Background: an optimization exercise with open tools, aiming at small area, a short achievable clock period and few clock cycles. Do not read the settings as production practice.
Function was checked by simulation only, so behaviour that the tests miss may differ from the original.
Some runs may be left out. An edit can pass the tests and still lose a function that they never use.

### design.v
module alu(input [31:0]  in1,
	   input [31:0]  in2,
	   input 	 cin,
	   input [4:0] 	 shamt,
	   input [9:0] 	 op,      
	   input 	 sra,     
	   input 	 left,    
	   input [31:0]  link,    
	   input [31:0]  stdata,  
	   output [31:0] out,
	   output 	 eq,
	   output 	 lt,
	   output 	 ltu);
   wire [31:0] 	 sum;
   wire 	 cout;
   ksadd32s add_inst(.a(in1), .b(in2), .sub(cin), .s(sum), .cout(cout));
   assign eq = (in1 == in2);
   assign ltu = ~cout;
   assign lt = (in1[31] ^ in2[31]) ? in1[31] : sum[31];
   wire [31:0] 	 shl, shr;
   shifter shift_inst(.in(in1), .shamt(shamt), .sra(sra), .left(left), .shl(shl), .shr(shr));
   assign out = ({32{op[0]}} & sum)
     | ({32{op[1]}} & shl)
     | {31'h0, op[2] & lt}
     | {31'h0, op[3] & ltu}
     | ({32{op[4]}} & (in1 ^ in2))
     | ({32{op[5]}} & shr)
     | ({32{op[6]}} & (in1 | in2))
     | ({32{op[7]}} & (in1 & in2))
     | ({32{op[8]}} & link)
     | ({32{op[9]}} & stdata);
endmodule  
module shifter(input [31:0]  in,
	       input [4:0]   shamt,
	       input 	     sra,
	       input 	     left,
	       output [31:0] shl,
	       output [31:0] shr);
   wire [31:0] x [0:5];
   wire        sfill = sra & in[31];    
   genvar i, k;
   generate
      for (i = 0; i < 32; i = i + 1) begin : g_in
	 mux2ig m(.a0(in[i]), .a1(in[31 - i]), .s(left), .y(x[0][i]));
      end
      for (k = 0; k < 5; k = k + 1) begin : g_lvl
	 wire fill = ((k % 2) == 0) ? ~sfill : sfill;
	 for (i = 0; i < 32; i = i + 1) begin : g_bit
	    if (i + (1 << k) < 32) begin : g_m
	       mux2ig m(.a0(x[k][i]), .a1(x[k][i + (1 << k)]), .s(shamt[k]), .y(x[k+1][i]));
	    end
	    else begin : g_f
	       mux2ig m(.a0(x[k][i]), .a1(fill), .s(shamt[k]), .y(x[k+1][i]));
	    end
	 end
      end
      for (i = 0; i < 32; i = i + 1) begin : g_out
	 assign shr[i] = x[5][i];
	 assign shl[i] = x[5][31 - i];
      end
   endgenerate
endmodule  
module mux2ig(input a0, a1, s, output y);
   assign y = ~(s ? a1 : a0);
endmodule  
module and2g(input a, b, output y);
   assign y = a & b;
endmodule
module xor2g(input a, b, output y);
   assign y = a ^ b;
endmodule
module xnor2g(input a, b, output y);
   assign y = ~(a ^ b);
endmodule
module a21oig(input a1, a2, b1, output y);
   assign y = ~((a1 & a2) | b1);
endmodule
module o21aig(input a1, a2, b1, output y);
   assign y = ~((a1 | a2) & b1);
endmodule
module ksadd14(input [13:0] a, input [13:0] b, output [13:0] s);
   wire g1;
   wire p3;
   wire g5;
   wire p7;
   wire g9;
   wire p11;
   wire g13;
   wire p15;
   wire g17;
   wire p19;
   wire g21;
   wire p23;
   wire g25;
   wire p27;
   wire g29;
   wire p31;
   wire g33;
   wire p35;
   wire g37;
   wire p39;
   wire g41;
   wire p43;
   wire g45;
   wire p47;
   wire g49;
   wire p51;
   wire g53;
   wire p55;
   wire G57;
   wire G59;
   wire P61;
   wire G63;
   wire P65;
   wire G67;
   wire P69;
   wire G71;
   wire P73;
   wire G75;
   wire P77;
   wire G79;
   wire P81;
   wire G83;
   wire P85;
   wire G87;
   wire P89;
   wire G91;
   wire P93;
   wire G95;
   wire P97;
   wire G99;
   wire P101;
   wire G103;
   wire P105;
   wire n107;
   wire G109;
   wire G111;
   wire G113;
   wire P115;
   wire G117;
   wire P119;
   wire G121;
   wire P123;
   wire G125;
   wire P127;
   wire G129;
   wire P131;
   wire G133;
   wire P135;
   wire G137;
   wire P139;
   wire G141;
   wire P143;
   wire G145;
   wire P147;
   wire G149;
   wire P151;
   wire G153;
   wire n155;
   wire G157;
   wire G159;
   wire G161;
   wire G163;
   wire P165;
   wire G167;
   wire P169;
   wire G171;
   wire P173;
   wire G175;
   wire P177;
   wire G179;
   wire P181;
   wire G183;
   wire P185;
   wire G187;
   wire G189;
   wire n191;
   wire G193;
   wire n195;
   wire G197;
   wire G199;
   wire G201;
   and2g u2(.a(a[0]), .b(b[0]), .y(g1));
   xor2g u4(.a(a[0]), .b(b[0]), .y(p3));
   and2g u6(.a(a[1]), .b(b[1]), .y(g5));
   xor2g u8(.a(a[1]), .b(b[1]), .y(p7));
   and2g u10(.a(a[2]), .b(b[2]), .y(g9));
   xor2g u12(.a(a[2]), .b(b[2]), .y(p11));
   and2g u14(.a(a[3]), .b(b[3]), .y(g13));
   xor2g u16(.a(a[3]), .b(b[3]), .y(p15));
   and2g u18(.a(a[4]), .b(b[4]), .y(g17));
   xor2g u20(.a(a[4]), .b(b[4]), .y(p19));
   and2g u22(.a(a[5]), .b(b[5]), .y(g21));
   xor2g u24(.a(a[5]), .b(b[5]), .y(p23));
   and2g u26(.a(a[6]), .b(b[6]), .y(g25));
   xor2g u28(.a(a[6]), .b(b[6]), .y(p27));
   and2g u30(.a(a[7]), .b(b[7]), .y(g29));
   xor2g u32(.a(a[7]), .b(b[7]), .y(p31));
   and2g u34(.a(a[8]), .b(b[8]), .y(g33));
   xor2g u36(.a(a[8]), .b(b[8]), .y(p35));
   and2g u38(.a(a[9]), .b(b[9]), .y(g37));
   xor2g u40(.a(a[9]), .b(b[9]), .y(p39));
   and2g u42(.a(a[10]), .b(b[10]), .y(g41));
   xor2g u44(.a(a[10]), .b(b[10]), .y(p43));
   and2g u46(.a(a[11]), .b(b[11]), .y(g45));
   xor2g u48(.a(a[11]), .b(b[11]), .y(p47));
   and2g u50(.a(a[12]), .b(b[12]), .y(g49));
   xor2g u52(.a(a[12]), .b(b[12]), .y(p51));
   and2g u54(.a(a[13]), .b(b[13]), .y(g53));
   xor2g u56(.a(a[13]), .b(b[13]), .y(p55));
   a21oig u58(.a1(p7), .a2(g1), .b1(g5), .y(G57));
   a21oig u60(.a1(p11), .a2(g5), .b1(g9), .y(G59));
   nand2g u62(.a(p11), .b(p7), .y(P61));
   a21oig u64(.a1(p15), .a2(g9), .b1(g13), .y(G63));
   nand2g u66(.a(p15), .b(p11), .y(P65));
   a21oig u68(.a1(p19), .a2(g13), .b1(g17), .y(G67));
   nand2g u70(.a(p19), .b(p15), .y(P69));
   a21oig u72(.a1(p23), .a2(g17), .b1(g21), .y(G71));
   nand2g u74(.a(p23), .b(p19), .y(P73));
   a21oig u76(.a1(p27), .a2(g21), .b1(g25), .y(G75));
   nand2g u78(.a(p27), .b(p23), .y(P77));
   a21oig u80(.a1(p31), .a2(g25), .b1(g29), .y(G79));
   nand2g u82(.a(p31), .b(p27), .y(P81));
   a21oig u84(.a1(p35), .a2(g29), .b1(g33), .y(G83));
   nand2g u86(.a(p35), .b(p31), .y(P85));
   a21oig u88(.a1(p39), .a2(g33), .b1(g37), .y(G87));
   nand2g u90(.a(p39), .b(p35), .y(P89));
   a21oig u92(.a1(p43), .a2(g37), .b1(g41), .y(G91));
   nand2g u94(.a(p43), .b(p39), .y(P93));
   a21oig u96(.a1(p47), .a2(g41), .b1(g45), .y(G95));
   nand2g u98(.a(p47), .b(p43), .y(P97));
   a21oig u100(.a1(p51), .a2(g45), .b1(g49), .y(G99));
   nand2g u102(.a(p51), .b(p47), .y(P101));
   a21oig u104(.a1(p55), .a2(g49), .b1(g53), .y(G103));
   nand2g u106(.a(p55), .b(p51), .y(P105));
   inv1g u108(.a(g1), .y(n107));
   o21aig u110(.a1(P61), .a2(n107), .b1(G59), .y(G109));
   o21aig u112(.a1(P65), .a2(G57), .b1(G63), .y(G111));
   o21aig u114(.a1(P69), .a2(G59), .b1(G67), .y(G113));
   nor2g u116(.a(P69), .b(P61), .y(P115));
   o21aig u118(.a1(P73), .a2(G63), .b1(G71), .y(G117));
   nor2g u120(.a(P73), .b(P65), .y(P119));
   o21aig u122(.a1(P77), .a2(G67), .b1(G75), .y(G121));
   nor2g u124(.a(P77), .b(P69), .y(P123));
   o21aig u126(.a1(P81), .a2(G71), .b1(G79), .y(G125));
   nor2g u128(.a(P81), .b(P73), .y(P127));
   o21aig u130(.a1(P85), .a2(G75), .b1(G83), .y(G129));
   nor2g u132(.a(P85), .b(P77), .y(P131));
   o21aig u134(.a1(P89), .a2(G79), .b1(G87), .y(G133));
   nor2g u136(.a(P89), .b(P81), .y(P135));
   o21aig u138(.a1(P93), .a2(G83), .b1(G91), .y(G137));
   nor2g u140(.a(P93), .b(P85), .y(P139));
   o21aig u142(.a1(P97), .a2(G87), .b1(G95), .y(G141));
   nor2g u144(.a(P97), .b(P89), .y(P143));
   o21aig u146(.a1(P101), .a2(G91), .b1(G99), .y(G145));
   nor2g u148(.a(P101), .b(P93), .y(P147));
   o21aig u150(.a1(P105), .a2(G95), .b1(G103), .y(G149));
   nor2g u152(.a(P105), .b(P97), .y(P151));
   a21oig u154(.a1(P115), .a2(g1), .b1(G113), .y(G153));
   inv1g u156(.a(G57), .y(n155));
   a21oig u158(.a1(P119), .a2(n155), .b1(G117), .y(G157));
   a21oig u160(.a1(P123), .a2(G109), .b1(G121), .y(G159));
   a21oig u162(.a1(P127), .a2(G111), .b1(G125), .y(G161));
   a21oig u164(.a1(P131), .a2(G113), .b1(G129), .y(G163));
   nand2g u166(.a(P131), .b(P115), .y(P165));
   a21oig u168(.a1(P135), .a2(G117), .b1(G133), .y(G167));
   nand2g u170(.a(P135), .b(P119), .y(P169));
   a21oig u172(.a1(P139), .a2(G121), .b1(G137), .y(G171));
   nand2g u174(.a(P139), .b(P123), .y(P173));
   a21oig u176(.a1(P143), .a2(G125), .b1(G141), .y(G175));
   nand2g u178(.a(P143), .b(P127), .y(P177));
   a21oig u180(.a1(P147), .a2(G129), .b1(G145), .y(G179));
   nand2g u182(.a(P147), .b(P131), .y(P181));
   a21oig u184(.a1(P151), .a2(G133), .b1(G149), .y(G183));
   nand2g u186(.a(P151), .b(P135), .y(P185));
   o21aig u188(.a1(P165), .a2(n107), .b1(G163), .y(G187));
   o21aig u190(.a1(P169), .a2(G57), .b1(G167), .y(G189));
   inv1g u192(.a(G109), .y(n191));
   o21aig u194(.a1(P173), .a2(n191), .b1(G171), .y(G193));
   inv1g u196(.a(G111), .y(n195));
   o21aig u198(.a1(P177), .a2(n195), .b1(G175), .y(G197));
   o21aig u200(.a1(P181), .a2(G153), .b1(G179), .y(G199));
   o21aig u202(.a1(P185), .a2(G157), .b1(G183), .y(G201));
   assign s[0] = p3;
   xor2g u203(.a(p7), .b(g1), .y(s[1]));
   xnor2g u204(.a(p11), .b(G57), .y(s[2]));
   xor2g u205(.a(p15), .b(G109), .y(s[3]));
   xor2g u206(.a(p19), .b(G111), .y(s[4]));
   xnor2g u207(.a(p23), .b(G153), .y(s[5]));
   xnor2g u208(.a(p27), .b(G157), .y(s[6]));
   xnor2g u209(.a(p31), .b(G159), .y(s[7]));
   xnor2g u210(.a(p35), .b(G161), .y(s[8]));
   xor2g u211(.a(p39), .b(G187), .y(s[9]));
   xor2g u212(.a(p43), .b(G189), .y(s[10]));
   xor2g u213(.a(p47), .b(G193), .y(s[11]));
   xor2g u214(.a(p51), .b(G197), .y(s[12]));
   xor2g u215(.a(p55), .b(G199), .y(s[13]));
endmodule  
module ksadd32s(input [31:0] a, input [31:0] b, input sub, output [31:0] s, output cout);
   wire bx1;
   wire g3;
   wire p5;
   wire bx7;
   wire g9;
   wire p11;
   wire bx13;
   wire g15;
   wire p17;
   wire bx19;
   wire g21;
   wire p23;
   wire bx25;
   wire g27;
   wire p29;
   wire bx31;
   wire g33;
   wire p35;
   wire bx37;
   wire g39;
   wire p41;
   wire bx43;
   wire g45;
   wire p47;
   wire bx49;
   wire g51;
   wire p53;
   wire bx55;
   wire g57;
   wire p59;
   wire bx61;
   wire g63;
   wire p65;
   wire bx67;
   wire g69;
   wire p71;
   wire bx73;
   wire g75;
   wire p77;
   wire bx79;
   wire g81;
   wire p83;
   wire bx85;
   wire g87;
   wire p89;
   wire bx91;
   wire g93;
   wire p95;
   wire bx97;
   wire g99;
   wire p101;
   wire bx103;
   wire g105;
   wire p107;
   wire bx109;
   wire g111;
   wire p113;
   wire bx115;
   wire g117;
   wire p119;
   wire bx121;
   wire g123;
   wire p125;
   wire bx127;
   wire g129;
   wire p131;
   wire bx133;
   wire g135;
   wire p137;
   wire bx139;
   wire g141;
   wire p143;
   wire bx145;
   wire g147;
   wire p149;
   wire bx151;
   wire g153;
   wire p155;
   wire bx157;
   wire g159;
   wire p161;
   wire bx163;
   wire g165;
   wire p167;
   wire bx169;
   wire g171;
   wire p173;
   wire bx175;
   wire g177;
   wire p179;
   wire bx181;
   wire g183;
   wire p185;
   wire bx187;
   wire g189;
   wire p191;
   wire G193;
   wire G195;
   wire P197;
   wire G199;
   wire P201;
   wire G203;
   wire P205;
   wire G207;
   wire P209;
   wire G211;
   wire P213;
   wire G215;
   wire P217;
   wire G219;
   wire P221;
   wire G223;
   wire P225;
   wire G227;
   wire P229;
   wire G231;
   wire P233;
   wire G235;
   wire P237;
   wire G239;
   wire P241;
   wire G243;
   wire P245;
   wire G247;
   wire P249;
   wire G251;
   wire P253;
   wire G255;
   wire P257;
   wire G259;
   wire P261;
   wire G263;
   wire P265;
   wire G267;
   wire P269;
   wire G271;
   wire P273;
   wire G275;
   wire P277;
   wire G279;
   wire P281;
   wire G283;
   wire P285;
   wire G287;
   wire P289;
   wire G291;
   wire P293;
   wire G295;
   wire P297;
   wire G299;
   wire P301;
   wire G303;
   wire P305;
   wire G307;
   wire P309;
   wire G311;
   wire P313;
   wire G315;
   wire P317;
   wire n319;
   wire G321;
   wire G323;
   wire G325;
   wire P327;
   wire G329;
   wire P331;
   wire G333;
   wire P335;
   wire G337;
   wire P339;
   wire G341;
   wire P343;
   wire G345;
   wire P347;
   wire G349;
   wire P351;
   wire G353;
   wire P355;
   wire G357;
   wire P359;
   wire G361;
   wire P363;
   wire G365;
   wire P367;
   wire G369;
   wire P371;
   wire G373;
   wire P375;
   wire G377;
   wire P379;
   wire G381;
   wire P383;
   wire G385;
   wire P387;
   wire G389;
   wire P391;
   wire G393;
   wire P395;
   wire G397;
   wire P399;
   wire G401;
   wire P403;
   wire G405;
   wire P407;
   wire G409;
   wire P411;
   wire G413;
   wire P415;
   wire G417;
   wire P419;
   wire G421;
   wire P423;
   wire G425;
   wire P427;
   wire G429;
   wire P431;
   wire G433;
   wire P435;
   wire G437;
   wire P439;
   wire G441;
   wire n443;
   wire G445;
   wire G447;
   wire G449;
   wire G451;
   wire P453;
   wire G455;
   wire P457;
   wire G459;
   wire P461;
   wire G463;
   wire P465;
   wire G467;
   wire P469;
   wire G471;
   wire P473;
   wire G475;
   wire P477;
   wire G479;
   wire P481;
   wire G483;
   wire P485;
   wire G487;
   wire P489;
   wire G491;
   wire P493;
   wire G495;
   wire P497;
   wire G499;
   wire P501;
   wire G503;
   wire P505;
   wire G507;
   wire P509;
   wire G511;
   wire P513;
   wire G515;
   wire P517;
   wire G519;
   wire P521;
   wire G523;
   wire P525;
   wire G527;
   wire P529;
   wire G531;
   wire P533;
   wire G535;
   wire P537;
   wire G539;
   wire P541;
   wire G543;
   wire P545;
   wire G547;
   wire P549;
   wire G551;
   wire G553;
   wire n555;
   wire G557;
   wire n559;
   wire G561;
   wire G563;
   wire G565;
   wire G567;
   wire G569;
   wire G571;
   wire P573;
   wire G575;
   wire P577;
   wire G579;
   wire P581;
   wire G583;
   wire P585;
   wire G587;
   wire P589;
   wire G591;
   wire P593;
   wire G595;
   wire P597;
   wire G599;
   wire P601;
   wire G603;
   wire P605;
   wire G607;
   wire P609;
   wire G611;
   wire P613;
   wire G615;
   wire P617;
   wire G619;
   wire P621;
   wire G623;
   wire P625;
   wire G627;
   wire P629;
   wire G631;
   wire P633;
   wire G635;
   wire P637;
   wire G639;
   wire G641;
   wire G643;
   wire G645;
   wire n647;
   wire G649;
   wire n651;
   wire G653;
   wire n655;
   wire G657;
   wire n659;
   wire G661;
   wire G663;
   wire G665;
   wire G667;
   wire G669;
   wire G671;
   wire G673;
   wire G675;
   wire G677;
   wire G679;
   wire P681;
   wire G683;
   xor2g u2(.a(b[0]), .b(sub), .y(bx1));
   and2g u4(.a(a[0]), .b(bx1), .y(g3));
   xor2g u6(.a(a[0]), .b(bx1), .y(p5));
   xor2g u8(.a(b[1]), .b(sub), .y(bx7));
   and2g u10(.a(a[1]), .b(bx7), .y(g9));
   xor2g u12(.a(a[1]), .b(bx7), .y(p11));
   xor2g u14(.a(b[2]), .b(sub), .y(bx13));
   and2g u16(.a(a[2]), .b(bx13), .y(g15));
   xor2g u18(.a(a[2]), .b(bx13), .y(p17));
   xor2g u20(.a(b[3]), .b(sub), .y(bx19));
   and2g u22(.a(a[3]), .b(bx19), .y(g21));
   xor2g u24(.a(a[3]), .b(bx19), .y(p23));
   xor2g u26(.a(b[4]), .b(sub), .y(bx25));
   and2g u28(.a(a[4]), .b(bx25), .y(g27));
   xor2g u30(.a(a[4]), .b(bx25), .y(p29));
   xor2g u32(.a(b[5]), .b(sub), .y(bx31));
   and2g u34(.a(a[5]), .b(bx31), .y(g33));
   xor2g u36(.a(a[5]), .b(bx31), .y(p35));
   xor2g u38(.a(b[6]), .b(sub), .y(bx37));
   and2g u40(.a(a[6]), .b(bx37), .y(g39));
   xor2g u42(.a(a[6]), .b(bx37), .y(p41));
   xor2g u44(.a(b[7]), .b(sub), .y(bx43));
   and2g u46(.a(a[7]), .b(bx43), .y(g45));
   xor2g u48(.a(a[7]), .b(bx43), .y(p47));
   xor2g u50(.a(b[8]), .b(sub), .y(bx49));
   and2g u52(.a(a[8]), .b(bx49), .y(g51));
   xor2g u54(.a(a[8]), .b(bx49), .y(p53));
   xor2g u56(.a(b[9]), .b(sub), .y(bx55));
   and2g u58(.a(a[9]), .b(bx55), .y(g57));
   xor2g u60(.a(a[9]), .b(bx55), .y(p59));
   xor2g u62(.a(b[10]), .b(sub), .y(bx61));
   and2g u64(.a(a[10]), .b(bx61), .y(g63));
   xor2g u66(.a(a[10]), .b(bx61), .y(p65));
   xor2g u68(.a(b[11]), .b(sub), .y(bx67));
   and2g u70(.a(a[11]), .b(bx67), .y(g69));
   xor2g u72(.a(a[11]), .b(bx67), .y(p71));
   xor2g u74(.a(b[12]), .b(sub), .y(bx73));
   and2g u76(.a(a[12]), .b(bx73), .y(g75));
   xor2g u78(.a(a[12]), .b(bx73), .y(p77));
   xor2g u80(.a(b[13]), .b(sub), .y(bx79));
   and2g u82(.a(a[13]), .b(bx79), .y(g81));
   xor2g u84(.a(a[13]), .b(bx79), .y(p83));
   xor2g u86(.a(b[14]), .b(sub), .y(bx85));
   and2g u88(.a(a[14]), .b(bx85), .y(g87));
   xor2g u90(.a(a[14]), .b(bx85), .y(p89));
   xor2g u92(.a(b[15]), .b(sub), .y(bx91));
   and2g u94(.a(a[15]), .b(bx91), .y(g93));
   xor2g u96(.a(a[15]), .b(bx91), .y(p95));
   xor2g u98(.a(b[16]), .b(sub), .y(bx97));
   and2g u100(.a(a[16]), .b(bx97), .y(g99));
   xor2g u102(.a(a[16]), .b(bx97), .y(p101));
   xor2g u104(.a(b[17]), .b(sub), .y(bx103));
   and2g u106(.a(a[17]), .b(bx103), .y(g105));
   xor2g u108(.a(a[17]), .b(bx103), .y(p107));
   xor2g u110(.a(b[18]), .b(sub), .y(bx109));
   and2g u112(.a(a[18]), .b(bx109), .y(g111));
   xor2g u114(.a(a[18]), .b(bx109), .y(p113));
   xor2g u116(.a(b[19]), .b(sub), .y(bx115));
   and2g u118(.a(a[19]), .b(bx115), .y(g117));
   xor2g u120(.a(a[19]), .b(bx115), .y(p119));
   xor2g u122(.a(b[20]), .b(sub), .y(bx121));
   and2g u124(.a(a[20]), .b(bx121), .y(g123));
   xor2g u126(.a(a[20]), .b(bx121), .y(p125));
   xor2g u128(.a(b[21]), .b(sub), .y(bx127));
   and2g u130(.a(a[21]), .b(bx127), .y(g129));
   xor2g u132(.a(a[21]), .b(bx127), .y(p131));
   xor2g u134(.a(b[22]), .b(sub), .y(bx133));
   and2g u136(.a(a[22]), .b(bx133), .y(g135));
   xor2g u138(.a(a[22]), .b(bx133), .y(p137));
   xor2g u140(.a(b[23]), .b(sub), .y(bx139));
   and2g u142(.a(a[23]), .b(bx139), .y(g141));
   xor2g u144(.a(a[23]), .b(bx139), .y(p143));
   xor2g u146(.a(b[24]), .b(sub), .y(bx145));
   and2g u148(.a(a[24]), .b(bx145), .y(g147));
   xor2g u150(.a(a[24]), .b(bx145), .y(p149));
   xor2g u152(.a(b[25]), .b(sub), .y(bx151));
   and2g u154(.a(a[25]), .b(bx151), .y(g153));
   xor2g u156(.a(a[25]), .b(bx151), .y(p155));
   xor2g u158(.a(b[26]), .b(sub), .y(bx157));
   and2g u160(.a(a[26]), .b(bx157), .y(g159));
   xor2g u162(.a(a[26]), .b(bx157), .y(p161));
   xor2g u164(.a(b[27]), .b(sub), .y(bx163));
   and2g u166(.a(a[27]), .b(bx163), .y(g165));
   xor2g u168(.a(a[27]), .b(bx163), .y(p167));
   xor2g u170(.a(b[28]), .b(sub), .y(bx169));
   and2g u172(.a(a[28]), .b(bx169), .y(g171));
   xor2g u174(.a(a[28]), .b(bx169), .y(p173));
   xor2g u176(.a(b[29]), .b(sub), .y(bx175));
   and2g u178(.a(a[29]), .b(bx175), .y(g177));
   xor2g u180(.a(a[29]), .b(bx175), .y(p179));
   xor2g u182(.a(b[30]), .b(sub), .y(bx181));
   and2g u184(.a(a[30]), .b(bx181), .y(g183));
   xor2g u186(.a(a[30]), .b(bx181), .y(p185));
   xor2g u188(.a(b[31]), .b(sub), .y(bx187));
   and2g u190(.a(a[31]), .b(bx187), .y(g189));
   xor2g u192(.a(a[31]), .b(bx187), .y(p191));
   a21oig u194(.a1(p5), .a2(sub), .b1(g3), .y(G193));
   a21oig u196(.a1(p11), .a2(g3), .b1(g9), .y(G195));
   nand2g u198(.a(p11), .b(p5), .y(P197));
   a21oig u200(.a1(p17), .a2(g9), .b1(g15), .y(G199));
   nand2g u202(.a(p17), .b(p11), .y(P201));
   a21oig u204(.a1(p23), .a2(g15), .b1(g21), .y(G203));
   nand2g u206(.a(p23), .b(p17), .y(P205));
   a21oig u208(.a1(p29), .a2(g21), .b1(g27), .y(G207));
   nand2g u210(.a(p29), .b(p23), .y(P209));
   a21oig u212(.a1(p35), .a2(g27), .b1(g33), .y(G211));
   nand2g u214(.a(p35), .b(p29), .y(P213));
   a21oig u216(.a1(p41), .a2(g33), .b1(g39), .y(G215));
   nand2g u218(.a(p41), .b(p35), .y(P217));
   a21oig u220(.a1(p47), .a2(g39), .b1(g45), .y(G219));
   nand2g u222(.a(p47), .b(p41), .y(P221));
   a21oig u224(.a1(p53), .a2(g45), .b1(g51), .y(G223));
   nand2g u226(.a(p53), .b(p47), .y(P225));
   a21oig u228(.a1(p59), .a2(g51), .b1(g57), .y(G227));
   nand2g u230(.a(p59), .b(p53), .y(P229));
   a21oig u232(.a1(p65), .a2(g57), .b1(g63), .y(G231));
   nand2g u234(.a(p65), .b(p59), .y(P233));
   a21oig u236(.a1(p71), .a2(g63), .b1(g69), .y(G235));
   nand2g u238(.a(p71), .b(p65), .y(P237));
   a21oig u240(.a1(p77), .a2(g69), .b1(g75), .y(G239));
   nand2g u242(.a(p77), .b(p71), .y(P241));
   a21oig u244(.a1(p83), .a2(g75), .b1(g81), .y(G243));
   nand2g u246(.a(p83), .b(p77), .y(P245));
   a21oig u248(.a1(p89), .a2(g81), .b1(g87), .y(G247));
   nand2g u250(.a(p89), .b(p83), .y(P249));
   a21oig u252(.a1(p95), .a2(g87), .b1(g93), .y(G251));
   nand2g u254(.a(p95), .b(p89), .y(P253));
   a21oig u256(.a1(p101), .a2(g93), .b1(g99), .y(G255));
   nand2g u258(.a(p101), .b(p95), .y(P257));
   a21oig u260(.a1(p107), .a2(g99), .b1(g105), .y(G259));
   nand2g u262(.a(p107), .b(p101), .y(P261));
   a21oig u264(.a1(p113), .a2(g105), .b1(g111), .y(G263));
   nand2g u266(.a(p113), .b(p107), .y(P265));
   a21oig u268(.a1(p119), .a2(g111), .b1(g117), .y(G267));
   nand2g u270(.a(p119), .b(p113), .y(P269));
   a21oig u272(.a1(p125), .a2(g117), .b1(g123), .y(G271));
   nand2g u274(.a(p125), .b(p119), .y(P273));
   a21oig u276(.a1(p131), .a2(g123), .b1(g129), .y(G275));
   nand2g u278(.a(p131), .b(p125), .y(P277));
   a21oig u280(.a1(p137), .a2(g129), .b1(g135), .y(G279));
   nand2g u282(.a(p137), .b(p131), .y(P281));
   a21oig u284(.a1(p143), .a2(g135), .b1(g141), .y(G283));
   nand2g u286(.a(p143), .b(p137), .y(P285));
   a21oig u288(.a1(p149), .a2(g141), .b1(g147), .y(G287));
   nand2g u290(.a(p149), .b(p143), .y(P289));
   a21oig u292(.a1(p155), .a2(g147), .b1(g153), .y(G291));
   nand2g u294(.a(p155), .b(p149), .y(P293));
   a21oig u296(.a1(p161), .a2(g153), .b1(g159), .y(G295));
   nand2g u298(.a(p161), .b(p155), .y(P297));
   a21oig u300(.a1(p167), .a2(g159), .b1(g165), .y(G299));
   nand2g u302(.a(p167), .b(p161), .y(P301));
   a21oig u304(.a1(p173), .a2(g165), .b1(g171), .y(G303));
   nand2g u306(.a(p173), .b(p167), .y(P305));
   a21oig u308(.a1(p179), .a2(g171), .b1(g177), .y(G307));
   nand2g u310(.a(p179), .b(p173), .y(P309));
   a21oig u312(.a1(p185), .a2(g177), .b1(g183), .y(G311));
   nand2g u314(.a(p185), .b(p179), .y(P313));
   a21oig u316(.a1(p191), .a2(g183), .b1(g189), .y(G315));
   nand2g u318(.a(p191), .b(p185), .y(P317));
   inv1g u320(.a(sub), .y(n319));
   o21aig u322(.a1(P197), .a2(n319), .b1(G195), .y(G321));
   o21aig u324(.a1(P201), .a2(G193), .b1(G199), .y(G323));
   o21aig u326(.a1(P205), .a2(G195), .b1(G203), .y(G325));
   nor2g u328(.a(P205), .b(P197), .y(P327));
   o21aig u330(.a1(P209), .a2(G199), .b1(G207), .y(G329));
   nor2g u332(.a(P209), .b(P201), .y(P331));
   o21aig u334(.a1(P213), .a2(G203), .b1(G211), .y(G333));
   nor2g u336(.a(P213), .b(P205), .y(P335));
   o21aig u338(.a1(P217), .a2(G207), .b1(G215), .y(G337));
   nor2g u340(.a(P217), .b(P209), .y(P339));
   o21aig u342(.a1(P221), .a2(G211), .b1(G219), .y(G341));
   nor2g u344(.a(P221), .b(P213), .y(P343));
   o21aig u346(.a1(P225), .a2(G215), .b1(G223), .y(G345));
   nor2g u348(.a(P225), .b(P217), .y(P347));
   o21aig u350(.a1(P229), .a2(G219), .b1(G227), .y(G349));
   nor2g u352(.a(P229), .b(P221), .y(P351));
   o21aig u354(.a1(P233), .a2(G223), .b1(G231), .y(G353));
   nor2g u356(.a(P233), .b(P225), .y(P355));
   o21aig u358(.a1(P237), .a2(G227), .b1(G235), .y(G357));
   nor2g u360(.a(P237), .b(P229), .y(P359));
   o21aig u362(.a1(P241), .a2(G231), .b1(G239), .y(G361));
   nor2g u364(.a(P241), .b(P233), .y(P363));
   o21aig u366(.a1(P245), .a2(G235), .b1(G243), .y(G365));
   nor2g u368(.a(P245), .b(P237), .y(P367));
   o21aig u370(.a1(P249), .a2(G239), .b1(G247), .y(G369));
   nor2g u372(.a(P249), .b(P241), .y(P371));
   o21aig u374(.a1(P253), .a2(G243), .b1(G251), .y(G373));
   nor2g u376(.a(P253), .b(P245), .y(P375));
   o21aig u378(.a1(P257), .a2(G247), .b1(G255), .y(G377));
   nor2g u380(.a(P257), .b(P249), .y(P379));
   o21aig u382(.a1(P261), .a2(G251), .b1(G259), .y(G381));
   nor2g u384(.a(P261), .b(P253), .y(P383));
   o21aig u386(.a1(P265), .a2(G255), .b1(G263), .y(G385));
   nor2g u388(.a(P265), .b(P257), .y(P387));
   o21aig u390(.a1(P269), .a2(G259), .b1(G267), .y(G389));
   nor2g u392(.a(P269), .b(P261), .y(P391));
   o21aig u394(.a1(P273), .a2(G263), .b1(G271), .y(G393));
   nor2g u396(.a(P273), .b(P265), .y(P395));
   o21aig u398(.a1(P277), .a2(G267), .b1(G275), .y(G397));
   nor2g u400(.a(P277), .b(P269), .y(P399));
   o21aig u402(.a1(P281), .a2(G271), .b1(G279), .y(G401));
   nor2g u404(.a(P281), .b(P273), .y(P403));
   o21aig u406(.a1(P285), .a2(G275), .b1(G283), .y(G405));
   nor2g u408(.a(P285), .b(P277), .y(P407));
   o21aig u410(.a1(P289), .a2(G279), .b1(G287), .y(G409));
   nor2g u412(.a(P289), .b(P281), .y(P411));
   o21aig u414(.a1(P293), .a2(G283), .b1(G291), .y(G413));
   nor2g u416(.a(P293), .b(P285), .y(P415));
   o21aig u418(.a1(P297), .a2(G287), .b1(G295), .y(G417));
   nor2g u420(.a(P297), .b(P289), .y(P419));
   o21aig u422(.a1(P301), .a2(G291), .b1(G299), .y(G421));
   nor2g u424(.a(P301), .b(P293), .y(P423));
   o21aig u426(.a1(P305), .a2(G295), .b1(G303), .y(G425));
   nor2g u428(.a(P305), .b(P297), .y(P427));
   o21aig u430(.a1(P309), .a2(G299), .b1(G307), .y(G429));
   nor2g u432(.a(P309), .b(P301), .y(P431));
   o21aig u434(.a1(P313), .a2(G303), .b1(G311), .y(G433));
   nor2g u436(.a(P313), .b(P305), .y(P435));
   o21aig u438(.a1(P317), .a2(G307), .b1(G315), .y(G437));
   nor2g u440(.a(P317), .b(P309), .y(P439));
   a21oig u442(.a1(P327), .a2(sub), .b1(G325), .y(G441));
   inv1g u444(.a(G193), .y(n443));
   a21oig u446(.a1(P331), .a2(n443), .b1(G329), .y(G445));
   a21oig u448(.a1(P335), .a2(G321), .b1(G333), .y(G447));
   a21oig u450(.a1(P339), .a2(G323), .b1(G337), .y(G449));
   a21oig u452(.a1(P343), .a2(G325), .b1(G341), .y(G451));
   nand2g u454(.a(P343), .b(P327), .y(P453));
   a21oig u456(.a1(P347), .a2(G329), .b1(G345), .y(G455));
   nand2g u458(.a(P347), .b(P331), .y(P457));
   a21oig u460(.a1(P351), .a2(G333), .b1(G349), .y(G459));
   nand2g u462(.a(P351), .b(P335), .y(P461));
   a21oig u464(.a1(P355), .a2(G337), .b1(G353), .y(G463));
   nand2g u466(.a(P355), .b(P339), .y(P465));
   a21oig u468(.a1(P359), .a2(G341), .b1(G357), .y(G467));
   nand2g u470(.a(P359), .b(P343), .y(P469));
   a21oig u472(.a1(P363), .a2(G345), .b1(G361), .y(G471));
   nand2g u474(.a(P363), .b(P347), .y(P473));
   a21oig u476(.a1(P367), .a2(G349), .b1(G365), .y(G475));
   nand2g u478(.a(P367), .b(P351), .y(P477));
   a21oig u480(.a1(P371), .a2(G353), .b1(G369), .y(G479));
   nand2g u482(.a(P371), .b(P355), .y(P481));
   a21oig u484(.a1(P375), .a2(G357), .b1(G373), .y(G483));
   nand2g u486(.a(P375), .b(P359), .y(P485));
   a21oig u488(.a1(P379), .a2(G361), .b1(G377), .y(G487));
   nand2g u490(.a(P379), .b(P363), .y(P489));
   a21oig u492(.a1(P383), .a2(G365), .b1(G381), .y(G491));
   nand2g u494(.a(P383), .b(P367), .y(P493));
   a21oig u496(.a1(P387), .a2(G369), .b1(G385), .y(G495));
   nand2g u498(.a(P387), .b(P371), .y(P497));
   a21oig u500(.a1(P391), .a2(G373), .b1(G389), .y(G499));
   nand2g u502(.a(P391), .b(P375), .y(P501));
   a21oig u504(.a1(P395), .a2(G377), .b1(G393), .y(G503));
   nand2g u506(.a(P395), .b(P379), .y(P505));
   a21oig u508(.a1(P399), .a2(G381), .b1(G397), .y(G507));
   nand2g u510(.a(P399), .b(P383), .y(P509));
   a21oig u512(.a1(P403), .a2(G385), .b1(G401), .y(G511));
   nand2g u514(.a(P403), .b(P387), .y(P513));
   a21oig u516(.a1(P407), .a2(G389), .b1(G405), .y(G515));
   nand2g u518(.a(P407), .b(P391), .y(P517));
   a21oig u520(.a1(P411), .a2(G393), .b1(G409), .y(G519));
   nand2g u522(.a(P411), .b(P395), .y(P521));
   a21oig u524(.a1(P415), .a2(G397), .b1(G413), .y(G523));
   nand2g u526(.a(P415), .b(P399), .y(P525));
   a21oig u528(.a1(P419), .a2(G401), .b1(G417), .y(G527));
   nand2g u530(.a(P419), .b(P403), .y(P529));
   a21oig u532(.a1(P423), .a2(G405), .b1(G421), .y(G531));
   nand2g u534(.a(P423), .b(P407), .y(P533));
   a21oig u536(.a1(P427), .a2(G409), .b1(G425), .y(G535));
   nand2g u538(.a(P427), .b(P411), .y(P537));
   a21oig u540(.a1(P431), .a2(G413), .b1(G429), .y(G539));
   nand2g u542(.a(P431), .b(P415), .y(P541));
   a21oig u544(.a1(P435), .a2(G417), .b1(G433), .y(G543));
   nand2g u546(.a(P435), .b(P419), .y(P545));
   a21oig u548(.a1(P439), .a2(G421), .b1(G437), .y(G547));
   nand2g u550(.a(P439), .b(P423), .y(P549));
   o21aig u552(.a1(P453), .a2(n319), .b1(G451), .y(G551));
   o21aig u554(.a1(P457), .a2(G193), .b1(G455), .y(G553));
   inv1g u556(.a(G321), .y(n555));
   o21aig u558(.a1(P461), .a2(n555), .b1(G459), .y(G557));
   inv1g u560(.a(G323), .y(n559));
   o21aig u562(.a1(P465), .a2(n559), .b1(G463), .y(G561));
   o21aig u564(.a1(P469), .a2(G441), .b1(G467), .y(G563));
   o21aig u566(.a1(P473), .a2(G445), .b1(G471), .y(G565));
   o21aig u568(.a1(P477), .a2(G447), .b1(G475), .y(G567));
   o21aig u570(.a1(P481), .a2(G449), .b1(G479), .y(G569));
   o21aig u572(.a1(P485), .a2(G451), .b1(G483), .y(G571));
   nor2g u574(.a(P485), .b(P453), .y(P573));
   o21aig u576(.a1(P489), .a2(G455), .b1(G487), .y(G575));
   nor2g u578(.a(P489), .b(P457), .y(P577));
   o21aig u580(.a1(P493), .a2(G459), .b1(G491), .y(G579));
   nor2g u582(.a(P493), .b(P461), .y(P581));
   o21aig u584(.a1(P497), .a2(G463), .b1(G495), .y(G583));
   nor2g u586(.a(P497), .b(P465), .y(P585));
   o21aig u588(.a1(P501), .a2(G467), .b1(G499), .y(G587));
   nor2g u590(.a(P501), .b(P469), .y(P589));
   o21aig u592(.a1(P505), .a2(G471), .b1(G503), .y(G591));
   nor2g u594(.a(P505), .b(P473), .y(P593));
   o21aig u596(.a1(P509), .a2(G475), .b1(G507), .y(G595));
   nor2g u598(.a(P509), .b(P477), .y(P597));
   o21aig u600(.a1(P513), .a2(G479), .b1(G511), .y(G599));
   nor2g u602(.a(P513), .b(P481), .y(P601));
   o21aig u604(.a1(P517), .a2(G483), .b1(G515), .y(G603));
   nor2g u606(.a(P517), .b(P485), .y(P605));
   o21aig u608(.a1(P521), .a2(G487), .b1(G519), .y(G607));
   nor2g u610(.a(P521), .b(P489), .y(P609));
   o21aig u612(.a1(P525), .a2(G491), .b1(G523), .y(G611));
   nor2g u614(.a(P525), .b(P493), .y(P613));
   o21aig u616(.a1(P529), .a2(G495), .b1(G527), .y(G615));
   nor2g u618(.a(P529), .b(P497), .y(P617));
   o21aig u620(.a1(P533), .a2(G499), .b1(G531), .y(G619));
   nor2g u622(.a(P533), .b(P501), .y(P621));
   o21aig u624(.a1(P537), .a2(G503), .b1(G535), .y(G623));
   nor2g u626(.a(P537), .b(P505), .y(P625));
   o21aig u628(.a1(P541), .a2(G507), .b1(G539), .y(G627));
   nor2g u630(.a(P541), .b(P509), .y(P629));
   o21aig u632(.a1(P545), .a2(G511), .b1(G543), .y(G631));
   nor2g u634(.a(P545), .b(P513), .y(P633));
   o21aig u636(.a1(P549), .a2(G515), .b1(G547), .y(G635));
   nor2g u638(.a(P549), .b(P517), .y(P637));
   a21oig u640(.a1(P573), .a2(sub), .b1(G571), .y(G639));
   a21oig u642(.a1(P577), .a2(n443), .b1(G575), .y(G641));
   a21oig u644(.a1(P581), .a2(G321), .b1(G579), .y(G643));
   a21oig u646(.a1(P585), .a2(G323), .b1(G583), .y(G645));
   inv1g u648(.a(G441), .y(n647));
   a21oig u650(.a1(P589), .a2(n647), .b1(G587), .y(G649));
   inv1g u652(.a(G445), .y(n651));
   a21oig u654(.a1(P593), .a2(n651), .b1(G591), .y(G653));
   inv1g u656(.a(G447), .y(n655));
   a21oig u658(.a1(P597), .a2(n655), .b1(G595), .y(G657));
   inv1g u660(.a(G449), .y(n659));
   a21oig u662(.a1(P601), .a2(n659), .b1(G599), .y(G661));
   a21oig u664(.a1(P605), .a2(G551), .b1(G603), .y(G663));
   a21oig u666(.a1(P609), .a2(G553), .b1(G607), .y(G665));
   a21oig u668(.a1(P613), .a2(G557), .b1(G611), .y(G667));
   a21oig u670(.a1(P617), .a2(G561), .b1(G615), .y(G669));
   a21oig u672(.a1(P621), .a2(G563), .b1(G619), .y(G671));
   a21oig u674(.a1(P625), .a2(G565), .b1(G623), .y(G673));
   a21oig u676(.a1(P629), .a2(G567), .b1(G627), .y(G675));
   a21oig u678(.a1(P633), .a2(G569), .b1(G631), .y(G677));
   a21oig u680(.a1(P637), .a2(G571), .b1(G635), .y(G679));
   nand2g u682(.a(P637), .b(P573), .y(P681));
   o21aig u684(.a1(P681), .a2(n319), .b1(G679), .y(G683));
   xor2g u685(.a(p5), .b(sub), .y(s[0]));
   xnor2g u686(.a(p11), .b(G193), .y(s[1]));
   xor2g u687(.a(p17), .b(G321), .y(s[2]));
   xor2g u688(.a(p23), .b(G323), .y(s[3]));
   xnor2g u689(.a(p29), .b(G441), .y(s[4]));
   xnor2g u690(.a(p35), .b(G445), .y(s[5]));
   xnor2g u691(.a(p41), .b(G447), .y(s[6]));
   xnor2g u692(.a(p47), .b(G449), .y(s[7]));
   xor2g u693(.a(p53), .b(G551), .y(s[8]));
   xor2g u694(.a(p59), .b(G553), .y(s[9]));
   xor2g u695(.a(p65), .b(G557), .y(s[10]));
   xor2g u696(.a(p71), .b(G561), .y(s[11]));
   xor2g u697(.a(p77), .b(G563), .y(s[12]));
   xor2g u698(.a(p83), .b(G565), .y(s[13]));
   xor2g u699(.a(p89), .b(G567), .y(s[14]));
   xor2g u700(.a(p95), .b(G569), .y(s[15]));
   xnor2g u701(.a(p101), .b(G639), .y(s[16]));
   xnor2g u702(.a(p107), .b(G641), .y(s[17]));
   xnor2g u703(.a(p113), .b(G643), .y(s[18]));
   xnor2g u704(.a(p119), .b(G645), .y(s[19]));
   xnor2g u705(.a(p125), .b(G649), .y(s[20]));
   xnor2g u706(.a(p131), .b(G653), .y(s[21]));
   xnor2g u707(.a(p137), .b(G657), .y(s[22]));
   xnor2g u708(.a(p143), .b(G661), .y(s[23]));
   xnor2g u709(.a(p149), .b(G663), .y(s[24]));
   xnor2g u710(.a(p155), .b(G665), .y(s[25]));
   xnor2g u711(.a(p161), .b(G667), .y(s[26]));
   xnor2g u712(.a(p167), .b(G669), .y(s[27]));
   xnor2g u713(.a(p173), .b(G671), .y(s[28]));
   xnor2g u714(.a(p179), .b(G673), .y(s[29]));
   xnor2g u715(.a(p185), .b(G675), .y(s[30]));
   xnor2g u716(.a(p191), .b(G677), .y(s[31]));
   assign cout = G683;
endmodule  
module controller(input [31:0]  ir,
		  output 	is_ld,      
		  output 	is_st,      
		  output 	is_br,      
		  output 	is_jal,     
		  output 	is_jalr,    
		  output 	is_auipc,   
		  output 	use_rs1,    
		  output 	use_rs2,    
		  output 	wr_rd,      
		  output [31:0] imm_b_op,   
		  output [11:0] imm_agu,    
		  output [9:0] 	alu_op,     
		  output 	inv_b,      
		  output 	sra,        
		  output [5:0] 	mis,        
		  output [13:0] off_b,      
		  output [13:0] off_j,      
		  output 	pred);      
   wire [4:0] op = ir[6:2];
   wire [2:0] f3 = ir[14:12];
   wire       is_r     = (op == 5'b01100);
   wire       is_i     = (op == 5'b00100);
   wire       is_lui   = (op == 5'b01101);
   assign is_ld    = (op == 5'b00000);
   assign is_st    = (op == 5'b01000);
   assign is_br    = (op == 5'b11000);
   assign is_jal   = (op == 5'b11011);
   assign is_jalr  = (op == 5'b11001);
   assign is_auipc = (op == 5'b00101);
   assign use_rs1 = is_r | is_i | is_ld | is_st | is_br | is_jalr;
   assign use_rs2 = is_r | is_st | is_br;
   assign wr_rd = (is_r | is_i | is_lui | is_auipc | is_jal | is_jalr) & (ir[11:7] != 5'd0);
   wire [31:0] imm_i = {{20{ir[31]}}, ir[31:20]};
   wire [31:0] imm_u = {ir[31:12], 12'h0};
   assign imm_b_op = (is_lui | is_auipc) ? imm_u : imm_i;
   assign imm_agu = is_st ? {ir[31:25], ir[11:7]} : ir[31:20];
   wire       alu = is_r | is_i;
   wire       sub = is_r & ir[30] & (f3 == 3'b000);
   assign inv_b = sub | is_br | (alu & f3[2:1] == 2'b01);
   assign alu_op[0] = (alu & f3 == 3'b000) | is_lui | is_auipc;
   assign alu_op[1] = alu & f3 == 3'b001;
   assign alu_op[2] = alu & f3 == 3'b010;
   assign alu_op[3] = alu & f3 == 3'b011;
   assign alu_op[4] = alu & f3 == 3'b100;
   assign alu_op[5] = alu & f3 == 3'b101;
   assign alu_op[6] = alu & f3 == 3'b110;
   assign alu_op[7] = alu & f3 == 3'b111;
   assign alu_op[8] = is_jal | is_jalr;
   assign alu_op[9] = is_st;
   assign sra = ir[30] & f3[2];
   assign pred = is_jal | (is_br & ir[31]);
   wire       bt = is_br & ir[31];     
   wire       bn = is_br & ~ir[31];    
   assign mis[0] = (f3 == 3'b000 & bn) | (f3 == 3'b001 & bt);   
   assign mis[1] = (f3 == 3'b000 & bt) | (f3 == 3'b001 & bn);   
   assign mis[2] = (f3 == 3'b100 & bn) | (f3 == 3'b101 & bt);   
   assign mis[3] = (f3 == 3'b100 & bt) | (f3 == 3'b101 & bn);   
   assign mis[4] = (f3 == 3'b110 & bn) | (f3 == 3'b111 & bt);   
   assign mis[5] = (f3 == 3'b110 & bt) | (f3 == 3'b111 & bn);   
   assign off_b = {{4{ir[31]}}, ir[7], ir[30:25], ir[11:9]};
   assign off_j = {ir[15:12], ir[20], ir[30:22]};
endmodule  
module reg32(input             clock,
	     input 	       reset,
	     input [31:0]      in,
	     input 	       ld,
	     output reg [31:0] out);
   always @ ( posedge clock or negedge reset )
     if ( !reset )
       out <= 32'h0;
     else if ( ld )
       out <= in;
endmodule  
module regfile(input         clock,
	       input [4:0]   rs1_addr,
	       input [4:0]   rs2_addr,
	       input [4:0]   rd_addr,
	       input [31:0]  in,
	       input 	     ld,
	       input 	     clear,    
	       output [31:0] rs1_out,
	       output [31:0] rs2_out);
   wire [32*32-1:0]  q;
   wire [31:1] 	     we, sel1, sel2;
   decode5 wdec(.a(rd_addr), .en(ld), .all(clear), .y(we));
   decode5 r1dec(.a(rs1_addr), .en(1'b1), .all(1'b0), .y(sel1));
   decode5 r2dec(.a(rs2_addr), .en(1'b1), .all(1'b0), .y(sel2));
   genvar i, b;
   generate
      for (i = 1; i < 32; i = i + 1) begin : g_reg
	 reg32e r(.clock(clock), .ld(we[i]), .in(in), .out(q[32*i +: 32]));
      end
      for (b = 0; b < 32; b = b + 1) begin : g_rd
	 wire [31:1] d;
	 for (i = 1; i < 32; i = i + 1) begin : g_d
	    assign d[i] = q[32*i + b];
	 end
	 rdmux31 m1(.d(d), .s(sel1), .y(rs1_out[b]));
	 rdmux31 m2(.d(d), .s(sel2), .y(rs2_out[b]));
      end
   endgenerate
endmodule  
module reg32e(input             clock,
	      input 		ld,
	      input [31:0] 	in,
	      output reg [31:0] out);
   always @ ( posedge clock )
     if ( ld )
       out <= in;
endmodule  
module decode5(input [4:0]   a,
	       input 	     en,
	       input 	     all,
	       output [31:1] y);
   wire [3:0] lo = {4{all}} | {a[1] & a[0], a[1] & ~a[0], ~a[1] & a[0], ~a[1] & ~a[0]};
   wire [7:0] hi = {8{all}} | ({8{en}} & (8'h01 << a[4:2]));
   genvar i;
   generate
      for (i = 1; i < 32; i = i + 1) begin : g_y
	 assign y[i] = hi[i / 4] & lo[i % 4];
      end
   endgenerate
endmodule  
module rdmux31(input [31:1] d,
	       input [31:1] s,
	       output 	    y);
   wire [10:0] t;
   genvar k;
   generate
      for (k = 0; k < 10; k = k + 1) begin : g_t
	 aoi222 g(.a0(s[3*k+1]), .b0(d[3*k+1]), .a1(s[3*k+2]), .b1(d[3*k+2]),
		  .a2(s[3*k+3]), .b2(d[3*k+3]), .y(t[k]));
      end
   endgenerate
   nand2g g10(.a(s[31]), .b(d[31]), .y(t[10]));
   wire [5:0] u;    
   wire [2:0] v;    
   genvar j;
   generate
      for (j = 0; j < 5; j = j + 1) begin : g_u
	 nand2g g(.a(t[2*j]), .b(t[2*j+1]), .y(u[j]));
      end
   endgenerate
   inv1g g15(.a(t[10]), .y(u[5]));
   nor2g g16(.a(u[0]), .b(u[1]), .y(v[0]));
   nor2g g17(.a(u[2]), .b(u[3]), .y(v[1]));
   nor2g g18(.a(u[4]), .b(u[5]), .y(v[2]));
   nand3g g19(.a(v[0]), .b(v[1]), .c(v[2]), .y(y));
endmodule  
module aoi222(input a0, b0, a1, b1, a2, b2, output y);
   assign y = ~((a0 & b0) | (a1 & b1) | (a2 & b2));
endmodule
module nand2g(input a, b, output y);
   assign y = ~(a & b);
endmodule
module nand3g(input a, b, c, output y);
   assign y = ~(a & b & c);
endmodule
module nand4g(input a, b, c, d, output y);
   assign y = ~(a & b & c & d);
endmodule
module nor2g(input a, b, output y);
   assign y = ~(a | b);
endmodule
module inv1g(input a, output y);
   assign y = ~a;
endmodule
module nor3g(input a, b, c, output y);
   assign y = ~(a | b | c);
endmodule
module ldconv(input [31:0]  in,
	      input [2:0]   f3,
	      input [1:0]   offset,
	      output [31:0] out);
   wire [7:0]  byte_v = offset[1] ? (offset[0] ? in[31:24] : in[23:16])
			          : (offset[0] ? in[15:8] : in[7:0]);
   wire [15:0] half = offset[1] ? in[31:16] : in[15:0];
   wire        bsign = byte_v[7] & ~f3[2];
   wire        hsign = half[15] & ~f3[2];
   assign out = f3[1] ? in :
		f3[0] ? {{16{hsign}}, half} :
		{{24{bsign}}, byte_v};
endmodule  
module stconv(input [31:0]  in,
	      input [1:0]   f3,
	      output [31:0] out);
   assign out = f3[1] ? in : f3[0] ? {2{in[15:0]}} : {4{in[7:0]}};
endmodule  
module stbits(input [1:0]  f3,
	      input [1:0]  offset,
	      output [3:0] bits);
   assign bits = f3[1] ? 4'b1111 :
		 f3[0] ? (offset[1] ? 4'b1100 : 4'b0011) :
		 (4'b0001 << offset);
endmodule  
module kappa3_light_core(input         clock,
			 input 	       reset,
			 output [31:0] mem_addr,
			 output        mem_read,
			 output        mem_write,
			 output [31:0] mem_wrdata,
			 output [3:0]  mem_wrbits,
			 input [31:0]  mem_rddata);
   reg 		init;           
   reg 		m_ld, m_st;     
   reg [15:2] 	fpc;            
   reg 		e_valid;        
   wire [31:0] 	e_a, e_b;       
   reg [11:0] 	e_imm;
   reg [9:0] 	e_op;
   wire [4:0] 	e_shamt;
   reg 		e_sra, e_left;
   reg [5:0] 	e_mis;
   reg [2:0] 	e_f3;
   reg [4:0] 	e_rd;
   reg 		e_wr, e_ld, e_st, e_jalr;
   reg [15:2] 	e_altpc;
   reg [31:0] 	r_q;            
   reg [4:0] 	w_rd;           
   reg 		w_valid;        
   reg [16:0] 	maddr;
   reg 		mread;
   reg [3:0] 	wbits;
   reg [2:0] 	m_f3;
   wire 	m_next;         
   wire 	e_go_next;
   wire 	fix_a_next, fix_b_next, rf_we_next;
   wire 	fd_go_e, fd_go_f, fd_go_v;
   wire 	e_go_1, e_go_2;
   wire 	en_a, en_b, fix_a, fix_b, rf_we;
   ctlff c_fd_e(.clock(clock), .reset(reset), .d(~m_next), .q(fd_go_e));
   ctlff c_fd_f(.clock(clock), .reset(reset), .d(~m_next), .q(fd_go_f));
   ctlff c_fd_v(.clock(clock), .reset(reset), .d(~m_next), .q(fd_go_v));
   ctlff c_eg_1(.clock(clock), .reset(reset), .d(e_go_next), .q(e_go_1));
   ctlff c_eg_2(.clock(clock), .reset(reset), .d(e_go_next), .q(e_go_2));
   ctlff c_en_a(.clock(clock), .reset(reset), .d(~m_next | fix_a_next), .q(en_a));
   ctlff c_en_b(.clock(clock), .reset(reset), .d(~m_next | fix_b_next), .q(en_b));
   ctlff c_fx_a(.clock(clock), .reset(reset), .d(fix_a_next), .q(fix_a));
   ctlff c_fx_b(.clock(clock), .reset(reset), .d(fix_b_next), .q(fix_b));
   ctlff c_rfwe(.clock(clock), .reset(reset), .d(rf_we_next), .q(rf_we));
   wire [31:0] 	ir = mem_rddata;
   wire 	is_ld, is_st, is_br, is_jal, is_jalr, is_auipc;
   wire 	use_rs1, use_rs2, wr_rd, sra, pred;
   wire [31:0] 	imm_b_op;
   wire [11:0] 	imm_agu;
   wire [9:0] 	alu_op;
   wire 	inv_b;
   wire [5:0] 	mis;
   wire [13:0] 	off_b, off_j;
   controller controller_inst(.ir(ir),
			      .is_ld(is_ld), .is_st(is_st), .is_br(is_br),
			      .is_jal(is_jal), .is_jalr(is_jalr), .is_auipc(is_auipc),
			      .use_rs1(use_rs1), .use_rs2(use_rs2), .wr_rd(wr_rd),
			      .imm_b_op(imm_b_op), .imm_agu(imm_agu),
			      .alu_op(alu_op), .inv_b(inv_b), .sra(sra), .mis(mis),
			      .off_b(off_b), .off_j(off_j), .pred(pred));
   wire [4:0] 	rs1_addr = ir[19:15];
   wire [4:0] 	rs2_addr = ir[24:20];
   wire [31:0] 	rf_rs1, rf_rs2;
   wire [31:0] 	rf_wdata;
   regfile regfile_inst(.clock(clock),
			.rs1_addr(rs1_addr), .rs2_addr(rs2_addr),
			.rd_addr(w_rd), .in(rf_wdata), .ld(rf_we), .clear(init),
			.rs1_out(rf_rs1), .rs2_out(rf_rs2));
   wire [31:0] 	e_result;
   wire [31:0] 	st_data;
   wire 	eq, lt, ltu;
   wire 	e_sub;
   dffe1 q_sub(.clock(clock), .en(fd_go_e), .d(inv_b), .q(e_sub));
   alu alu_inst(.in1(e_a), .in2(e_b), .cin(e_sub), .shamt(e_shamt), .op(e_op), .sra(e_sra), .left(e_left),
		.link({16'h0, e_altpc, 2'b00}), .stdata(st_data),
		.out(e_result), .eq(eq), .lt(lt), .ltu(ltu));
   wire [16:0] 	agu;
   add17 agu_inst(.a(e_a[16:0]), .b({{5{e_imm[11]}}, e_imm}), .s(agu));
   wire 	mispredict, mispredict_v;
   mispred mp_f(.m(e_mis), .eq(eq), .lt(lt), .ltu(ltu), .go(e_go_1), .y(mispredict));
   mispred mp_v(.m(e_mis), .eq(eq), .lt(lt), .ltu(ltu), .go(e_go_1), .y(mispredict_v));
   wire 	jump_reg = e_go_1 & e_jalr;
   wire 	wbf1 = w_valid & (w_rd == rs1_addr);
   wire 	wbf2 = w_valid & (w_rd == rs2_addr);
   wire 	fwd_ok = e_go_2 & e_wr;
   wire 	fa = fwd_ok & (e_rd == rs1_addr);
   wire 	fb = fwd_ok & (e_rd == rs2_addr);
   wire [15:2] 	fpc_inc = fpc + 14'd1;
   wire [15:2] 	tgt_b, tgt_j;
   ksadd14 tgt_b_inst(.a(fpc), .b(off_b), .s(tgt_b));
   ksadd14 tgt_j_inst(.a(fpc), .b(off_j), .s(tgt_j));
   wire [31:0] 	ld_data;
   ldconv ldconv_inst(.in(mem_rddata), .f3(m_f3), .offset(maddr[1:0]), .out(ld_data));
   assign rf_wdata = m_ld ? ld_data : (r_q & {32{~init}});
   wire 	m_next_ld = e_go_2 & e_ld;
   wire 	m_next_st = e_go_2 & e_st;
   assign m_next = m_next_ld | m_next_st;
   wire 	v_base = fd_go_v ? ~jump_reg : e_valid;
   wire 	e_valid_next, e_go_next_g;
   nor2g g_ev(.a(mispredict_v), .b(~v_base), .y(e_valid_next));
   nor2g g_eg(.a(mispredict_v), .b(~(v_base & ~m_next)), .y(e_go_next_g));
   assign e_go_next = e_go_next_g;
   wire 	ld_rd_nz = (e_rd != 5'd0);
   assign fix_a_next = m_next_ld & ld_rd_nz & use_rs1 & (rs1_addr == e_rd);
   assign fix_b_next = m_next_ld & ld_rd_nz & use_rs2 & (rs2_addr == e_rd);
   assign rf_we_next = e_go_2 & (e_wr | (e_ld & ld_rd_nz));
   wire 	s_jr = jump_reg;
   wire 	s_hold = ~jump_reg & ~fd_go_f;
   wire 	s_tj = ~jump_reg & fd_go_f & is_jal;
   wire 	s_tb = ~jump_reg & fd_go_f & pred & ~is_jal;
   wire 	s_inc = ~jump_reg & fd_go_f & ~pred;
   wire [15:2] 	fpc_seq = ({14{s_jr}} & agu[15:2]) | ({14{s_hold}} & fpc) |
		({14{s_tj}} & tgt_j) | ({14{s_tb}} & tgt_b) | ({14{s_inc}} & fpc_inc);
   wire 	a_agu = m_next | jump_reg;
   wire [16:0] 	maddr_seq = ({17{a_agu}} & agu) |
		({17{~m_next & s_hold}} & {1'b0, fpc, 2'b00}) |
		({17{~m_next & s_tj}} & {1'b0, tgt_j, 2'b00}) |
		({17{~m_next & s_tb}} & {1'b0, tgt_b, 2'b00}) |
		({17{~m_next & s_inc}} & {1'b0, fpc_inc, 2'b00});
   wire [15:2] 	fpc_next;
   wire [16:2] 	maddr_next_hi;
   genvar k;
   generate
      for (k = 2; k < 16; k = k + 1) begin : g_npc
	 mux2g mf(.a0(fpc_seq[k]), .a1(e_altpc[k]), .s(mispredict), .y(fpc_next[k]));
	 mux2g mm(.a0(maddr_seq[k]), .a1(e_altpc[k]), .s(mispredict), .y(maddr_next_hi[k]));
      end
   endgenerate
   assign maddr_next_hi[16] = ~mispredict & maddr_seq[16];
   wire [16:0] 	maddr_next = {maddr_next_hi, maddr_seq[1:0] & {2{~mispredict}}};
   wire [3:0] 	st_bits;
   stconv stconv_inst(.in(e_b), .f3(e_f3[1:0]), .out(st_data));
   stbits stbits_inst(.f3(e_f3[1:0]), .offset(agu[1:0]), .bits(st_bits));
   always @ ( posedge clock or negedge reset )
     if ( !reset ) begin
	init <= 1'b1;
	m_ld <= 1'b0;
	m_st <= 1'b0;
	fpc <= 14'h0;
	e_valid <= 1'b0;
     end
     else begin
	init <= 1'b0;
	m_ld <= m_next_ld;
	m_st <= m_next_st;
	fpc <= fpc_next;
	e_valid <= e_valid_next;
     end
   always @ ( posedge clock ) begin
      mread <= ~m_next_st;
      maddr <= maddr_next;
   end
   always @ ( posedge clock ) begin
      r_q <= e_result;
      w_rd <= e_rd;
      w_valid <= e_go_2 & e_wr;
   end
   wire 	sa_ex = use_rs1 & fa;
   wire 	sa_rf = use_rs1 & ~fa & ~wbf1;
   wire [31:0] 	a_other = use_rs1 ? r_q : (is_auipc ? {16'h0, fpc, 2'b00} : 32'h0);
   wire 	sb_ex = use_rs2 & fb;
   wire 	sb_rf = use_rs2 & ~fb & ~wbf2;
   wire [31:0] 	b_oth0 = use_rs2 ? r_q : imm_b_op;
   wire 	s_arf = en_a & ~fix_a & sa_rf;
   wire 	s_aex = en_a & ~fix_a & sa_ex;
   wire 	s_brf = en_b & ~fix_b & sb_rf;
   wire 	s_bex = en_b & ~fix_b & sb_ex;
   wire [31:0] 	a_rest = ~en_a ? e_a : fix_a ? ld_data : (sa_rf | sa_ex) ? 32'h0 : a_other;
   wire [31:0] 	b_rest = ~en_b ? e_b : fix_b ? ld_data : (sb_rf | sb_ex) ? 32'h0 : b_oth0;
   wire [4:0] 	sh_rest = ~en_b ? e_shamt : fix_b ? ld_data[4:0] : (sb_rf | sb_ex) ? 5'h0 :
		b_oth0[4:0];
   wire [31:0] 	d_a, d_b;
   wire [4:0] 	d_sh;
   genvar i;
   generate
      for (i = 0; i < 32; i = i + 1) begin : g_op
	 ao221g ga(.a1(s_arf), .a2(rf_rs1[i]), .b1(s_aex), .b2(e_result[i]),
		   .c(a_rest[i]), .y(d_a[i]));
	 ao221g gb(.a1(s_brf), .a2(rf_rs2[i]), .b1(s_bex), .b2(e_result[i]),
		   .c(b_rest[i]), .y(d_b[i]));
      end
      for (i = 0; i < 5; i = i + 1) begin : g_sh
	 ao221g gs(.a1(s_brf), .a2(rf_rs2[i]), .b1(s_bex), .b2(e_result[i]),
		   .c(sh_rest[i]), .y(d_sh[i]));
      end
   endgenerate
   dffq #(32) q_a(.clock(clock), .d(d_a), .q(e_a));
   dffq #(32) q_b(.clock(clock), .d(d_b), .q(e_b));
   dffq #(5) q_sh(.clock(clock), .d(d_sh), .q(e_shamt));
   always @ ( posedge clock ) begin
      if ( fd_go_e ) begin
	 e_imm <= imm_agu;
	 e_op <= alu_op;
	 e_sra <= sra;
	 e_left <= alu_op[1];
	 e_mis <= mis;
	 e_f3 <= ir[14:12];
	 e_rd <= ir[11:7];
	 e_wr <= wr_rd;
	 e_ld <= is_ld;
	 e_st <= is_st;
	 e_jalr <= is_jalr;
	 e_altpc <= (is_br & ~ir[31]) ? tgt_b : fpc_inc;
      end
      if ( e_go_2 ) begin
	 wbits <= st_bits;
	 m_f3 <= e_f3;
      end
   end
   assign mem_addr = {15'h0, maddr};
   assign mem_read = mread;
   assign mem_write = m_st;
   assign mem_wrdata = r_q;
   assign mem_wrbits = wbits;
endmodule  
module mispred(input [5:0] m,
	       input 	   eq, lt, ltu,
	       input 	   go,
	       output 	   y);
   assign y = go & ((m[0] & eq) | (m[1] & ~eq) | (m[2] & lt) | (m[3] & ~lt) |
		    (m[4] & ltu) | (m[5] & ~ltu));
endmodule  
module ao221g(input a1, a2, b1, b2, c, output y);
   assign y = (a1 & a2) | (b1 & b2) | c;
endmodule  
module mux2g(input a0, a1, s, output y);
   assign y = s ? a1 : a0;
endmodule  
module dffe1(input     clock,
	     input     en,
	     input     d,
	     output reg q);
   always @ ( posedge clock )
     if ( en )
       q <= d;
endmodule  
module dffq #(parameter W = 1)
   (input              clock,
    input [W-1:0]      d,
    output reg [W-1:0] q);
   always @ ( posedge clock )
     q <= d;
endmodule  
module ctlff(input     clock,
	     input     reset,
	     input     d,
	     output reg q);
   always @ ( posedge clock or negedge reset )
     if ( !reset )
       q <= 1'b0;
     else
       q <= d;
endmodule  
module add17(input [16:0]  a,
	     input [16:0]  b,
	     output [16:0] s);
   assign s = a + b;
endmodule  
### flow/run.sh
#!/bin/bash
# Layout flow: the standard synthesis (standard.sh synth, unchanged), then
# the standard ORFS steps (standard.sh) with three changes:
#  - the port buffers are buf_4 cells instead of the cell buffer_ports picks
#    by default (a slow delay cell on this platform);
#  - timing repair aims for a larger setup margin, on the worst endpoints only;
#  - clock tree synthesis inserts no dummy loads (same buffers and clustering
#    as config.mk's CTS settings).
# make's output goes to flow_synth.log and flow_layout.log, each ORFS step's
# to orfs/logs/.
set -euo pipefail
cd "$(dirname "$0")/.."
bash standard.sh synth > flow_synth.log 2>&1
bash standard.sh "BUFFER_PORTS_ARGS=-buffer_cell sky130_fd_sc_hd__buf_4" \
     SETUP_SLACK_MARGIN=6.5 TNS_END_PERCENT=5 \
     "CTS_ARGS=-sink_clustering_enable -repair_clock_nets -buf_list sky130_fd_sc_hd__clkbuf_16 -sink_clustering_size 24 -sink_clustering_max_diameter 80 -dont_use_dummy_load" \
     finish > flow_layout.log 2>&1
### standard.sh
#!/bin/bash
# synth_recipe.tcl (not shown) runs the flow's synth.tcl, then flattens the netlist and writes it again
# the make line also repeats each setting of config.mk as NAME=value (left out here)
make -C /OpenROAD-flow-scripts/flow DESIGN_CONFIG=/design/flow/config.mk WORK_HOME=/design/flow/orfs CLKGATE_MAP_FILE= SYNTH_SCRIPT=/design/flow/synth_recipe.tcl "${@:-finish}"
### config.mk
export PLATFORM = sky130hd
export DESIGN_NAME = kappa3_light_core
export DESIGN_NICKNAME = kappa3_light_core
export VERILOG_FILES = /design/flow/design.v
export SDC_FILE = /design/flow/constraint.sdc
export NUM_CORES = 8
export LEC_CHECK = 0
export CAP_MARGIN = 25
export CORE_MARGIN = 2
export CORE_UTILIZATION = 60
export CTS_BUF_LIST = sky130_fd_sc_hd__clkbuf_16
export CTS_CLUSTER_DIAMETER = 80
export CTS_CLUSTER_SIZE = 24
export PLACE_DENSITY = 0.7
export SLEW_MARGIN = 25
export SYNTH_HIERARCHICAL = 1
### constraint.sdc
create_clock -name core_clock -period 10.0 [get_ports {clock}]
set_input_delay 2.0000 -clock core_clock [delete_from_list [all_inputs] [get_ports {clock}]]
set_output_delay 2.0000 -clock core_clock [all_outputs]
set_load 0.01 [all_outputs]
Figure 1. Sequential cells coloured by instance or generate block (run 1).
Bar = 100 um. Other sequential cells in the stronger grey, the rest of the logic in the fainter grey.
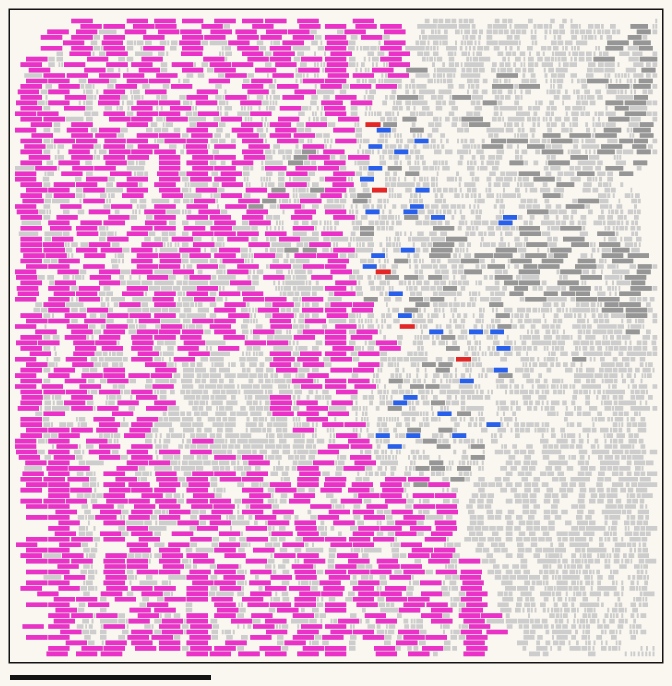
Key: blue = q_b [sequential cells 32]; red = q_sh [sequential cells 5]; magenta = regfile_inst [sequential cells 992]
die area: 106000 um^2
final core occ: 70.1%
Post-Layout Cell Count: 6877

Figure 2. Metal 3 (run 1).
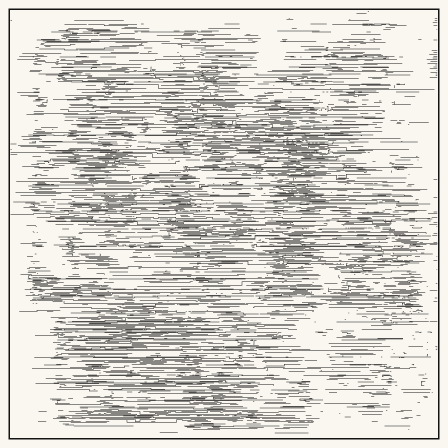
1387 nets have wire on it. The longest straight run is 145 um. The layer carries 44.8 mm of wire. The wires run mostly horizontal.
met3 Track Usage GR: 14.1%
via count: 54000

Figure 3. Signal wires by layer (run 1).
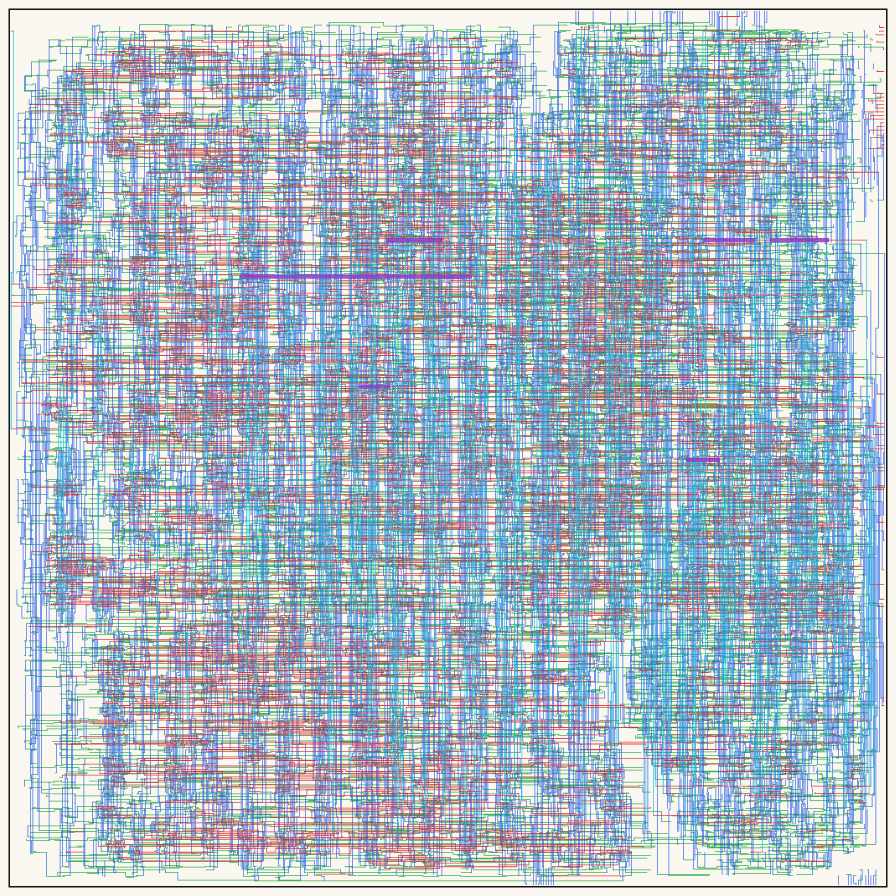
Key: blue = metal 2 [wire length 108 mm]; red = metal 3 [wire length 44.8 mm]; purple = metal 5 [wire length 163 um]; cyan = metal 4 [wire length 24.1 mm]; green = metal 1 [wire length 85.0 mm]
GRT Overall Usage: 46.4%
Avg WL per Cell: 38.2 um
Total Routed Length: 262000 um

Figure 4. Clock routing (run 1).
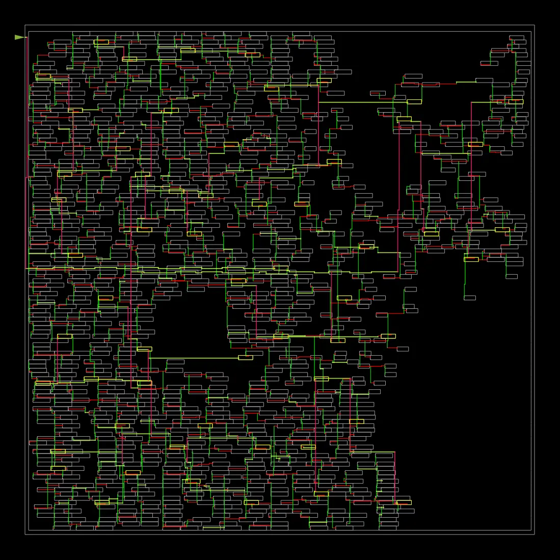
clock skew: 0.0977 ns
clock latency (worst-skew pair): 0.75 ns
Num CTS Buffers: 58

[run 1: state kept, by name, indices dropped and copies added, names as in the netlist, 4 cells and up]
signal                flops
q_sh.q                    5
e_mis                     6
q_a.q                    32
e_op                     10
e_rd                      5
e_imm                    12
wbits                     4
fpc                      14
w_rd                      5
regfile_inst.g.r.out    992
e_altpc                  14
maddr                    17
r_q                      32
q_b.q                    32
[run 1: layout make-up]
class | count | area (um^2) | share of cell area (%)
Timing Repair Buffer | 451 | 4670 | 6.53
Tap cell | 1368 | 1710 | 2.39
Clock buffer | 58 | 1450 | 2.03
Multi-Input combinational cell | 3582 | 28000 | 39.2
Sequential cell | 1208 | 34900 | 48.8
Antenna cell | 15 | 37.5 | 0.0525
Inverter | 195 | 732 | 1.02
[run 1: per-stage QoR]
stage               util [%]  cell area (um^2)  hold WS (ns)  worst slack (ns)
floorplan                  -             62300         0.400              5.44
global placement        64.1             65400         0.424              4.77
detailed placement      64.3             65600         0.433              4.75
CTS                     66.7             68100         0.471              6.14
global route            70.1             71500         0.481              6.05
finish                  70.1             71500         0.461              6.08
[run 1: worst max-delay path, stage by stage (launching register included)]
cell and delay [ns]:
edfxtp_1 0.42, buf_12 0.18, clkbuf_16 0.20, xor2_4 0.20, xor2_2 0.18, buf_4 0.17
a21oi_4 0.16, o21ai_2 0.10, a21oi_2 0.20, o21ai_2 0.10, a21oi_2 0.25, xnor2_2 0.18
mux2_4 0.33, mux2i_2 0.18, a31oi_4 0.38, clkbuf_16 0.26, mux2_4 0.30
[run 1: cells in the final DEF, fill, tap and decap left out, types with 28 or more instances in the layout]
cell,n
edfxtp_1,1055
nand2_1,712
a222oi_1,645
buf_4,330
nor2_1,227
mux2i_1,210
inv_1,193
a22oi_1,147
a21oi_2,136
dfxtp_1,116
o21ai_1,102
a221o_1,85
o21ai_0,84
nand3_1,83
ha_1,81
clkbuf_16,78
xor2_1,71
nand2b_1,71
nor2_2,69
and2_1,62
conb_1,58
nand4_1,57
nor2_4,57
o21ai_2,55
xnor2_1,50
xor2_2,50
buf_6,43
a21oi_4,37
mux2_2,32
o21ai_4,31
buf_12,31
mux2_4,30
o221ai_1,28
[run 1: metal layers]
metal	part of all wire (%)	global-route usage [%]	vias to the layer above	wire [um]
li1	-	-	21400	-
met3	17	14.1	1057	44800
met1	32	61.4	25900	85000
met5	0.062	0	-	162
met2	41	65.8	5574	108000
met4	9.2	31.8	12	24100
==> impl_metrics.csv, run 1 <==
group,metric,value,unit
logic_synthesis,seq_area_frac_synth,56.4,%
clocking,cts_resized,177,
logic_synthesis,synthMuxAreaShare,4.88,%
clocking,cts_max_level,2,
logic_synthesis,synth_edf_count,1055,
logic_synthesis,ys_seq_elements,1208,
floorplanning,pin_count,104,
logic_synthesis,synthArstFlopShare,2.32,%
clocking,root_buffer,"clkbuf_16",
logic_synthesis,synth-adder-area-share,1.67,%
cells_and_area,final_layout_size_suffix_gt1_share,21.0,%
logic_synthesis,synth_area,61900,um^2
routing,drt_iter0_markers,14500,
floorplanning,core_area,102000,um^2
status,status,"complete, no violations",
logic_synthesis,synthCells,5151,
logic_synthesis,synth_common_cells,"1055 x edfxtp_1, 721 x nand2_1, 645 x a222oi_1",
timing,fin_crit_sh,39.2,%
logic_synthesis,synth_largest_area_cell,"edfxtp_1",
placed_design,dp_hpwl,168000,um
logic_synthesis,synth_ff_type,"edfxtp_1",
setup_path,r2r_end,"maddr[13]",
logic_synthesis,synth_simple_gate_area_share,10.8,%
routing,drc_errors,0,
timing,report.final.slew_viol_count,0,
timing,fmax,255,MHz
clocking,cts_hold_buf,0,
timing,slew_headroom,24.1,%
routing,ant_nets,0,
routing,drtPass1Iterations,14,
setup_path,r2r_start,"q_sub.q",
clocking,clk_pin_slew,0.10,ns
setup_path,startpoint_type,"register",
timing,finalSetupViolCount,0,
logic_synthesis,synth_top_area_share,51.2,%
grt,grt_max_degree,98,
min_path,hold_class,"register to register",
setup_path,crit_end,"maddr[13]",
logic_synthesis,synth_compound_area_share,20.0,%
Testbench counts for the RTL of run 1, summed over its fixed seeds: cycles 653,986.
Figure 5. Nets reached from selected ports (run 1).
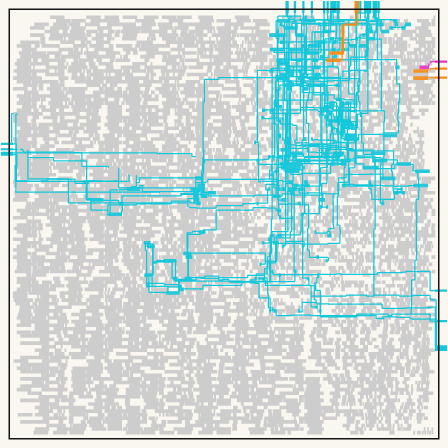

==> run 1 -> run 2 <==
--- a/flow/run.sh
+++ b/flow/run.sh
@@ -12,6 +12,6 @@
 cd "$(dirname "$0")/.."
 bash standard.sh synth > flow_synth.log 2>&1
 bash standard.sh "BUFFER_PORTS_ARGS=-buffer_cell sky130_fd_sc_hd__buf_4" \
-     SETUP_SLACK_MARGIN=6.5 TNS_END_PERCENT=5 \
+     SETUP_SLACK_MARGIN=6.25 TNS_END_PERCENT=5 \
      "CTS_ARGS=-sink_clustering_enable -repair_clock_nets -buf_list sky130_fd_sc_hd__clkbuf_16 -sink_clustering_size 24 -sink_clustering_max_diameter 80 -dont_use_dummy_load" \
      finish > flow_layout.log 2>&1
Figure 6. Nets reached from selected ports (run 2).
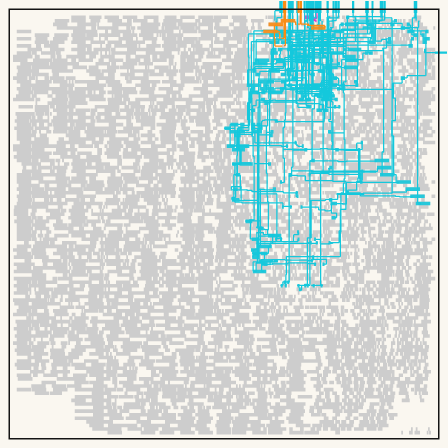
Key: magenta = mem_read [bits 1, direction output, end cells 1, buffers 1, wire 12.9 um]; cyan = mem_rddata [bits 32, direction input, end cells 244, buffers 32, wire 8820 um]; orange = mem_wrbits [bits 4, direction output, end cells 4, buffers 4, wire 134 um]
Ports: 104
PortBufs: 88

Figure 7. Metal 3 (run 2).
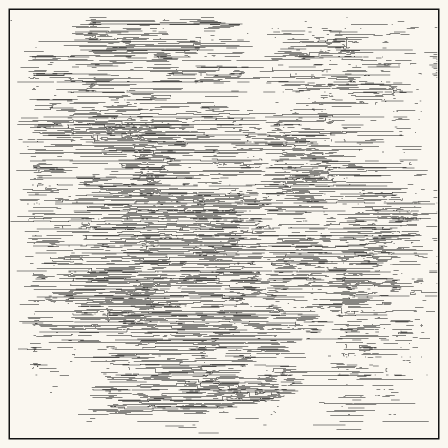
The longest straight run is 142 um. The layer holds 16% of the routed length. The wires run mostly horizontal.
met3 Track Usage GR: 15.7%
Total Routed Length: 256000 um
via count: 53400

Figure 8. Clock routing (run 2).
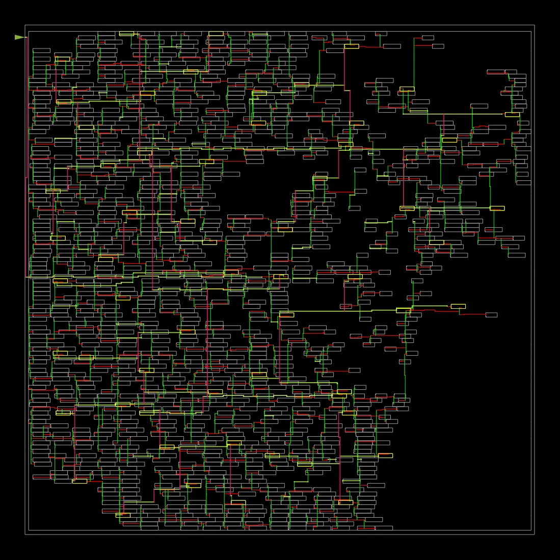
clock buffers: 60
# clock sinks: 1208

==> impl_metrics.csv, run 2 <==
group,metric,value,unit
clocking,cts_hold_buf,0,
setup_path,crit_buf_inv,3,
clocking,clk_pin_slew,0.08,ns
timing,clock_skew,0.141,ns
logic_synthesis,seq_area_frac_synth,56.4,%
grt,use_met2,68.4,%
logic_synthesis,synth_common_cells,"1055 x edfxtp_1, 721 x nand2_1, 645 x a222oi_1",
cells_and_area,top_register,"regfile_inst.g.r.out",
timing,slew_headroom,23.6,%
timing,whs,0.419,ns
timing,fin_crit_sh,39.9,%
logic_synthesis,synthCells,5151,
status,status,"complete, no violations",
logic_synthesis,synth_edf_count,1055,
routing,drc_errors,0,
timing,fmax,251,MHz
clocking,clk_latency,0.78,ns
setup_path,path_cells,"buf_4, nand4b_1, buf_4, o21ai_2, buf_4, a222oi_1, nand2_1, nor2_2, nand3_1, a221o_1",
placed_design,dp_hpwl,165000,um
logic_synthesis,ys_seq_elements,1208,
logic_synthesis,synth_area,61900,um^2
routing,drt_iter0_markers,14200,
cells_and_area,stdcell_count,6802,
cells_and_area,final_util,68.8,%
timing,report.final.slew_viol_count,0,
setup_path,critPathMostFrequentCell,"buf_4",
cells_and_area,mostFrequentLayoutCell,"edfxtp_1",
cells_and_area,final_layout_size_suffix_gt1_share,20.3,%
run 2: cell types whose count changed in the layout (fill, tap and decap cells not counted), sizes merged:
cell,before,now
buf,430,384
clkbuf,79,64
diode,15,2
nand2b,77,76
nand3,107,106
nor2,354,355
run 2: per-module statistics from Yosys, one instance, submodules excluded, excerpt:
module,flip-flops and latches,times used,area [um^2],cells inside
stconv,0,1,449,53
xor2g,0,119,8.76,1
mux2ig,0,192,10.0,1
nor2g,0,258,3.75,1
aoi222,0,640,10.0,1
mux2g,0,28,15.0,1
add17,0,1,762,100
decode5,0,3,275,47
and2g,0,58,6.26,1
inv1g,0,80,3.75,1
dffe1,1,1,30.0,1
stbits,0,1,43.8,7
mispred,0,2,40.0,5
ldconv,0,1,742,98
shifter,0,1,250,34
run 2: area by class of cell:
cell class	instances	area [um^2]	area share (%)
clock buffers	60	1500	2.14
well taps	1368	1710	2.44
multi-input cells	3581	28100	40.0
flip-flops and latches	1208	34900	49.7
repair buffers	388	3280	4.67
diodes	2	5.00	0.00713
inverters	195	732	1.04
run 2: routing by layer:
layer  routed length, um  vias up
met5                 171        -
met2              108000     5443
li1                    -    21300
met3               41800     1280
met1               80600    25400
met4               25700       18
run 2: kinds of logic after synthesis:
logic type                 after synthesis  synth area share [%]
adders and majority gates               82                  1.67
and+or+nand+nor                       1481                  10.8
DFF                                   1208                  56.4
xor gates and xnor gates               198                  2.80
buffers and inverters                  419                  3.40
other                                    3                0.0182
AOI/OAI and AO/OA                     1480                  20.0
muxes                                  280                  4.88
run 2: repair_timing:
item,4_1_cts,5_1_grt
endpoints found under the setup margin,104,104
buffers inserted,51,47
resized for setup,216,218
pin swaps,31,91
gates cloned,5,4
run 2: path summary, 6_finish.rpt:
check / start / to / slack [ns] / cells past startpoint
hold / removal: e_f3[2] / m_f3[2] / 0.42 / 0
max in group asynchronous: reset / init / 8.40 / 1
min in group asynchronous: reset / fpc[13] / 1.20 / 1
hold reg to reg: e_f3[2] / m_f3[2] / 0.42 / 0
setup reg to reg: q_sub.q / fpc[5] / 6.17 / 16
setup / recovery: mem_rddata[19] / q_a.q[17] / 6.01 / 10
Figure 9. Sequential cells coloured by instance or generate block (run 2).
Bar = 100 um. Other sequential cells in the stronger grey, the rest of the logic in the fainter grey.
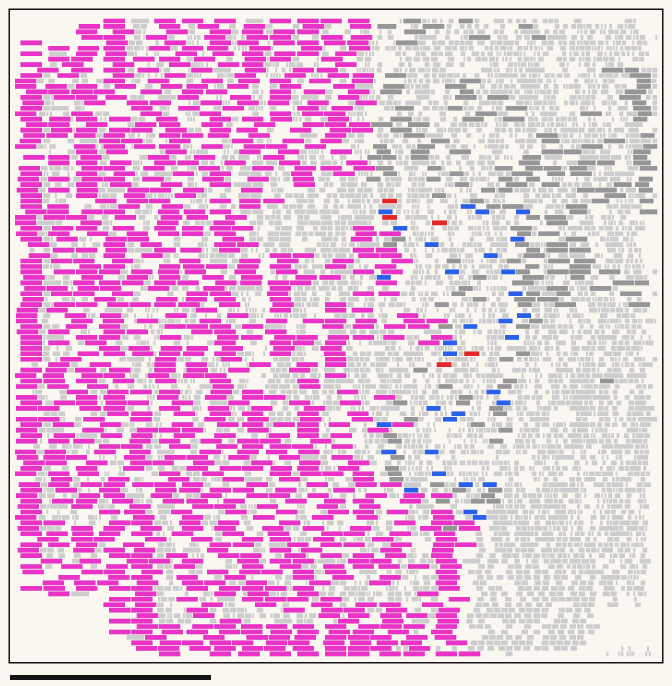

==> run 2 -> run 3 <==
--- a/flow/run.sh
+++ b/flow/run.sh
@@ -12,6 +12,6 @@
 cd "$(dirname "$0")/.."
 bash standard.sh synth > flow_synth.log 2>&1
 bash standard.sh "BUFFER_PORTS_ARGS=-buffer_cell sky130_fd_sc_hd__buf_4" \
-     SETUP_SLACK_MARGIN=6.25 TNS_END_PERCENT=5 \
+     SETUP_SLACK_MARGIN=6.5 TNS_END_PERCENT=5 \
      "CTS_ARGS=-sink_clustering_enable -repair_clock_nets -buf_list sky130_fd_sc_hd__clkbuf_16 -sink_clustering_size 24 -sink_clustering_max_diameter 80 -dont_use_dummy_load" \
      finish > flow_layout.log 2>&1
--- a/config.mk
+++ b/config.mk
@@ -12,5 +12,5 @@
 export CTS_CLUSTER_DIAMETER = 80
 export CTS_CLUSTER_SIZE = 24
 export PLACE_DENSITY = 0.7
-export SLEW_MARGIN = 25
+export SLEW_MARGIN = 40
 export SYNTH_HIERARCHICAL = 1
Figure 10. Sequential cells coloured by instance or generate block (run 3).
Bar = 100 um. Other sequential cells in the stronger grey, the rest of the logic in the fainter grey.
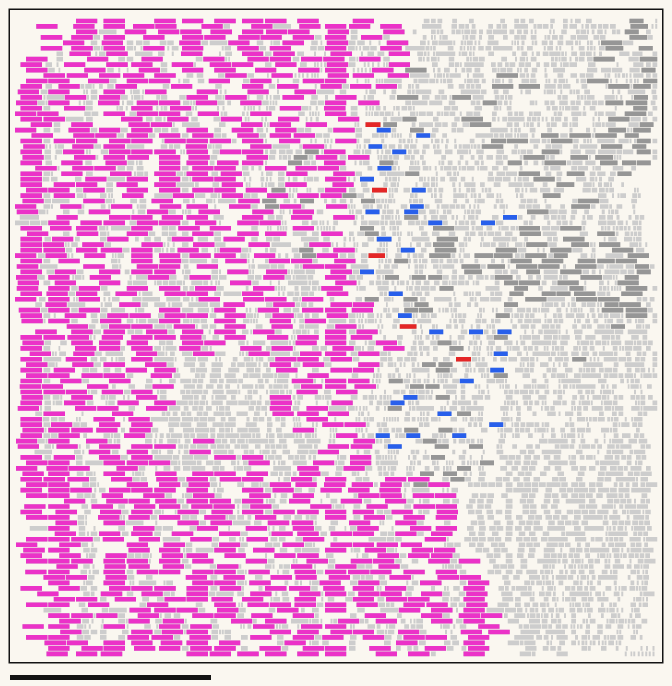
Key: blue = q_b [sequential cells 32]; magenta = regfile_inst [sequential cells 992]; red = q_sh [sequential cells 5]
final core occ: 69.5%
Post-Layout Cell Count: 6845

Figure 11. Clock routing (run 3).
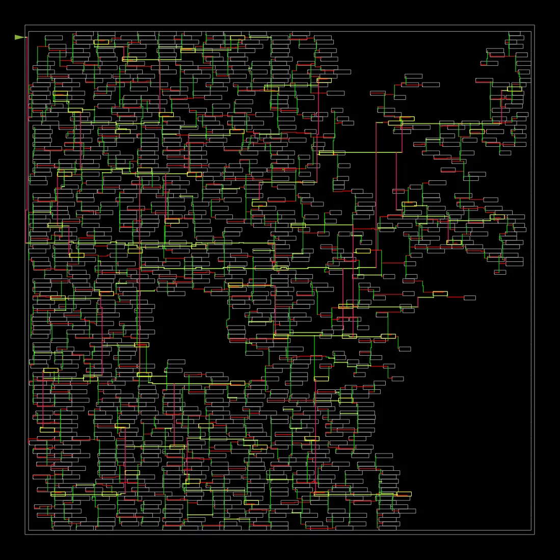
FFs & Latches: 1208
clock skew: 0.109 ns

Figure 12. Signal wires by layer (run 3).
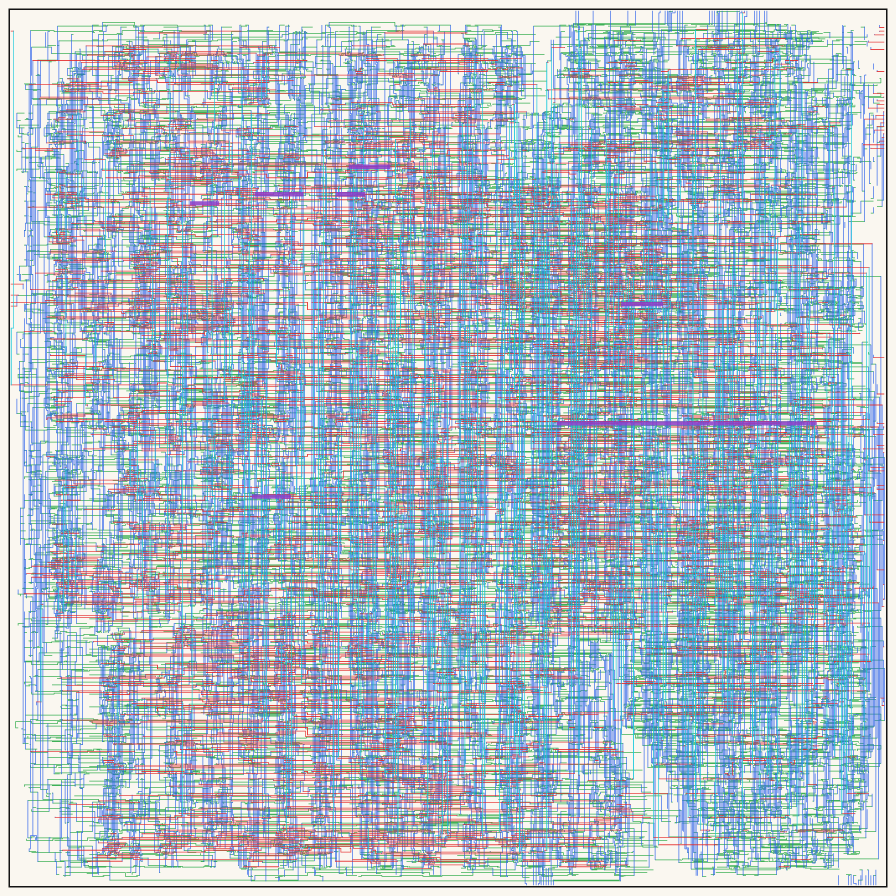
Key: blue = metal 2 [wire length 107 mm]; green = metal 1 [wire length 84.7 mm]; cyan = metal 4 [wire length 23.3 mm]; red = metal 3 [wire length 43.6 mm]; purple = metal 5 [wire length 170 um]
via count: 53400
Total Routed Length: 259000 um

==> impl_metrics.csv, run 3 <==
group,metric,value,unit
status,status,"complete, no violations",
setup_path,r2r_start,"q_sub.q",
timing,fin_crit_sh,39.6,%
timing,whs,0.472,ns
placed_design,numPortBuffers,88,
timing,finalSetupViolCount,0,
setup_path,rrSetupSlack,6.04,ns
logic_synthesis,synth_ff_type,"edfxtp_1",
cells_and_area,final_layout_size_suffix_gt1_share,20.5,%
floorplanning,core_area,102000,um^2
placed_design,dp_hpwl,168000,um
timing,slew_headroom,32.6,%
setup_path,crit_end,"maddr[5]",
cells_and_area,mostFrequentLayoutCell,"edfxtp_1",
setup_path,rr_worst_depth,15,
grt,grt_max_degree,98,
clocking,cts_resized,126,
grt,met3_usage,14.8,%
logic_synthesis,seq_area_frac_synth,56.4,%
setup_path,crit_start,"q_sub.q",
timing,worst_slack,6.04,ns
grt,grt-busiest-layer,"met2",
timing,fmax,253,MHz
clocking,post-cts-setup-buffer-count,13,
routing,met3_wirelength,43600,um
grt,use_met2,65.8,%
routing,drt_iter0_markers,13700,
logic_synthesis,synth_top_area_share,51.2,%
routing,drtPass1Iterations,15,
clocking,cts_max_level,2,
clocking,root_buffer,"clkbuf_16",
grt,use_met1,60.6,%
logic_synthesis,ys_seq_elements,1208,
floorplanning,pin_count,104,
clocking,cts_hold_buf,0,
routing,top_layer,"met5",
clocking,clock_sinks,1208,
logic_synthesis,synthArstFlopShare,2.32,%
routing,met1_length,84700,um
cells_and_area,layout_common_cells,"1055 x edfxtp_1, 710 x nand2_1, 645 x a222oi_1, 325 x buf_4, 237 x nor2_1",
cells_and_area,top_register,"regfile_inst.g.r.out",
floorplanning,die-area,106000,um^2
logic_synthesis,synth_common_cells,"1055 x edfxtp_1, 721 x nand2_1, 645 x a222oi_1",
routing,wl_met2,107000,um
placed_design,dp_slack,4.77,ns
cells_and_area,largest_reg_flops,992,
-- run 3: critical path: cells and delay by family, from the launching register on --
| kind | cells | cell delay (ns) |
|---|---|---|
| multiplexers | 3 | 0.82 |
| XOR/XNOR | 3 | 0.75 |
| AO/OA/AOI/OAI | 5 | 0.97 |
| buffers and inverters | 3 | 0.66 |
| flip-flops | 1 | 0.51 |
| AND/OR/NAND/NOR | 1 | 0.13 |
-- run 3: cell type report --
type                    instances  area [um^2]
fillers                      7348        31100
repair buffers                423         4130
multi-input cells            3580        27900
diodes                         12         30.0
inverters                     195          732
clock buffers                  59         1480
well taps                    1368         1710
flip-flops and latches       1208        34900
-- run 3: kinds of logic (layout without fill, tap and decap cells) --
logic type                 Yosys count  in the layout  synth area share [%]
adders and majority gates           82             82                  1.67
xor gates and xnor gates           198            198                  2.80
DFF                               1208           1208                  56.4
buffers and inverters              419            677                  3.40
and+or+nand+nor                   1481           1482                  10.8
AOI/OAI and AO/OA                 1480           1480                  20.0
other                                3             70                0.0182
muxes                              280            280                  4.88
-- run 3: through the flow --
step	utilization (%)	area, um^2	cells
2_1_floorplan	-	62300	5206
3_5_place_dp	64.4	65700	6642
6_report	69.5	70900	6845
3_3_place_gp	64.1	65400	6627
4_1_cts	66.6	67900	6715
5_1_grt	69.5	70900	6836
-- run 3: per-module statistics from Yosys (local to each module, per instance), a selection --
module / cells inside / cell area, um^2 / flops+latches / copies in the design
and2g: 1 / 6.26 / 0 / 58
a21oig: 1 / 8.76 / 0 / 120
ldconv: 98 / 742 / 0 / 1
nand3g: 1 / 5.00 / 0 / 64
decode5: 47 / 275 / 0 / 3
mispred: 5 / 40.0 / 0 / 2
nor2g: 1 / 3.75 / 0 / 258
-- run 3: worst min path at each step --
stage | start | to | slack, ns | depth (start not counted)
floorplan | e_f3[2] | m_f3[2] | 0.40 | 0
global placement | e_f3[2] | m_f3[2] | 0.42 | 0
detailed placement | e_f3[2] | m_f3[2] | 0.43 | 0
CTS | e_f3[2] | m_f3[2] | 0.47 | 0
global route | e_f3[2] | m_f3[2] | 0.48 | 0
finish | e_f3[2] | m_f3[2] | 0.47 | 0
Figure 13. Nets reached from selected ports (run 3).
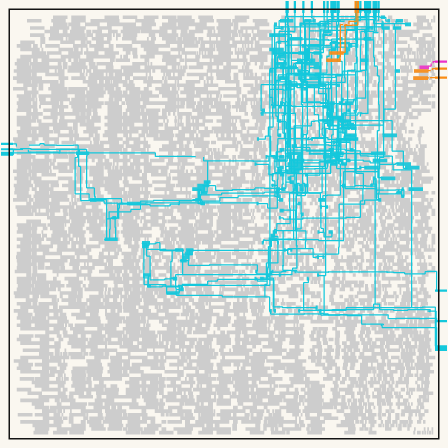

==> run 3 -> run 4 <==
--- a/config.mk
+++ b/config.mk
@@ -12,5 +12,5 @@
 export CTS_CLUSTER_DIAMETER = 80
 export CTS_CLUSTER_SIZE = 24
 export PLACE_DENSITY = 0.7
-export SLEW_MARGIN = 40
+export SLEW_MARGIN = 55
 export SYNTH_HIERARCHICAL = 1
Figure 14. Nets reached from selected ports (run 4).
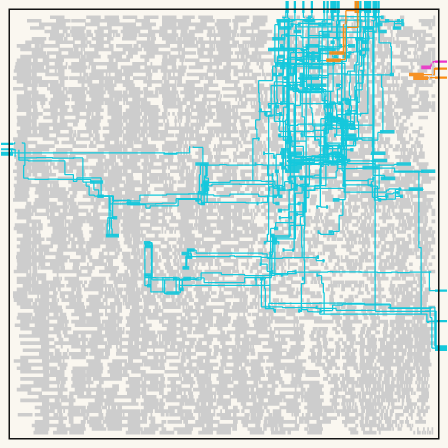
Key: magenta = mem_read [bits 1, direction output, end cells 1, buffers 1, wire 6.70 um]; orange = mem_wrbits [bits 4, direction output, end cells 4, buffers 4, wire 110 um]; cyan = mem_rddata [bits 32, direction input, end cells 244, buffers 32, wire 10700 um]

Figure 15. Signal wires by layer (run 4).
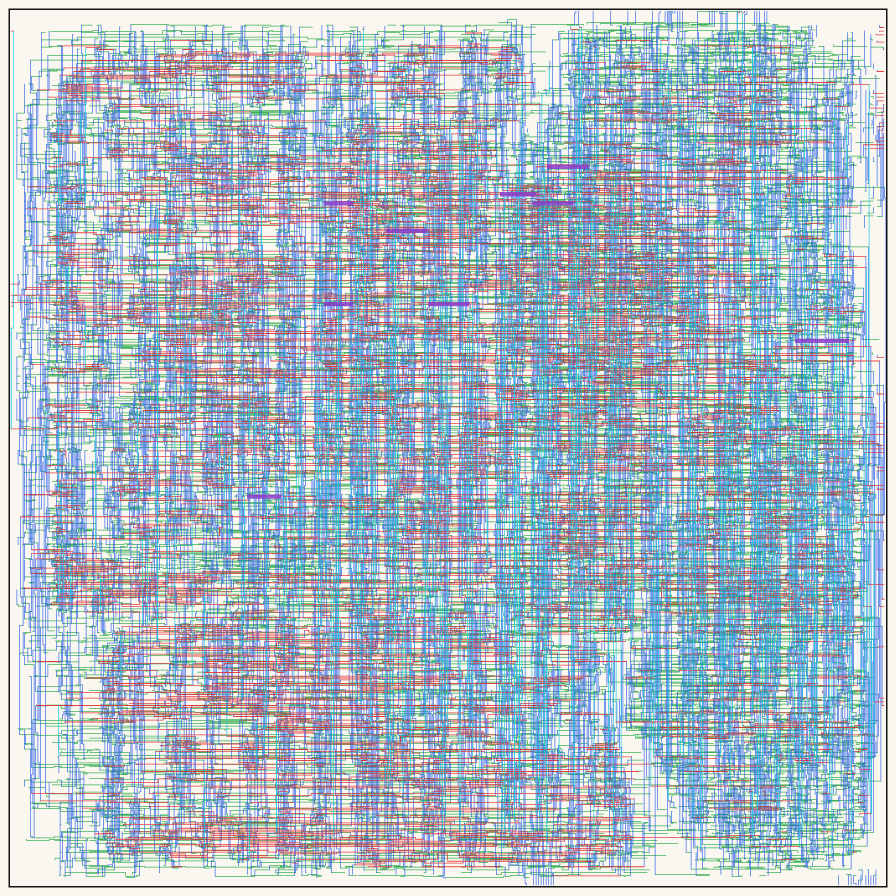
Key: green = metal 1 [wire length 84.5 mm]; blue = metal 2 [wire length 107 mm]; red = metal 3 [wire length 43.9 mm]; cyan = metal 4 [wire length 23.1 mm]; purple = metal 5 [wire length 115 um]
Total Routed Length: 258000 um
GRT Overall Usage: 47.2%
via count: 53600

Figure 16. Metal 3 (run 4).
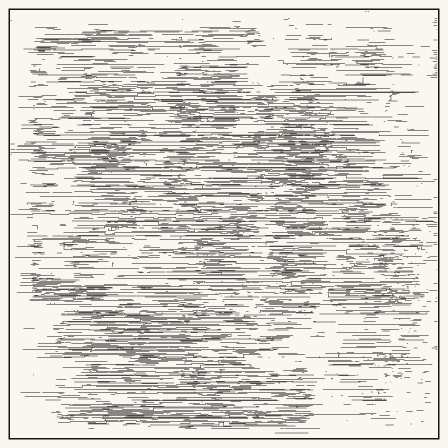
The longest straight run is 143 um. The wires run mostly horizontal. 1300 nets have wire on it. The layer holds 17% of the routed length.
met3 Track Usage GR: 16.4%

==> impl_metrics.csv, run 4 <==
group,metric,value,unit
status,status,"complete, no violations",
setup_path,slowest_delay,0.35,ns
clocking,clock_sinks,1208,
min_path,hold_class,"register to register",
clocking,clk_pin_slew,0.08,ns
logic_synthesis,synthArstFlopShare,2.32,%
clocking,clk_latency,0.78,ns
logic_synthesis,synth_ff_type,"edfxtp_1",
grt,grt_max_degree,98,
routing,wl_per_cell,37.6,um
setup_path,crit_start,"mem_rddata[15]",
min_path,whs_path_depth,0,
floorplanning,pin_count,104,
timing,fin_crit_sh,38.4,%
routing,met1_length,84500,um
logic_synthesis,synthCells,5151,
setup_path,rr_worst_depth,11,
logic_synthesis,synth_edf_count,1055,
min_path,hold_path_startpoint,"e_f3[2]",
cells_and_area,top_register,"regfile_inst.g.r.out",
setup_path,slowest_stage,"a221o_1",
logic_synthesis,seq_area_frac_synth,56.4,%
min_path,worstHoldEndpoint,"m_f3[2]",
cells_and_area,final_layout_size_suffix_gt1_share,21.9,%
logic_synthesis,synth_top_area_share,51.2,%
routing,drtPass1Iterations,22,
setup_path,startpoint_type,"primary input",
floorplanning,core_area,102000,um^2
grt,use_met2,67.5,%
timing,slew_headroom,50.2,%
routing,drt_iter0_markers,13600,
cells_and_area,largest_reg_flops,992,
placed_design,numPortBuffers,88,
cells_and_area,mostFrequentLayoutCell,"edfxtp_1",
grt,grt-busiest-layer,"met2",
clocking,cts_max_level,2,
timing,clock_skew,0.153,ns
floorplanning,die-area,106000,um^2
timing,report.final.slew_viol_count,0,
run 4: through the flow:
| step | hold slack (ns) | setup WS, ns | instance area (um^2) |
|---|---|---|---|
| 6_report | 0.450 | 6.16 | 71500 |
| 5_1_grt | 0.441 | 6.22 | 71500 |
| 4_1_cts | 0.443 | 6.38 | 70300 |
| 3_5_place_dp | 0.419 | 4.86 | 65900 |
| 3_3_place_gp | 0.424 | 4.77 | 65400 |
| 2_1_floorplan | 0.400 | 5.44 | 62300 |
run 4: how the worst max path moves through the flow:
stage / slack (ns) / cells after the start / end
finish: 6.16 / 10 / q_a.q[27]
detailed placement: 4.86 / 9 / q_b.q[5]
global route: 6.22 / 10 / q_a.q[27]
global placement: 4.77 / 9 / q_b.q[13]
CTS: 6.38 / 9 / q_b.q[31]
floorplan: 5.44 / 12 / fpc[10]
run 4: area by class of cell:
class                           count  area, um^2  share of cell area (%)
Tap cell                         1368        1710                    2.39
Sequential cell                  1208       34900                    48.9
Inverter                          195         732                    1.02
Timing Repair Buffer              453        4200                    5.88
Multi-Input combinational cell   3580       28400                    39.7
Antenna cell                        8        20.0                  0.0280
Clock buffer                       60        1500                    2.10
run 4: logic make-up (layout without fill, tap and decap cells):
| logic type | count (synthesis) | after routing | synth area share, % |
|---|---|---|---|
| compound gates | 1480 | 1480 | 20.0 |
| xor+xnor | 198 | 198 | 2.80 |
| fa+ha+maj | 82 | 82 | 1.67 |
| buf+inv | 419 | 708 | 3.40 |
| flops | 1208 | 1208 | 56.4 |
| mux | 280 | 280 | 4.88 |
| other cells | 3 | 66 | 0.0182 |
| simple gates | 1481 | 1482 | 10.8 |
run 4: worst max-delay path: cells and delay by family:
kind / cells / cell delay [ns]
buffers and inverters: 3 / 0.60
AOI/OAI and AO/OA: 3 / 0.83
and+or+nand+nor: 4 / 0.95
run 4: timing repair:
item	CTS	global route
gates cloned	6	3
gates resized for setup	418	114
pin swaps	88	68
setup buffers	91	46
endpoints found under the setup margin	128	120
Figure 17. Sequential cells coloured by instance or generate block (run 4).
Bar = 100 um. Other sequential cells in the stronger grey, the rest of the logic in the fainter grey.
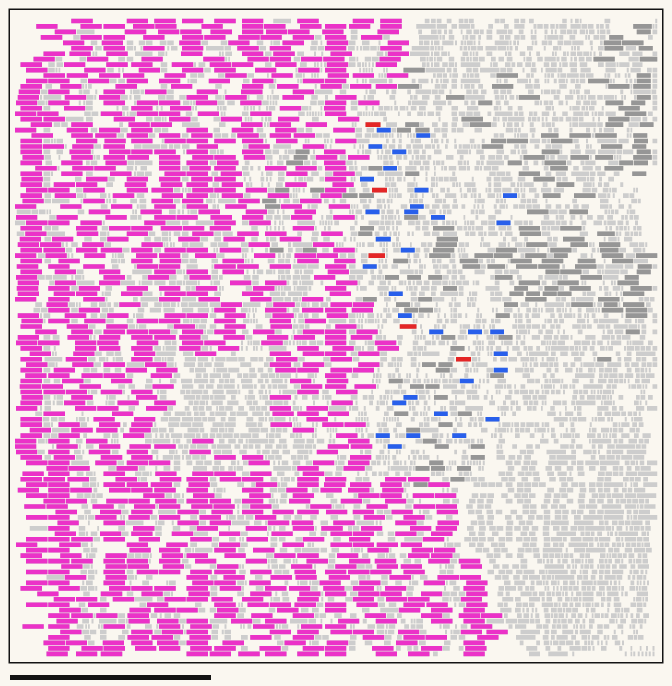

==> run 4 -> run 5 <==
--- a/config.mk
+++ b/config.mk
@@ -12,5 +12,5 @@
 export CTS_CLUSTER_DIAMETER = 80
 export CTS_CLUSTER_SIZE = 24
 export PLACE_DENSITY = 0.7
-export SLEW_MARGIN = 55
+export SLEW_MARGIN = 70
 export SYNTH_HIERARCHICAL = 1
Figure 18. Sequential cells coloured by instance or generate block (run 5).
Bar = 100 um. Other sequential cells in the stronger grey, the rest of the logic in the fainter grey.
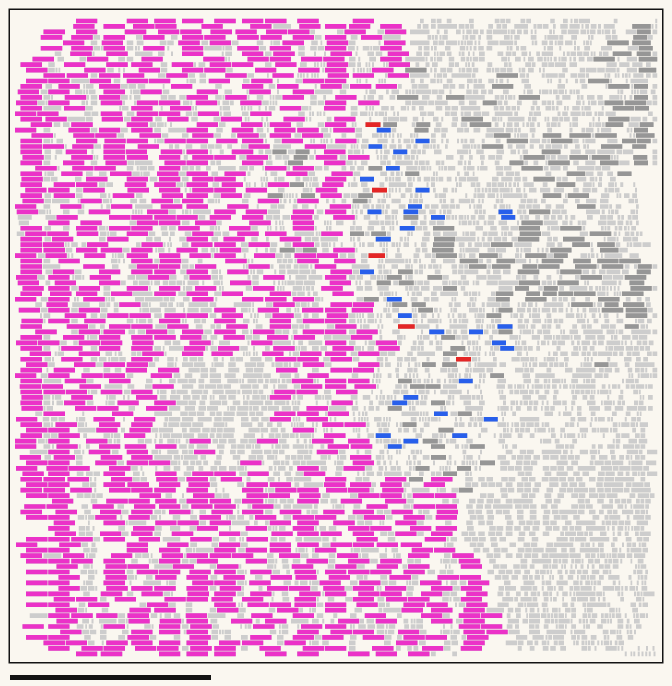
Key: magenta = regfile_inst [sequential cells 992]; red = q_sh [sequential cells 5]; blue = q_b [sequential cells 32]
Post-Layout Cell Count: 6900
final core occ: 70.4%

Figure 19. Signal wires by layer (run 5).
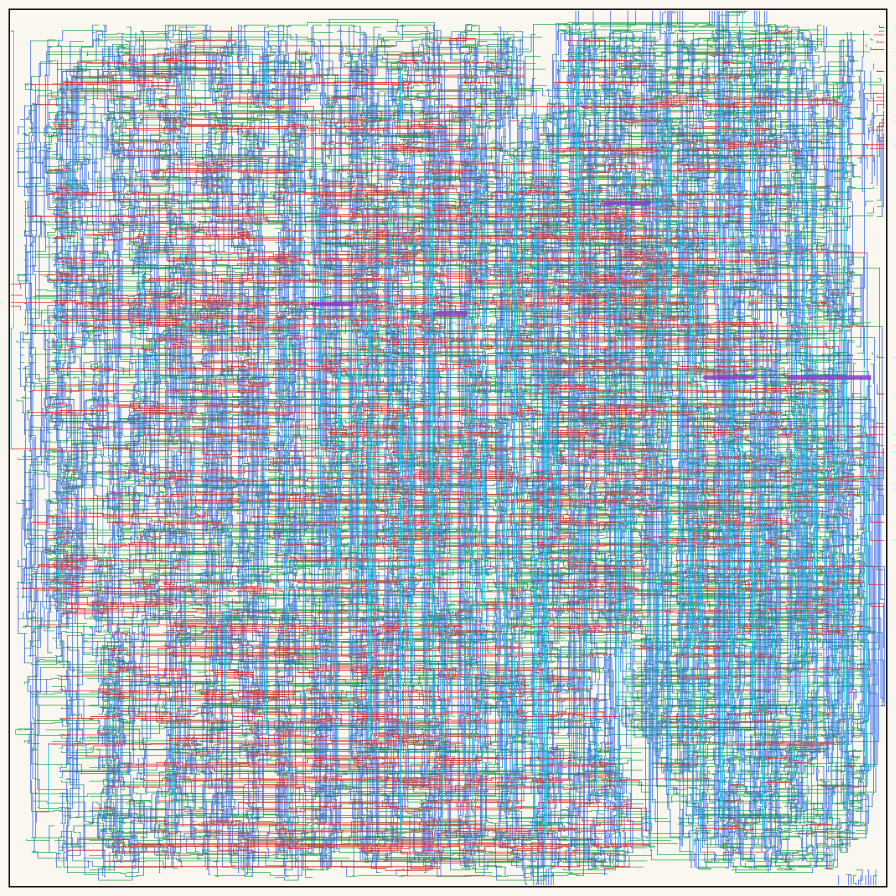
Key: purple = metal 5 [wire length 87.4 um]; cyan = metal 4 [wire length 22.4 mm]; red = metal 3 [wire length 42.4 mm]; blue = metal 2 [wire length 107 mm]; green = metal 1 [wire length 84.9 mm]
GRT Overall Usage: 46.5%
Total Routed Length: 257000 um

==> impl_metrics.csv, run 5 <==
group,metric,value,unit
clocking,clock_sinks,1208,
timing,slew_headroom,64.8,%
floorplanning,pin_count,104,
cells_and_area,mostFrequentLayoutCell,"edfxtp_1",
timing,fmax,256,MHz
clocking,clk_pin_slew,0.10,ns
grt,antenna_found_initial,12,
setup_path,path_max_fanout,16,
timing,finalSetupViolCount,0,
clocking,root_buffer,"clkbuf_16",
routing,drc_errors,0,
grt,grt_max_degree,81,
timing,fin_crit_sh,39.1,%
cells_and_area,layout_common_cells,"1055 x edfxtp_1, 709 x nand2_1, 645 x a222oi_1, 289 x buf_4, 227 x nor2_1",
clocking,clk_latency,0.75,ns
logic_synthesis,synth_common_cells,"1055 x edfxtp_1, 721 x nand2_1, 645 x a222oi_1",
logic_synthesis,synthCells,5151,
logic_synthesis,seq_area_frac_synth,56.4,%
floorplanning,core_area,102000,um^2
status,status,"complete, no violations",
timing,worst_slack,6.09,ns
cells_and_area,largest_reg_flops,992,
logic_synthesis,ys_seq_elements,1208,
logic_synthesis,synth_edf_count,1055,
setup_path,path_cells,"buf_16, a21oi_4, buf_6, buf_12, buf_12, a21oi_4, clkbuf_16, a222oi_1, nand2_1, nor2_2, nand3_1, a221o_1",
logic_synthesis,synth_most_common_cell,"edfxtp_1",
logic_synthesis,synth_ff_type,"edfxtp_1",
floorplanning,die-area,106000,um^2
routing,ant_nets,0,
logic_synthesis,synth_top_area_share,51.2,%
routing,drt_iter0_markers,13800,
cells_and_area,design_area,71800,um^2
clocking,cts_max_level,2,
setup_path,critPathKind,"primary input to register",
setup_path,slowest_delay,0.49,ns
clocking,clockBufferDepth,3,
setup_path,rrSetupSlack,6.16,ns
setup_path,slowest_stage,"a222oi_1",
cells_and_area,final_layout_size_suffix_gt1_share,23.0,%
min_path,hold_class,"register to register",
placed_design,dp.cells,6727,
routing,drtPass1Iterations,14,
placed_design,dpl-instance-area,67400,um^2
timing,clock_skew,0.0942,ns
timing,report.final.slew_viol_count,0,
placed_design,dp_slack,5.07,ns
cells_and_area,top_register,"regfile_inst.g.r.out",
logic_synthesis,synthArstFlopShare,2.32,%
clocking,numCtsBuffers,58,
timing,tns,0,ns
setup_path,startpoint_type,"primary input",
logic_synthesis,synth_largest_area_cell,"edfxtp_1",
placed_design,numPortBuffers,88,
Figure 20. Metal 3 (run 5).
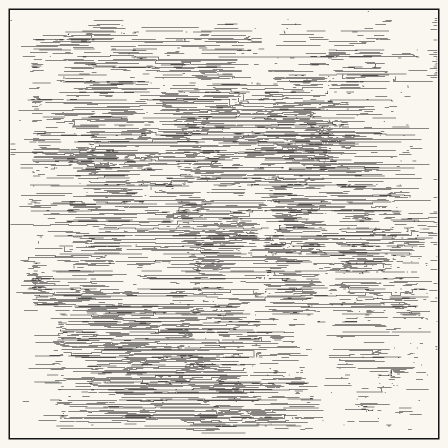
The layer holds 16% of the routed length. The wires run mostly horizontal. 1272 nets have wire on it. The layer carries 42.4 mm of wire. The longest straight run is 131 um.
met3 Track Usage GR: 14.4%
via count: 53200

## run 5: changes by cell type in the layout (fill, tap and decap cells not counted), moves of 12 or more
cell / previous run / this run
buf_6: 52 / 100
buf_2: 0 / 25
xor2_2: 42 / 54
nor2_4: 74 / 61
dfxtp_2: 9 / 41
buf_4: 348 / 289
dfxtp_1: 113 / 81
xor2_4: 38 / 25
## run 5: worst paths after layout
| kind | startpoint | endpoint | cells after the start |
|---|---|---|---|
| worst max-delay path | mem_rddata[15] | q_a.q[7] | 12 |
| worst min-delay path | e_f3[2] | m_f3[2] | 0 |
| worst max register to register | q_sub.q | maddr[13] | 16 |
| worst min register to register | e_f3[2] | m_f3[2] | 0 |
| max in group asynchronous | reset | init | 1 |
| min in group asynchronous | reset | m_st | 1 |
## run 5: worst max-delay path, delay by kind of cell
kind | cells | cell delay [ns]
buf+inv | 5 | 0.74
compound gates | 4 | 1.02
simple gates | 3 | 0.76
## run 5: final cells by class
class / instances / area (um^2)
fillers: 7220 / 30200
diodes: 9 / 22.5
multi-input cells: 3579 / 28200
clock buffers: 58 / 1450
repair buffers: 483 / 4770
flip-flops and latches: 1208 / 35000
inverters: 195 / 732
well taps: 1368 / 1710
## run 5: logic make-up after synthesis
| kind of cell | synth area share (%) |
|---|---|
| muxes | 4.88 |
| AOI/OAI and AO/OA | 20.0 |
| and+or+nand+nor | 10.8 |
| xor gates and xnor gates | 2.80 |
| adders and majority gates | 1.67 |
| other | 0.0182 |
| DFF | 56.4 |
| buffers and inverters | 3.40 |
## run 5: routing by layer
metal,GRT usage (%),wire length (um),vias to the layer above
met1,61.1,84900,25600
met3,14.4,42400,910
met5,0,87,-
met2,66.5,107000,5152
met4,31.0,22400,10
li1,-,-,21500
## run 5: timing repair
action                                  in CTS  in global routing
hold buffers                                 0                  0
resized for setup                           79                237
gates cloned                                 1                  9
endpoints found under the setup margin     111                141
buffers inserted                             9                 77
pin swaps                                    7                 97
Figure 21. Clock routing (run 5).
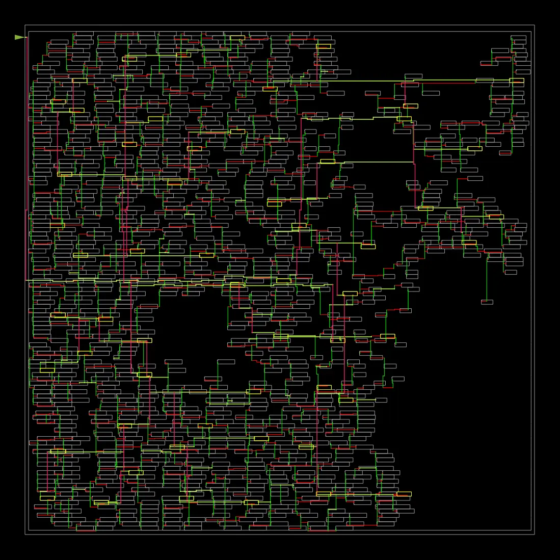

==> run 5 -> run 6 <==
--- a/config.mk
+++ b/config.mk
@@ -7,10 +7,10 @@
 export LEC_CHECK = 0
 export CAP_MARGIN = 25
 export CORE_MARGIN = 2
-export CORE_UTILIZATION = 60
+export CORE_UTILIZATION = 55
 export CTS_BUF_LIST = sky130_fd_sc_hd__clkbuf_16
 export CTS_CLUSTER_DIAMETER = 80
 export CTS_CLUSTER_SIZE = 24
-export PLACE_DENSITY = 0.7
-export SLEW_MARGIN = 70
+export PLACE_DENSITY = 0.66
+export SLEW_MARGIN = 25
 export SYNTH_HIERARCHICAL = 1
Figure 22. Clock routing (run 6).
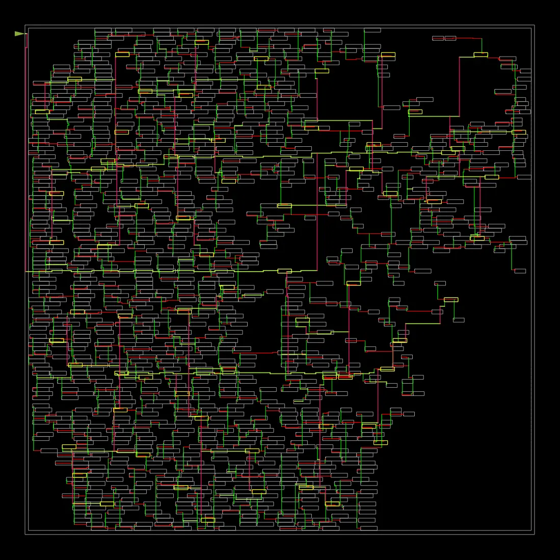
Num CTS Buffers: 68
clock buffers: 68
clock latency (worst-skew pair): 0.69 ns
clock skew: 0.127 ns

Figure 23. Signal wires by layer (run 6).
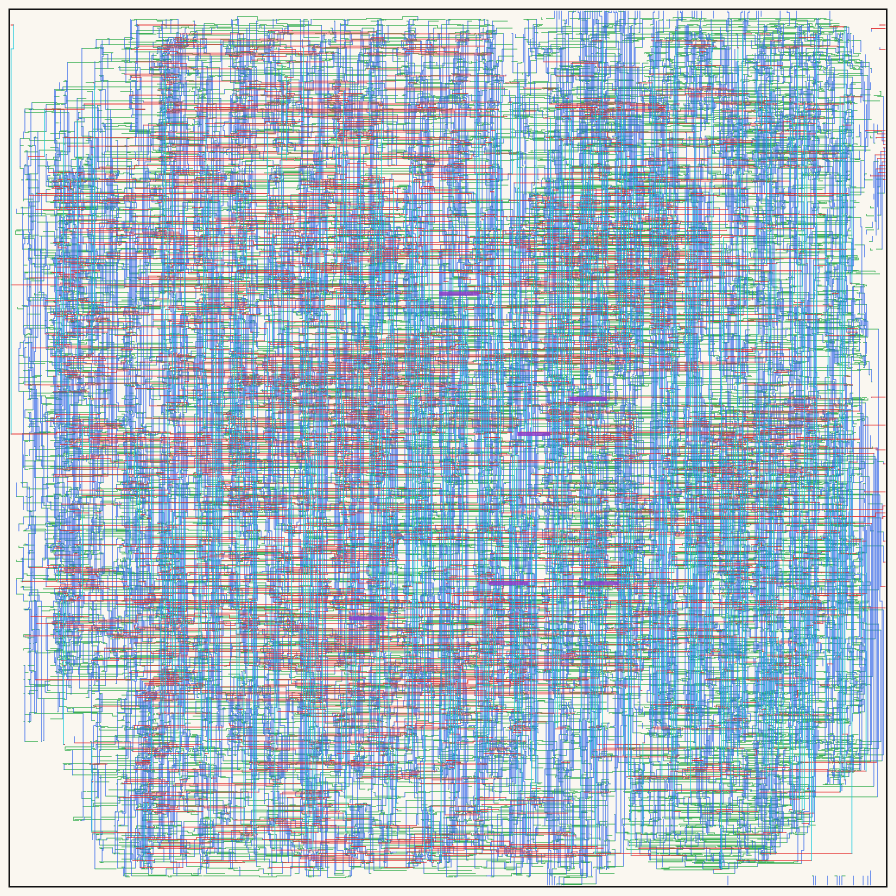
Key: red = metal 3 [wire length 38.5 mm]; cyan = metal 4 [wire length 26.6 mm]; purple = metal 5 [wire length 76.4 um]; green = metal 1 [wire length 86.6 mm]; blue = metal 2 [wire length 113 mm]
GRT Overall Usage: 44.2%
Avg WL per Cell: 38.0 um

Figure 24. Sequential cells coloured by instance or generate block (run 6).
Bar = 100 um. Other sequential cells in the stronger grey, the rest of the logic in the fainter grey.
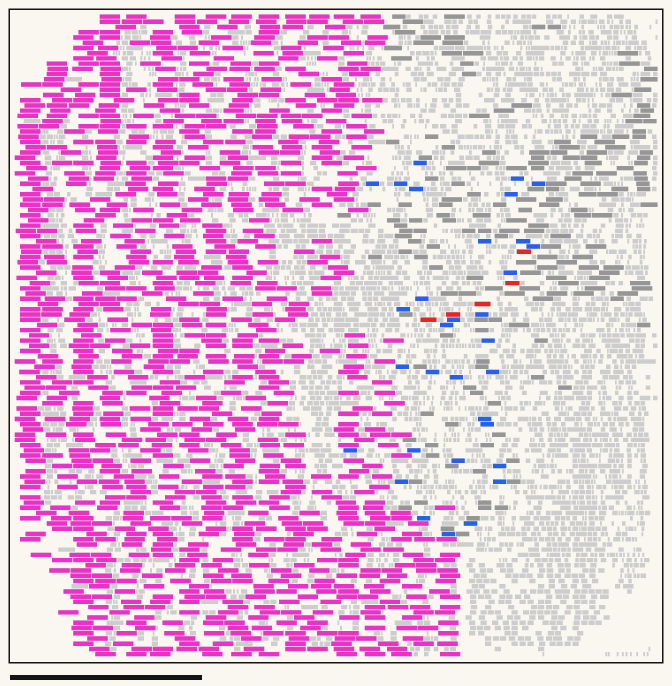
Key: red = q_sh [sequential cells 5, where middle right]; magenta = regfile_inst [sequential cells 992]; blue = q_b [sequential cells 32]
Another 179 sequential cells are not coloured.
Post-Layout Cell Count: 6974
final core occ: 63.4%
die area: 115000 um^2

==> impl_metrics.csv, run 6 <==
group,metric,value,unit
routing,met3_wirelength,38500,um
placed_design,dp_hpwl,171000,um
grt,grt_max_degree,98,
logic_synthesis,synth_area,61900,um^2
clocking,clk_pin_slew,0.09,ns
logic_synthesis,synth_top_area_share,51.2,%
timing,worst_slack,6.08,ns
logic_synthesis,synth_common_cells,"1055 x edfxtp_1, 721 x nand2_1, 645 x a222oi_1",
routing,met1_length,86600,um
timing,fmax,255,MHz
clocking,cts_max_level,3,
cells_and_area,seqCellArea,34900,um^2
cells_and_area,top_register,"regfile_inst.g.r.out",
routing,ant_nets,0,
logic_synthesis,synth_most_common_cell,"edfxtp_1",
min_path,hold_class,"register to register",
logic_synthesis,synth_xor_area_share,2.80,%
timing,report.final.slew_viol_count,0,
setup_path,cp_top_family,"simple AND/OR/NAND/NOR gates",
status,status,"complete, no violations",
cells_and_area,design_area,71100,um^2
setup_path,slowest_delay,0.39,ns
routing,wl_met2,113000,um
cells_and_area,fillCellCount,8690,
timing,tns,0,ns
cells_and_area,largest_reg_flops,992,
logic_synthesis,synth_top_family_by_area,"compound AO/OA/AOI/OAI gates",
## run 6: changes by cell type in the layout (fill, tap and decap cells not counted), moves of 12 or more
cell	delta
buf_2	-25
dfrtp_2	-16
dfxtp_2	-35
buf_4	+50
nor2_2	+12
dfxtp_1	+36
nand2_1	-15
dfrtp_1	+16
nand2_2	+15
o21ai_2	+12
buf_6	-53
nand3_1	-19
## run 6: cell type report
type | instances | area share (%)
timing repair buffer | 420 | 5.28
clock buffer | 68 | 2.39
tap | 1500 | 2.64
inverter | 195 | 1.03
antenna | 3 | 0.0106
multi-input combinational | 3580 | 39.5
sequential | 1208 | 49.1
## run 6: cell families (layout without fill, tap and decap cells)
family,count (synthesis),count (layout)
adder cells (fa/ha/maj),82,82
AO/OA/AOI/OAI,1480,1480
flip-flops,1208,1208
other,3,61
XOR/XNOR,198,198
multiplexers,280,280
buffers and inverters,419,683
AND/OR/NAND/NOR,1481,1482
## run 6: Yosys stat by module (local to each module, per instance), a selection
| module | flops+latches | cell area, um^2 | copies in the design | cells inside |
|---|---|---|---|---|
| controller | 0 | 915 | 1 | 151 |
| regfile | 0 | 7.51 | 1 | 2 |
| reg32e | 32 | 961 | 31 | 32 |
| nand2g | 0 | 3.75 | 473 | 1 |
| mux2ig | 0 | 10.0 | 192 | 1 |
| aoi222 | 0 | 10.0 | 640 | 1 |
| a21oig | 0 | 8.76 | 120 | 1 |
| nand3g | 0 | 5.00 | 64 | 1 |
| mispred | 0 | 40.0 | 2 | 5 |
## run 6: worst paths after layout
| check | startpoint | to | cells past startpoint |
|---|---|---|---|
| worst max register to register | q_b.q[0] | q_a.q[14] | 10 |
| worst min-delay path | e_f3[2] | m_f3[2] | 0 |
| max in group asynchronous | reset | c_en_b.q | 1 |
| worst max-delay path | mem_rddata[24] | q_b.q[25] | 10 |
| min in group asynchronous | reset | fpc[7] | 1 |
| worst min register to register | e_f3[2] | m_f3[2] | 0 |
## run 6: repair_timing
action | CTS | global route
pin swaps | 45 | 90
endpoints found under the setup margin | 248 | 638
buffers inserted | 57 | 80
gates cloned | 4 | 3
gates resized for setup | 264 | 274
Figure 25. Nets reached from selected ports (run 6).
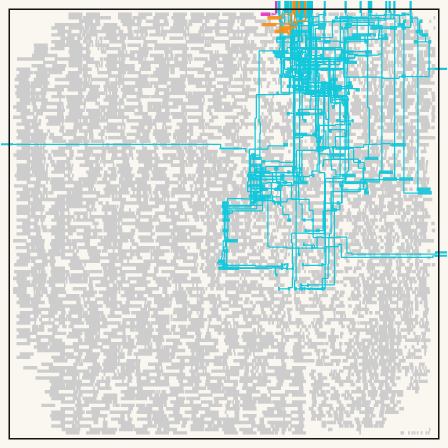

==> run 6 -> run 7 <==
--- a/design.v
+++ b/design.v
@@ -19,16 +19,27 @@
    assign lt = (in1[31] ^ in2[31]) ? in1[31] : sum[31];
    wire [31:0] 	 shl, shr;
    shifter shift_inst(.in(in1), .shamt(shamt), .sra(sra), .left(left), .shl(shl), .shr(shr));
-   assign out = ({32{op[0]}} & sum)
-     | ({32{op[1]}} & shl)
-     | {31'h0, op[2] & lt}
-     | {31'h0, op[3] & ltu}
-     | ({32{op[4]}} & (in1 ^ in2))
-     | ({32{op[5]}} & shr)
+   wire [31:0] 	 early = ({32{op[4]}} & (in1 ^ in2))
      | ({32{op[6]}} & (in1 | in2))
      | ({32{op[7]}} & (in1 & in2))
      | ({32{op[8]}} & link)
      | ({32{op[9]}} & stdata);
+   wire [31:0] 	 late_n;
+   genvar i;
+   generate
+      for (i = 0; i < 32; i = i + 1) begin : g_res
+	 aoi222g g(.a0(op[0]), .b0(sum[i]), .a1(op[1]), .b1(shl[i]),
+		   .a2(op[5]), .b2(shr[i]), .y(late_n[i]));
+	 if (i == 0) begin : g_b0
+	    wire cmp_n;
+	    aoi22g gc(.a0(op[2]), .b0(lt), .a1(op[3]), .b1(ltu), .y(cmp_n));
+	    nand3g go(.a(late_n[0]), .b(cmp_n), .c(~early[0]), .y(out[0]));
+	 end
+	 else begin : g_bn
+	    nand2g go(.a(late_n[i]), .b(~early[i]), .y(out[i]));
+	 end
+      end
+   endgenerate
 endmodule  
 module shifter(input [31:0]  in,
 	       input [4:0]   shamt,
@@ -60,6 +71,12 @@
       end
    endgenerate
 endmodule  
+module aoi222g(input a0, b0, a1, b1, a2, b2, output y);
+   assign y = ~((a0 & b0) | (a1 & b1) | (a2 & b2));
+endmodule  
+module aoi22g(input a0, b0, a1, b1, output y);
+   assign y = ~((a0 & b0) | (a1 & b1));
+endmodule  
 module mux2ig(input a0, a1, s, output y);
    assign y = ~(s ? a1 : a0);
 endmodule  
--- a/config.mk
+++ b/config.mk
@@ -7,10 +7,10 @@
 export LEC_CHECK = 0
 export CAP_MARGIN = 25
 export CORE_MARGIN = 2
-export CORE_UTILIZATION = 55
+export CORE_UTILIZATION = 60
 export CTS_BUF_LIST = sky130_fd_sc_hd__clkbuf_16
 export CTS_CLUSTER_DIAMETER = 80
 export CTS_CLUSTER_SIZE = 24
-export PLACE_DENSITY = 0.66
+export PLACE_DENSITY = 0.7
 export SLEW_MARGIN = 25
 export SYNTH_HIERARCHICAL = 1
Figure 26. Nets reached from selected ports (run 7).
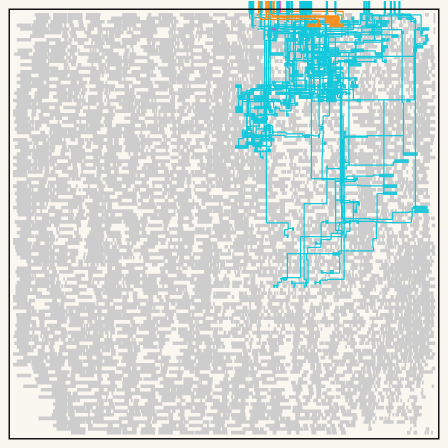
Key: magenta = mem_read [bits 1, direction output, end cells 1, buffers 1, wire 15.3 um]; orange = mem_wrbits [bits 4, direction output, end cells 4, buffers 4, wire 253 um]; cyan = mem_rddata [bits 32, direction input, end cells 244, buffers 32, wire 7490 um]

Figure 27. Sequential cells coloured by instance or generate block (run 7).
Bar = 100 um. Other sequential cells in the stronger grey, the rest of the logic in the fainter grey.
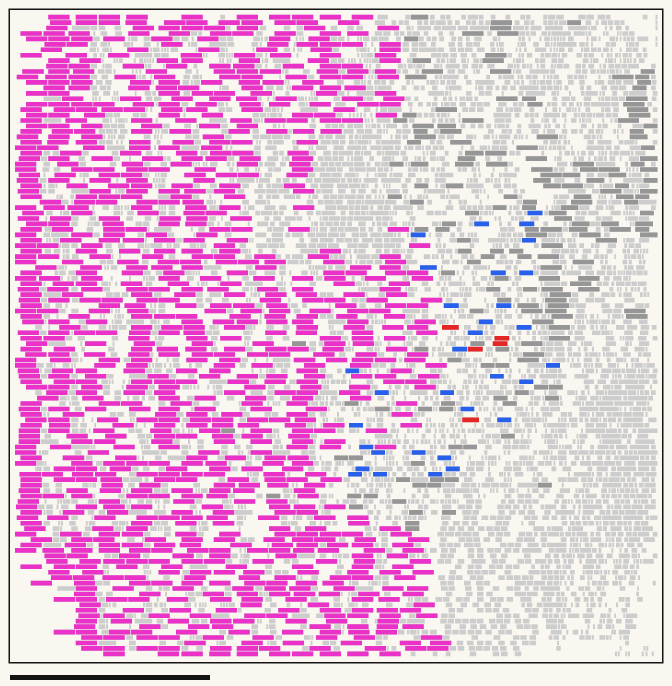
Key: magenta = regfile_inst [sequential cells 992]; blue = q_b [sequential cells 32]; red = q_sh [sequential cells 5]
die area: 106000 um^2
Post-Layout Cell Count: 6853
final core occ: 69.4%

Figure 28. Clock routing (run 7).
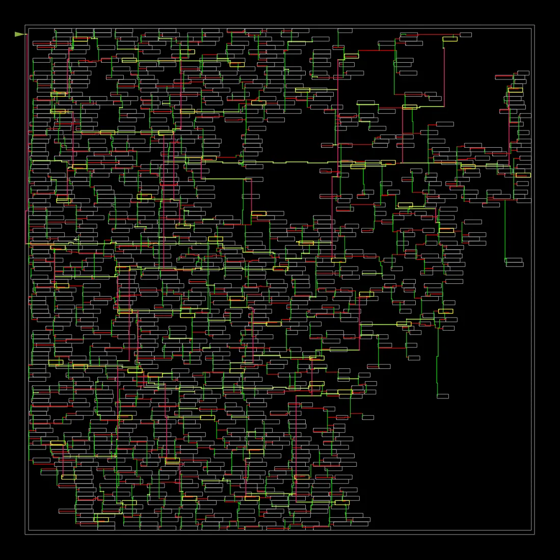
clock buffers: 61
clock latency (worst-skew pair): 0.77 ns
Num CTS Buffers: 61

==> impl_metrics.csv, run 7 <==
group,metric,value,unit
setup_path,slowest_delay,0.97,ns
cells_and_area,design_area,71700,um^2
logic_synthesis,synth_compound_area_share,20.2,%
setup_path,r2r_end,"q_a.q[16]",
grt,grt_max_degree,98,
min_path,whs_path_depth,0,
logic_synthesis,synth_xor_area_share,2.79,%
logic_synthesis,synthMuxAreaShare,4.86,%
logic_synthesis,synth_edf_count,1055,
clocking,clockBufferDepth,3,
routing,drtPass1Iterations,14,
logic_synthesis,seq_area_frac_synth,56.1,%
setup_path,cp_top_family,"compound AO/OA/AOI/OAI gates",
setup_path,r2r_start,"q_sub.q",
status,status,"complete, no violations",
logic_synthesis,synth_area,62200,um^2
grt,antenna_found_initial,13,
routing,wl,263000,um
setup_path,path_max_fanout,5,
logic_synthesis,synth_ff_type,"edfxtp_1",
logic_synthesis,synth_largest_area_cell,"edfxtp_1",
routing,vias,53700,
routing,drt_iter0_markers,14400,
setup_path,critPathMostFrequentCell,"nand2_1",
cells_and_area,final_layout_size_suffix_gt1_share,23.1,%
timing,fin_crit_sh,38.9,%
logic_synthesis,synth-adder-area-share,1.66,%
placed_design,dp_hpwl,161000,um
placed_design,numPortBuffers,88,
routing,ant_nets,0,
clocking,clk_pin_slew,0.09,ns
cells_and_area,largest_reg_flops,992,
Testbench counts for the RTL of run 7, summed over its fixed seeds: cycles 653,986.
[run 7: changes by cell type in the layout (fill, tap and decap cells not counted), moves of 14 or more]
cell / change
buf_4: -33
inv_1: -31
nand2_1: +65
nand4_1: -31
o211ai_2: +20
buf_6: +14
a222oi_1: +31
a22oi_1: -124
nand2_2: +19
a221oi_2: +24
[run 7: per-stage QoR]
step	setup WS [ns]
6_report	6.11
5_1_grt	6.13
4_1_cts	6.30
3_5_place_dp	4.88
3_3_place_gp	4.93
2_1_floorplan	5.43
[run 7: repair_timing]
action / CTS / global route
buffers inserted: 75 / 69
gates resized for setup: 353 / 284
setup endpoints to repair: 487 / 658
cloned: 6 / 10
pin swaps: 50 / 110
[run 7: area by class of cell]
type	instances	area [um^2]
sequential	1208	34900
timing repair buffer	425	4070
clock buffer	61	1530
multi-input combinational	3610	28800
inverter	165	622
fill	7279	31500
tap	1380	1730
antenna	4	10.0
[run 7: layer usage]
layer | routed length [um] | vias to the layer above | part of all wire [%] | track usage [%]
li1 | - | 21400 | - | -
met1 | 83700 | 25600 | 32 | 57.7
met2 | 110000 | 5431 | 42 | 67.9
met3 | 41900 | 1280 | 16 | 16.7
met4 | 27700 | 14 | 11 | 38.6
met5 | 91 | - | 0.035 | 0
[run 7: modules after synthesis, one instance, submodules excluded, excerpt]
| module | copies in the design | cell area [um^2] | cells | flops+latches |
|---|---|---|---|---|
| ldconv | 1 | 742 | 98 | 0 |
| xor2g | 119 | 8.76 | 1 | 0 |
| controller | 1 | 915 | 151 | 0 |
| reg32e | 31 | 961 | 32 | 32 |
| xnor2g | 31 | 8.76 | 1 | 0 |
| inv1g | 80 | 3.75 | 1 | 0 |
| stconv | 1 | 449 | 53 | 0 |
| mux2g | 28 | 15.0 | 1 | 0 |
| decode5 | 3 | 275 | 47 | 0 |
| shifter | 1 | 250 | 34 | 0 |
| add17 | 1 | 762 | 100 | 0 |
| nor2g | 258 | 3.75 | 1 | 0 |
| aoi222 | 640 | 10.0 | 1 | 0 |
| ksadd14 | 2 | 7.51 | 1 | 0 |
| aoi22g | 1 | 12.5 | 1 | 0 |
| mispred | 2 | 40.0 | 5 | 0 |
Figure 29. Signal wires by layer (run 7).
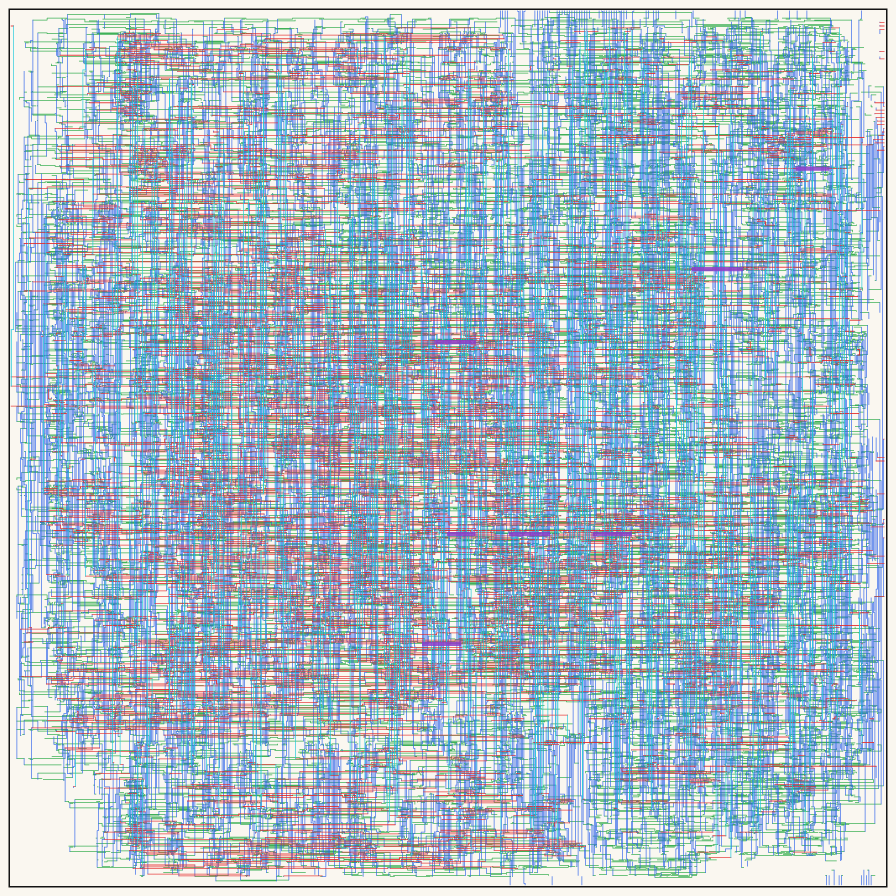

==> run 7 -> run 8 <==
--- a/config.mk
+++ b/config.mk
@@ -12,5 +12,5 @@
 export CTS_CLUSTER_DIAMETER = 80
 export CTS_CLUSTER_SIZE = 24
 export PLACE_DENSITY = 0.7
-export SLEW_MARGIN = 25
+export SLEW_MARGIN = 40
 export SYNTH_HIERARCHICAL = 1
Figure 30. Signal wires by layer (run 8).
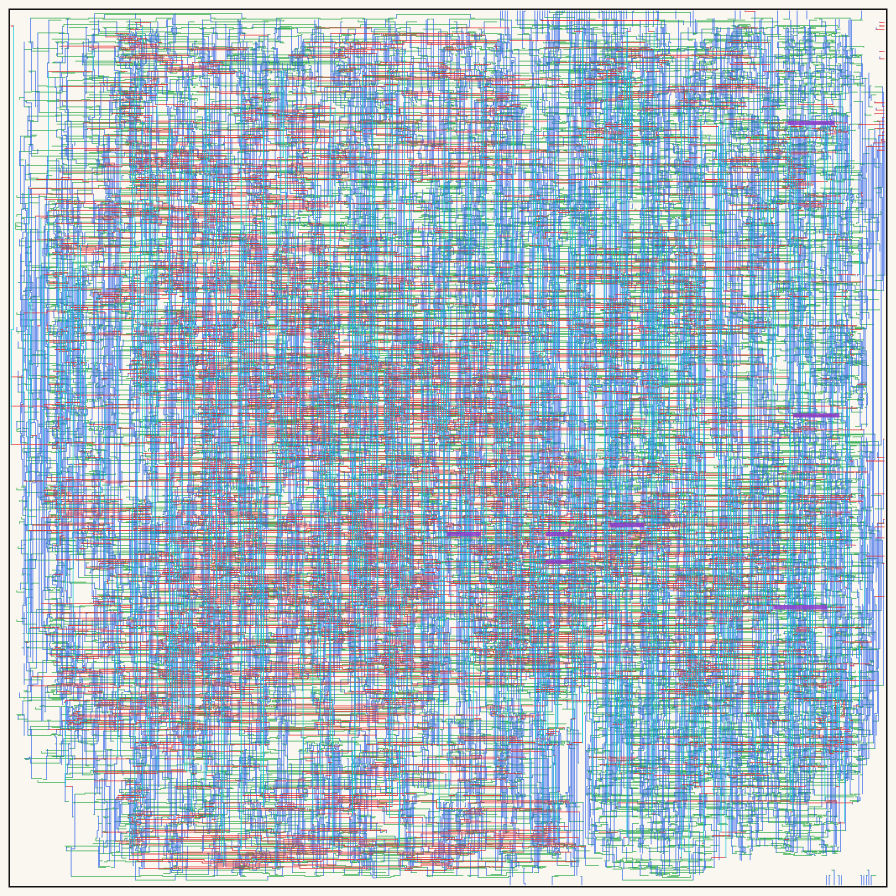
Key: green = metal 1 [wire length 84.4 mm]; red = metal 3 [wire length 41.5 mm]; purple = metal 5 [wire length 88.3 um]; cyan = metal 4 [wire length 28.0 mm]; blue = metal 2 [wire length 110 mm]
Total Routed Length: 264000 um
via count: 54100
Avg WL per Cell: 38.5 um
GRT Overall Usage: 47.3%

Figure 31. Sequential cells coloured by instance or generate block (run 8).
Bar = 100 um. Other sequential cells in the stronger grey, the rest of the logic in the fainter grey.
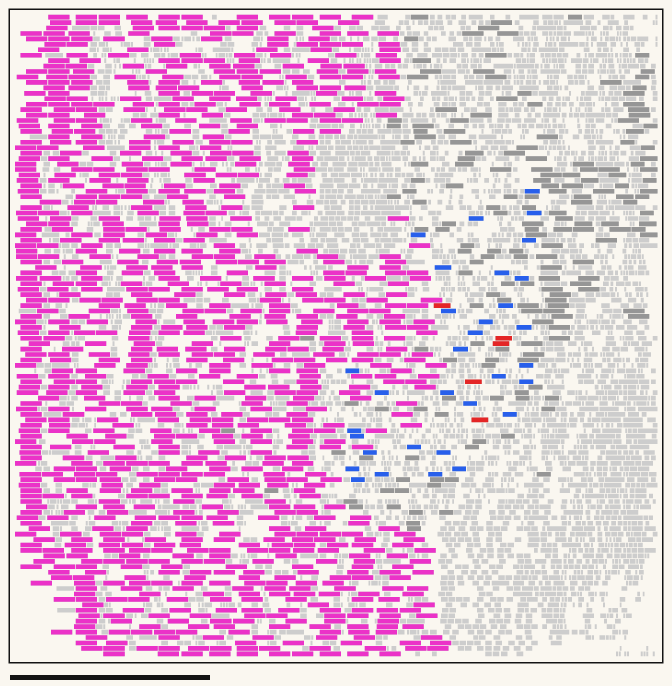
Key: magenta = regfile_inst [sequential cells 992]; blue = q_b [sequential cells 32]; red = q_sh [sequential cells 5, where middle right]
Another 179 sequential cells are not coloured.
final core occ: 69.9%
Post-Layout Cell Count: 6872

Figure 32. Clock routing (run 8).
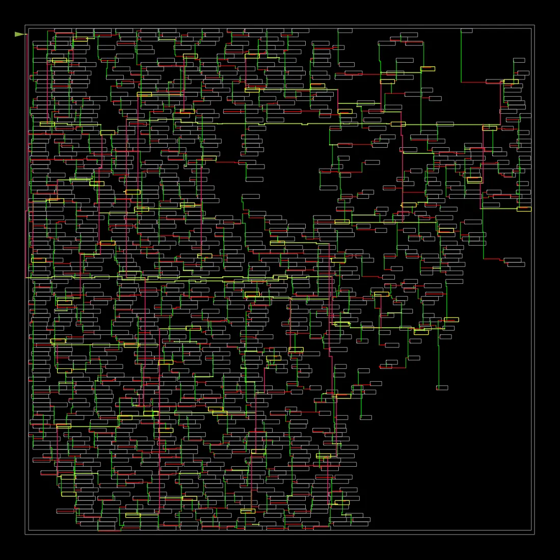
clock skew: 0.123 ns

==> impl_metrics.csv, run 8 <==
group,metric,value,unit
status,status,"complete, no violations",
min_path,hold_path_startpoint,"e_f3[2]",
logic_synthesis,synth_edf_count,1055,
routing,ant_nets,0,
logic_synthesis,synth_most_common_cell,"edfxtp_1",
timing,report.final.slew_viol_count,0,
timing,worst_slack,6.19,ns
grt,grt_max_degree,98,
routing,drt_iter0_markers,14300,
placed_design,numPortBuffers,88,
grt,antenna_found_initial,14,
clocking,cts_hold_buf,0,
logic_synthesis,synth_top_area_share,51.0,%
logic_synthesis,ys_seq_elements,1208,
floorplanning,die-area,106000,um^2
routing,drtPass1Iterations,14,
setup_path,rr_worst_depth,13,
clocking,clk_latency,0.77,ns
cells_and_area,layout_common_cells,"1055 x edfxtp_1, 763 x nand2_1, 676 x a222oi_1, 318 x buf_4, 224 x nor2_1",
placed_design,dp_slack,5.00,ns
setup_path,rrSetupSlack,6.26,ns
min_path,worstHoldEndpoint,"m_f3[2]",
clocking,numCtsBuffers,61,
logic_synthesis,synthArstFlopShare,2.32,%
cells_and_area,top_register,"regfile_inst.g.r.out",
clocking,clock_sinks,1208,
min_path,whs_path_depth,0,
clocking,root_buffer,"clkbuf_16",
placed_design,dpl-instance-area,65700,um^2
setup_path,startpoint_type,"primary input",
logic_synthesis,seq_area_frac_synth,56.1,%
routing,drc_errors,0,
timing,finalSetupViolCount,0,
clocking,cts_max_level,2,
timing,fmax,262,MHz
logic_synthesis,synthCells,5142,
cells_and_area,design_area,72100,um^2
cells_and_area,multiInputGateArea,29000,um^2
setup_path,r2r_end,"q_sh.q[4]",
clocking,clockBufferDepth,3,
logic_synthesis,synth_largest_area_cell,"edfxtp_1",
setup_path,crit_end,"q_b.q[18]",
cells_and_area,fillCellCount,7224,
floorplanning,pin_count,104,
placed_design,dp_hpwl,161000,um
timing,fin_crit_sh,38.1,%
cells_and_area,largest_reg_flops,992,
setup_path,r2r_start,"q_sub.q",
logic_synthesis,synth_common_cells,"1055 x edfxtp_1, 784 x nand2_1, 676 x a222oi_1",
timing,tns,0,ns
-- run 8: cell counts after synthesis --
No cell type changed its count.
-- run 8: timing repair --
item	in CTS	in global routing
buffers inserted	84	63
endpoints found under the setup margin	383	559
resized for setup	346	314
pin swaps	71	129
gates cloned	5	13
-- run 8: per-layer routing --
metal  global-route usage (%)  vias to the layer above  routed length (um)
met4                     38.8                       14               28000
met2                     68.2                     5456              110000
met1                     58.0                    25900               84400
li1                         -                    21400                   -
met3                     15.7                     1332               41500
met5                        0                        -                  88
-- run 8: stage by stage --
| stage | utilization [%] | instances | hold WS [ns] |
|---|---|---|---|
| finish | 69.9 | 6872 | 0.426 |
| global route | 69.9 | 6866 | 0.444 |
| detailed placement | 63.7 | 6632 | 0.420 |
| CTS | 67.6 | 6782 | 0.426 |
| global placement | 63.6 | 6627 | 0.404 |
| floorplan | - | 5197 | 0.400 |
-- run 8: logic make-up after synthesis --
logic type | Yosys count | synth area share [%]
xor+xnor | 198 | 2.79
fa+ha+maj | 82 | 1.66
flops | 1208 | 56.1
buf+inv | 380 | 3.28
other cells | 3 | 0.0181
simple gates | 1533 | 11.0
compound gates | 1458 | 20.2
mux | 280 | 4.86
-- run 8: Yosys stat by module (local to each module, per instance), excerpt --
module / flip-flops and latches / cells inside / times used
add17: 0 / 100 / 1
inv1g: 0 / 1 / 80
kappa3_light_core: 136 / 902 / 1
ksadd14: 0 / 1 / 2
ldconv: 0 / 98 / 1
and2g: 0 / 1 / 58
nand2g: 0 / 1 / 504
aoi22g: 0 / 1 / 1
o21aig: 0 / 1 / 89
xor2g: 0 / 1 / 119
xnor2g: 0 / 1 / 31
dffe1: 1 / 1 / 1
alu: 0 / 284 / 1
-- run 8: cell type report --
cell class                      instances  area share, %
Inverter                              165          0.862
Timing Repair Buffer                  441           5.98
Sequential cell                      1208           48.4
Tap cell                             1380           2.39
Clock buffer                           61           2.12
Antenna cell                            7         0.0243
Multi-Input combinational cell       3610           40.2
-- run 8: worst max-delay path: stages --
cell and delay [ns]:
buf_6 0.19, nand4bb_2 0.27, a21oi_2 0.08, buf_6 0.24, a222oi_1 0.56, nand2_1 0.20, nor2_2 0.22, nand3_1 0.20
a221o_1 0.35
Figure 33. Metal 3 (run 8).
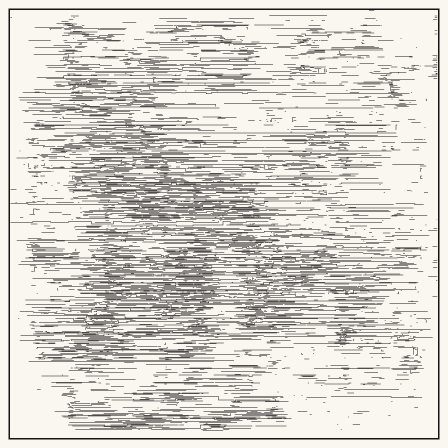

==> run 8 -> run 9 <==
--- a/config.mk
+++ b/config.mk
@@ -12,5 +12,5 @@
 export CTS_CLUSTER_DIAMETER = 80
 export CTS_CLUSTER_SIZE = 24
 export PLACE_DENSITY = 0.7
-export SLEW_MARGIN = 40
+export SLEW_MARGIN = 55
 export SYNTH_HIERARCHICAL = 1
Figure 34. Metal 3 (run 9).
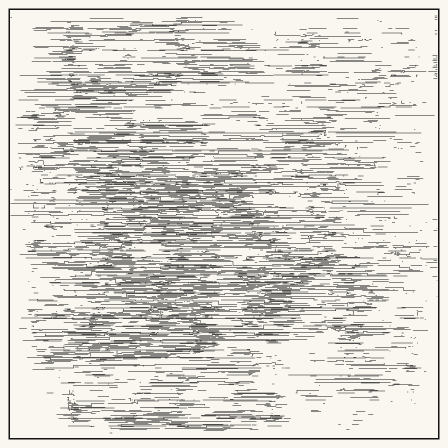
The layer holds 16% of the routed length. The longest straight run is 182 um. 1161 nets have wire on it. The wires run mostly horizontal.
via count: 53600
met3 Track Usage GR: 15.6%

Figure 35. Clock routing (run 9).
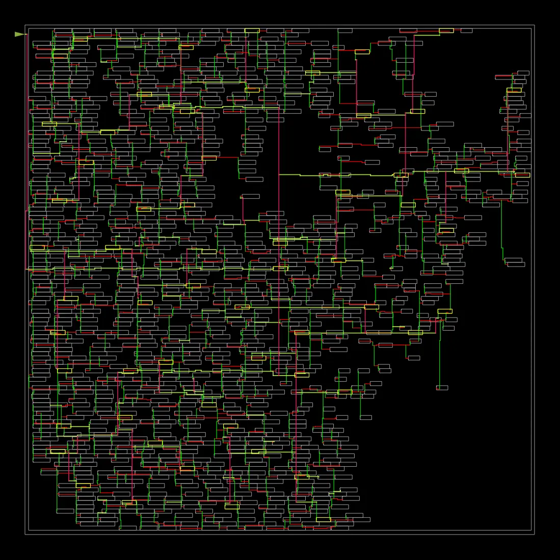
clock skew: 0.111 ns

Figure 36. Nets reached from selected ports (run 9).
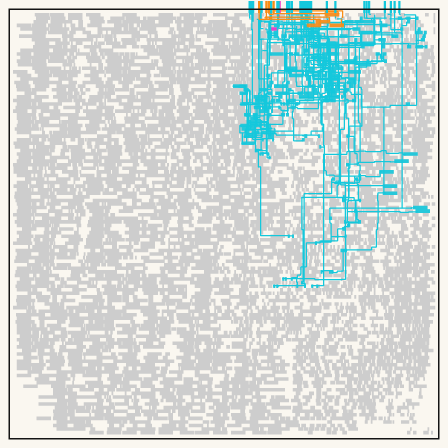
Key: orange = mem_wrbits [bits 4, direction output, end cells 4, buffers 4, wire 244 um]; magenta = mem_read [bits 1, direction output, end cells 1, buffers 1, wire 16.7 um]; cyan = mem_rddata [bits 32, direction input, end cells 244, buffers 42, wire 7670 um]

==> impl_metrics.csv, run 9 <==
group,metric,value,unit
placed_design,dp_hpwl,161000,um
status,status,"complete, no violations",
routing,wl,262000,um
clocking,cts_max_level,2,
logic_synthesis,synth_compound_area_share,20.2,%
timing,report.final.slew_viol_count,0,
setup_path,slowest_delay,0.52,ns
clocking,clk_latency,0.77,ns
cells_and_area,top_register,"regfile_inst.g.r.out",
clocking,clock_sinks,1208,
floorplanning,die-area,106000,um^2
min_path,hold_path_startpoint,"e_f3[2]",
logic_synthesis,synthMuxAreaShare,4.86,%
grt,grtUsageTotal,47.3,%
grt,grt_max_degree,98,
min_path,whs_path_depth,0,
logic_synthesis,synth_edf_count,1055,
routing,drc_errors,0,
placed_design,dp.cells,6641,
logic_synthesis,synth_ff_type,"edfxtp_1",
routing,wl_per_cell,38.2,um
cells_and_area,final_layout_size_suffix_gt1_share,23.1,%
clocking,clockBufferDepth,3,
timing,tns,0,ns
setup_path,cp_top_family,"compound AO/OA/AOI/OAI gates",
logic_synthesis,ys_seq_elements,1208,
logic_synthesis,synth_largest_area_cell,"edfxtp_1",
min_path,hold_class,"register to register",
logic_synthesis,synthCells,5142,
logic_synthesis,synth_top_area_share,51.0,%
logic_synthesis,seq_area_frac_synth,56.1,%
setup_path,crit_start,"mem_rddata[20]",
-- run 9: worst register-to-register path, delay by kind of cell, from the launching register on --
| family | cells | cell delay [ns] |
|---|---|---|
| AO/OA/AOI/OAI | 6 | 1.11 |
| XOR/XNOR | 2 | 0.37 |
| buffers and inverters | 5 | 0.75 |
| flip-flops | 1 | 0.42 |
| multiplexers | 3 | 0.85 |
| AND/OR/NAND/NOR | 1 | 0.22 |
-- run 9: per-layer routing --
metal | GRT usage [%] | routed length (um) | vias to the layer above
met2 | 68.8 | 110000 | 5314
met1 | 57.9 | 84100 | 25600
met3 | 15.6 | 40700 | 1288
met5 | 0.266 | 93 | -
met4 | 37.9 | 27000 | 14
li1 | - | - | 21400
-- run 9: timing repair --
action / in CTS / in global routing
resized for setup: 337 / 231
setup endpoints to repair: 125 / 210
endpoints found under the hold margin: 0 / 0
buffers inserted: 71 / 63
pin swaps: 60 / 87
gates cloned: 5 / 11
-- run 9: final timing paths --
| path | to | slack, ns |
|---|---|---|
| min in group asynchronous | e_valid | 1.25 |
| setup / recovery | q_b.q[15] | 6.17 |
| hold reg to reg | m_f3[2] | 0.44 |
| setup reg to reg | maddr[10] | 6.20 |
| hold / removal | m_f3[2] | 0.44 |
| max in group asynchronous | m_ld | 8.36 |
-- run 9: cell type report --
class | instances | share of cell area (%)
Timing Repair Buffer | 434 | 5.98
Antenna cell | 5 | 0.0175
Multi-Input combinational cell | 3610 | 39.9
Clock buffer | 61 | 2.13
Tap cell | 1380 | 2.41
Sequential cell | 1208 | 48.7
Inverter | 165 | 0.867
-- run 9: cells by family (layout without fill, tap and decap cells) --
family,after synthesis,in the layout
mux,280,280
compound gates,1458,1458
xor+xnor,198,198
fa+ha+maj,82,82
simple gates,1533,1534
buf+inv,380,660
other cells,3,63
flops,1208,1208
-- run 9: metrics by stage --
stage                     instance area, um^2  util, %  hold slack [ns]
after floorplan                         62600        -            0.400
after detailed placement                65900     63.9            0.408
after global routing                    71700     69.5            0.452
after CTS                               69800     67.6            0.437
after global placement                  65600     63.6            0.404
final                                   71700     69.5            0.436
==> run 9 -> run 10 <==
--- a/config.mk
+++ b/config.mk
@@ -5,12 +5,12 @@
 export SDC_FILE = /design/flow/constraint.sdc
 export NUM_CORES = 8
 export LEC_CHECK = 0
-export CAP_MARGIN = 25
+export CAP_MARGIN = 35
 export CORE_MARGIN = 2
 export CORE_UTILIZATION = 60
 export CTS_BUF_LIST = sky130_fd_sc_hd__clkbuf_16
 export CTS_CLUSTER_DIAMETER = 80
 export CTS_CLUSTER_SIZE = 24
 export PLACE_DENSITY = 0.7
-export SLEW_MARGIN = 55
+export SLEW_MARGIN = 40
 export SYNTH_HIERARCHICAL = 1
Figure 37. Nets reached from selected ports (run 10).
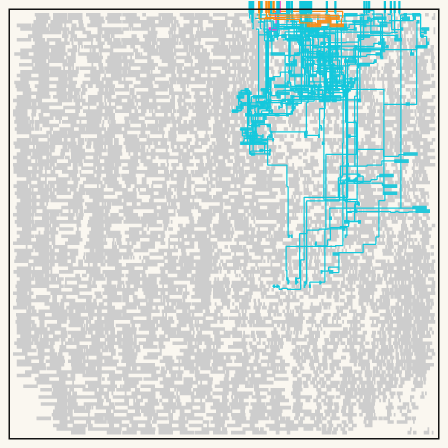
Key: cyan = mem_rddata [bits 32, direction input, end cells 244, buffers 32, wire 7340 um]; magenta = mem_read [bits 1, direction output, end cells 1, buffers 1, wire 22.9 um]; orange = mem_wrbits [bits 4, direction output, end cells 4, buffers 4, wire 245 um]

==> impl_metrics.csv, run 10 <==
group,metric,value,unit
placed_design,dp_hpwl,161000,um
clocking,clk_pin_slew,0.10,ns
logic_synthesis,synthArstFlopShare,2.32,%
grt,antenna_found_initial,14,
setup_path,path_cells,"buf_6, nand4bb_2, a21oi_2, buf_6, a222oi_1, nand2_1, nor2_2, nand3_1, a221o_1",
logic_synthesis,synth_most_common_cell,"edfxtp_1",
logic_synthesis,synth_top_area_share,51.0,%
placed_design,dp.cells,6632,
cells_and_area,fillCellCount,7224,
setup_path,critPathKind,"primary input to register",
floorplanning,pin_count,104,
timing,report.final.slew_viol_count,0,
logic_synthesis,synth_edf_count,1055,
logic_synthesis,seq_area_frac_synth,56.1,%
routing,drtPass1Iterations,14,
status,status,"complete, no violations",
routing,wl_per_cell,38.5,um
cells_and_area,multiInputGateArea,29000,um^2
routing,ant_nets,0,
cells_and_area,final_layout_size_suffix_gt1_share,23.6,%
cells_and_area,mostFrequentLayoutCell,"edfxtp_1",
cells_and_area,top_register,"regfile_inst.g.r.out",
timing,slew_headroom,35.3,%
floorplanning,dieHeight,326,um
cells_and_area,stdcell_count,6872,
floorplanning,core_area,103000,um^2
setup_path,cp-end-kind,"register",
cells_and_area,layout_common_cells,"1055 x edfxtp_1, 763 x nand2_1, 676 x a222oi_1, 318 x buf_4, 224 x nor2_1",
grt,grtUsageTotal,47.3,%
placed_design,numPortBuffers,88,
clocking,clock_sinks,1208,
routing,wl,264000,um
floorplanning,die-area,106000,um^2
setup_path,path_max_fanout,32,
logic_synthesis,synth_ff_type,"edfxtp_1",
setup_path,critPathMostFrequentCell,"buf_6",
timing,clock_skew,0.123,ns
routing,vias,54100,
routing,drt_iter0_markers,14300,
timing,whs,0.426,ns
min_path,hold_class,"register to register",
timing,tns,0,ns
grt,grt_max_degree,98,
clocking,cts_hold_buf,0,
clocking,cts_max_level,2,
logic_synthesis,synthCells,5142,
setup_path,cp_top_family,"compound AO/OA/AOI/OAI gates",
setup_path,slowest_delay,0.56,ns
[run 10: layout make-up]
type	instances	area share, %
multi-input combinational	3610	40.2
timing repair buffer	441	5.98
clock buffer	61	2.12
sequential	1208	48.4
tap	1380	2.39
inverter	165	0.862
antenna	7	0.0243
[run 10: cell families (layout without fill, tap and decap cells)]
kind of cell / Yosys count / count (layout) / share of synthesized area, %
simple gates: 1533 / 1534 / 11.0
mux: 280 / 280 / 4.86
compound gates: 1458 / 1458 / 20.2
buf+inv: 380 / 667 / 3.28
xor+xnor: 198 / 198 / 2.79
other cells: 3 / 65 / 0.0181
fa+ha+maj: 82 / 82 / 1.66
flops: 1208 / 1208 / 56.1
[run 10: path summary, 6_finish.rpt]
check,from,to,slack (ns),depth (start not counted)
min in group asynchronous,reset,fpc[12],1.23,1
max in group asynchronous,reset,c_en_a.q,8.38,1
worst min register to register,e_f3[2],m_f3[2],0.43,0
worst max register to register,q_sub.q,q_sh.q[4],6.26,13
worst max-delay path,mem_rddata[22],q_b.q[18],6.19,9
worst min-delay path,e_f3[2],m_f3[2],0.43,0
[run 10: per-layer routing]
| metal | share of wire (%) | global-route usage (%) | vias up |
|---|---|---|---|
| met2 | 42 | 68.2 | 5456 |
| li1 | - | - | 21400 |
| met1 | 32 | 58.0 | 25900 |
| met4 | 11 | 38.8 | 14 |
| met3 | 16 | 15.7 | 1332 |
| met5 | 0.033 | 0 | - |
[run 10: Yosys stat by module (local to each module, per instance), a selection]
| module | flops+latches | copies in the design | area, um^2 |
|---|---|---|---|
| add17 | 0 | 1 | 762 |
| and2g | 0 | 58 | 6.26 |
| xnor2g | 0 | 31 | 8.76 |
| inv1g | 0 | 80 | 3.75 |
| alu | 0 | 1 | 2370 |
| controller | 0 | 1 | 915 |
| nor2g | 0 | 258 | 3.75 |
[run 10: what timing repair did]
| item | CTS | global route |
|---|---|---|
| pin swaps | 71 | 129 |
| resized for setup | 346 | 314 |
| gates cloned | 5 | 13 |
| endpoints found under the setup margin | 383 | 559 |
| setup buffers | 84 | 63 |
[run 10: stage by stage]
stage	util (%)	setup slack (ns)	area, um^2
global route	69.9	6.17	72100
global placement	63.6	4.93	65600
CTS	67.6	6.24	69800
floorplan	-	5.43	62600
detailed placement	63.7	5.00	65700
finish	69.9	6.19	72100
==> run 10 -> run 11 <==
--- a/flow/run.sh
+++ b/flow/run.sh
@@ -12,6 +12,6 @@
 cd "$(dirname "$0")/.."
 bash standard.sh synth > flow_synth.log 2>&1
 bash standard.sh "BUFFER_PORTS_ARGS=-buffer_cell sky130_fd_sc_hd__buf_4" \
-     SETUP_SLACK_MARGIN=6.5 TNS_END_PERCENT=5 \
+     SETUP_SLACK_MARGIN=6.25 TNS_END_PERCENT=5 \
      "CTS_ARGS=-sink_clustering_enable -repair_clock_nets -buf_list sky130_fd_sc_hd__clkbuf_16 -sink_clustering_size 24 -sink_clustering_max_diameter 80 -dont_use_dummy_load" \
      finish > flow_layout.log 2>&1
--- a/config.mk
+++ b/config.mk
@@ -5,7 +5,7 @@
 export SDC_FILE = /design/flow/constraint.sdc
 export NUM_CORES = 8
 export LEC_CHECK = 0
-export CAP_MARGIN = 35
+export CAP_MARGIN = 25
 export CORE_MARGIN = 2
 export CORE_UTILIZATION = 60
 export CTS_BUF_LIST = sky130_fd_sc_hd__clkbuf_16
Figure 38. Clock routing (run 11).
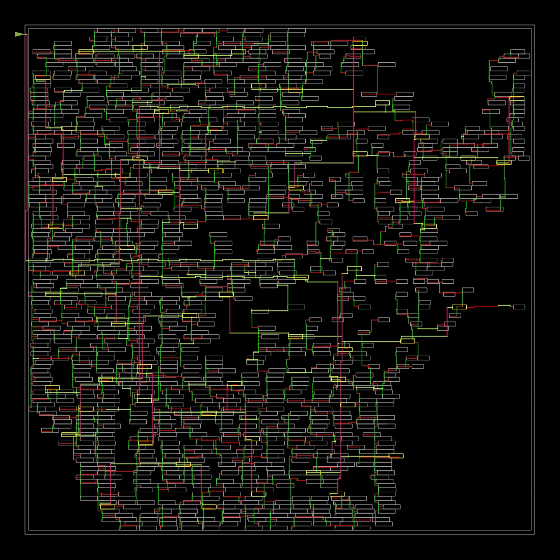
Num CTS Buffers: 59

Figure 39. Signal wires by layer (run 11).
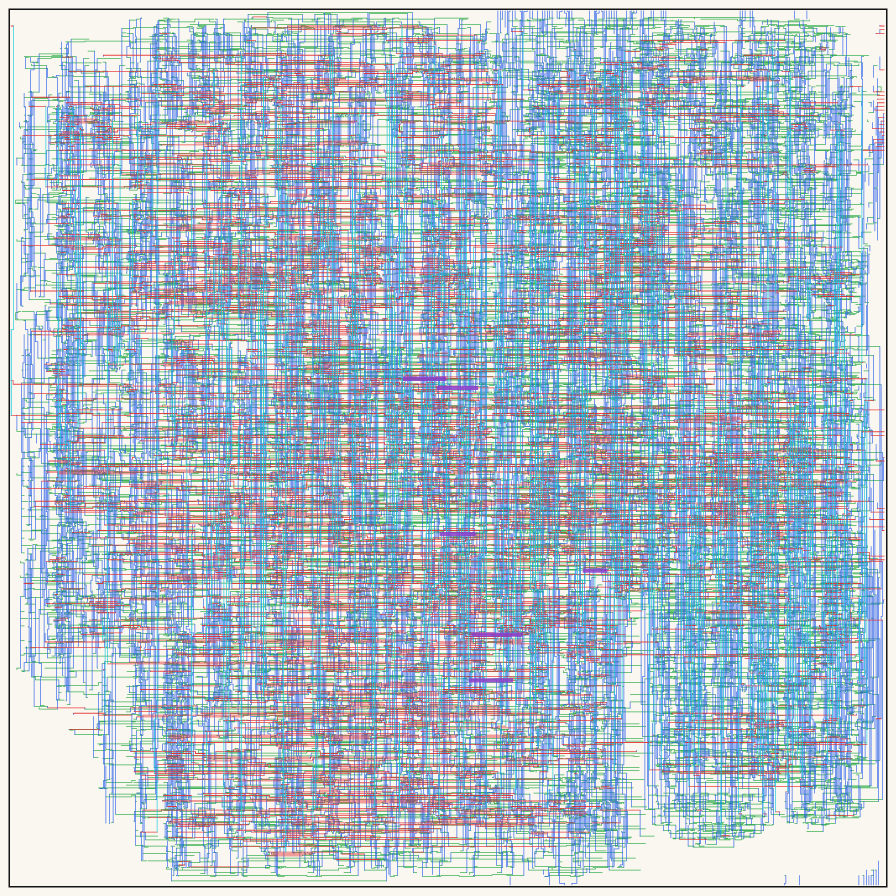
Key: blue = metal 2 [wire length 106 mm]; purple = metal 5 [wire length 79.8 um]; green = metal 1 [wire length 80.9 mm]; red = metal 3 [wire length 41.7 mm]; cyan = metal 4 [wire length 23.4 mm]
Avg WL per Cell: 36.9 um
via count: 53000

==> impl_metrics.csv, run 11 <==
group,metric,value,unit
status,status,"complete, no violations",
routing,drtPass1Iterations,15,
placed_design,dp.cells,6652,
logic_synthesis,synth_area,62200,um^2
timing,finalSetupViolCount,0,
logic_synthesis,ys_seq_elements,1208,
clocking,cts_max_level,2,
timing,clock_skew,0.117,ns
setup_path,cp-end-kind,"register",
grt,antenna_found_initial,12,
logic_synthesis,synthCells,5142,
setup_path,cp_top_family,"compound AO/OA/AOI/OAI gates",
cells_and_area,largest_reg_flops,992,
setup_path,slowest_stage,"nor2_1",
floorplanning,pin_count,104,
cells_and_area,mostFrequentLayoutCell,"edfxtp_1",
setup_path,crit_buf_inv,3,
clocking,clock_sinks,1208,
timing,whs,0.429,ns
setup_path,slowest_delay,0.52,ns
floorplanning,dieHeight,326,um
grt,grtUsageTotal,45.5,%
logic_synthesis,seq_area_frac_synth,56.1,%
setup_path,rr_worst_depth,14,
Figure 40. Nets reached from selected ports (run 11).
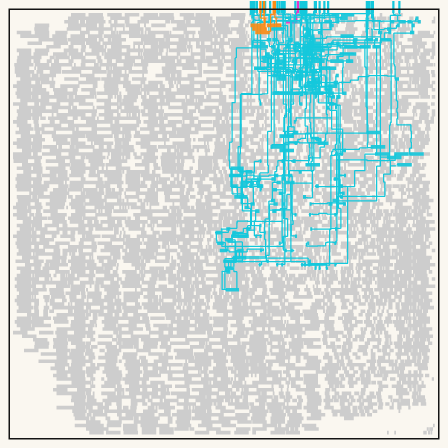
Key: orange = mem_wrbits [bits 4, direction output, end cells 4, buffers 4, wire 67.7 um]; magenta = mem_read [bits 1, direction output, end cells 1, buffers 1, wire 11.5 um]; cyan = mem_rddata [bits 32, direction input, end cells 244, buffers 32, wire 8440 um]

==> run 11: cell count changes in the layout (fill, tap and decap cells not counted), sizes merged <==
cell | before | now
clkbuf | 73 | 67
diode | 7 | 8
buf | 429 | 397
==> run 11: worst paths after layout <==
check	from	endpoint	slack [ns]
setup / recovery	mem_rddata[21]	q_b.q[4]	6.01
hold / removal	e_f3[2]	m_f3[2]	0.43
setup reg to reg	q_sub.q	q_b.q[30]	6.07
hold reg to reg	e_f3[2]	m_f3[2]	0.43
max in group asynchronous	reset	init	8.38
min in group asynchronous	reset	fpc[13]	1.23
==> run 11: kinds of logic after synthesis <==
logic type | count (synthesis) | share of synthesized area [%]
other | 3 | 0.0181
AO/OA/AOI/OAI | 1458 | 20.2
AND/OR/NAND/NOR | 1533 | 11.0
multiplexers | 280 | 4.86
adder cells (fa/ha/maj) | 82 | 1.66
buffers and inverters | 380 | 3.28
XOR/XNOR | 198 | 2.79
flip-flops | 1208 | 56.1
==> run 11: routing by layer <==
| metal | up-vias | share of wire [%] |
|---|---|---|
| met2 | 5038 | 42 |
| met3 | 1088 | 17 |
| met4 | 12 | 9.3 |
| met5 | - | 0.031 |
| li1 | 21300 | - |
| met1 | 25500 | 32 |
==> run 11: through the flow <==
stage               util, %  cell area [um^2]
floorplan                 -             62400
global placement       63.7             65700
detailed placement     63.9             65900
CTS                    66.8             68900
global route           68.7             70900
finish                 68.7             70900
==> run 11: timing repair <==
item	CTS	global route
endpoints found under the setup margin	123	119
pin swaps	32	104
buffers inserted	42	62
cloned	3	3
resized for setup	224	279
hold endpoints to repair	0	0
==> run 11: worst register-to-register path, delay by kind of cell, from the launching register on <==
kind / cells / cell delay (ns)
AOI/OAI and AO/OA: 6 / 1.87
xor gates and xnor gates: 3 / 0.65
buffers and inverters: 3 / 0.59
DFF: 1 / 0.36
and+or+nand+nor: 2 / 0.34
==> run 11: cell type report <==
type,count,area [um^2]
sequential,1208,34900
fill,7317,32300
multi-input combinational,3610,28700
timing repair buffer,405,3470
tap,1380,1730
clock buffer,59,1480
inverter,165,622
antenna,8,20.0
==> run 11: per-module statistics from Yosys, one instance, submodules excluded, a selection <==
module   cells  flops+latches  area [um^2]
regfile      2              0         7.51
ldconv      98              0          742
o21aig       1              0         5.00
and2g        1              0         6.26
mux2ig       1              0         10.0
nor2g        1              0         3.75
alu        284              0         2370
aoi22g       1              0         12.5
Figure 41. Metal 3 (run 11).
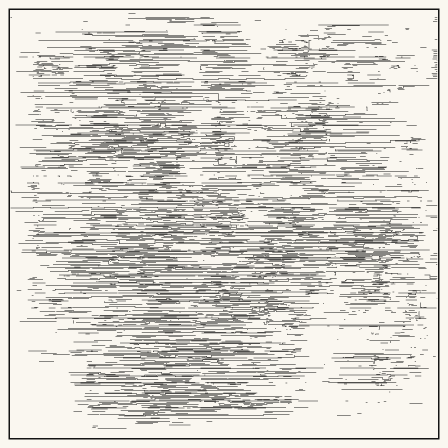

==> run 11 -> run 12 <==
--- a/flow/run.sh
+++ b/flow/run.sh
@@ -12,6 +12,6 @@
 cd "$(dirname "$0")/.."
 bash standard.sh synth > flow_synth.log 2>&1
 bash standard.sh "BUFFER_PORTS_ARGS=-buffer_cell sky130_fd_sc_hd__buf_4" \
-     SETUP_SLACK_MARGIN=6.25 TNS_END_PERCENT=5 \
+     SETUP_SLACK_MARGIN=6.5 TNS_END_PERCENT=3 \
      "CTS_ARGS=-sink_clustering_enable -repair_clock_nets -buf_list sky130_fd_sc_hd__clkbuf_16 -sink_clustering_size 24 -sink_clustering_max_diameter 80 -dont_use_dummy_load" \
      finish > flow_layout.log 2>&1
Figure 42. Metal 3 (run 12).
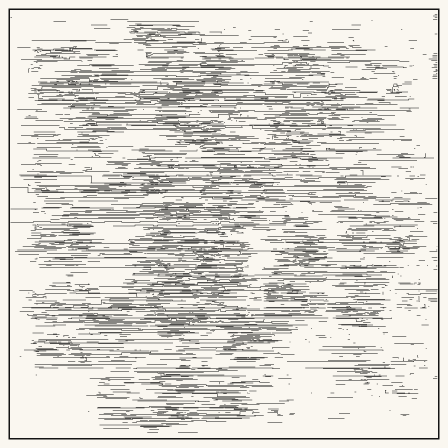
The layer holds 15% of the routed length. The wires run mostly horizontal. 1261 nets have wire on it. The longest straight run is 195 um.
Total Routed Length: 250000 um
via count: 53300

Figure 43. Clock routing (run 12).
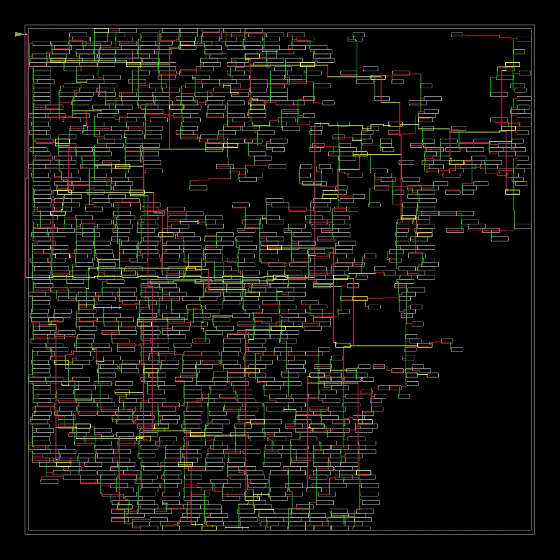
clock skew: 0.128 ns
clock latency (worst-skew pair): 0.76 ns
clock buffers: 60

Figure 44. Nets reached from selected ports (run 12).
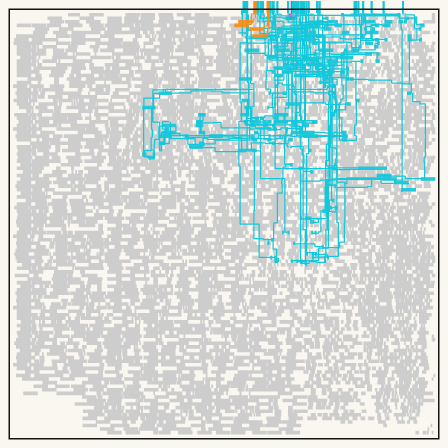
Key: cyan = mem_rddata [bits 32, direction input, end cells 244, buffers 42, wire 8910 um]; orange = mem_wrbits [bits 4, direction output, end cells 4, buffers 4, wire 59.0 um]; magenta = mem_read [bits 1, direction output, end cells 1, buffers 1, wire 10.4 um]

==> impl_metrics.csv, run 12 <==
group,metric,value,unit
setup_path,crit_start,"mem_rddata[19]",
logic_synthesis,ys_seq_elements,1208,
placed_design,dp.cells,6636,
routing,drtPass1Iterations,14,
routing,drt_iter0_markers,13300,
logic_synthesis,synth_edf_count,1055,
routing,wl_per_cell,36.3,um
setup_path,r2r_end,"q_a.q[8]",
setup_path,critPathKind,"primary input to register",
setup_path,rrSetupSlack,6.10,ns
setup_path,rr_worst_depth,14,
floorplanning,pin_count,104,
clocking,clock_sinks,1208,
timing,fin_crit_sh,39.8,%
routing,ant_nets,0,
clocking,clockBufferDepth,3,
grt,grt_max_degree,98,
cells_and_area,design_area,71500,um^2
logic_synthesis,synth_ff_type,"edfxtp_1",
min_path,hold_class,"register to register",
floorplanning,core_area,103000,um^2
floorplanning,dieHeight,326,um
status,status,"complete, no violations",
logic_synthesis,synth_largest_area_cell,"edfxtp_1",
setup_path,r2r_start,"q_sub.q",
cells_and_area,final_util,69.3,%
## run 12: cell count changes in the layout (fill, tap and decap cells not counted), moves of 5 or more
cell / previous run / this run
xor2_4: 30 / 42
xor2_1: 74 / 69
nor2_1: 214 / 240
nand3_1: 76 / 84
buf_12: 12 / 25
nor2_4: 70 / 44
xor2_2: 42 / 35
a21oi_4: 41 / 53
buf_6: 50 / 42
buf_16: 3 / 9
a21oi_2: 132 / 120
buf_4: 321 / 347
## run 12: timing repair
item,in CTS,in global routing
pin swaps,90,88
setup endpoints to repair,184,324
hold buffers,0,0
gates resized for setup,312,222
buffers inserted,89,59
cloned,8,5
endpoints found under the hold margin,0,0
## run 12: final cells by class
type	count	area, um^2	share of cell area [%]
Antenna cell	4	10.0	0.0140
Clock buffer	60	1500	2.10
Inverter	165	622	0.869
Multi-Input combinational cell	3610	28700	40.1
Sequential cell	1208	34900	48.8
Tap cell	1380	1730	2.41
Timing Repair Buffer	441	4060	5.68
## run 12: kinds of logic after synthesis
logic type,after synthesis,share of synthesized area [%]
multiplexers,280,4.86
XOR/XNOR,198,2.79
AND/OR/NAND/NOR,1533,11.0
buffers and inverters,380,3.28
flip-flops,1208,56.1
other,3,0.0181
AO/OA/AOI/OAI,1458,20.2
adder cells (fa/ha/maj),82,1.66
## run 12: routing by layer
metal / part of all wire (%) / up-vias / global-route usage (%)
met5: 0.080 / - / 0.665
met4: 8.5 / 16 / 27.1
met3: 15 / 1093 / 13.0
met2: 43 / 5186 / 67.4
met1: 33 / 25700 / 57.5
li1: - / 21400 / -
## run 12: modules after synthesis (local to each module, per instance), a selection
module,copies in the design,cells,cell area [um^2]
aoi222g,32,1,10.0
add17,1,100,762
nor2g,258,1,3.75
and2g,58,1,6.26
inv1g,80,1,3.75
mispred,2,5,40.0
nand2g,504,1,3.75
xnor2g,31,1,8.76
## run 12: worst max-delay path: stages
cell and delay, ns:
buf_6 0.24, nand4b_1 0.22, buf_4 0.15, a21oi_4 0.05
buf_4 0.27, a222oi_1 0.56, nand2_1 0.21, nor2_4 0.20
nand3_1 0.22, a221o_1 0.36
Figure 45. Signal wires by layer (run 12).
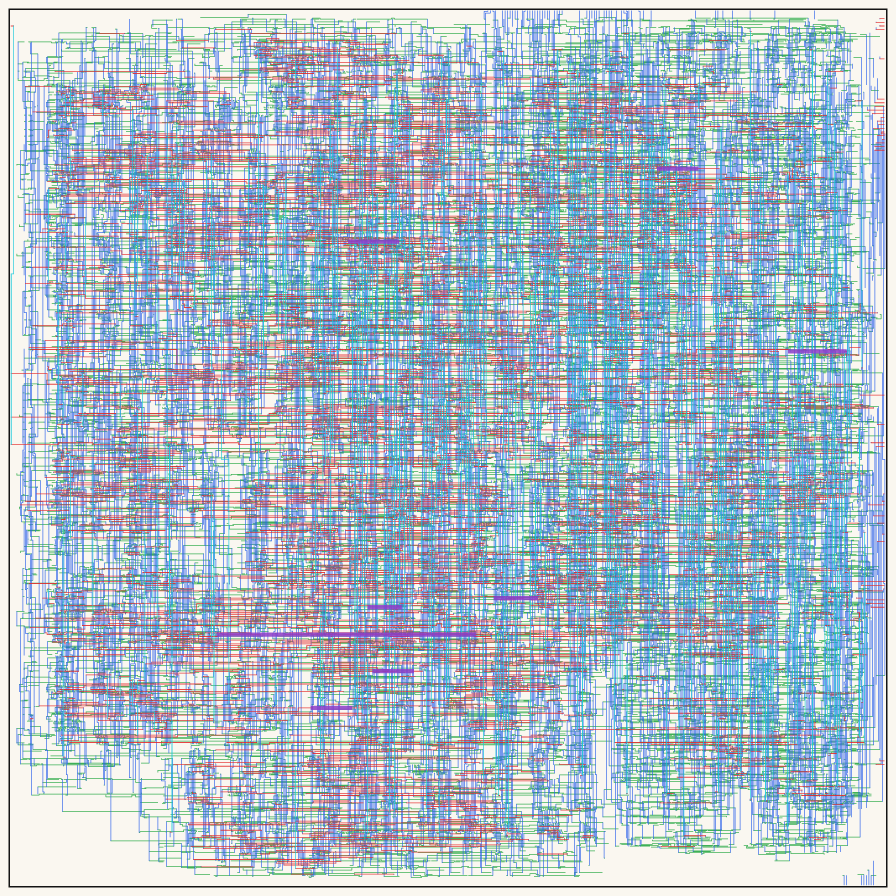

==> run 12 -> run 13 <==
--- a/flow/run.sh
+++ b/flow/run.sh
@@ -12,6 +12,6 @@
 cd "$(dirname "$0")/.."
 bash standard.sh synth > flow_synth.log 2>&1
 bash standard.sh "BUFFER_PORTS_ARGS=-buffer_cell sky130_fd_sc_hd__buf_4" \
-     SETUP_SLACK_MARGIN=6.5 TNS_END_PERCENT=3 \
+     SETUP_SLACK_MARGIN=6.5 TNS_END_PERCENT=5 \
      "CTS_ARGS=-sink_clustering_enable -repair_clock_nets -buf_list sky130_fd_sc_hd__clkbuf_16 -sink_clustering_size 24 -sink_clustering_max_diameter 80 -dont_use_dummy_load" \
      finish > flow_layout.log 2>&1
--- a/config.mk
+++ b/config.mk
@@ -12,5 +12,5 @@
 export CTS_CLUSTER_DIAMETER = 80
 export CTS_CLUSTER_SIZE = 24
 export PLACE_DENSITY = 0.7
-export SLEW_MARGIN = 40
+export SLEW_MARGIN = 70
 export SYNTH_HIERARCHICAL = 1
Figure 46. Signal wires by layer (run 13).
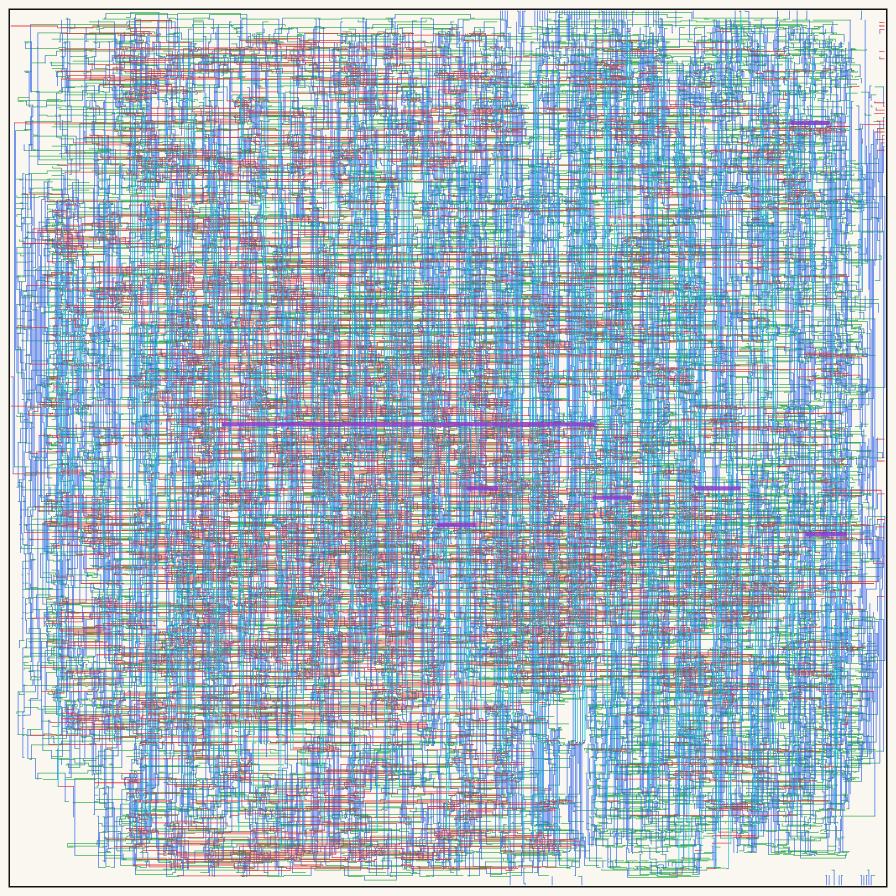
Key: blue = metal 2 [wire length 111 mm]; red = metal 3 [wire length 42.1 mm]; cyan = metal 4 [wire length 28.3 mm]; purple = metal 5 [wire length 215 um]; green = metal 1 [wire length 84.8 mm]
GRT Overall Usage: 47.8%
via count: 55000
Avg WL per Cell: 38.2 um

Figure 47. Clock routing (run 13).
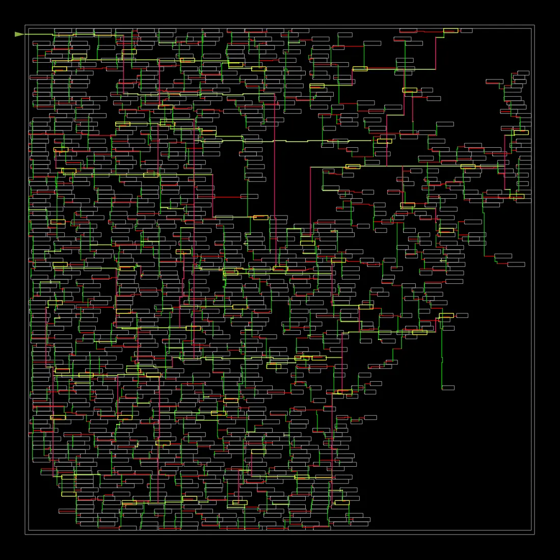
clock skew: 0.152 ns
clock latency (worst-skew pair): 0.79 ns
clock buffers: 61
Num CTS Buffers: 61

Figure 48. Metal 3 (run 13).
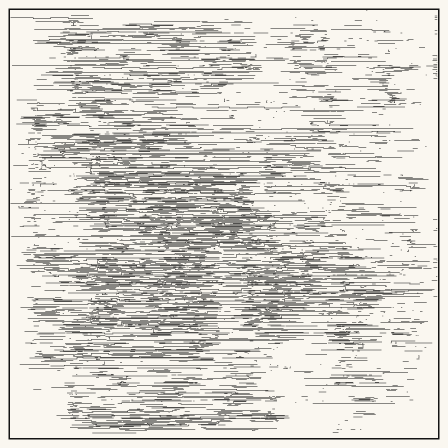
1229 nets have wire on it. The wires run mostly horizontal. The layer carries 42.1 mm of wire.
Total Routed Length: 267000 um
met3 Track Usage GR: 16.6%

==> impl_metrics.csv, run 13 <==
group,metric,value,unit
status,status,"complete, no violations",
min_path,hold_class,"register to register",
setup_path,critPathKind,"primary input to register",
clocking,cts_max_level,2,
logic_synthesis,ys_seq_elements,1208,
cells_and_area,stdcell_count,6978,
setup_path,startpoint_type,"primary input",
routing,drc_errors,0,
cells_and_area,final_layout_size_suffix_gt1_share,25.8,%
cells_and_area,fillCellCount,7035,
timing,finalSetupViolCount,0,
cells_and_area,layout_common_cells,"1055 x edfxtp_1, 755 x nand2_1, 676 x a222oi_1, 292 x buf_4, 220 x nor2_1",
floorplanning,die-area,106000,um^2
timing,slew_headroom,65.7,%
floorplanning,pin_count,104,
clocking,clock_sinks,1208,
logic_synthesis,synthArstFlopShare,2.32,%
setup_path,slowest_delay,0.58,ns
clocking,root_buffer,"clkbuf_16",
cells_and_area,mostFrequentLayoutCell,"edfxtp_1",
min_path,whs_path_depth,0,
cells_and_area,top_register,"regfile_inst.g.r.out",
routing,drtPass1Iterations,14,
logic_synthesis,synth_largest_area_cell,"edfxtp_1",
placed_design,dp.cells,6696,
setup_path,cp-end-kind,"register",
logic_synthesis,synth_top_area_share,51.0,%
logic_synthesis,synth_edf_count,1055,
clocking,cts_hold_buf,0,
routing,ant_nets,0,
clocking,clk_pin_slew,0.10,ns
logic_synthesis,synth_area,62200,um^2
floorplanning,core_area,103000,um^2
setup_path,rr_worst_depth,16,
cells_and_area,seqCellArea,35000,um^2
floorplanning,dieHeight,326,um
routing,drt_iter0_markers,13800,
## run 13: worst paths after layout
check	startpoint	end	slack, ns
max	mem_rddata[20]	q_b.q[18]	6.17
min	e_f3[2]	m_f3[2]	0.44
max reg2reg	q_sub.q	fpc[12]	6.24
min reg2reg	e_f3[2]	m_f3[2]	0.44
max in group asynchronous	reset	init	8.49
min in group asynchronous	reset	fpc[12]	1.18
## run 13: final cells by class
| type | count | area share [%] |
|---|---|---|
| timing repair buffer | 543 | 7.96 |
| multi-input combinational | 3610 | 39.5 |
| antenna | 11 | 0.0372 |
| sequential | 1208 | 47.3 |
| tap | 1380 | 2.33 |
| clock buffer | 61 | 2.06 |
| inverter | 165 | 0.844 |
## run 13: stage by stage
stage | setup slack [ns] | hold slack [ns] | util, % | cell area, um^2
3_5_place_dp | 5.13 | 0.408 | 65.3 | 67400
6_report | 6.17 | 0.437 | 71.7 | 74000
5_1_grt | 6.19 | 0.453 | 71.7 | 74000
4_1_cts | 6.35 | 0.436 | 69.4 | 71600
3_3_place_gp | 4.93 | 0.404 | 63.6 | 65600
2_1_floorplan | 5.43 | 0.400 | - | 62600
## run 13: critical path: cells and delay by family
kind            cells  cell delay, ns
compound gates      3            1.04
buf+inv             2            0.46
simple gates        4            0.85
## run 13: kinds of logic after synthesis
logic type               Yosys count  synth area share (%)
AO/OA/AOI/OAI                   1458                  20.2
XOR/XNOR                         198                  2.79
AND/OR/NAND/NOR                 1533                  11.0
buffers and inverters            380                  3.28
other                              3                0.0181
flip-flops                      1208                  56.1
adder cells (fa/ha/maj)           82                  1.66
multiplexers                     280                  4.86
## run 13: what timing repair did
| action | CTS | global route |
|---|---|---|
| resized for setup | 343 | 208 |
| setup endpoints to repair | 125 | 244 |
| pin swaps | 71 | 114 |
| buffers inserted | 96 | 71 |
| hold endpoints to repair | 0 | 0 |
| cloned | 7 | 12 |
## run 13: routing by layer
metal	vias up	track usage (%)	wire length (um)
li1	21600	-	-
met1	26300	58.3	84800
met2	5579	69.6	111000
met3	1452	16.6	42100
met4	14	37.0	28300
met5	-	0.887	215
Figure 49. Sequential cells coloured by instance or generate block (run 13).
Bar = 100 um. Other sequential cells in the stronger grey, the rest of the logic in the fainter grey.
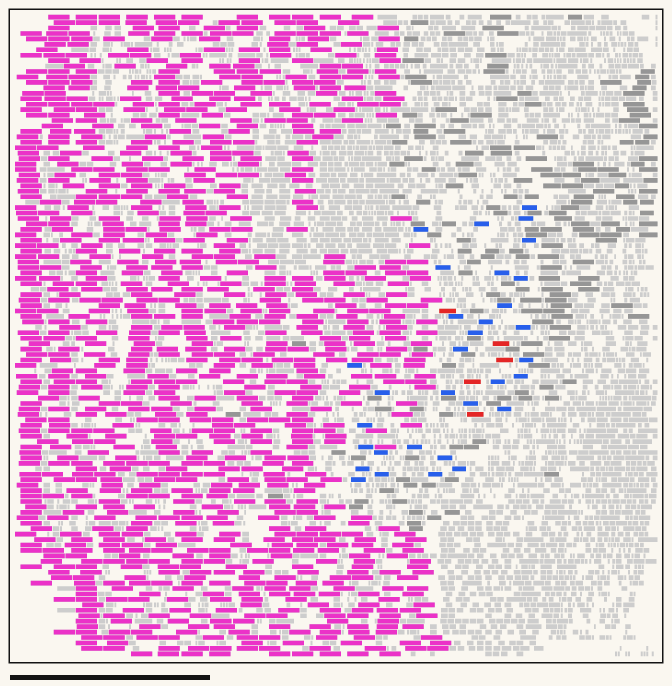

==> run 13 -> run 14 <==
--- a/config.mk
+++ b/config.mk
@@ -7,10 +7,10 @@
 export LEC_CHECK = 0
 export CAP_MARGIN = 25
 export CORE_MARGIN = 2
-export CORE_UTILIZATION = 60
+export CORE_UTILIZATION = 55
 export CTS_BUF_LIST = sky130_fd_sc_hd__clkbuf_16
 export CTS_CLUSTER_DIAMETER = 80
 export CTS_CLUSTER_SIZE = 24
-export PLACE_DENSITY = 0.7
-export SLEW_MARGIN = 70
+export PLACE_DENSITY = 0.66
+export SLEW_MARGIN = 25
 export SYNTH_HIERARCHICAL = 1
Figure 50. Sequential cells coloured by instance or generate block (run 14).
Bar = 100 um. Other sequential cells in the stronger grey, the rest of the logic in the fainter grey.
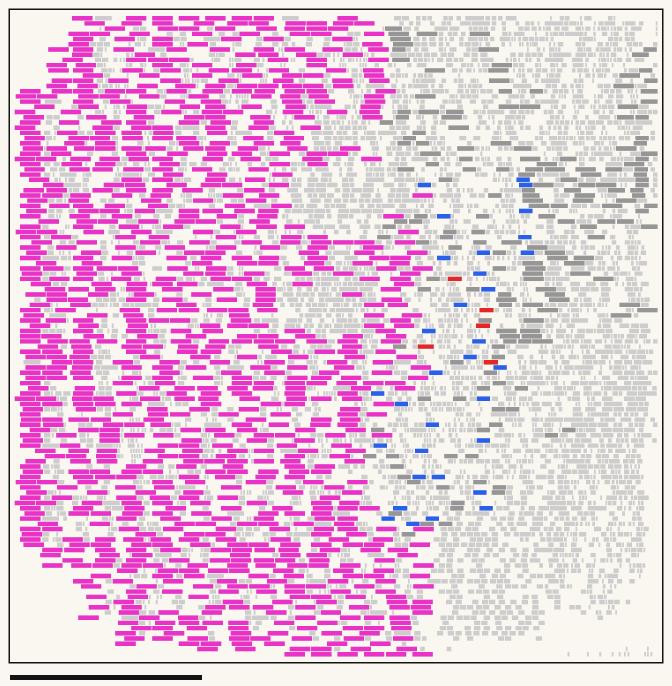
Key: blue = q_b [sequential cells 32]; magenta = regfile_inst [sequential cells 992]; red = q_sh [sequential cells 5, where middle right]
Post-Layout Cell Count: 6925
die area: 116000 um^2
final core occ: 63.0%

Figure 51. Nets reached from selected ports (run 14).
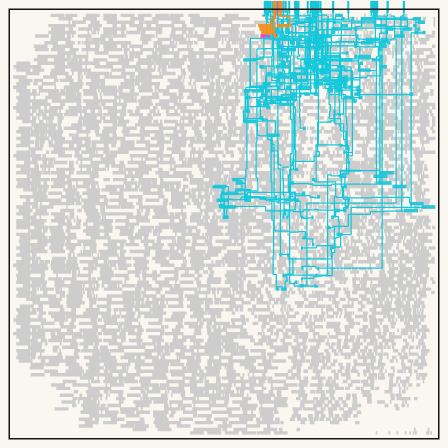
Key: cyan = mem_rddata [bits 32, direction input, end cells 244, buffers 38, wire 9000 um]; magenta = mem_read [bits 1, direction output, end cells 1, buffers 1, wire 26.6 um]; orange = mem_wrbits [bits 4, direction output, end cells 4, buffers 4, wire 78.8 um]

==> impl_metrics.csv, run 14 <==
group,metric,value,unit
floorplanning,core_area,112000,um^2
setup_path,r2r_end,"q_a.q[28]",
logic_synthesis,synth_xor_area_share,2.79,%
cells_and_area,largest_reg_flops,992,
status,status,"complete, no violations",
cells_and_area,final_layout_size_suffix_gt1_share,21.3,%
clocking,cts_resized,163,
setup_path,rrSetupSlack,6.05,ns
logic_synthesis,synthArstFlopShare,2.32,%
logic_synthesis,synth_most_common_cell,"edfxtp_1",
setup_path,slowest_stage,"a222oi_1",
min_path,worstHoldEndpoint,"m_f3[2]",
setup_path,slowest_delay,0.71,ns
setup_path,critPathKind,"register to register",
clocking,cts_max_level,2,
logic_synthesis,synth_largest_area_cell,"edfxtp_1",
clocking,root_buffer,"clkbuf_16",
timing,finalSetupViolCount,0,
placed_design,dp_hpwl,163000,um
logic_synthesis,synth_simple_gate_area_share,11.0,%
logic_synthesis,synth_ff_type,"edfxtp_1",
routing,ant_nets,0,
routing,wl,264000,um
setup_path,rr_worst_depth,12,
clocking,cts_hold_buf,0,
clocking,clk_pin_slew,0.10,ns
setup_path,path_max_fanout,10,
cells_and_area,layout_common_cells,"1055 x edfxtp_1, 766 x nand2_1, 676 x a222oi_1, 290 x buf_4, 260 x nor2_1",
placed_design,numPortBuffers,88,
timing,fmax,253,MHz
routing,drtPass1Iterations,15,
timing,tns,0,ns
logic_synthesis,synth_common_cells,"1055 x edfxtp_1, 784 x nand2_1, 676 x a222oi_1",
setup_path,cp-end-kind,"register",
routing,vias,53100,
grt,grt_max_degree,98,
routing,drt_iter0_markers,13200,
floorplanning,pin_count,104,
min_path,whs_path_depth,0,
logic_synthesis,synth_area,62200,um^2
logic_synthesis,synthMuxAreaShare,4.86,%
placed_design,dp.cells,6752,
logic_synthesis,synth-adder-area-share,1.66,%
placed_design,dp_slack,4.99,ns
Figure 52. Clock routing (run 14).
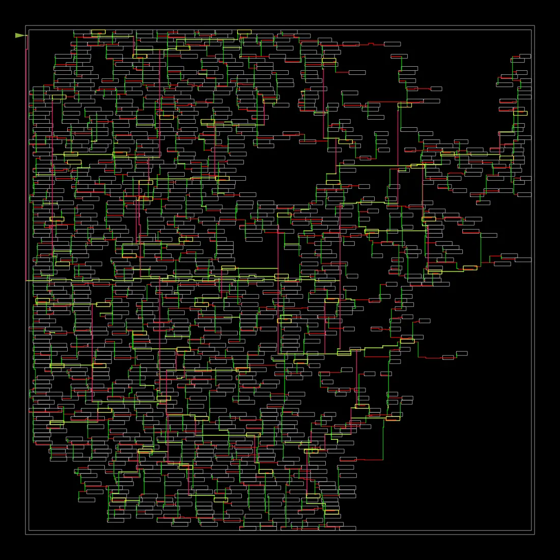
clock skew: 0.144 ns
clock latency (worst-skew pair): 0.76 ns

==> run 14: cell counts after synthesis <==
Identical to the previous run, type by type.
==> run 14: worst max-delay path, delay by kind of cell (launching register included) <==
kind	cells	cell delay, ns
compound gates	6	1.81
simple gates	2	0.57
xor+xnor	3	0.75
buf+inv	1	0.24
flops	1	0.47
==> run 14: metal layers <==
| layer | wire, um | track usage [%] |
|---|---|---|
| met5 | 319 | 1.06 |
| met4 | 25100 | 32.8 |
| met3 | 39600 | 13.6 |
| met2 | 112000 | 63.5 |
| met1 | 87000 | 53.5 |
==> run 14: how the worst max path moves through the flow <==
stage                         from   endpoint  slack, ns  cells after the start
floorplan                  q_sub.q    fpc[10]       5.43                     12
global placement    mem_rddata[20]  q_sh.q[4]       5.02                      9
detailed placement  mem_rddata[20]   q_b.q[1]       4.99                      9
CTS                        q_sub.q  q_a.q[12]       6.17                     13
global route               q_sub.q  q_a.q[12]       6.08                     13
finish                     q_sub.q  q_a.q[28]       6.05                     12
==> run 14: logic make-up (layout without fill, tap and decap cells) <==
kind of cell	after synthesis	in the layout
adder cells (fa/ha/maj)	82	82
XOR/XNOR	198	198
other	3	63
AO/OA/AOI/OAI	1458	1458
flip-flops	1208	1208
buffers and inverters	380	602
multiplexers	280	280
AND/OR/NAND/NOR	1533	1534
==> run 14: layout make-up <==
cell class / count / area (um^2) / area share, %
Sequential cell: 1208 / 34900 / 49.3
Antenna cell: 5 / 12.5 / 0.0177
Timing Repair Buffer: 376 / 3500 / 4.95
Clock buffer: 61 / 1530 / 2.16
Multi-Input combinational cell: 3610 / 28300 / 40.0
Inverter: 165 / 622 / 0.879
Tap cell: 1500 / 1880 / 2.65
==> run 14: modules after synthesis, one instance, submodules excluded, excerpt <==
module   flops+latches  area [um^2]  times used  cells
a21oig               0         8.76         120      1
alu                  0         2370           1    284
ao221g               0         10.0          69      1
aoi222g              0         10.0          32      1
aoi22g               0         12.5           1      1
dffe1                1         30.0           1      1
ksadd14              0         7.51           2      1
ldconv               0          742           1     98
mispred              0         40.0           2      5
mux2g                0         15.0          28      1
mux2ig               0         10.0         192      1
nor2g                0         3.75         258      1
reg32e              32          961          31     32
regfile              0         7.51           1      2
stconv               0          449           1     53
xor2g                0         8.76         119      1
Figure 53. Metal 3 (run 14).
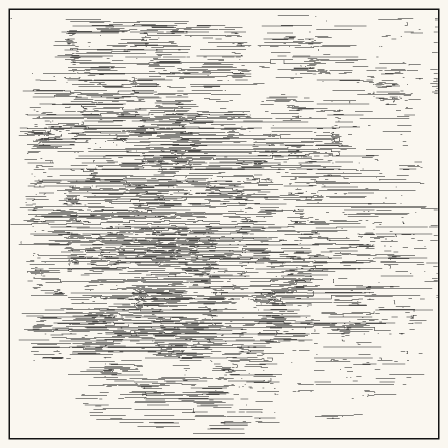

==> run 14 -> run 15 <==
--- a/config.mk
+++ b/config.mk
@@ -7,10 +7,10 @@
 export LEC_CHECK = 0
 export CAP_MARGIN = 25
 export CORE_MARGIN = 2
-export CORE_UTILIZATION = 55
+export CORE_UTILIZATION = 63
 export CTS_BUF_LIST = sky130_fd_sc_hd__clkbuf_16
 export CTS_CLUSTER_DIAMETER = 80
 export CTS_CLUSTER_SIZE = 24
-export PLACE_DENSITY = 0.66
-export SLEW_MARGIN = 25
+export PLACE_DENSITY = 0.72
+export SLEW_MARGIN = 40
 export SYNTH_HIERARCHICAL = 1
Figure 54. Metal 3 (run 15).
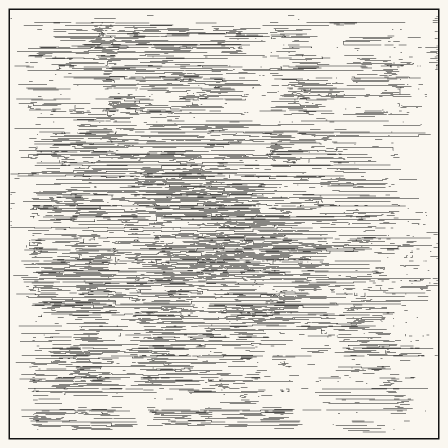
The layer holds 16% of the routed length. 1220 nets have wire on it. The layer carries 41.1 mm of wire. The wires run mostly horizontal.
Total Routed Length: 258000 um
via count: 53700
met3 Track Usage GR: 15.2%

Figure 55. Sequential cells coloured by instance or generate block (run 15).
Bar = 100 um. Other sequential cells in the stronger grey, the rest of the logic in the fainter grey.
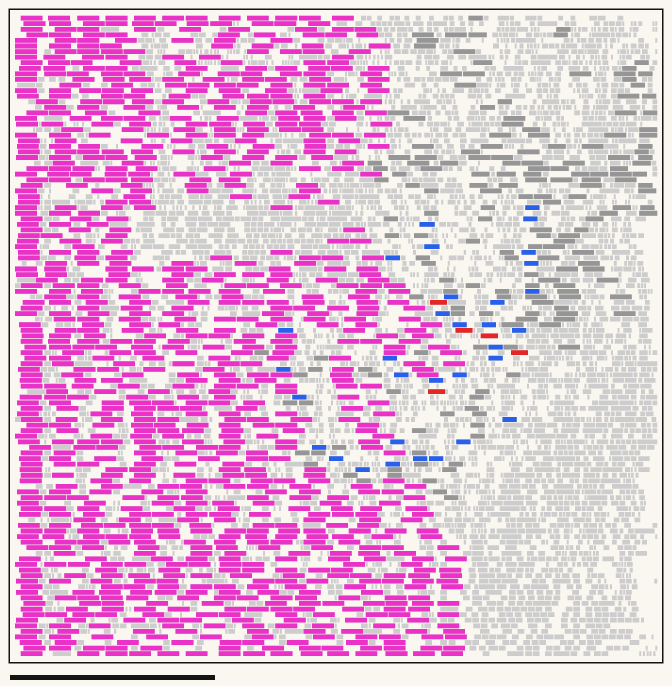
Key: red = q_sh [sequential cells 5]; magenta = regfile_inst [sequential cells 992]; blue = q_b [sequential cells 32]
Another 179 sequential cells are not coloured.
final core occ: 73.3%
die area: 101000 um^2
Post-Layout Cell Count: 6779

==> impl_metrics.csv, run 15 <==
group,metric,value,unit
status,status,"complete, no violations",
floorplanning,core_area,98100,um^2
timing,report.final.slew_viol_count,0,
grt,grt_max_degree,98,
logic_synthesis,synth_common_cells,"1055 x edfxtp_1, 784 x nand2_1, 676 x a222oi_1",
placed_design,numPortBuffers,88,
floorplanning,pin_count,104,
clocking,root_buffer,"clkbuf_16",
setup_path,critPathMostFrequentCell,"buf_4",
grt,grtUsageTotal,48.5,%
cells_and_area,top_register,"regfile_inst.g.r.out",
routing,wl_per_cell,38.1,um
timing,clock_skew,0.135,ns
routing,ant_nets,0,
clocking,clock_sinks,1208,
logic_synthesis,ys_seq_elements,1208,
logic_synthesis,synth_area,62200,um^2
logic_synthesis,seq_area_frac_synth,56.1,%
timing,worst_slack,6.10,ns
logic_synthesis,synth_ff_type,"edfxtp_1",
placed_design,dp.cells,6540,
logic_synthesis,synth_edf_count,1055,
setup_path,slowest_delay,0.52,ns
cells_and_area,final_layout_size_suffix_gt1_share,24.1,%
clocking,clk_pin_slew,0.11,ns
timing,fmax,257,MHz
timing,fin_crit_sh,39.0,%
timing,slew_headroom,29.9,%
logic_synthesis,synth_top_area_share,51.0,%
timing,finalSetupViolCount,0,
setup_path,startpoint_type,"primary input",
placed_design,dp_hpwl,163000,um
setup_path,path_cells,"buf_8, nand4b_1, buf_4, a21oi_2, buf_4, a222oi_1, nand2_1, nor2_1, nand3_1, a221o_1",
clocking,clk_latency,0.76,ns
routing,drtPass1Iterations,14,
setup_path,slowest_stage,"a222oi_1",
clocking,numCtsBuffers,61,
routing,drc_errors,0,
routing,drt_iter0_markers,13500,
min_path,hold_class,"register to register",
logic_synthesis,synthArstFlopShare,2.32,%
cells_and_area,layout_common_cells,"1055 x edfxtp_1, 753 x nand2_1, 676 x a222oi_1, 316 x buf_4, 215 x nor2_1",
clocking,clockBufferDepth,3,
floorplanning,dieHeight,318,um
cells_and_area,largest_reg_flops,992,
Figure 56. Nets reached from selected ports (run 15).
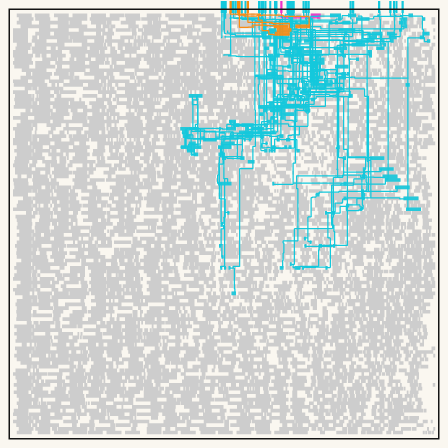
Key: cyan = mem_rddata [bits 32, direction input, end cells 244, buffers 32, wire 8020 um]; magenta = mem_read [bits 1, direction output, end cells 1, buffers 1, wire 38.0 um]; orange = mem_wrbits [bits 4, direction output, end cells 4, buffers 4, wire 229 um]

-- run 15: worst max-delay path, delay by kind of cell --
| family | cells | cell delay (ns) |
|---|---|---|
| AND/OR/NAND/NOR | 4 | 0.85 |
| AO/OA/AOI/OAI | 3 | 0.95 |
| buffers and inverters | 3 | 0.63 |
-- run 15: layout make-up --
cell class | count | area [um^2]
sequential | 1208 | 34900
fill | 6586 | 26200
clock buffer | 61 | 1530
timing repair buffer | 438 | 4170
inverter | 165 | 622
multi-input combinational | 3611 | 29100
tap | 1287 | 1610
antenna | 9 | 22.5
-- run 15: layer usage --
metal | share of wire, % | global-route usage [%]
met3 | 16 | 15.2
met5 | 0.081 | 0.898
met1 | 32 | 60.4
met4 | 10 | 35.3
met2 | 42 | 71.6
-- run 15: worst paths after layout --
check	endpoint	cells past startpoint	start	slack, ns
min in group asynchronous	fpc[10]	1	reset	1.21
worst min register to register	m_f3[2]	0	e_f3[2]	0.41
worst max-delay path	q_b.q[16]	10	mem_rddata[24]	6.10
worst min-delay path	m_f3[2]	0	e_f3[2]	0.41
max in group asynchronous	c_en_a.q	1	reset	8.39
worst max register to register	q_b.q[7]	11	e_op[1]	6.15
-- run 15: cells by family after synthesis --
| logic type | share of synthesized area, % |
|---|---|
| AND/OR/NAND/NOR | 11.0 |
| AO/OA/AOI/OAI | 20.2 |
| flip-flops | 56.1 |
| buffers and inverters | 3.28 |
| multiplexers | 4.86 |
| XOR/XNOR | 2.79 |
| adder cells (fa/ha/maj) | 1.66 |
| other | 0.0181 |
-- run 15: per-module statistics from Yosys, one instance, submodules excluded, excerpt --
module   flops+latches  copies in the design  cells
ksadd14              0                     2      1
reg32e              32                    31     32
decode5              0                     3     47
dffe1                1                     1      1
nand3g               0                    65      1
inv1g                0                    80      1
xnor2g               0                    31      1
-- run 15: metrics by stage --
stage,hold slack (ns),cell area [um^2]
floorplan,0.400,62600
global route,0.410,71900
finish,0.405,71900
CTS,0.406,69200
global placement,0.405,65500
detailed placement,0.407,65600
-- run 15: timing repair --
item	CTS	global route
cloned	5	13
resized for setup	284	396
buffers inserted	72	75
endpoints found under the setup margin	440	677
hold buffers	0	0
pin swaps	71	120

port drivers added, routing unchanged:
In the flow no input, the clock included, has a driving cell. The finished layouts below were timed again as built, in two steps.
Step 1 assumes that a clkbuf_16 drives the clock port and a buf_2 every other input.
Step 2 moves the port delays by t, midway between the first and last clock arrival at a register: inputs arrive t later, outputs are due t later. That takes back most of the time a late clock gives input paths.
Slacks: ideal / step 1 / step 2; pairs: ideal / step 1.
| run | shift t [ns] | setup slack, ns | clock arrival spread, ns | worst slew at a driven data input, ns |
|---|---|---|---|---|
| run 1 | 0.774 | 6.077 / 5.976 / 5.201 | 0.098 / 0.099 | 0.26 |
| run 2 | 0.783 | 6.011 / 6.050 / 5.267 | 0.147 / 0.148 | 0.05 |
| run 3 | 0.758 | 6.041 / 5.998 / 5.241 | 0.109 / 0.109 | 0.24 |
| run 4 | 0.779 | 6.157 / 6.142 / 5.362 | 0.153 / 0.153 | 0.18 |
| run 5 | 0.774 | 6.090 / 6.026 / 5.251 | 0.096 / 0.097 | 0.20 |
| run 6 | 0.706 | 6.078 / 6.068 / 5.362 | 0.133 / 0.134 | 0.23 |
| run 7 | 0.791 | 6.106 / 6.106 / 5.448 | 0.113 / 0.114 | 0.07 |
| run 8 | 0.780 | 6.185 / 6.219 / 5.439 | 0.123 / 0.124 | 0.06 |
| run 9 | 0.783 | 6.168 / 6.191 / 5.407 | 0.121 / 0.121 | 0.16 |
| run 10 | 0.780 | 6.185 / 6.219 / 5.439 | 0.123 / 0.124 | 0.06 |
| run 11 | 0.775 | 6.009 / 6.055 / 5.280 | 0.117 / 0.118 | 0.05 |
| run 12 | 0.761 | 6.020 / 6.051 / 5.290 | 0.128 / 0.128 | 0.09 |
| run 13 | 0.793 | 6.175 / 6.203 / 5.410 | 0.156 / 0.155 | 0.13 |
| run 14 | 0.761 | 6.049 / 6.049 / 5.306 | 0.144 / 0.145 | 0.23 |
| run 15 | 0.776 | 6.104 / 6.123 / 5.347 | 0.140 / 0.140 | 0.07 |
After both steps setup and hold are still met in every run listed. For run 1, which loses most, drivers alone change the setup slack by -0.101 ns; drivers and shift together by -0.876 ns.
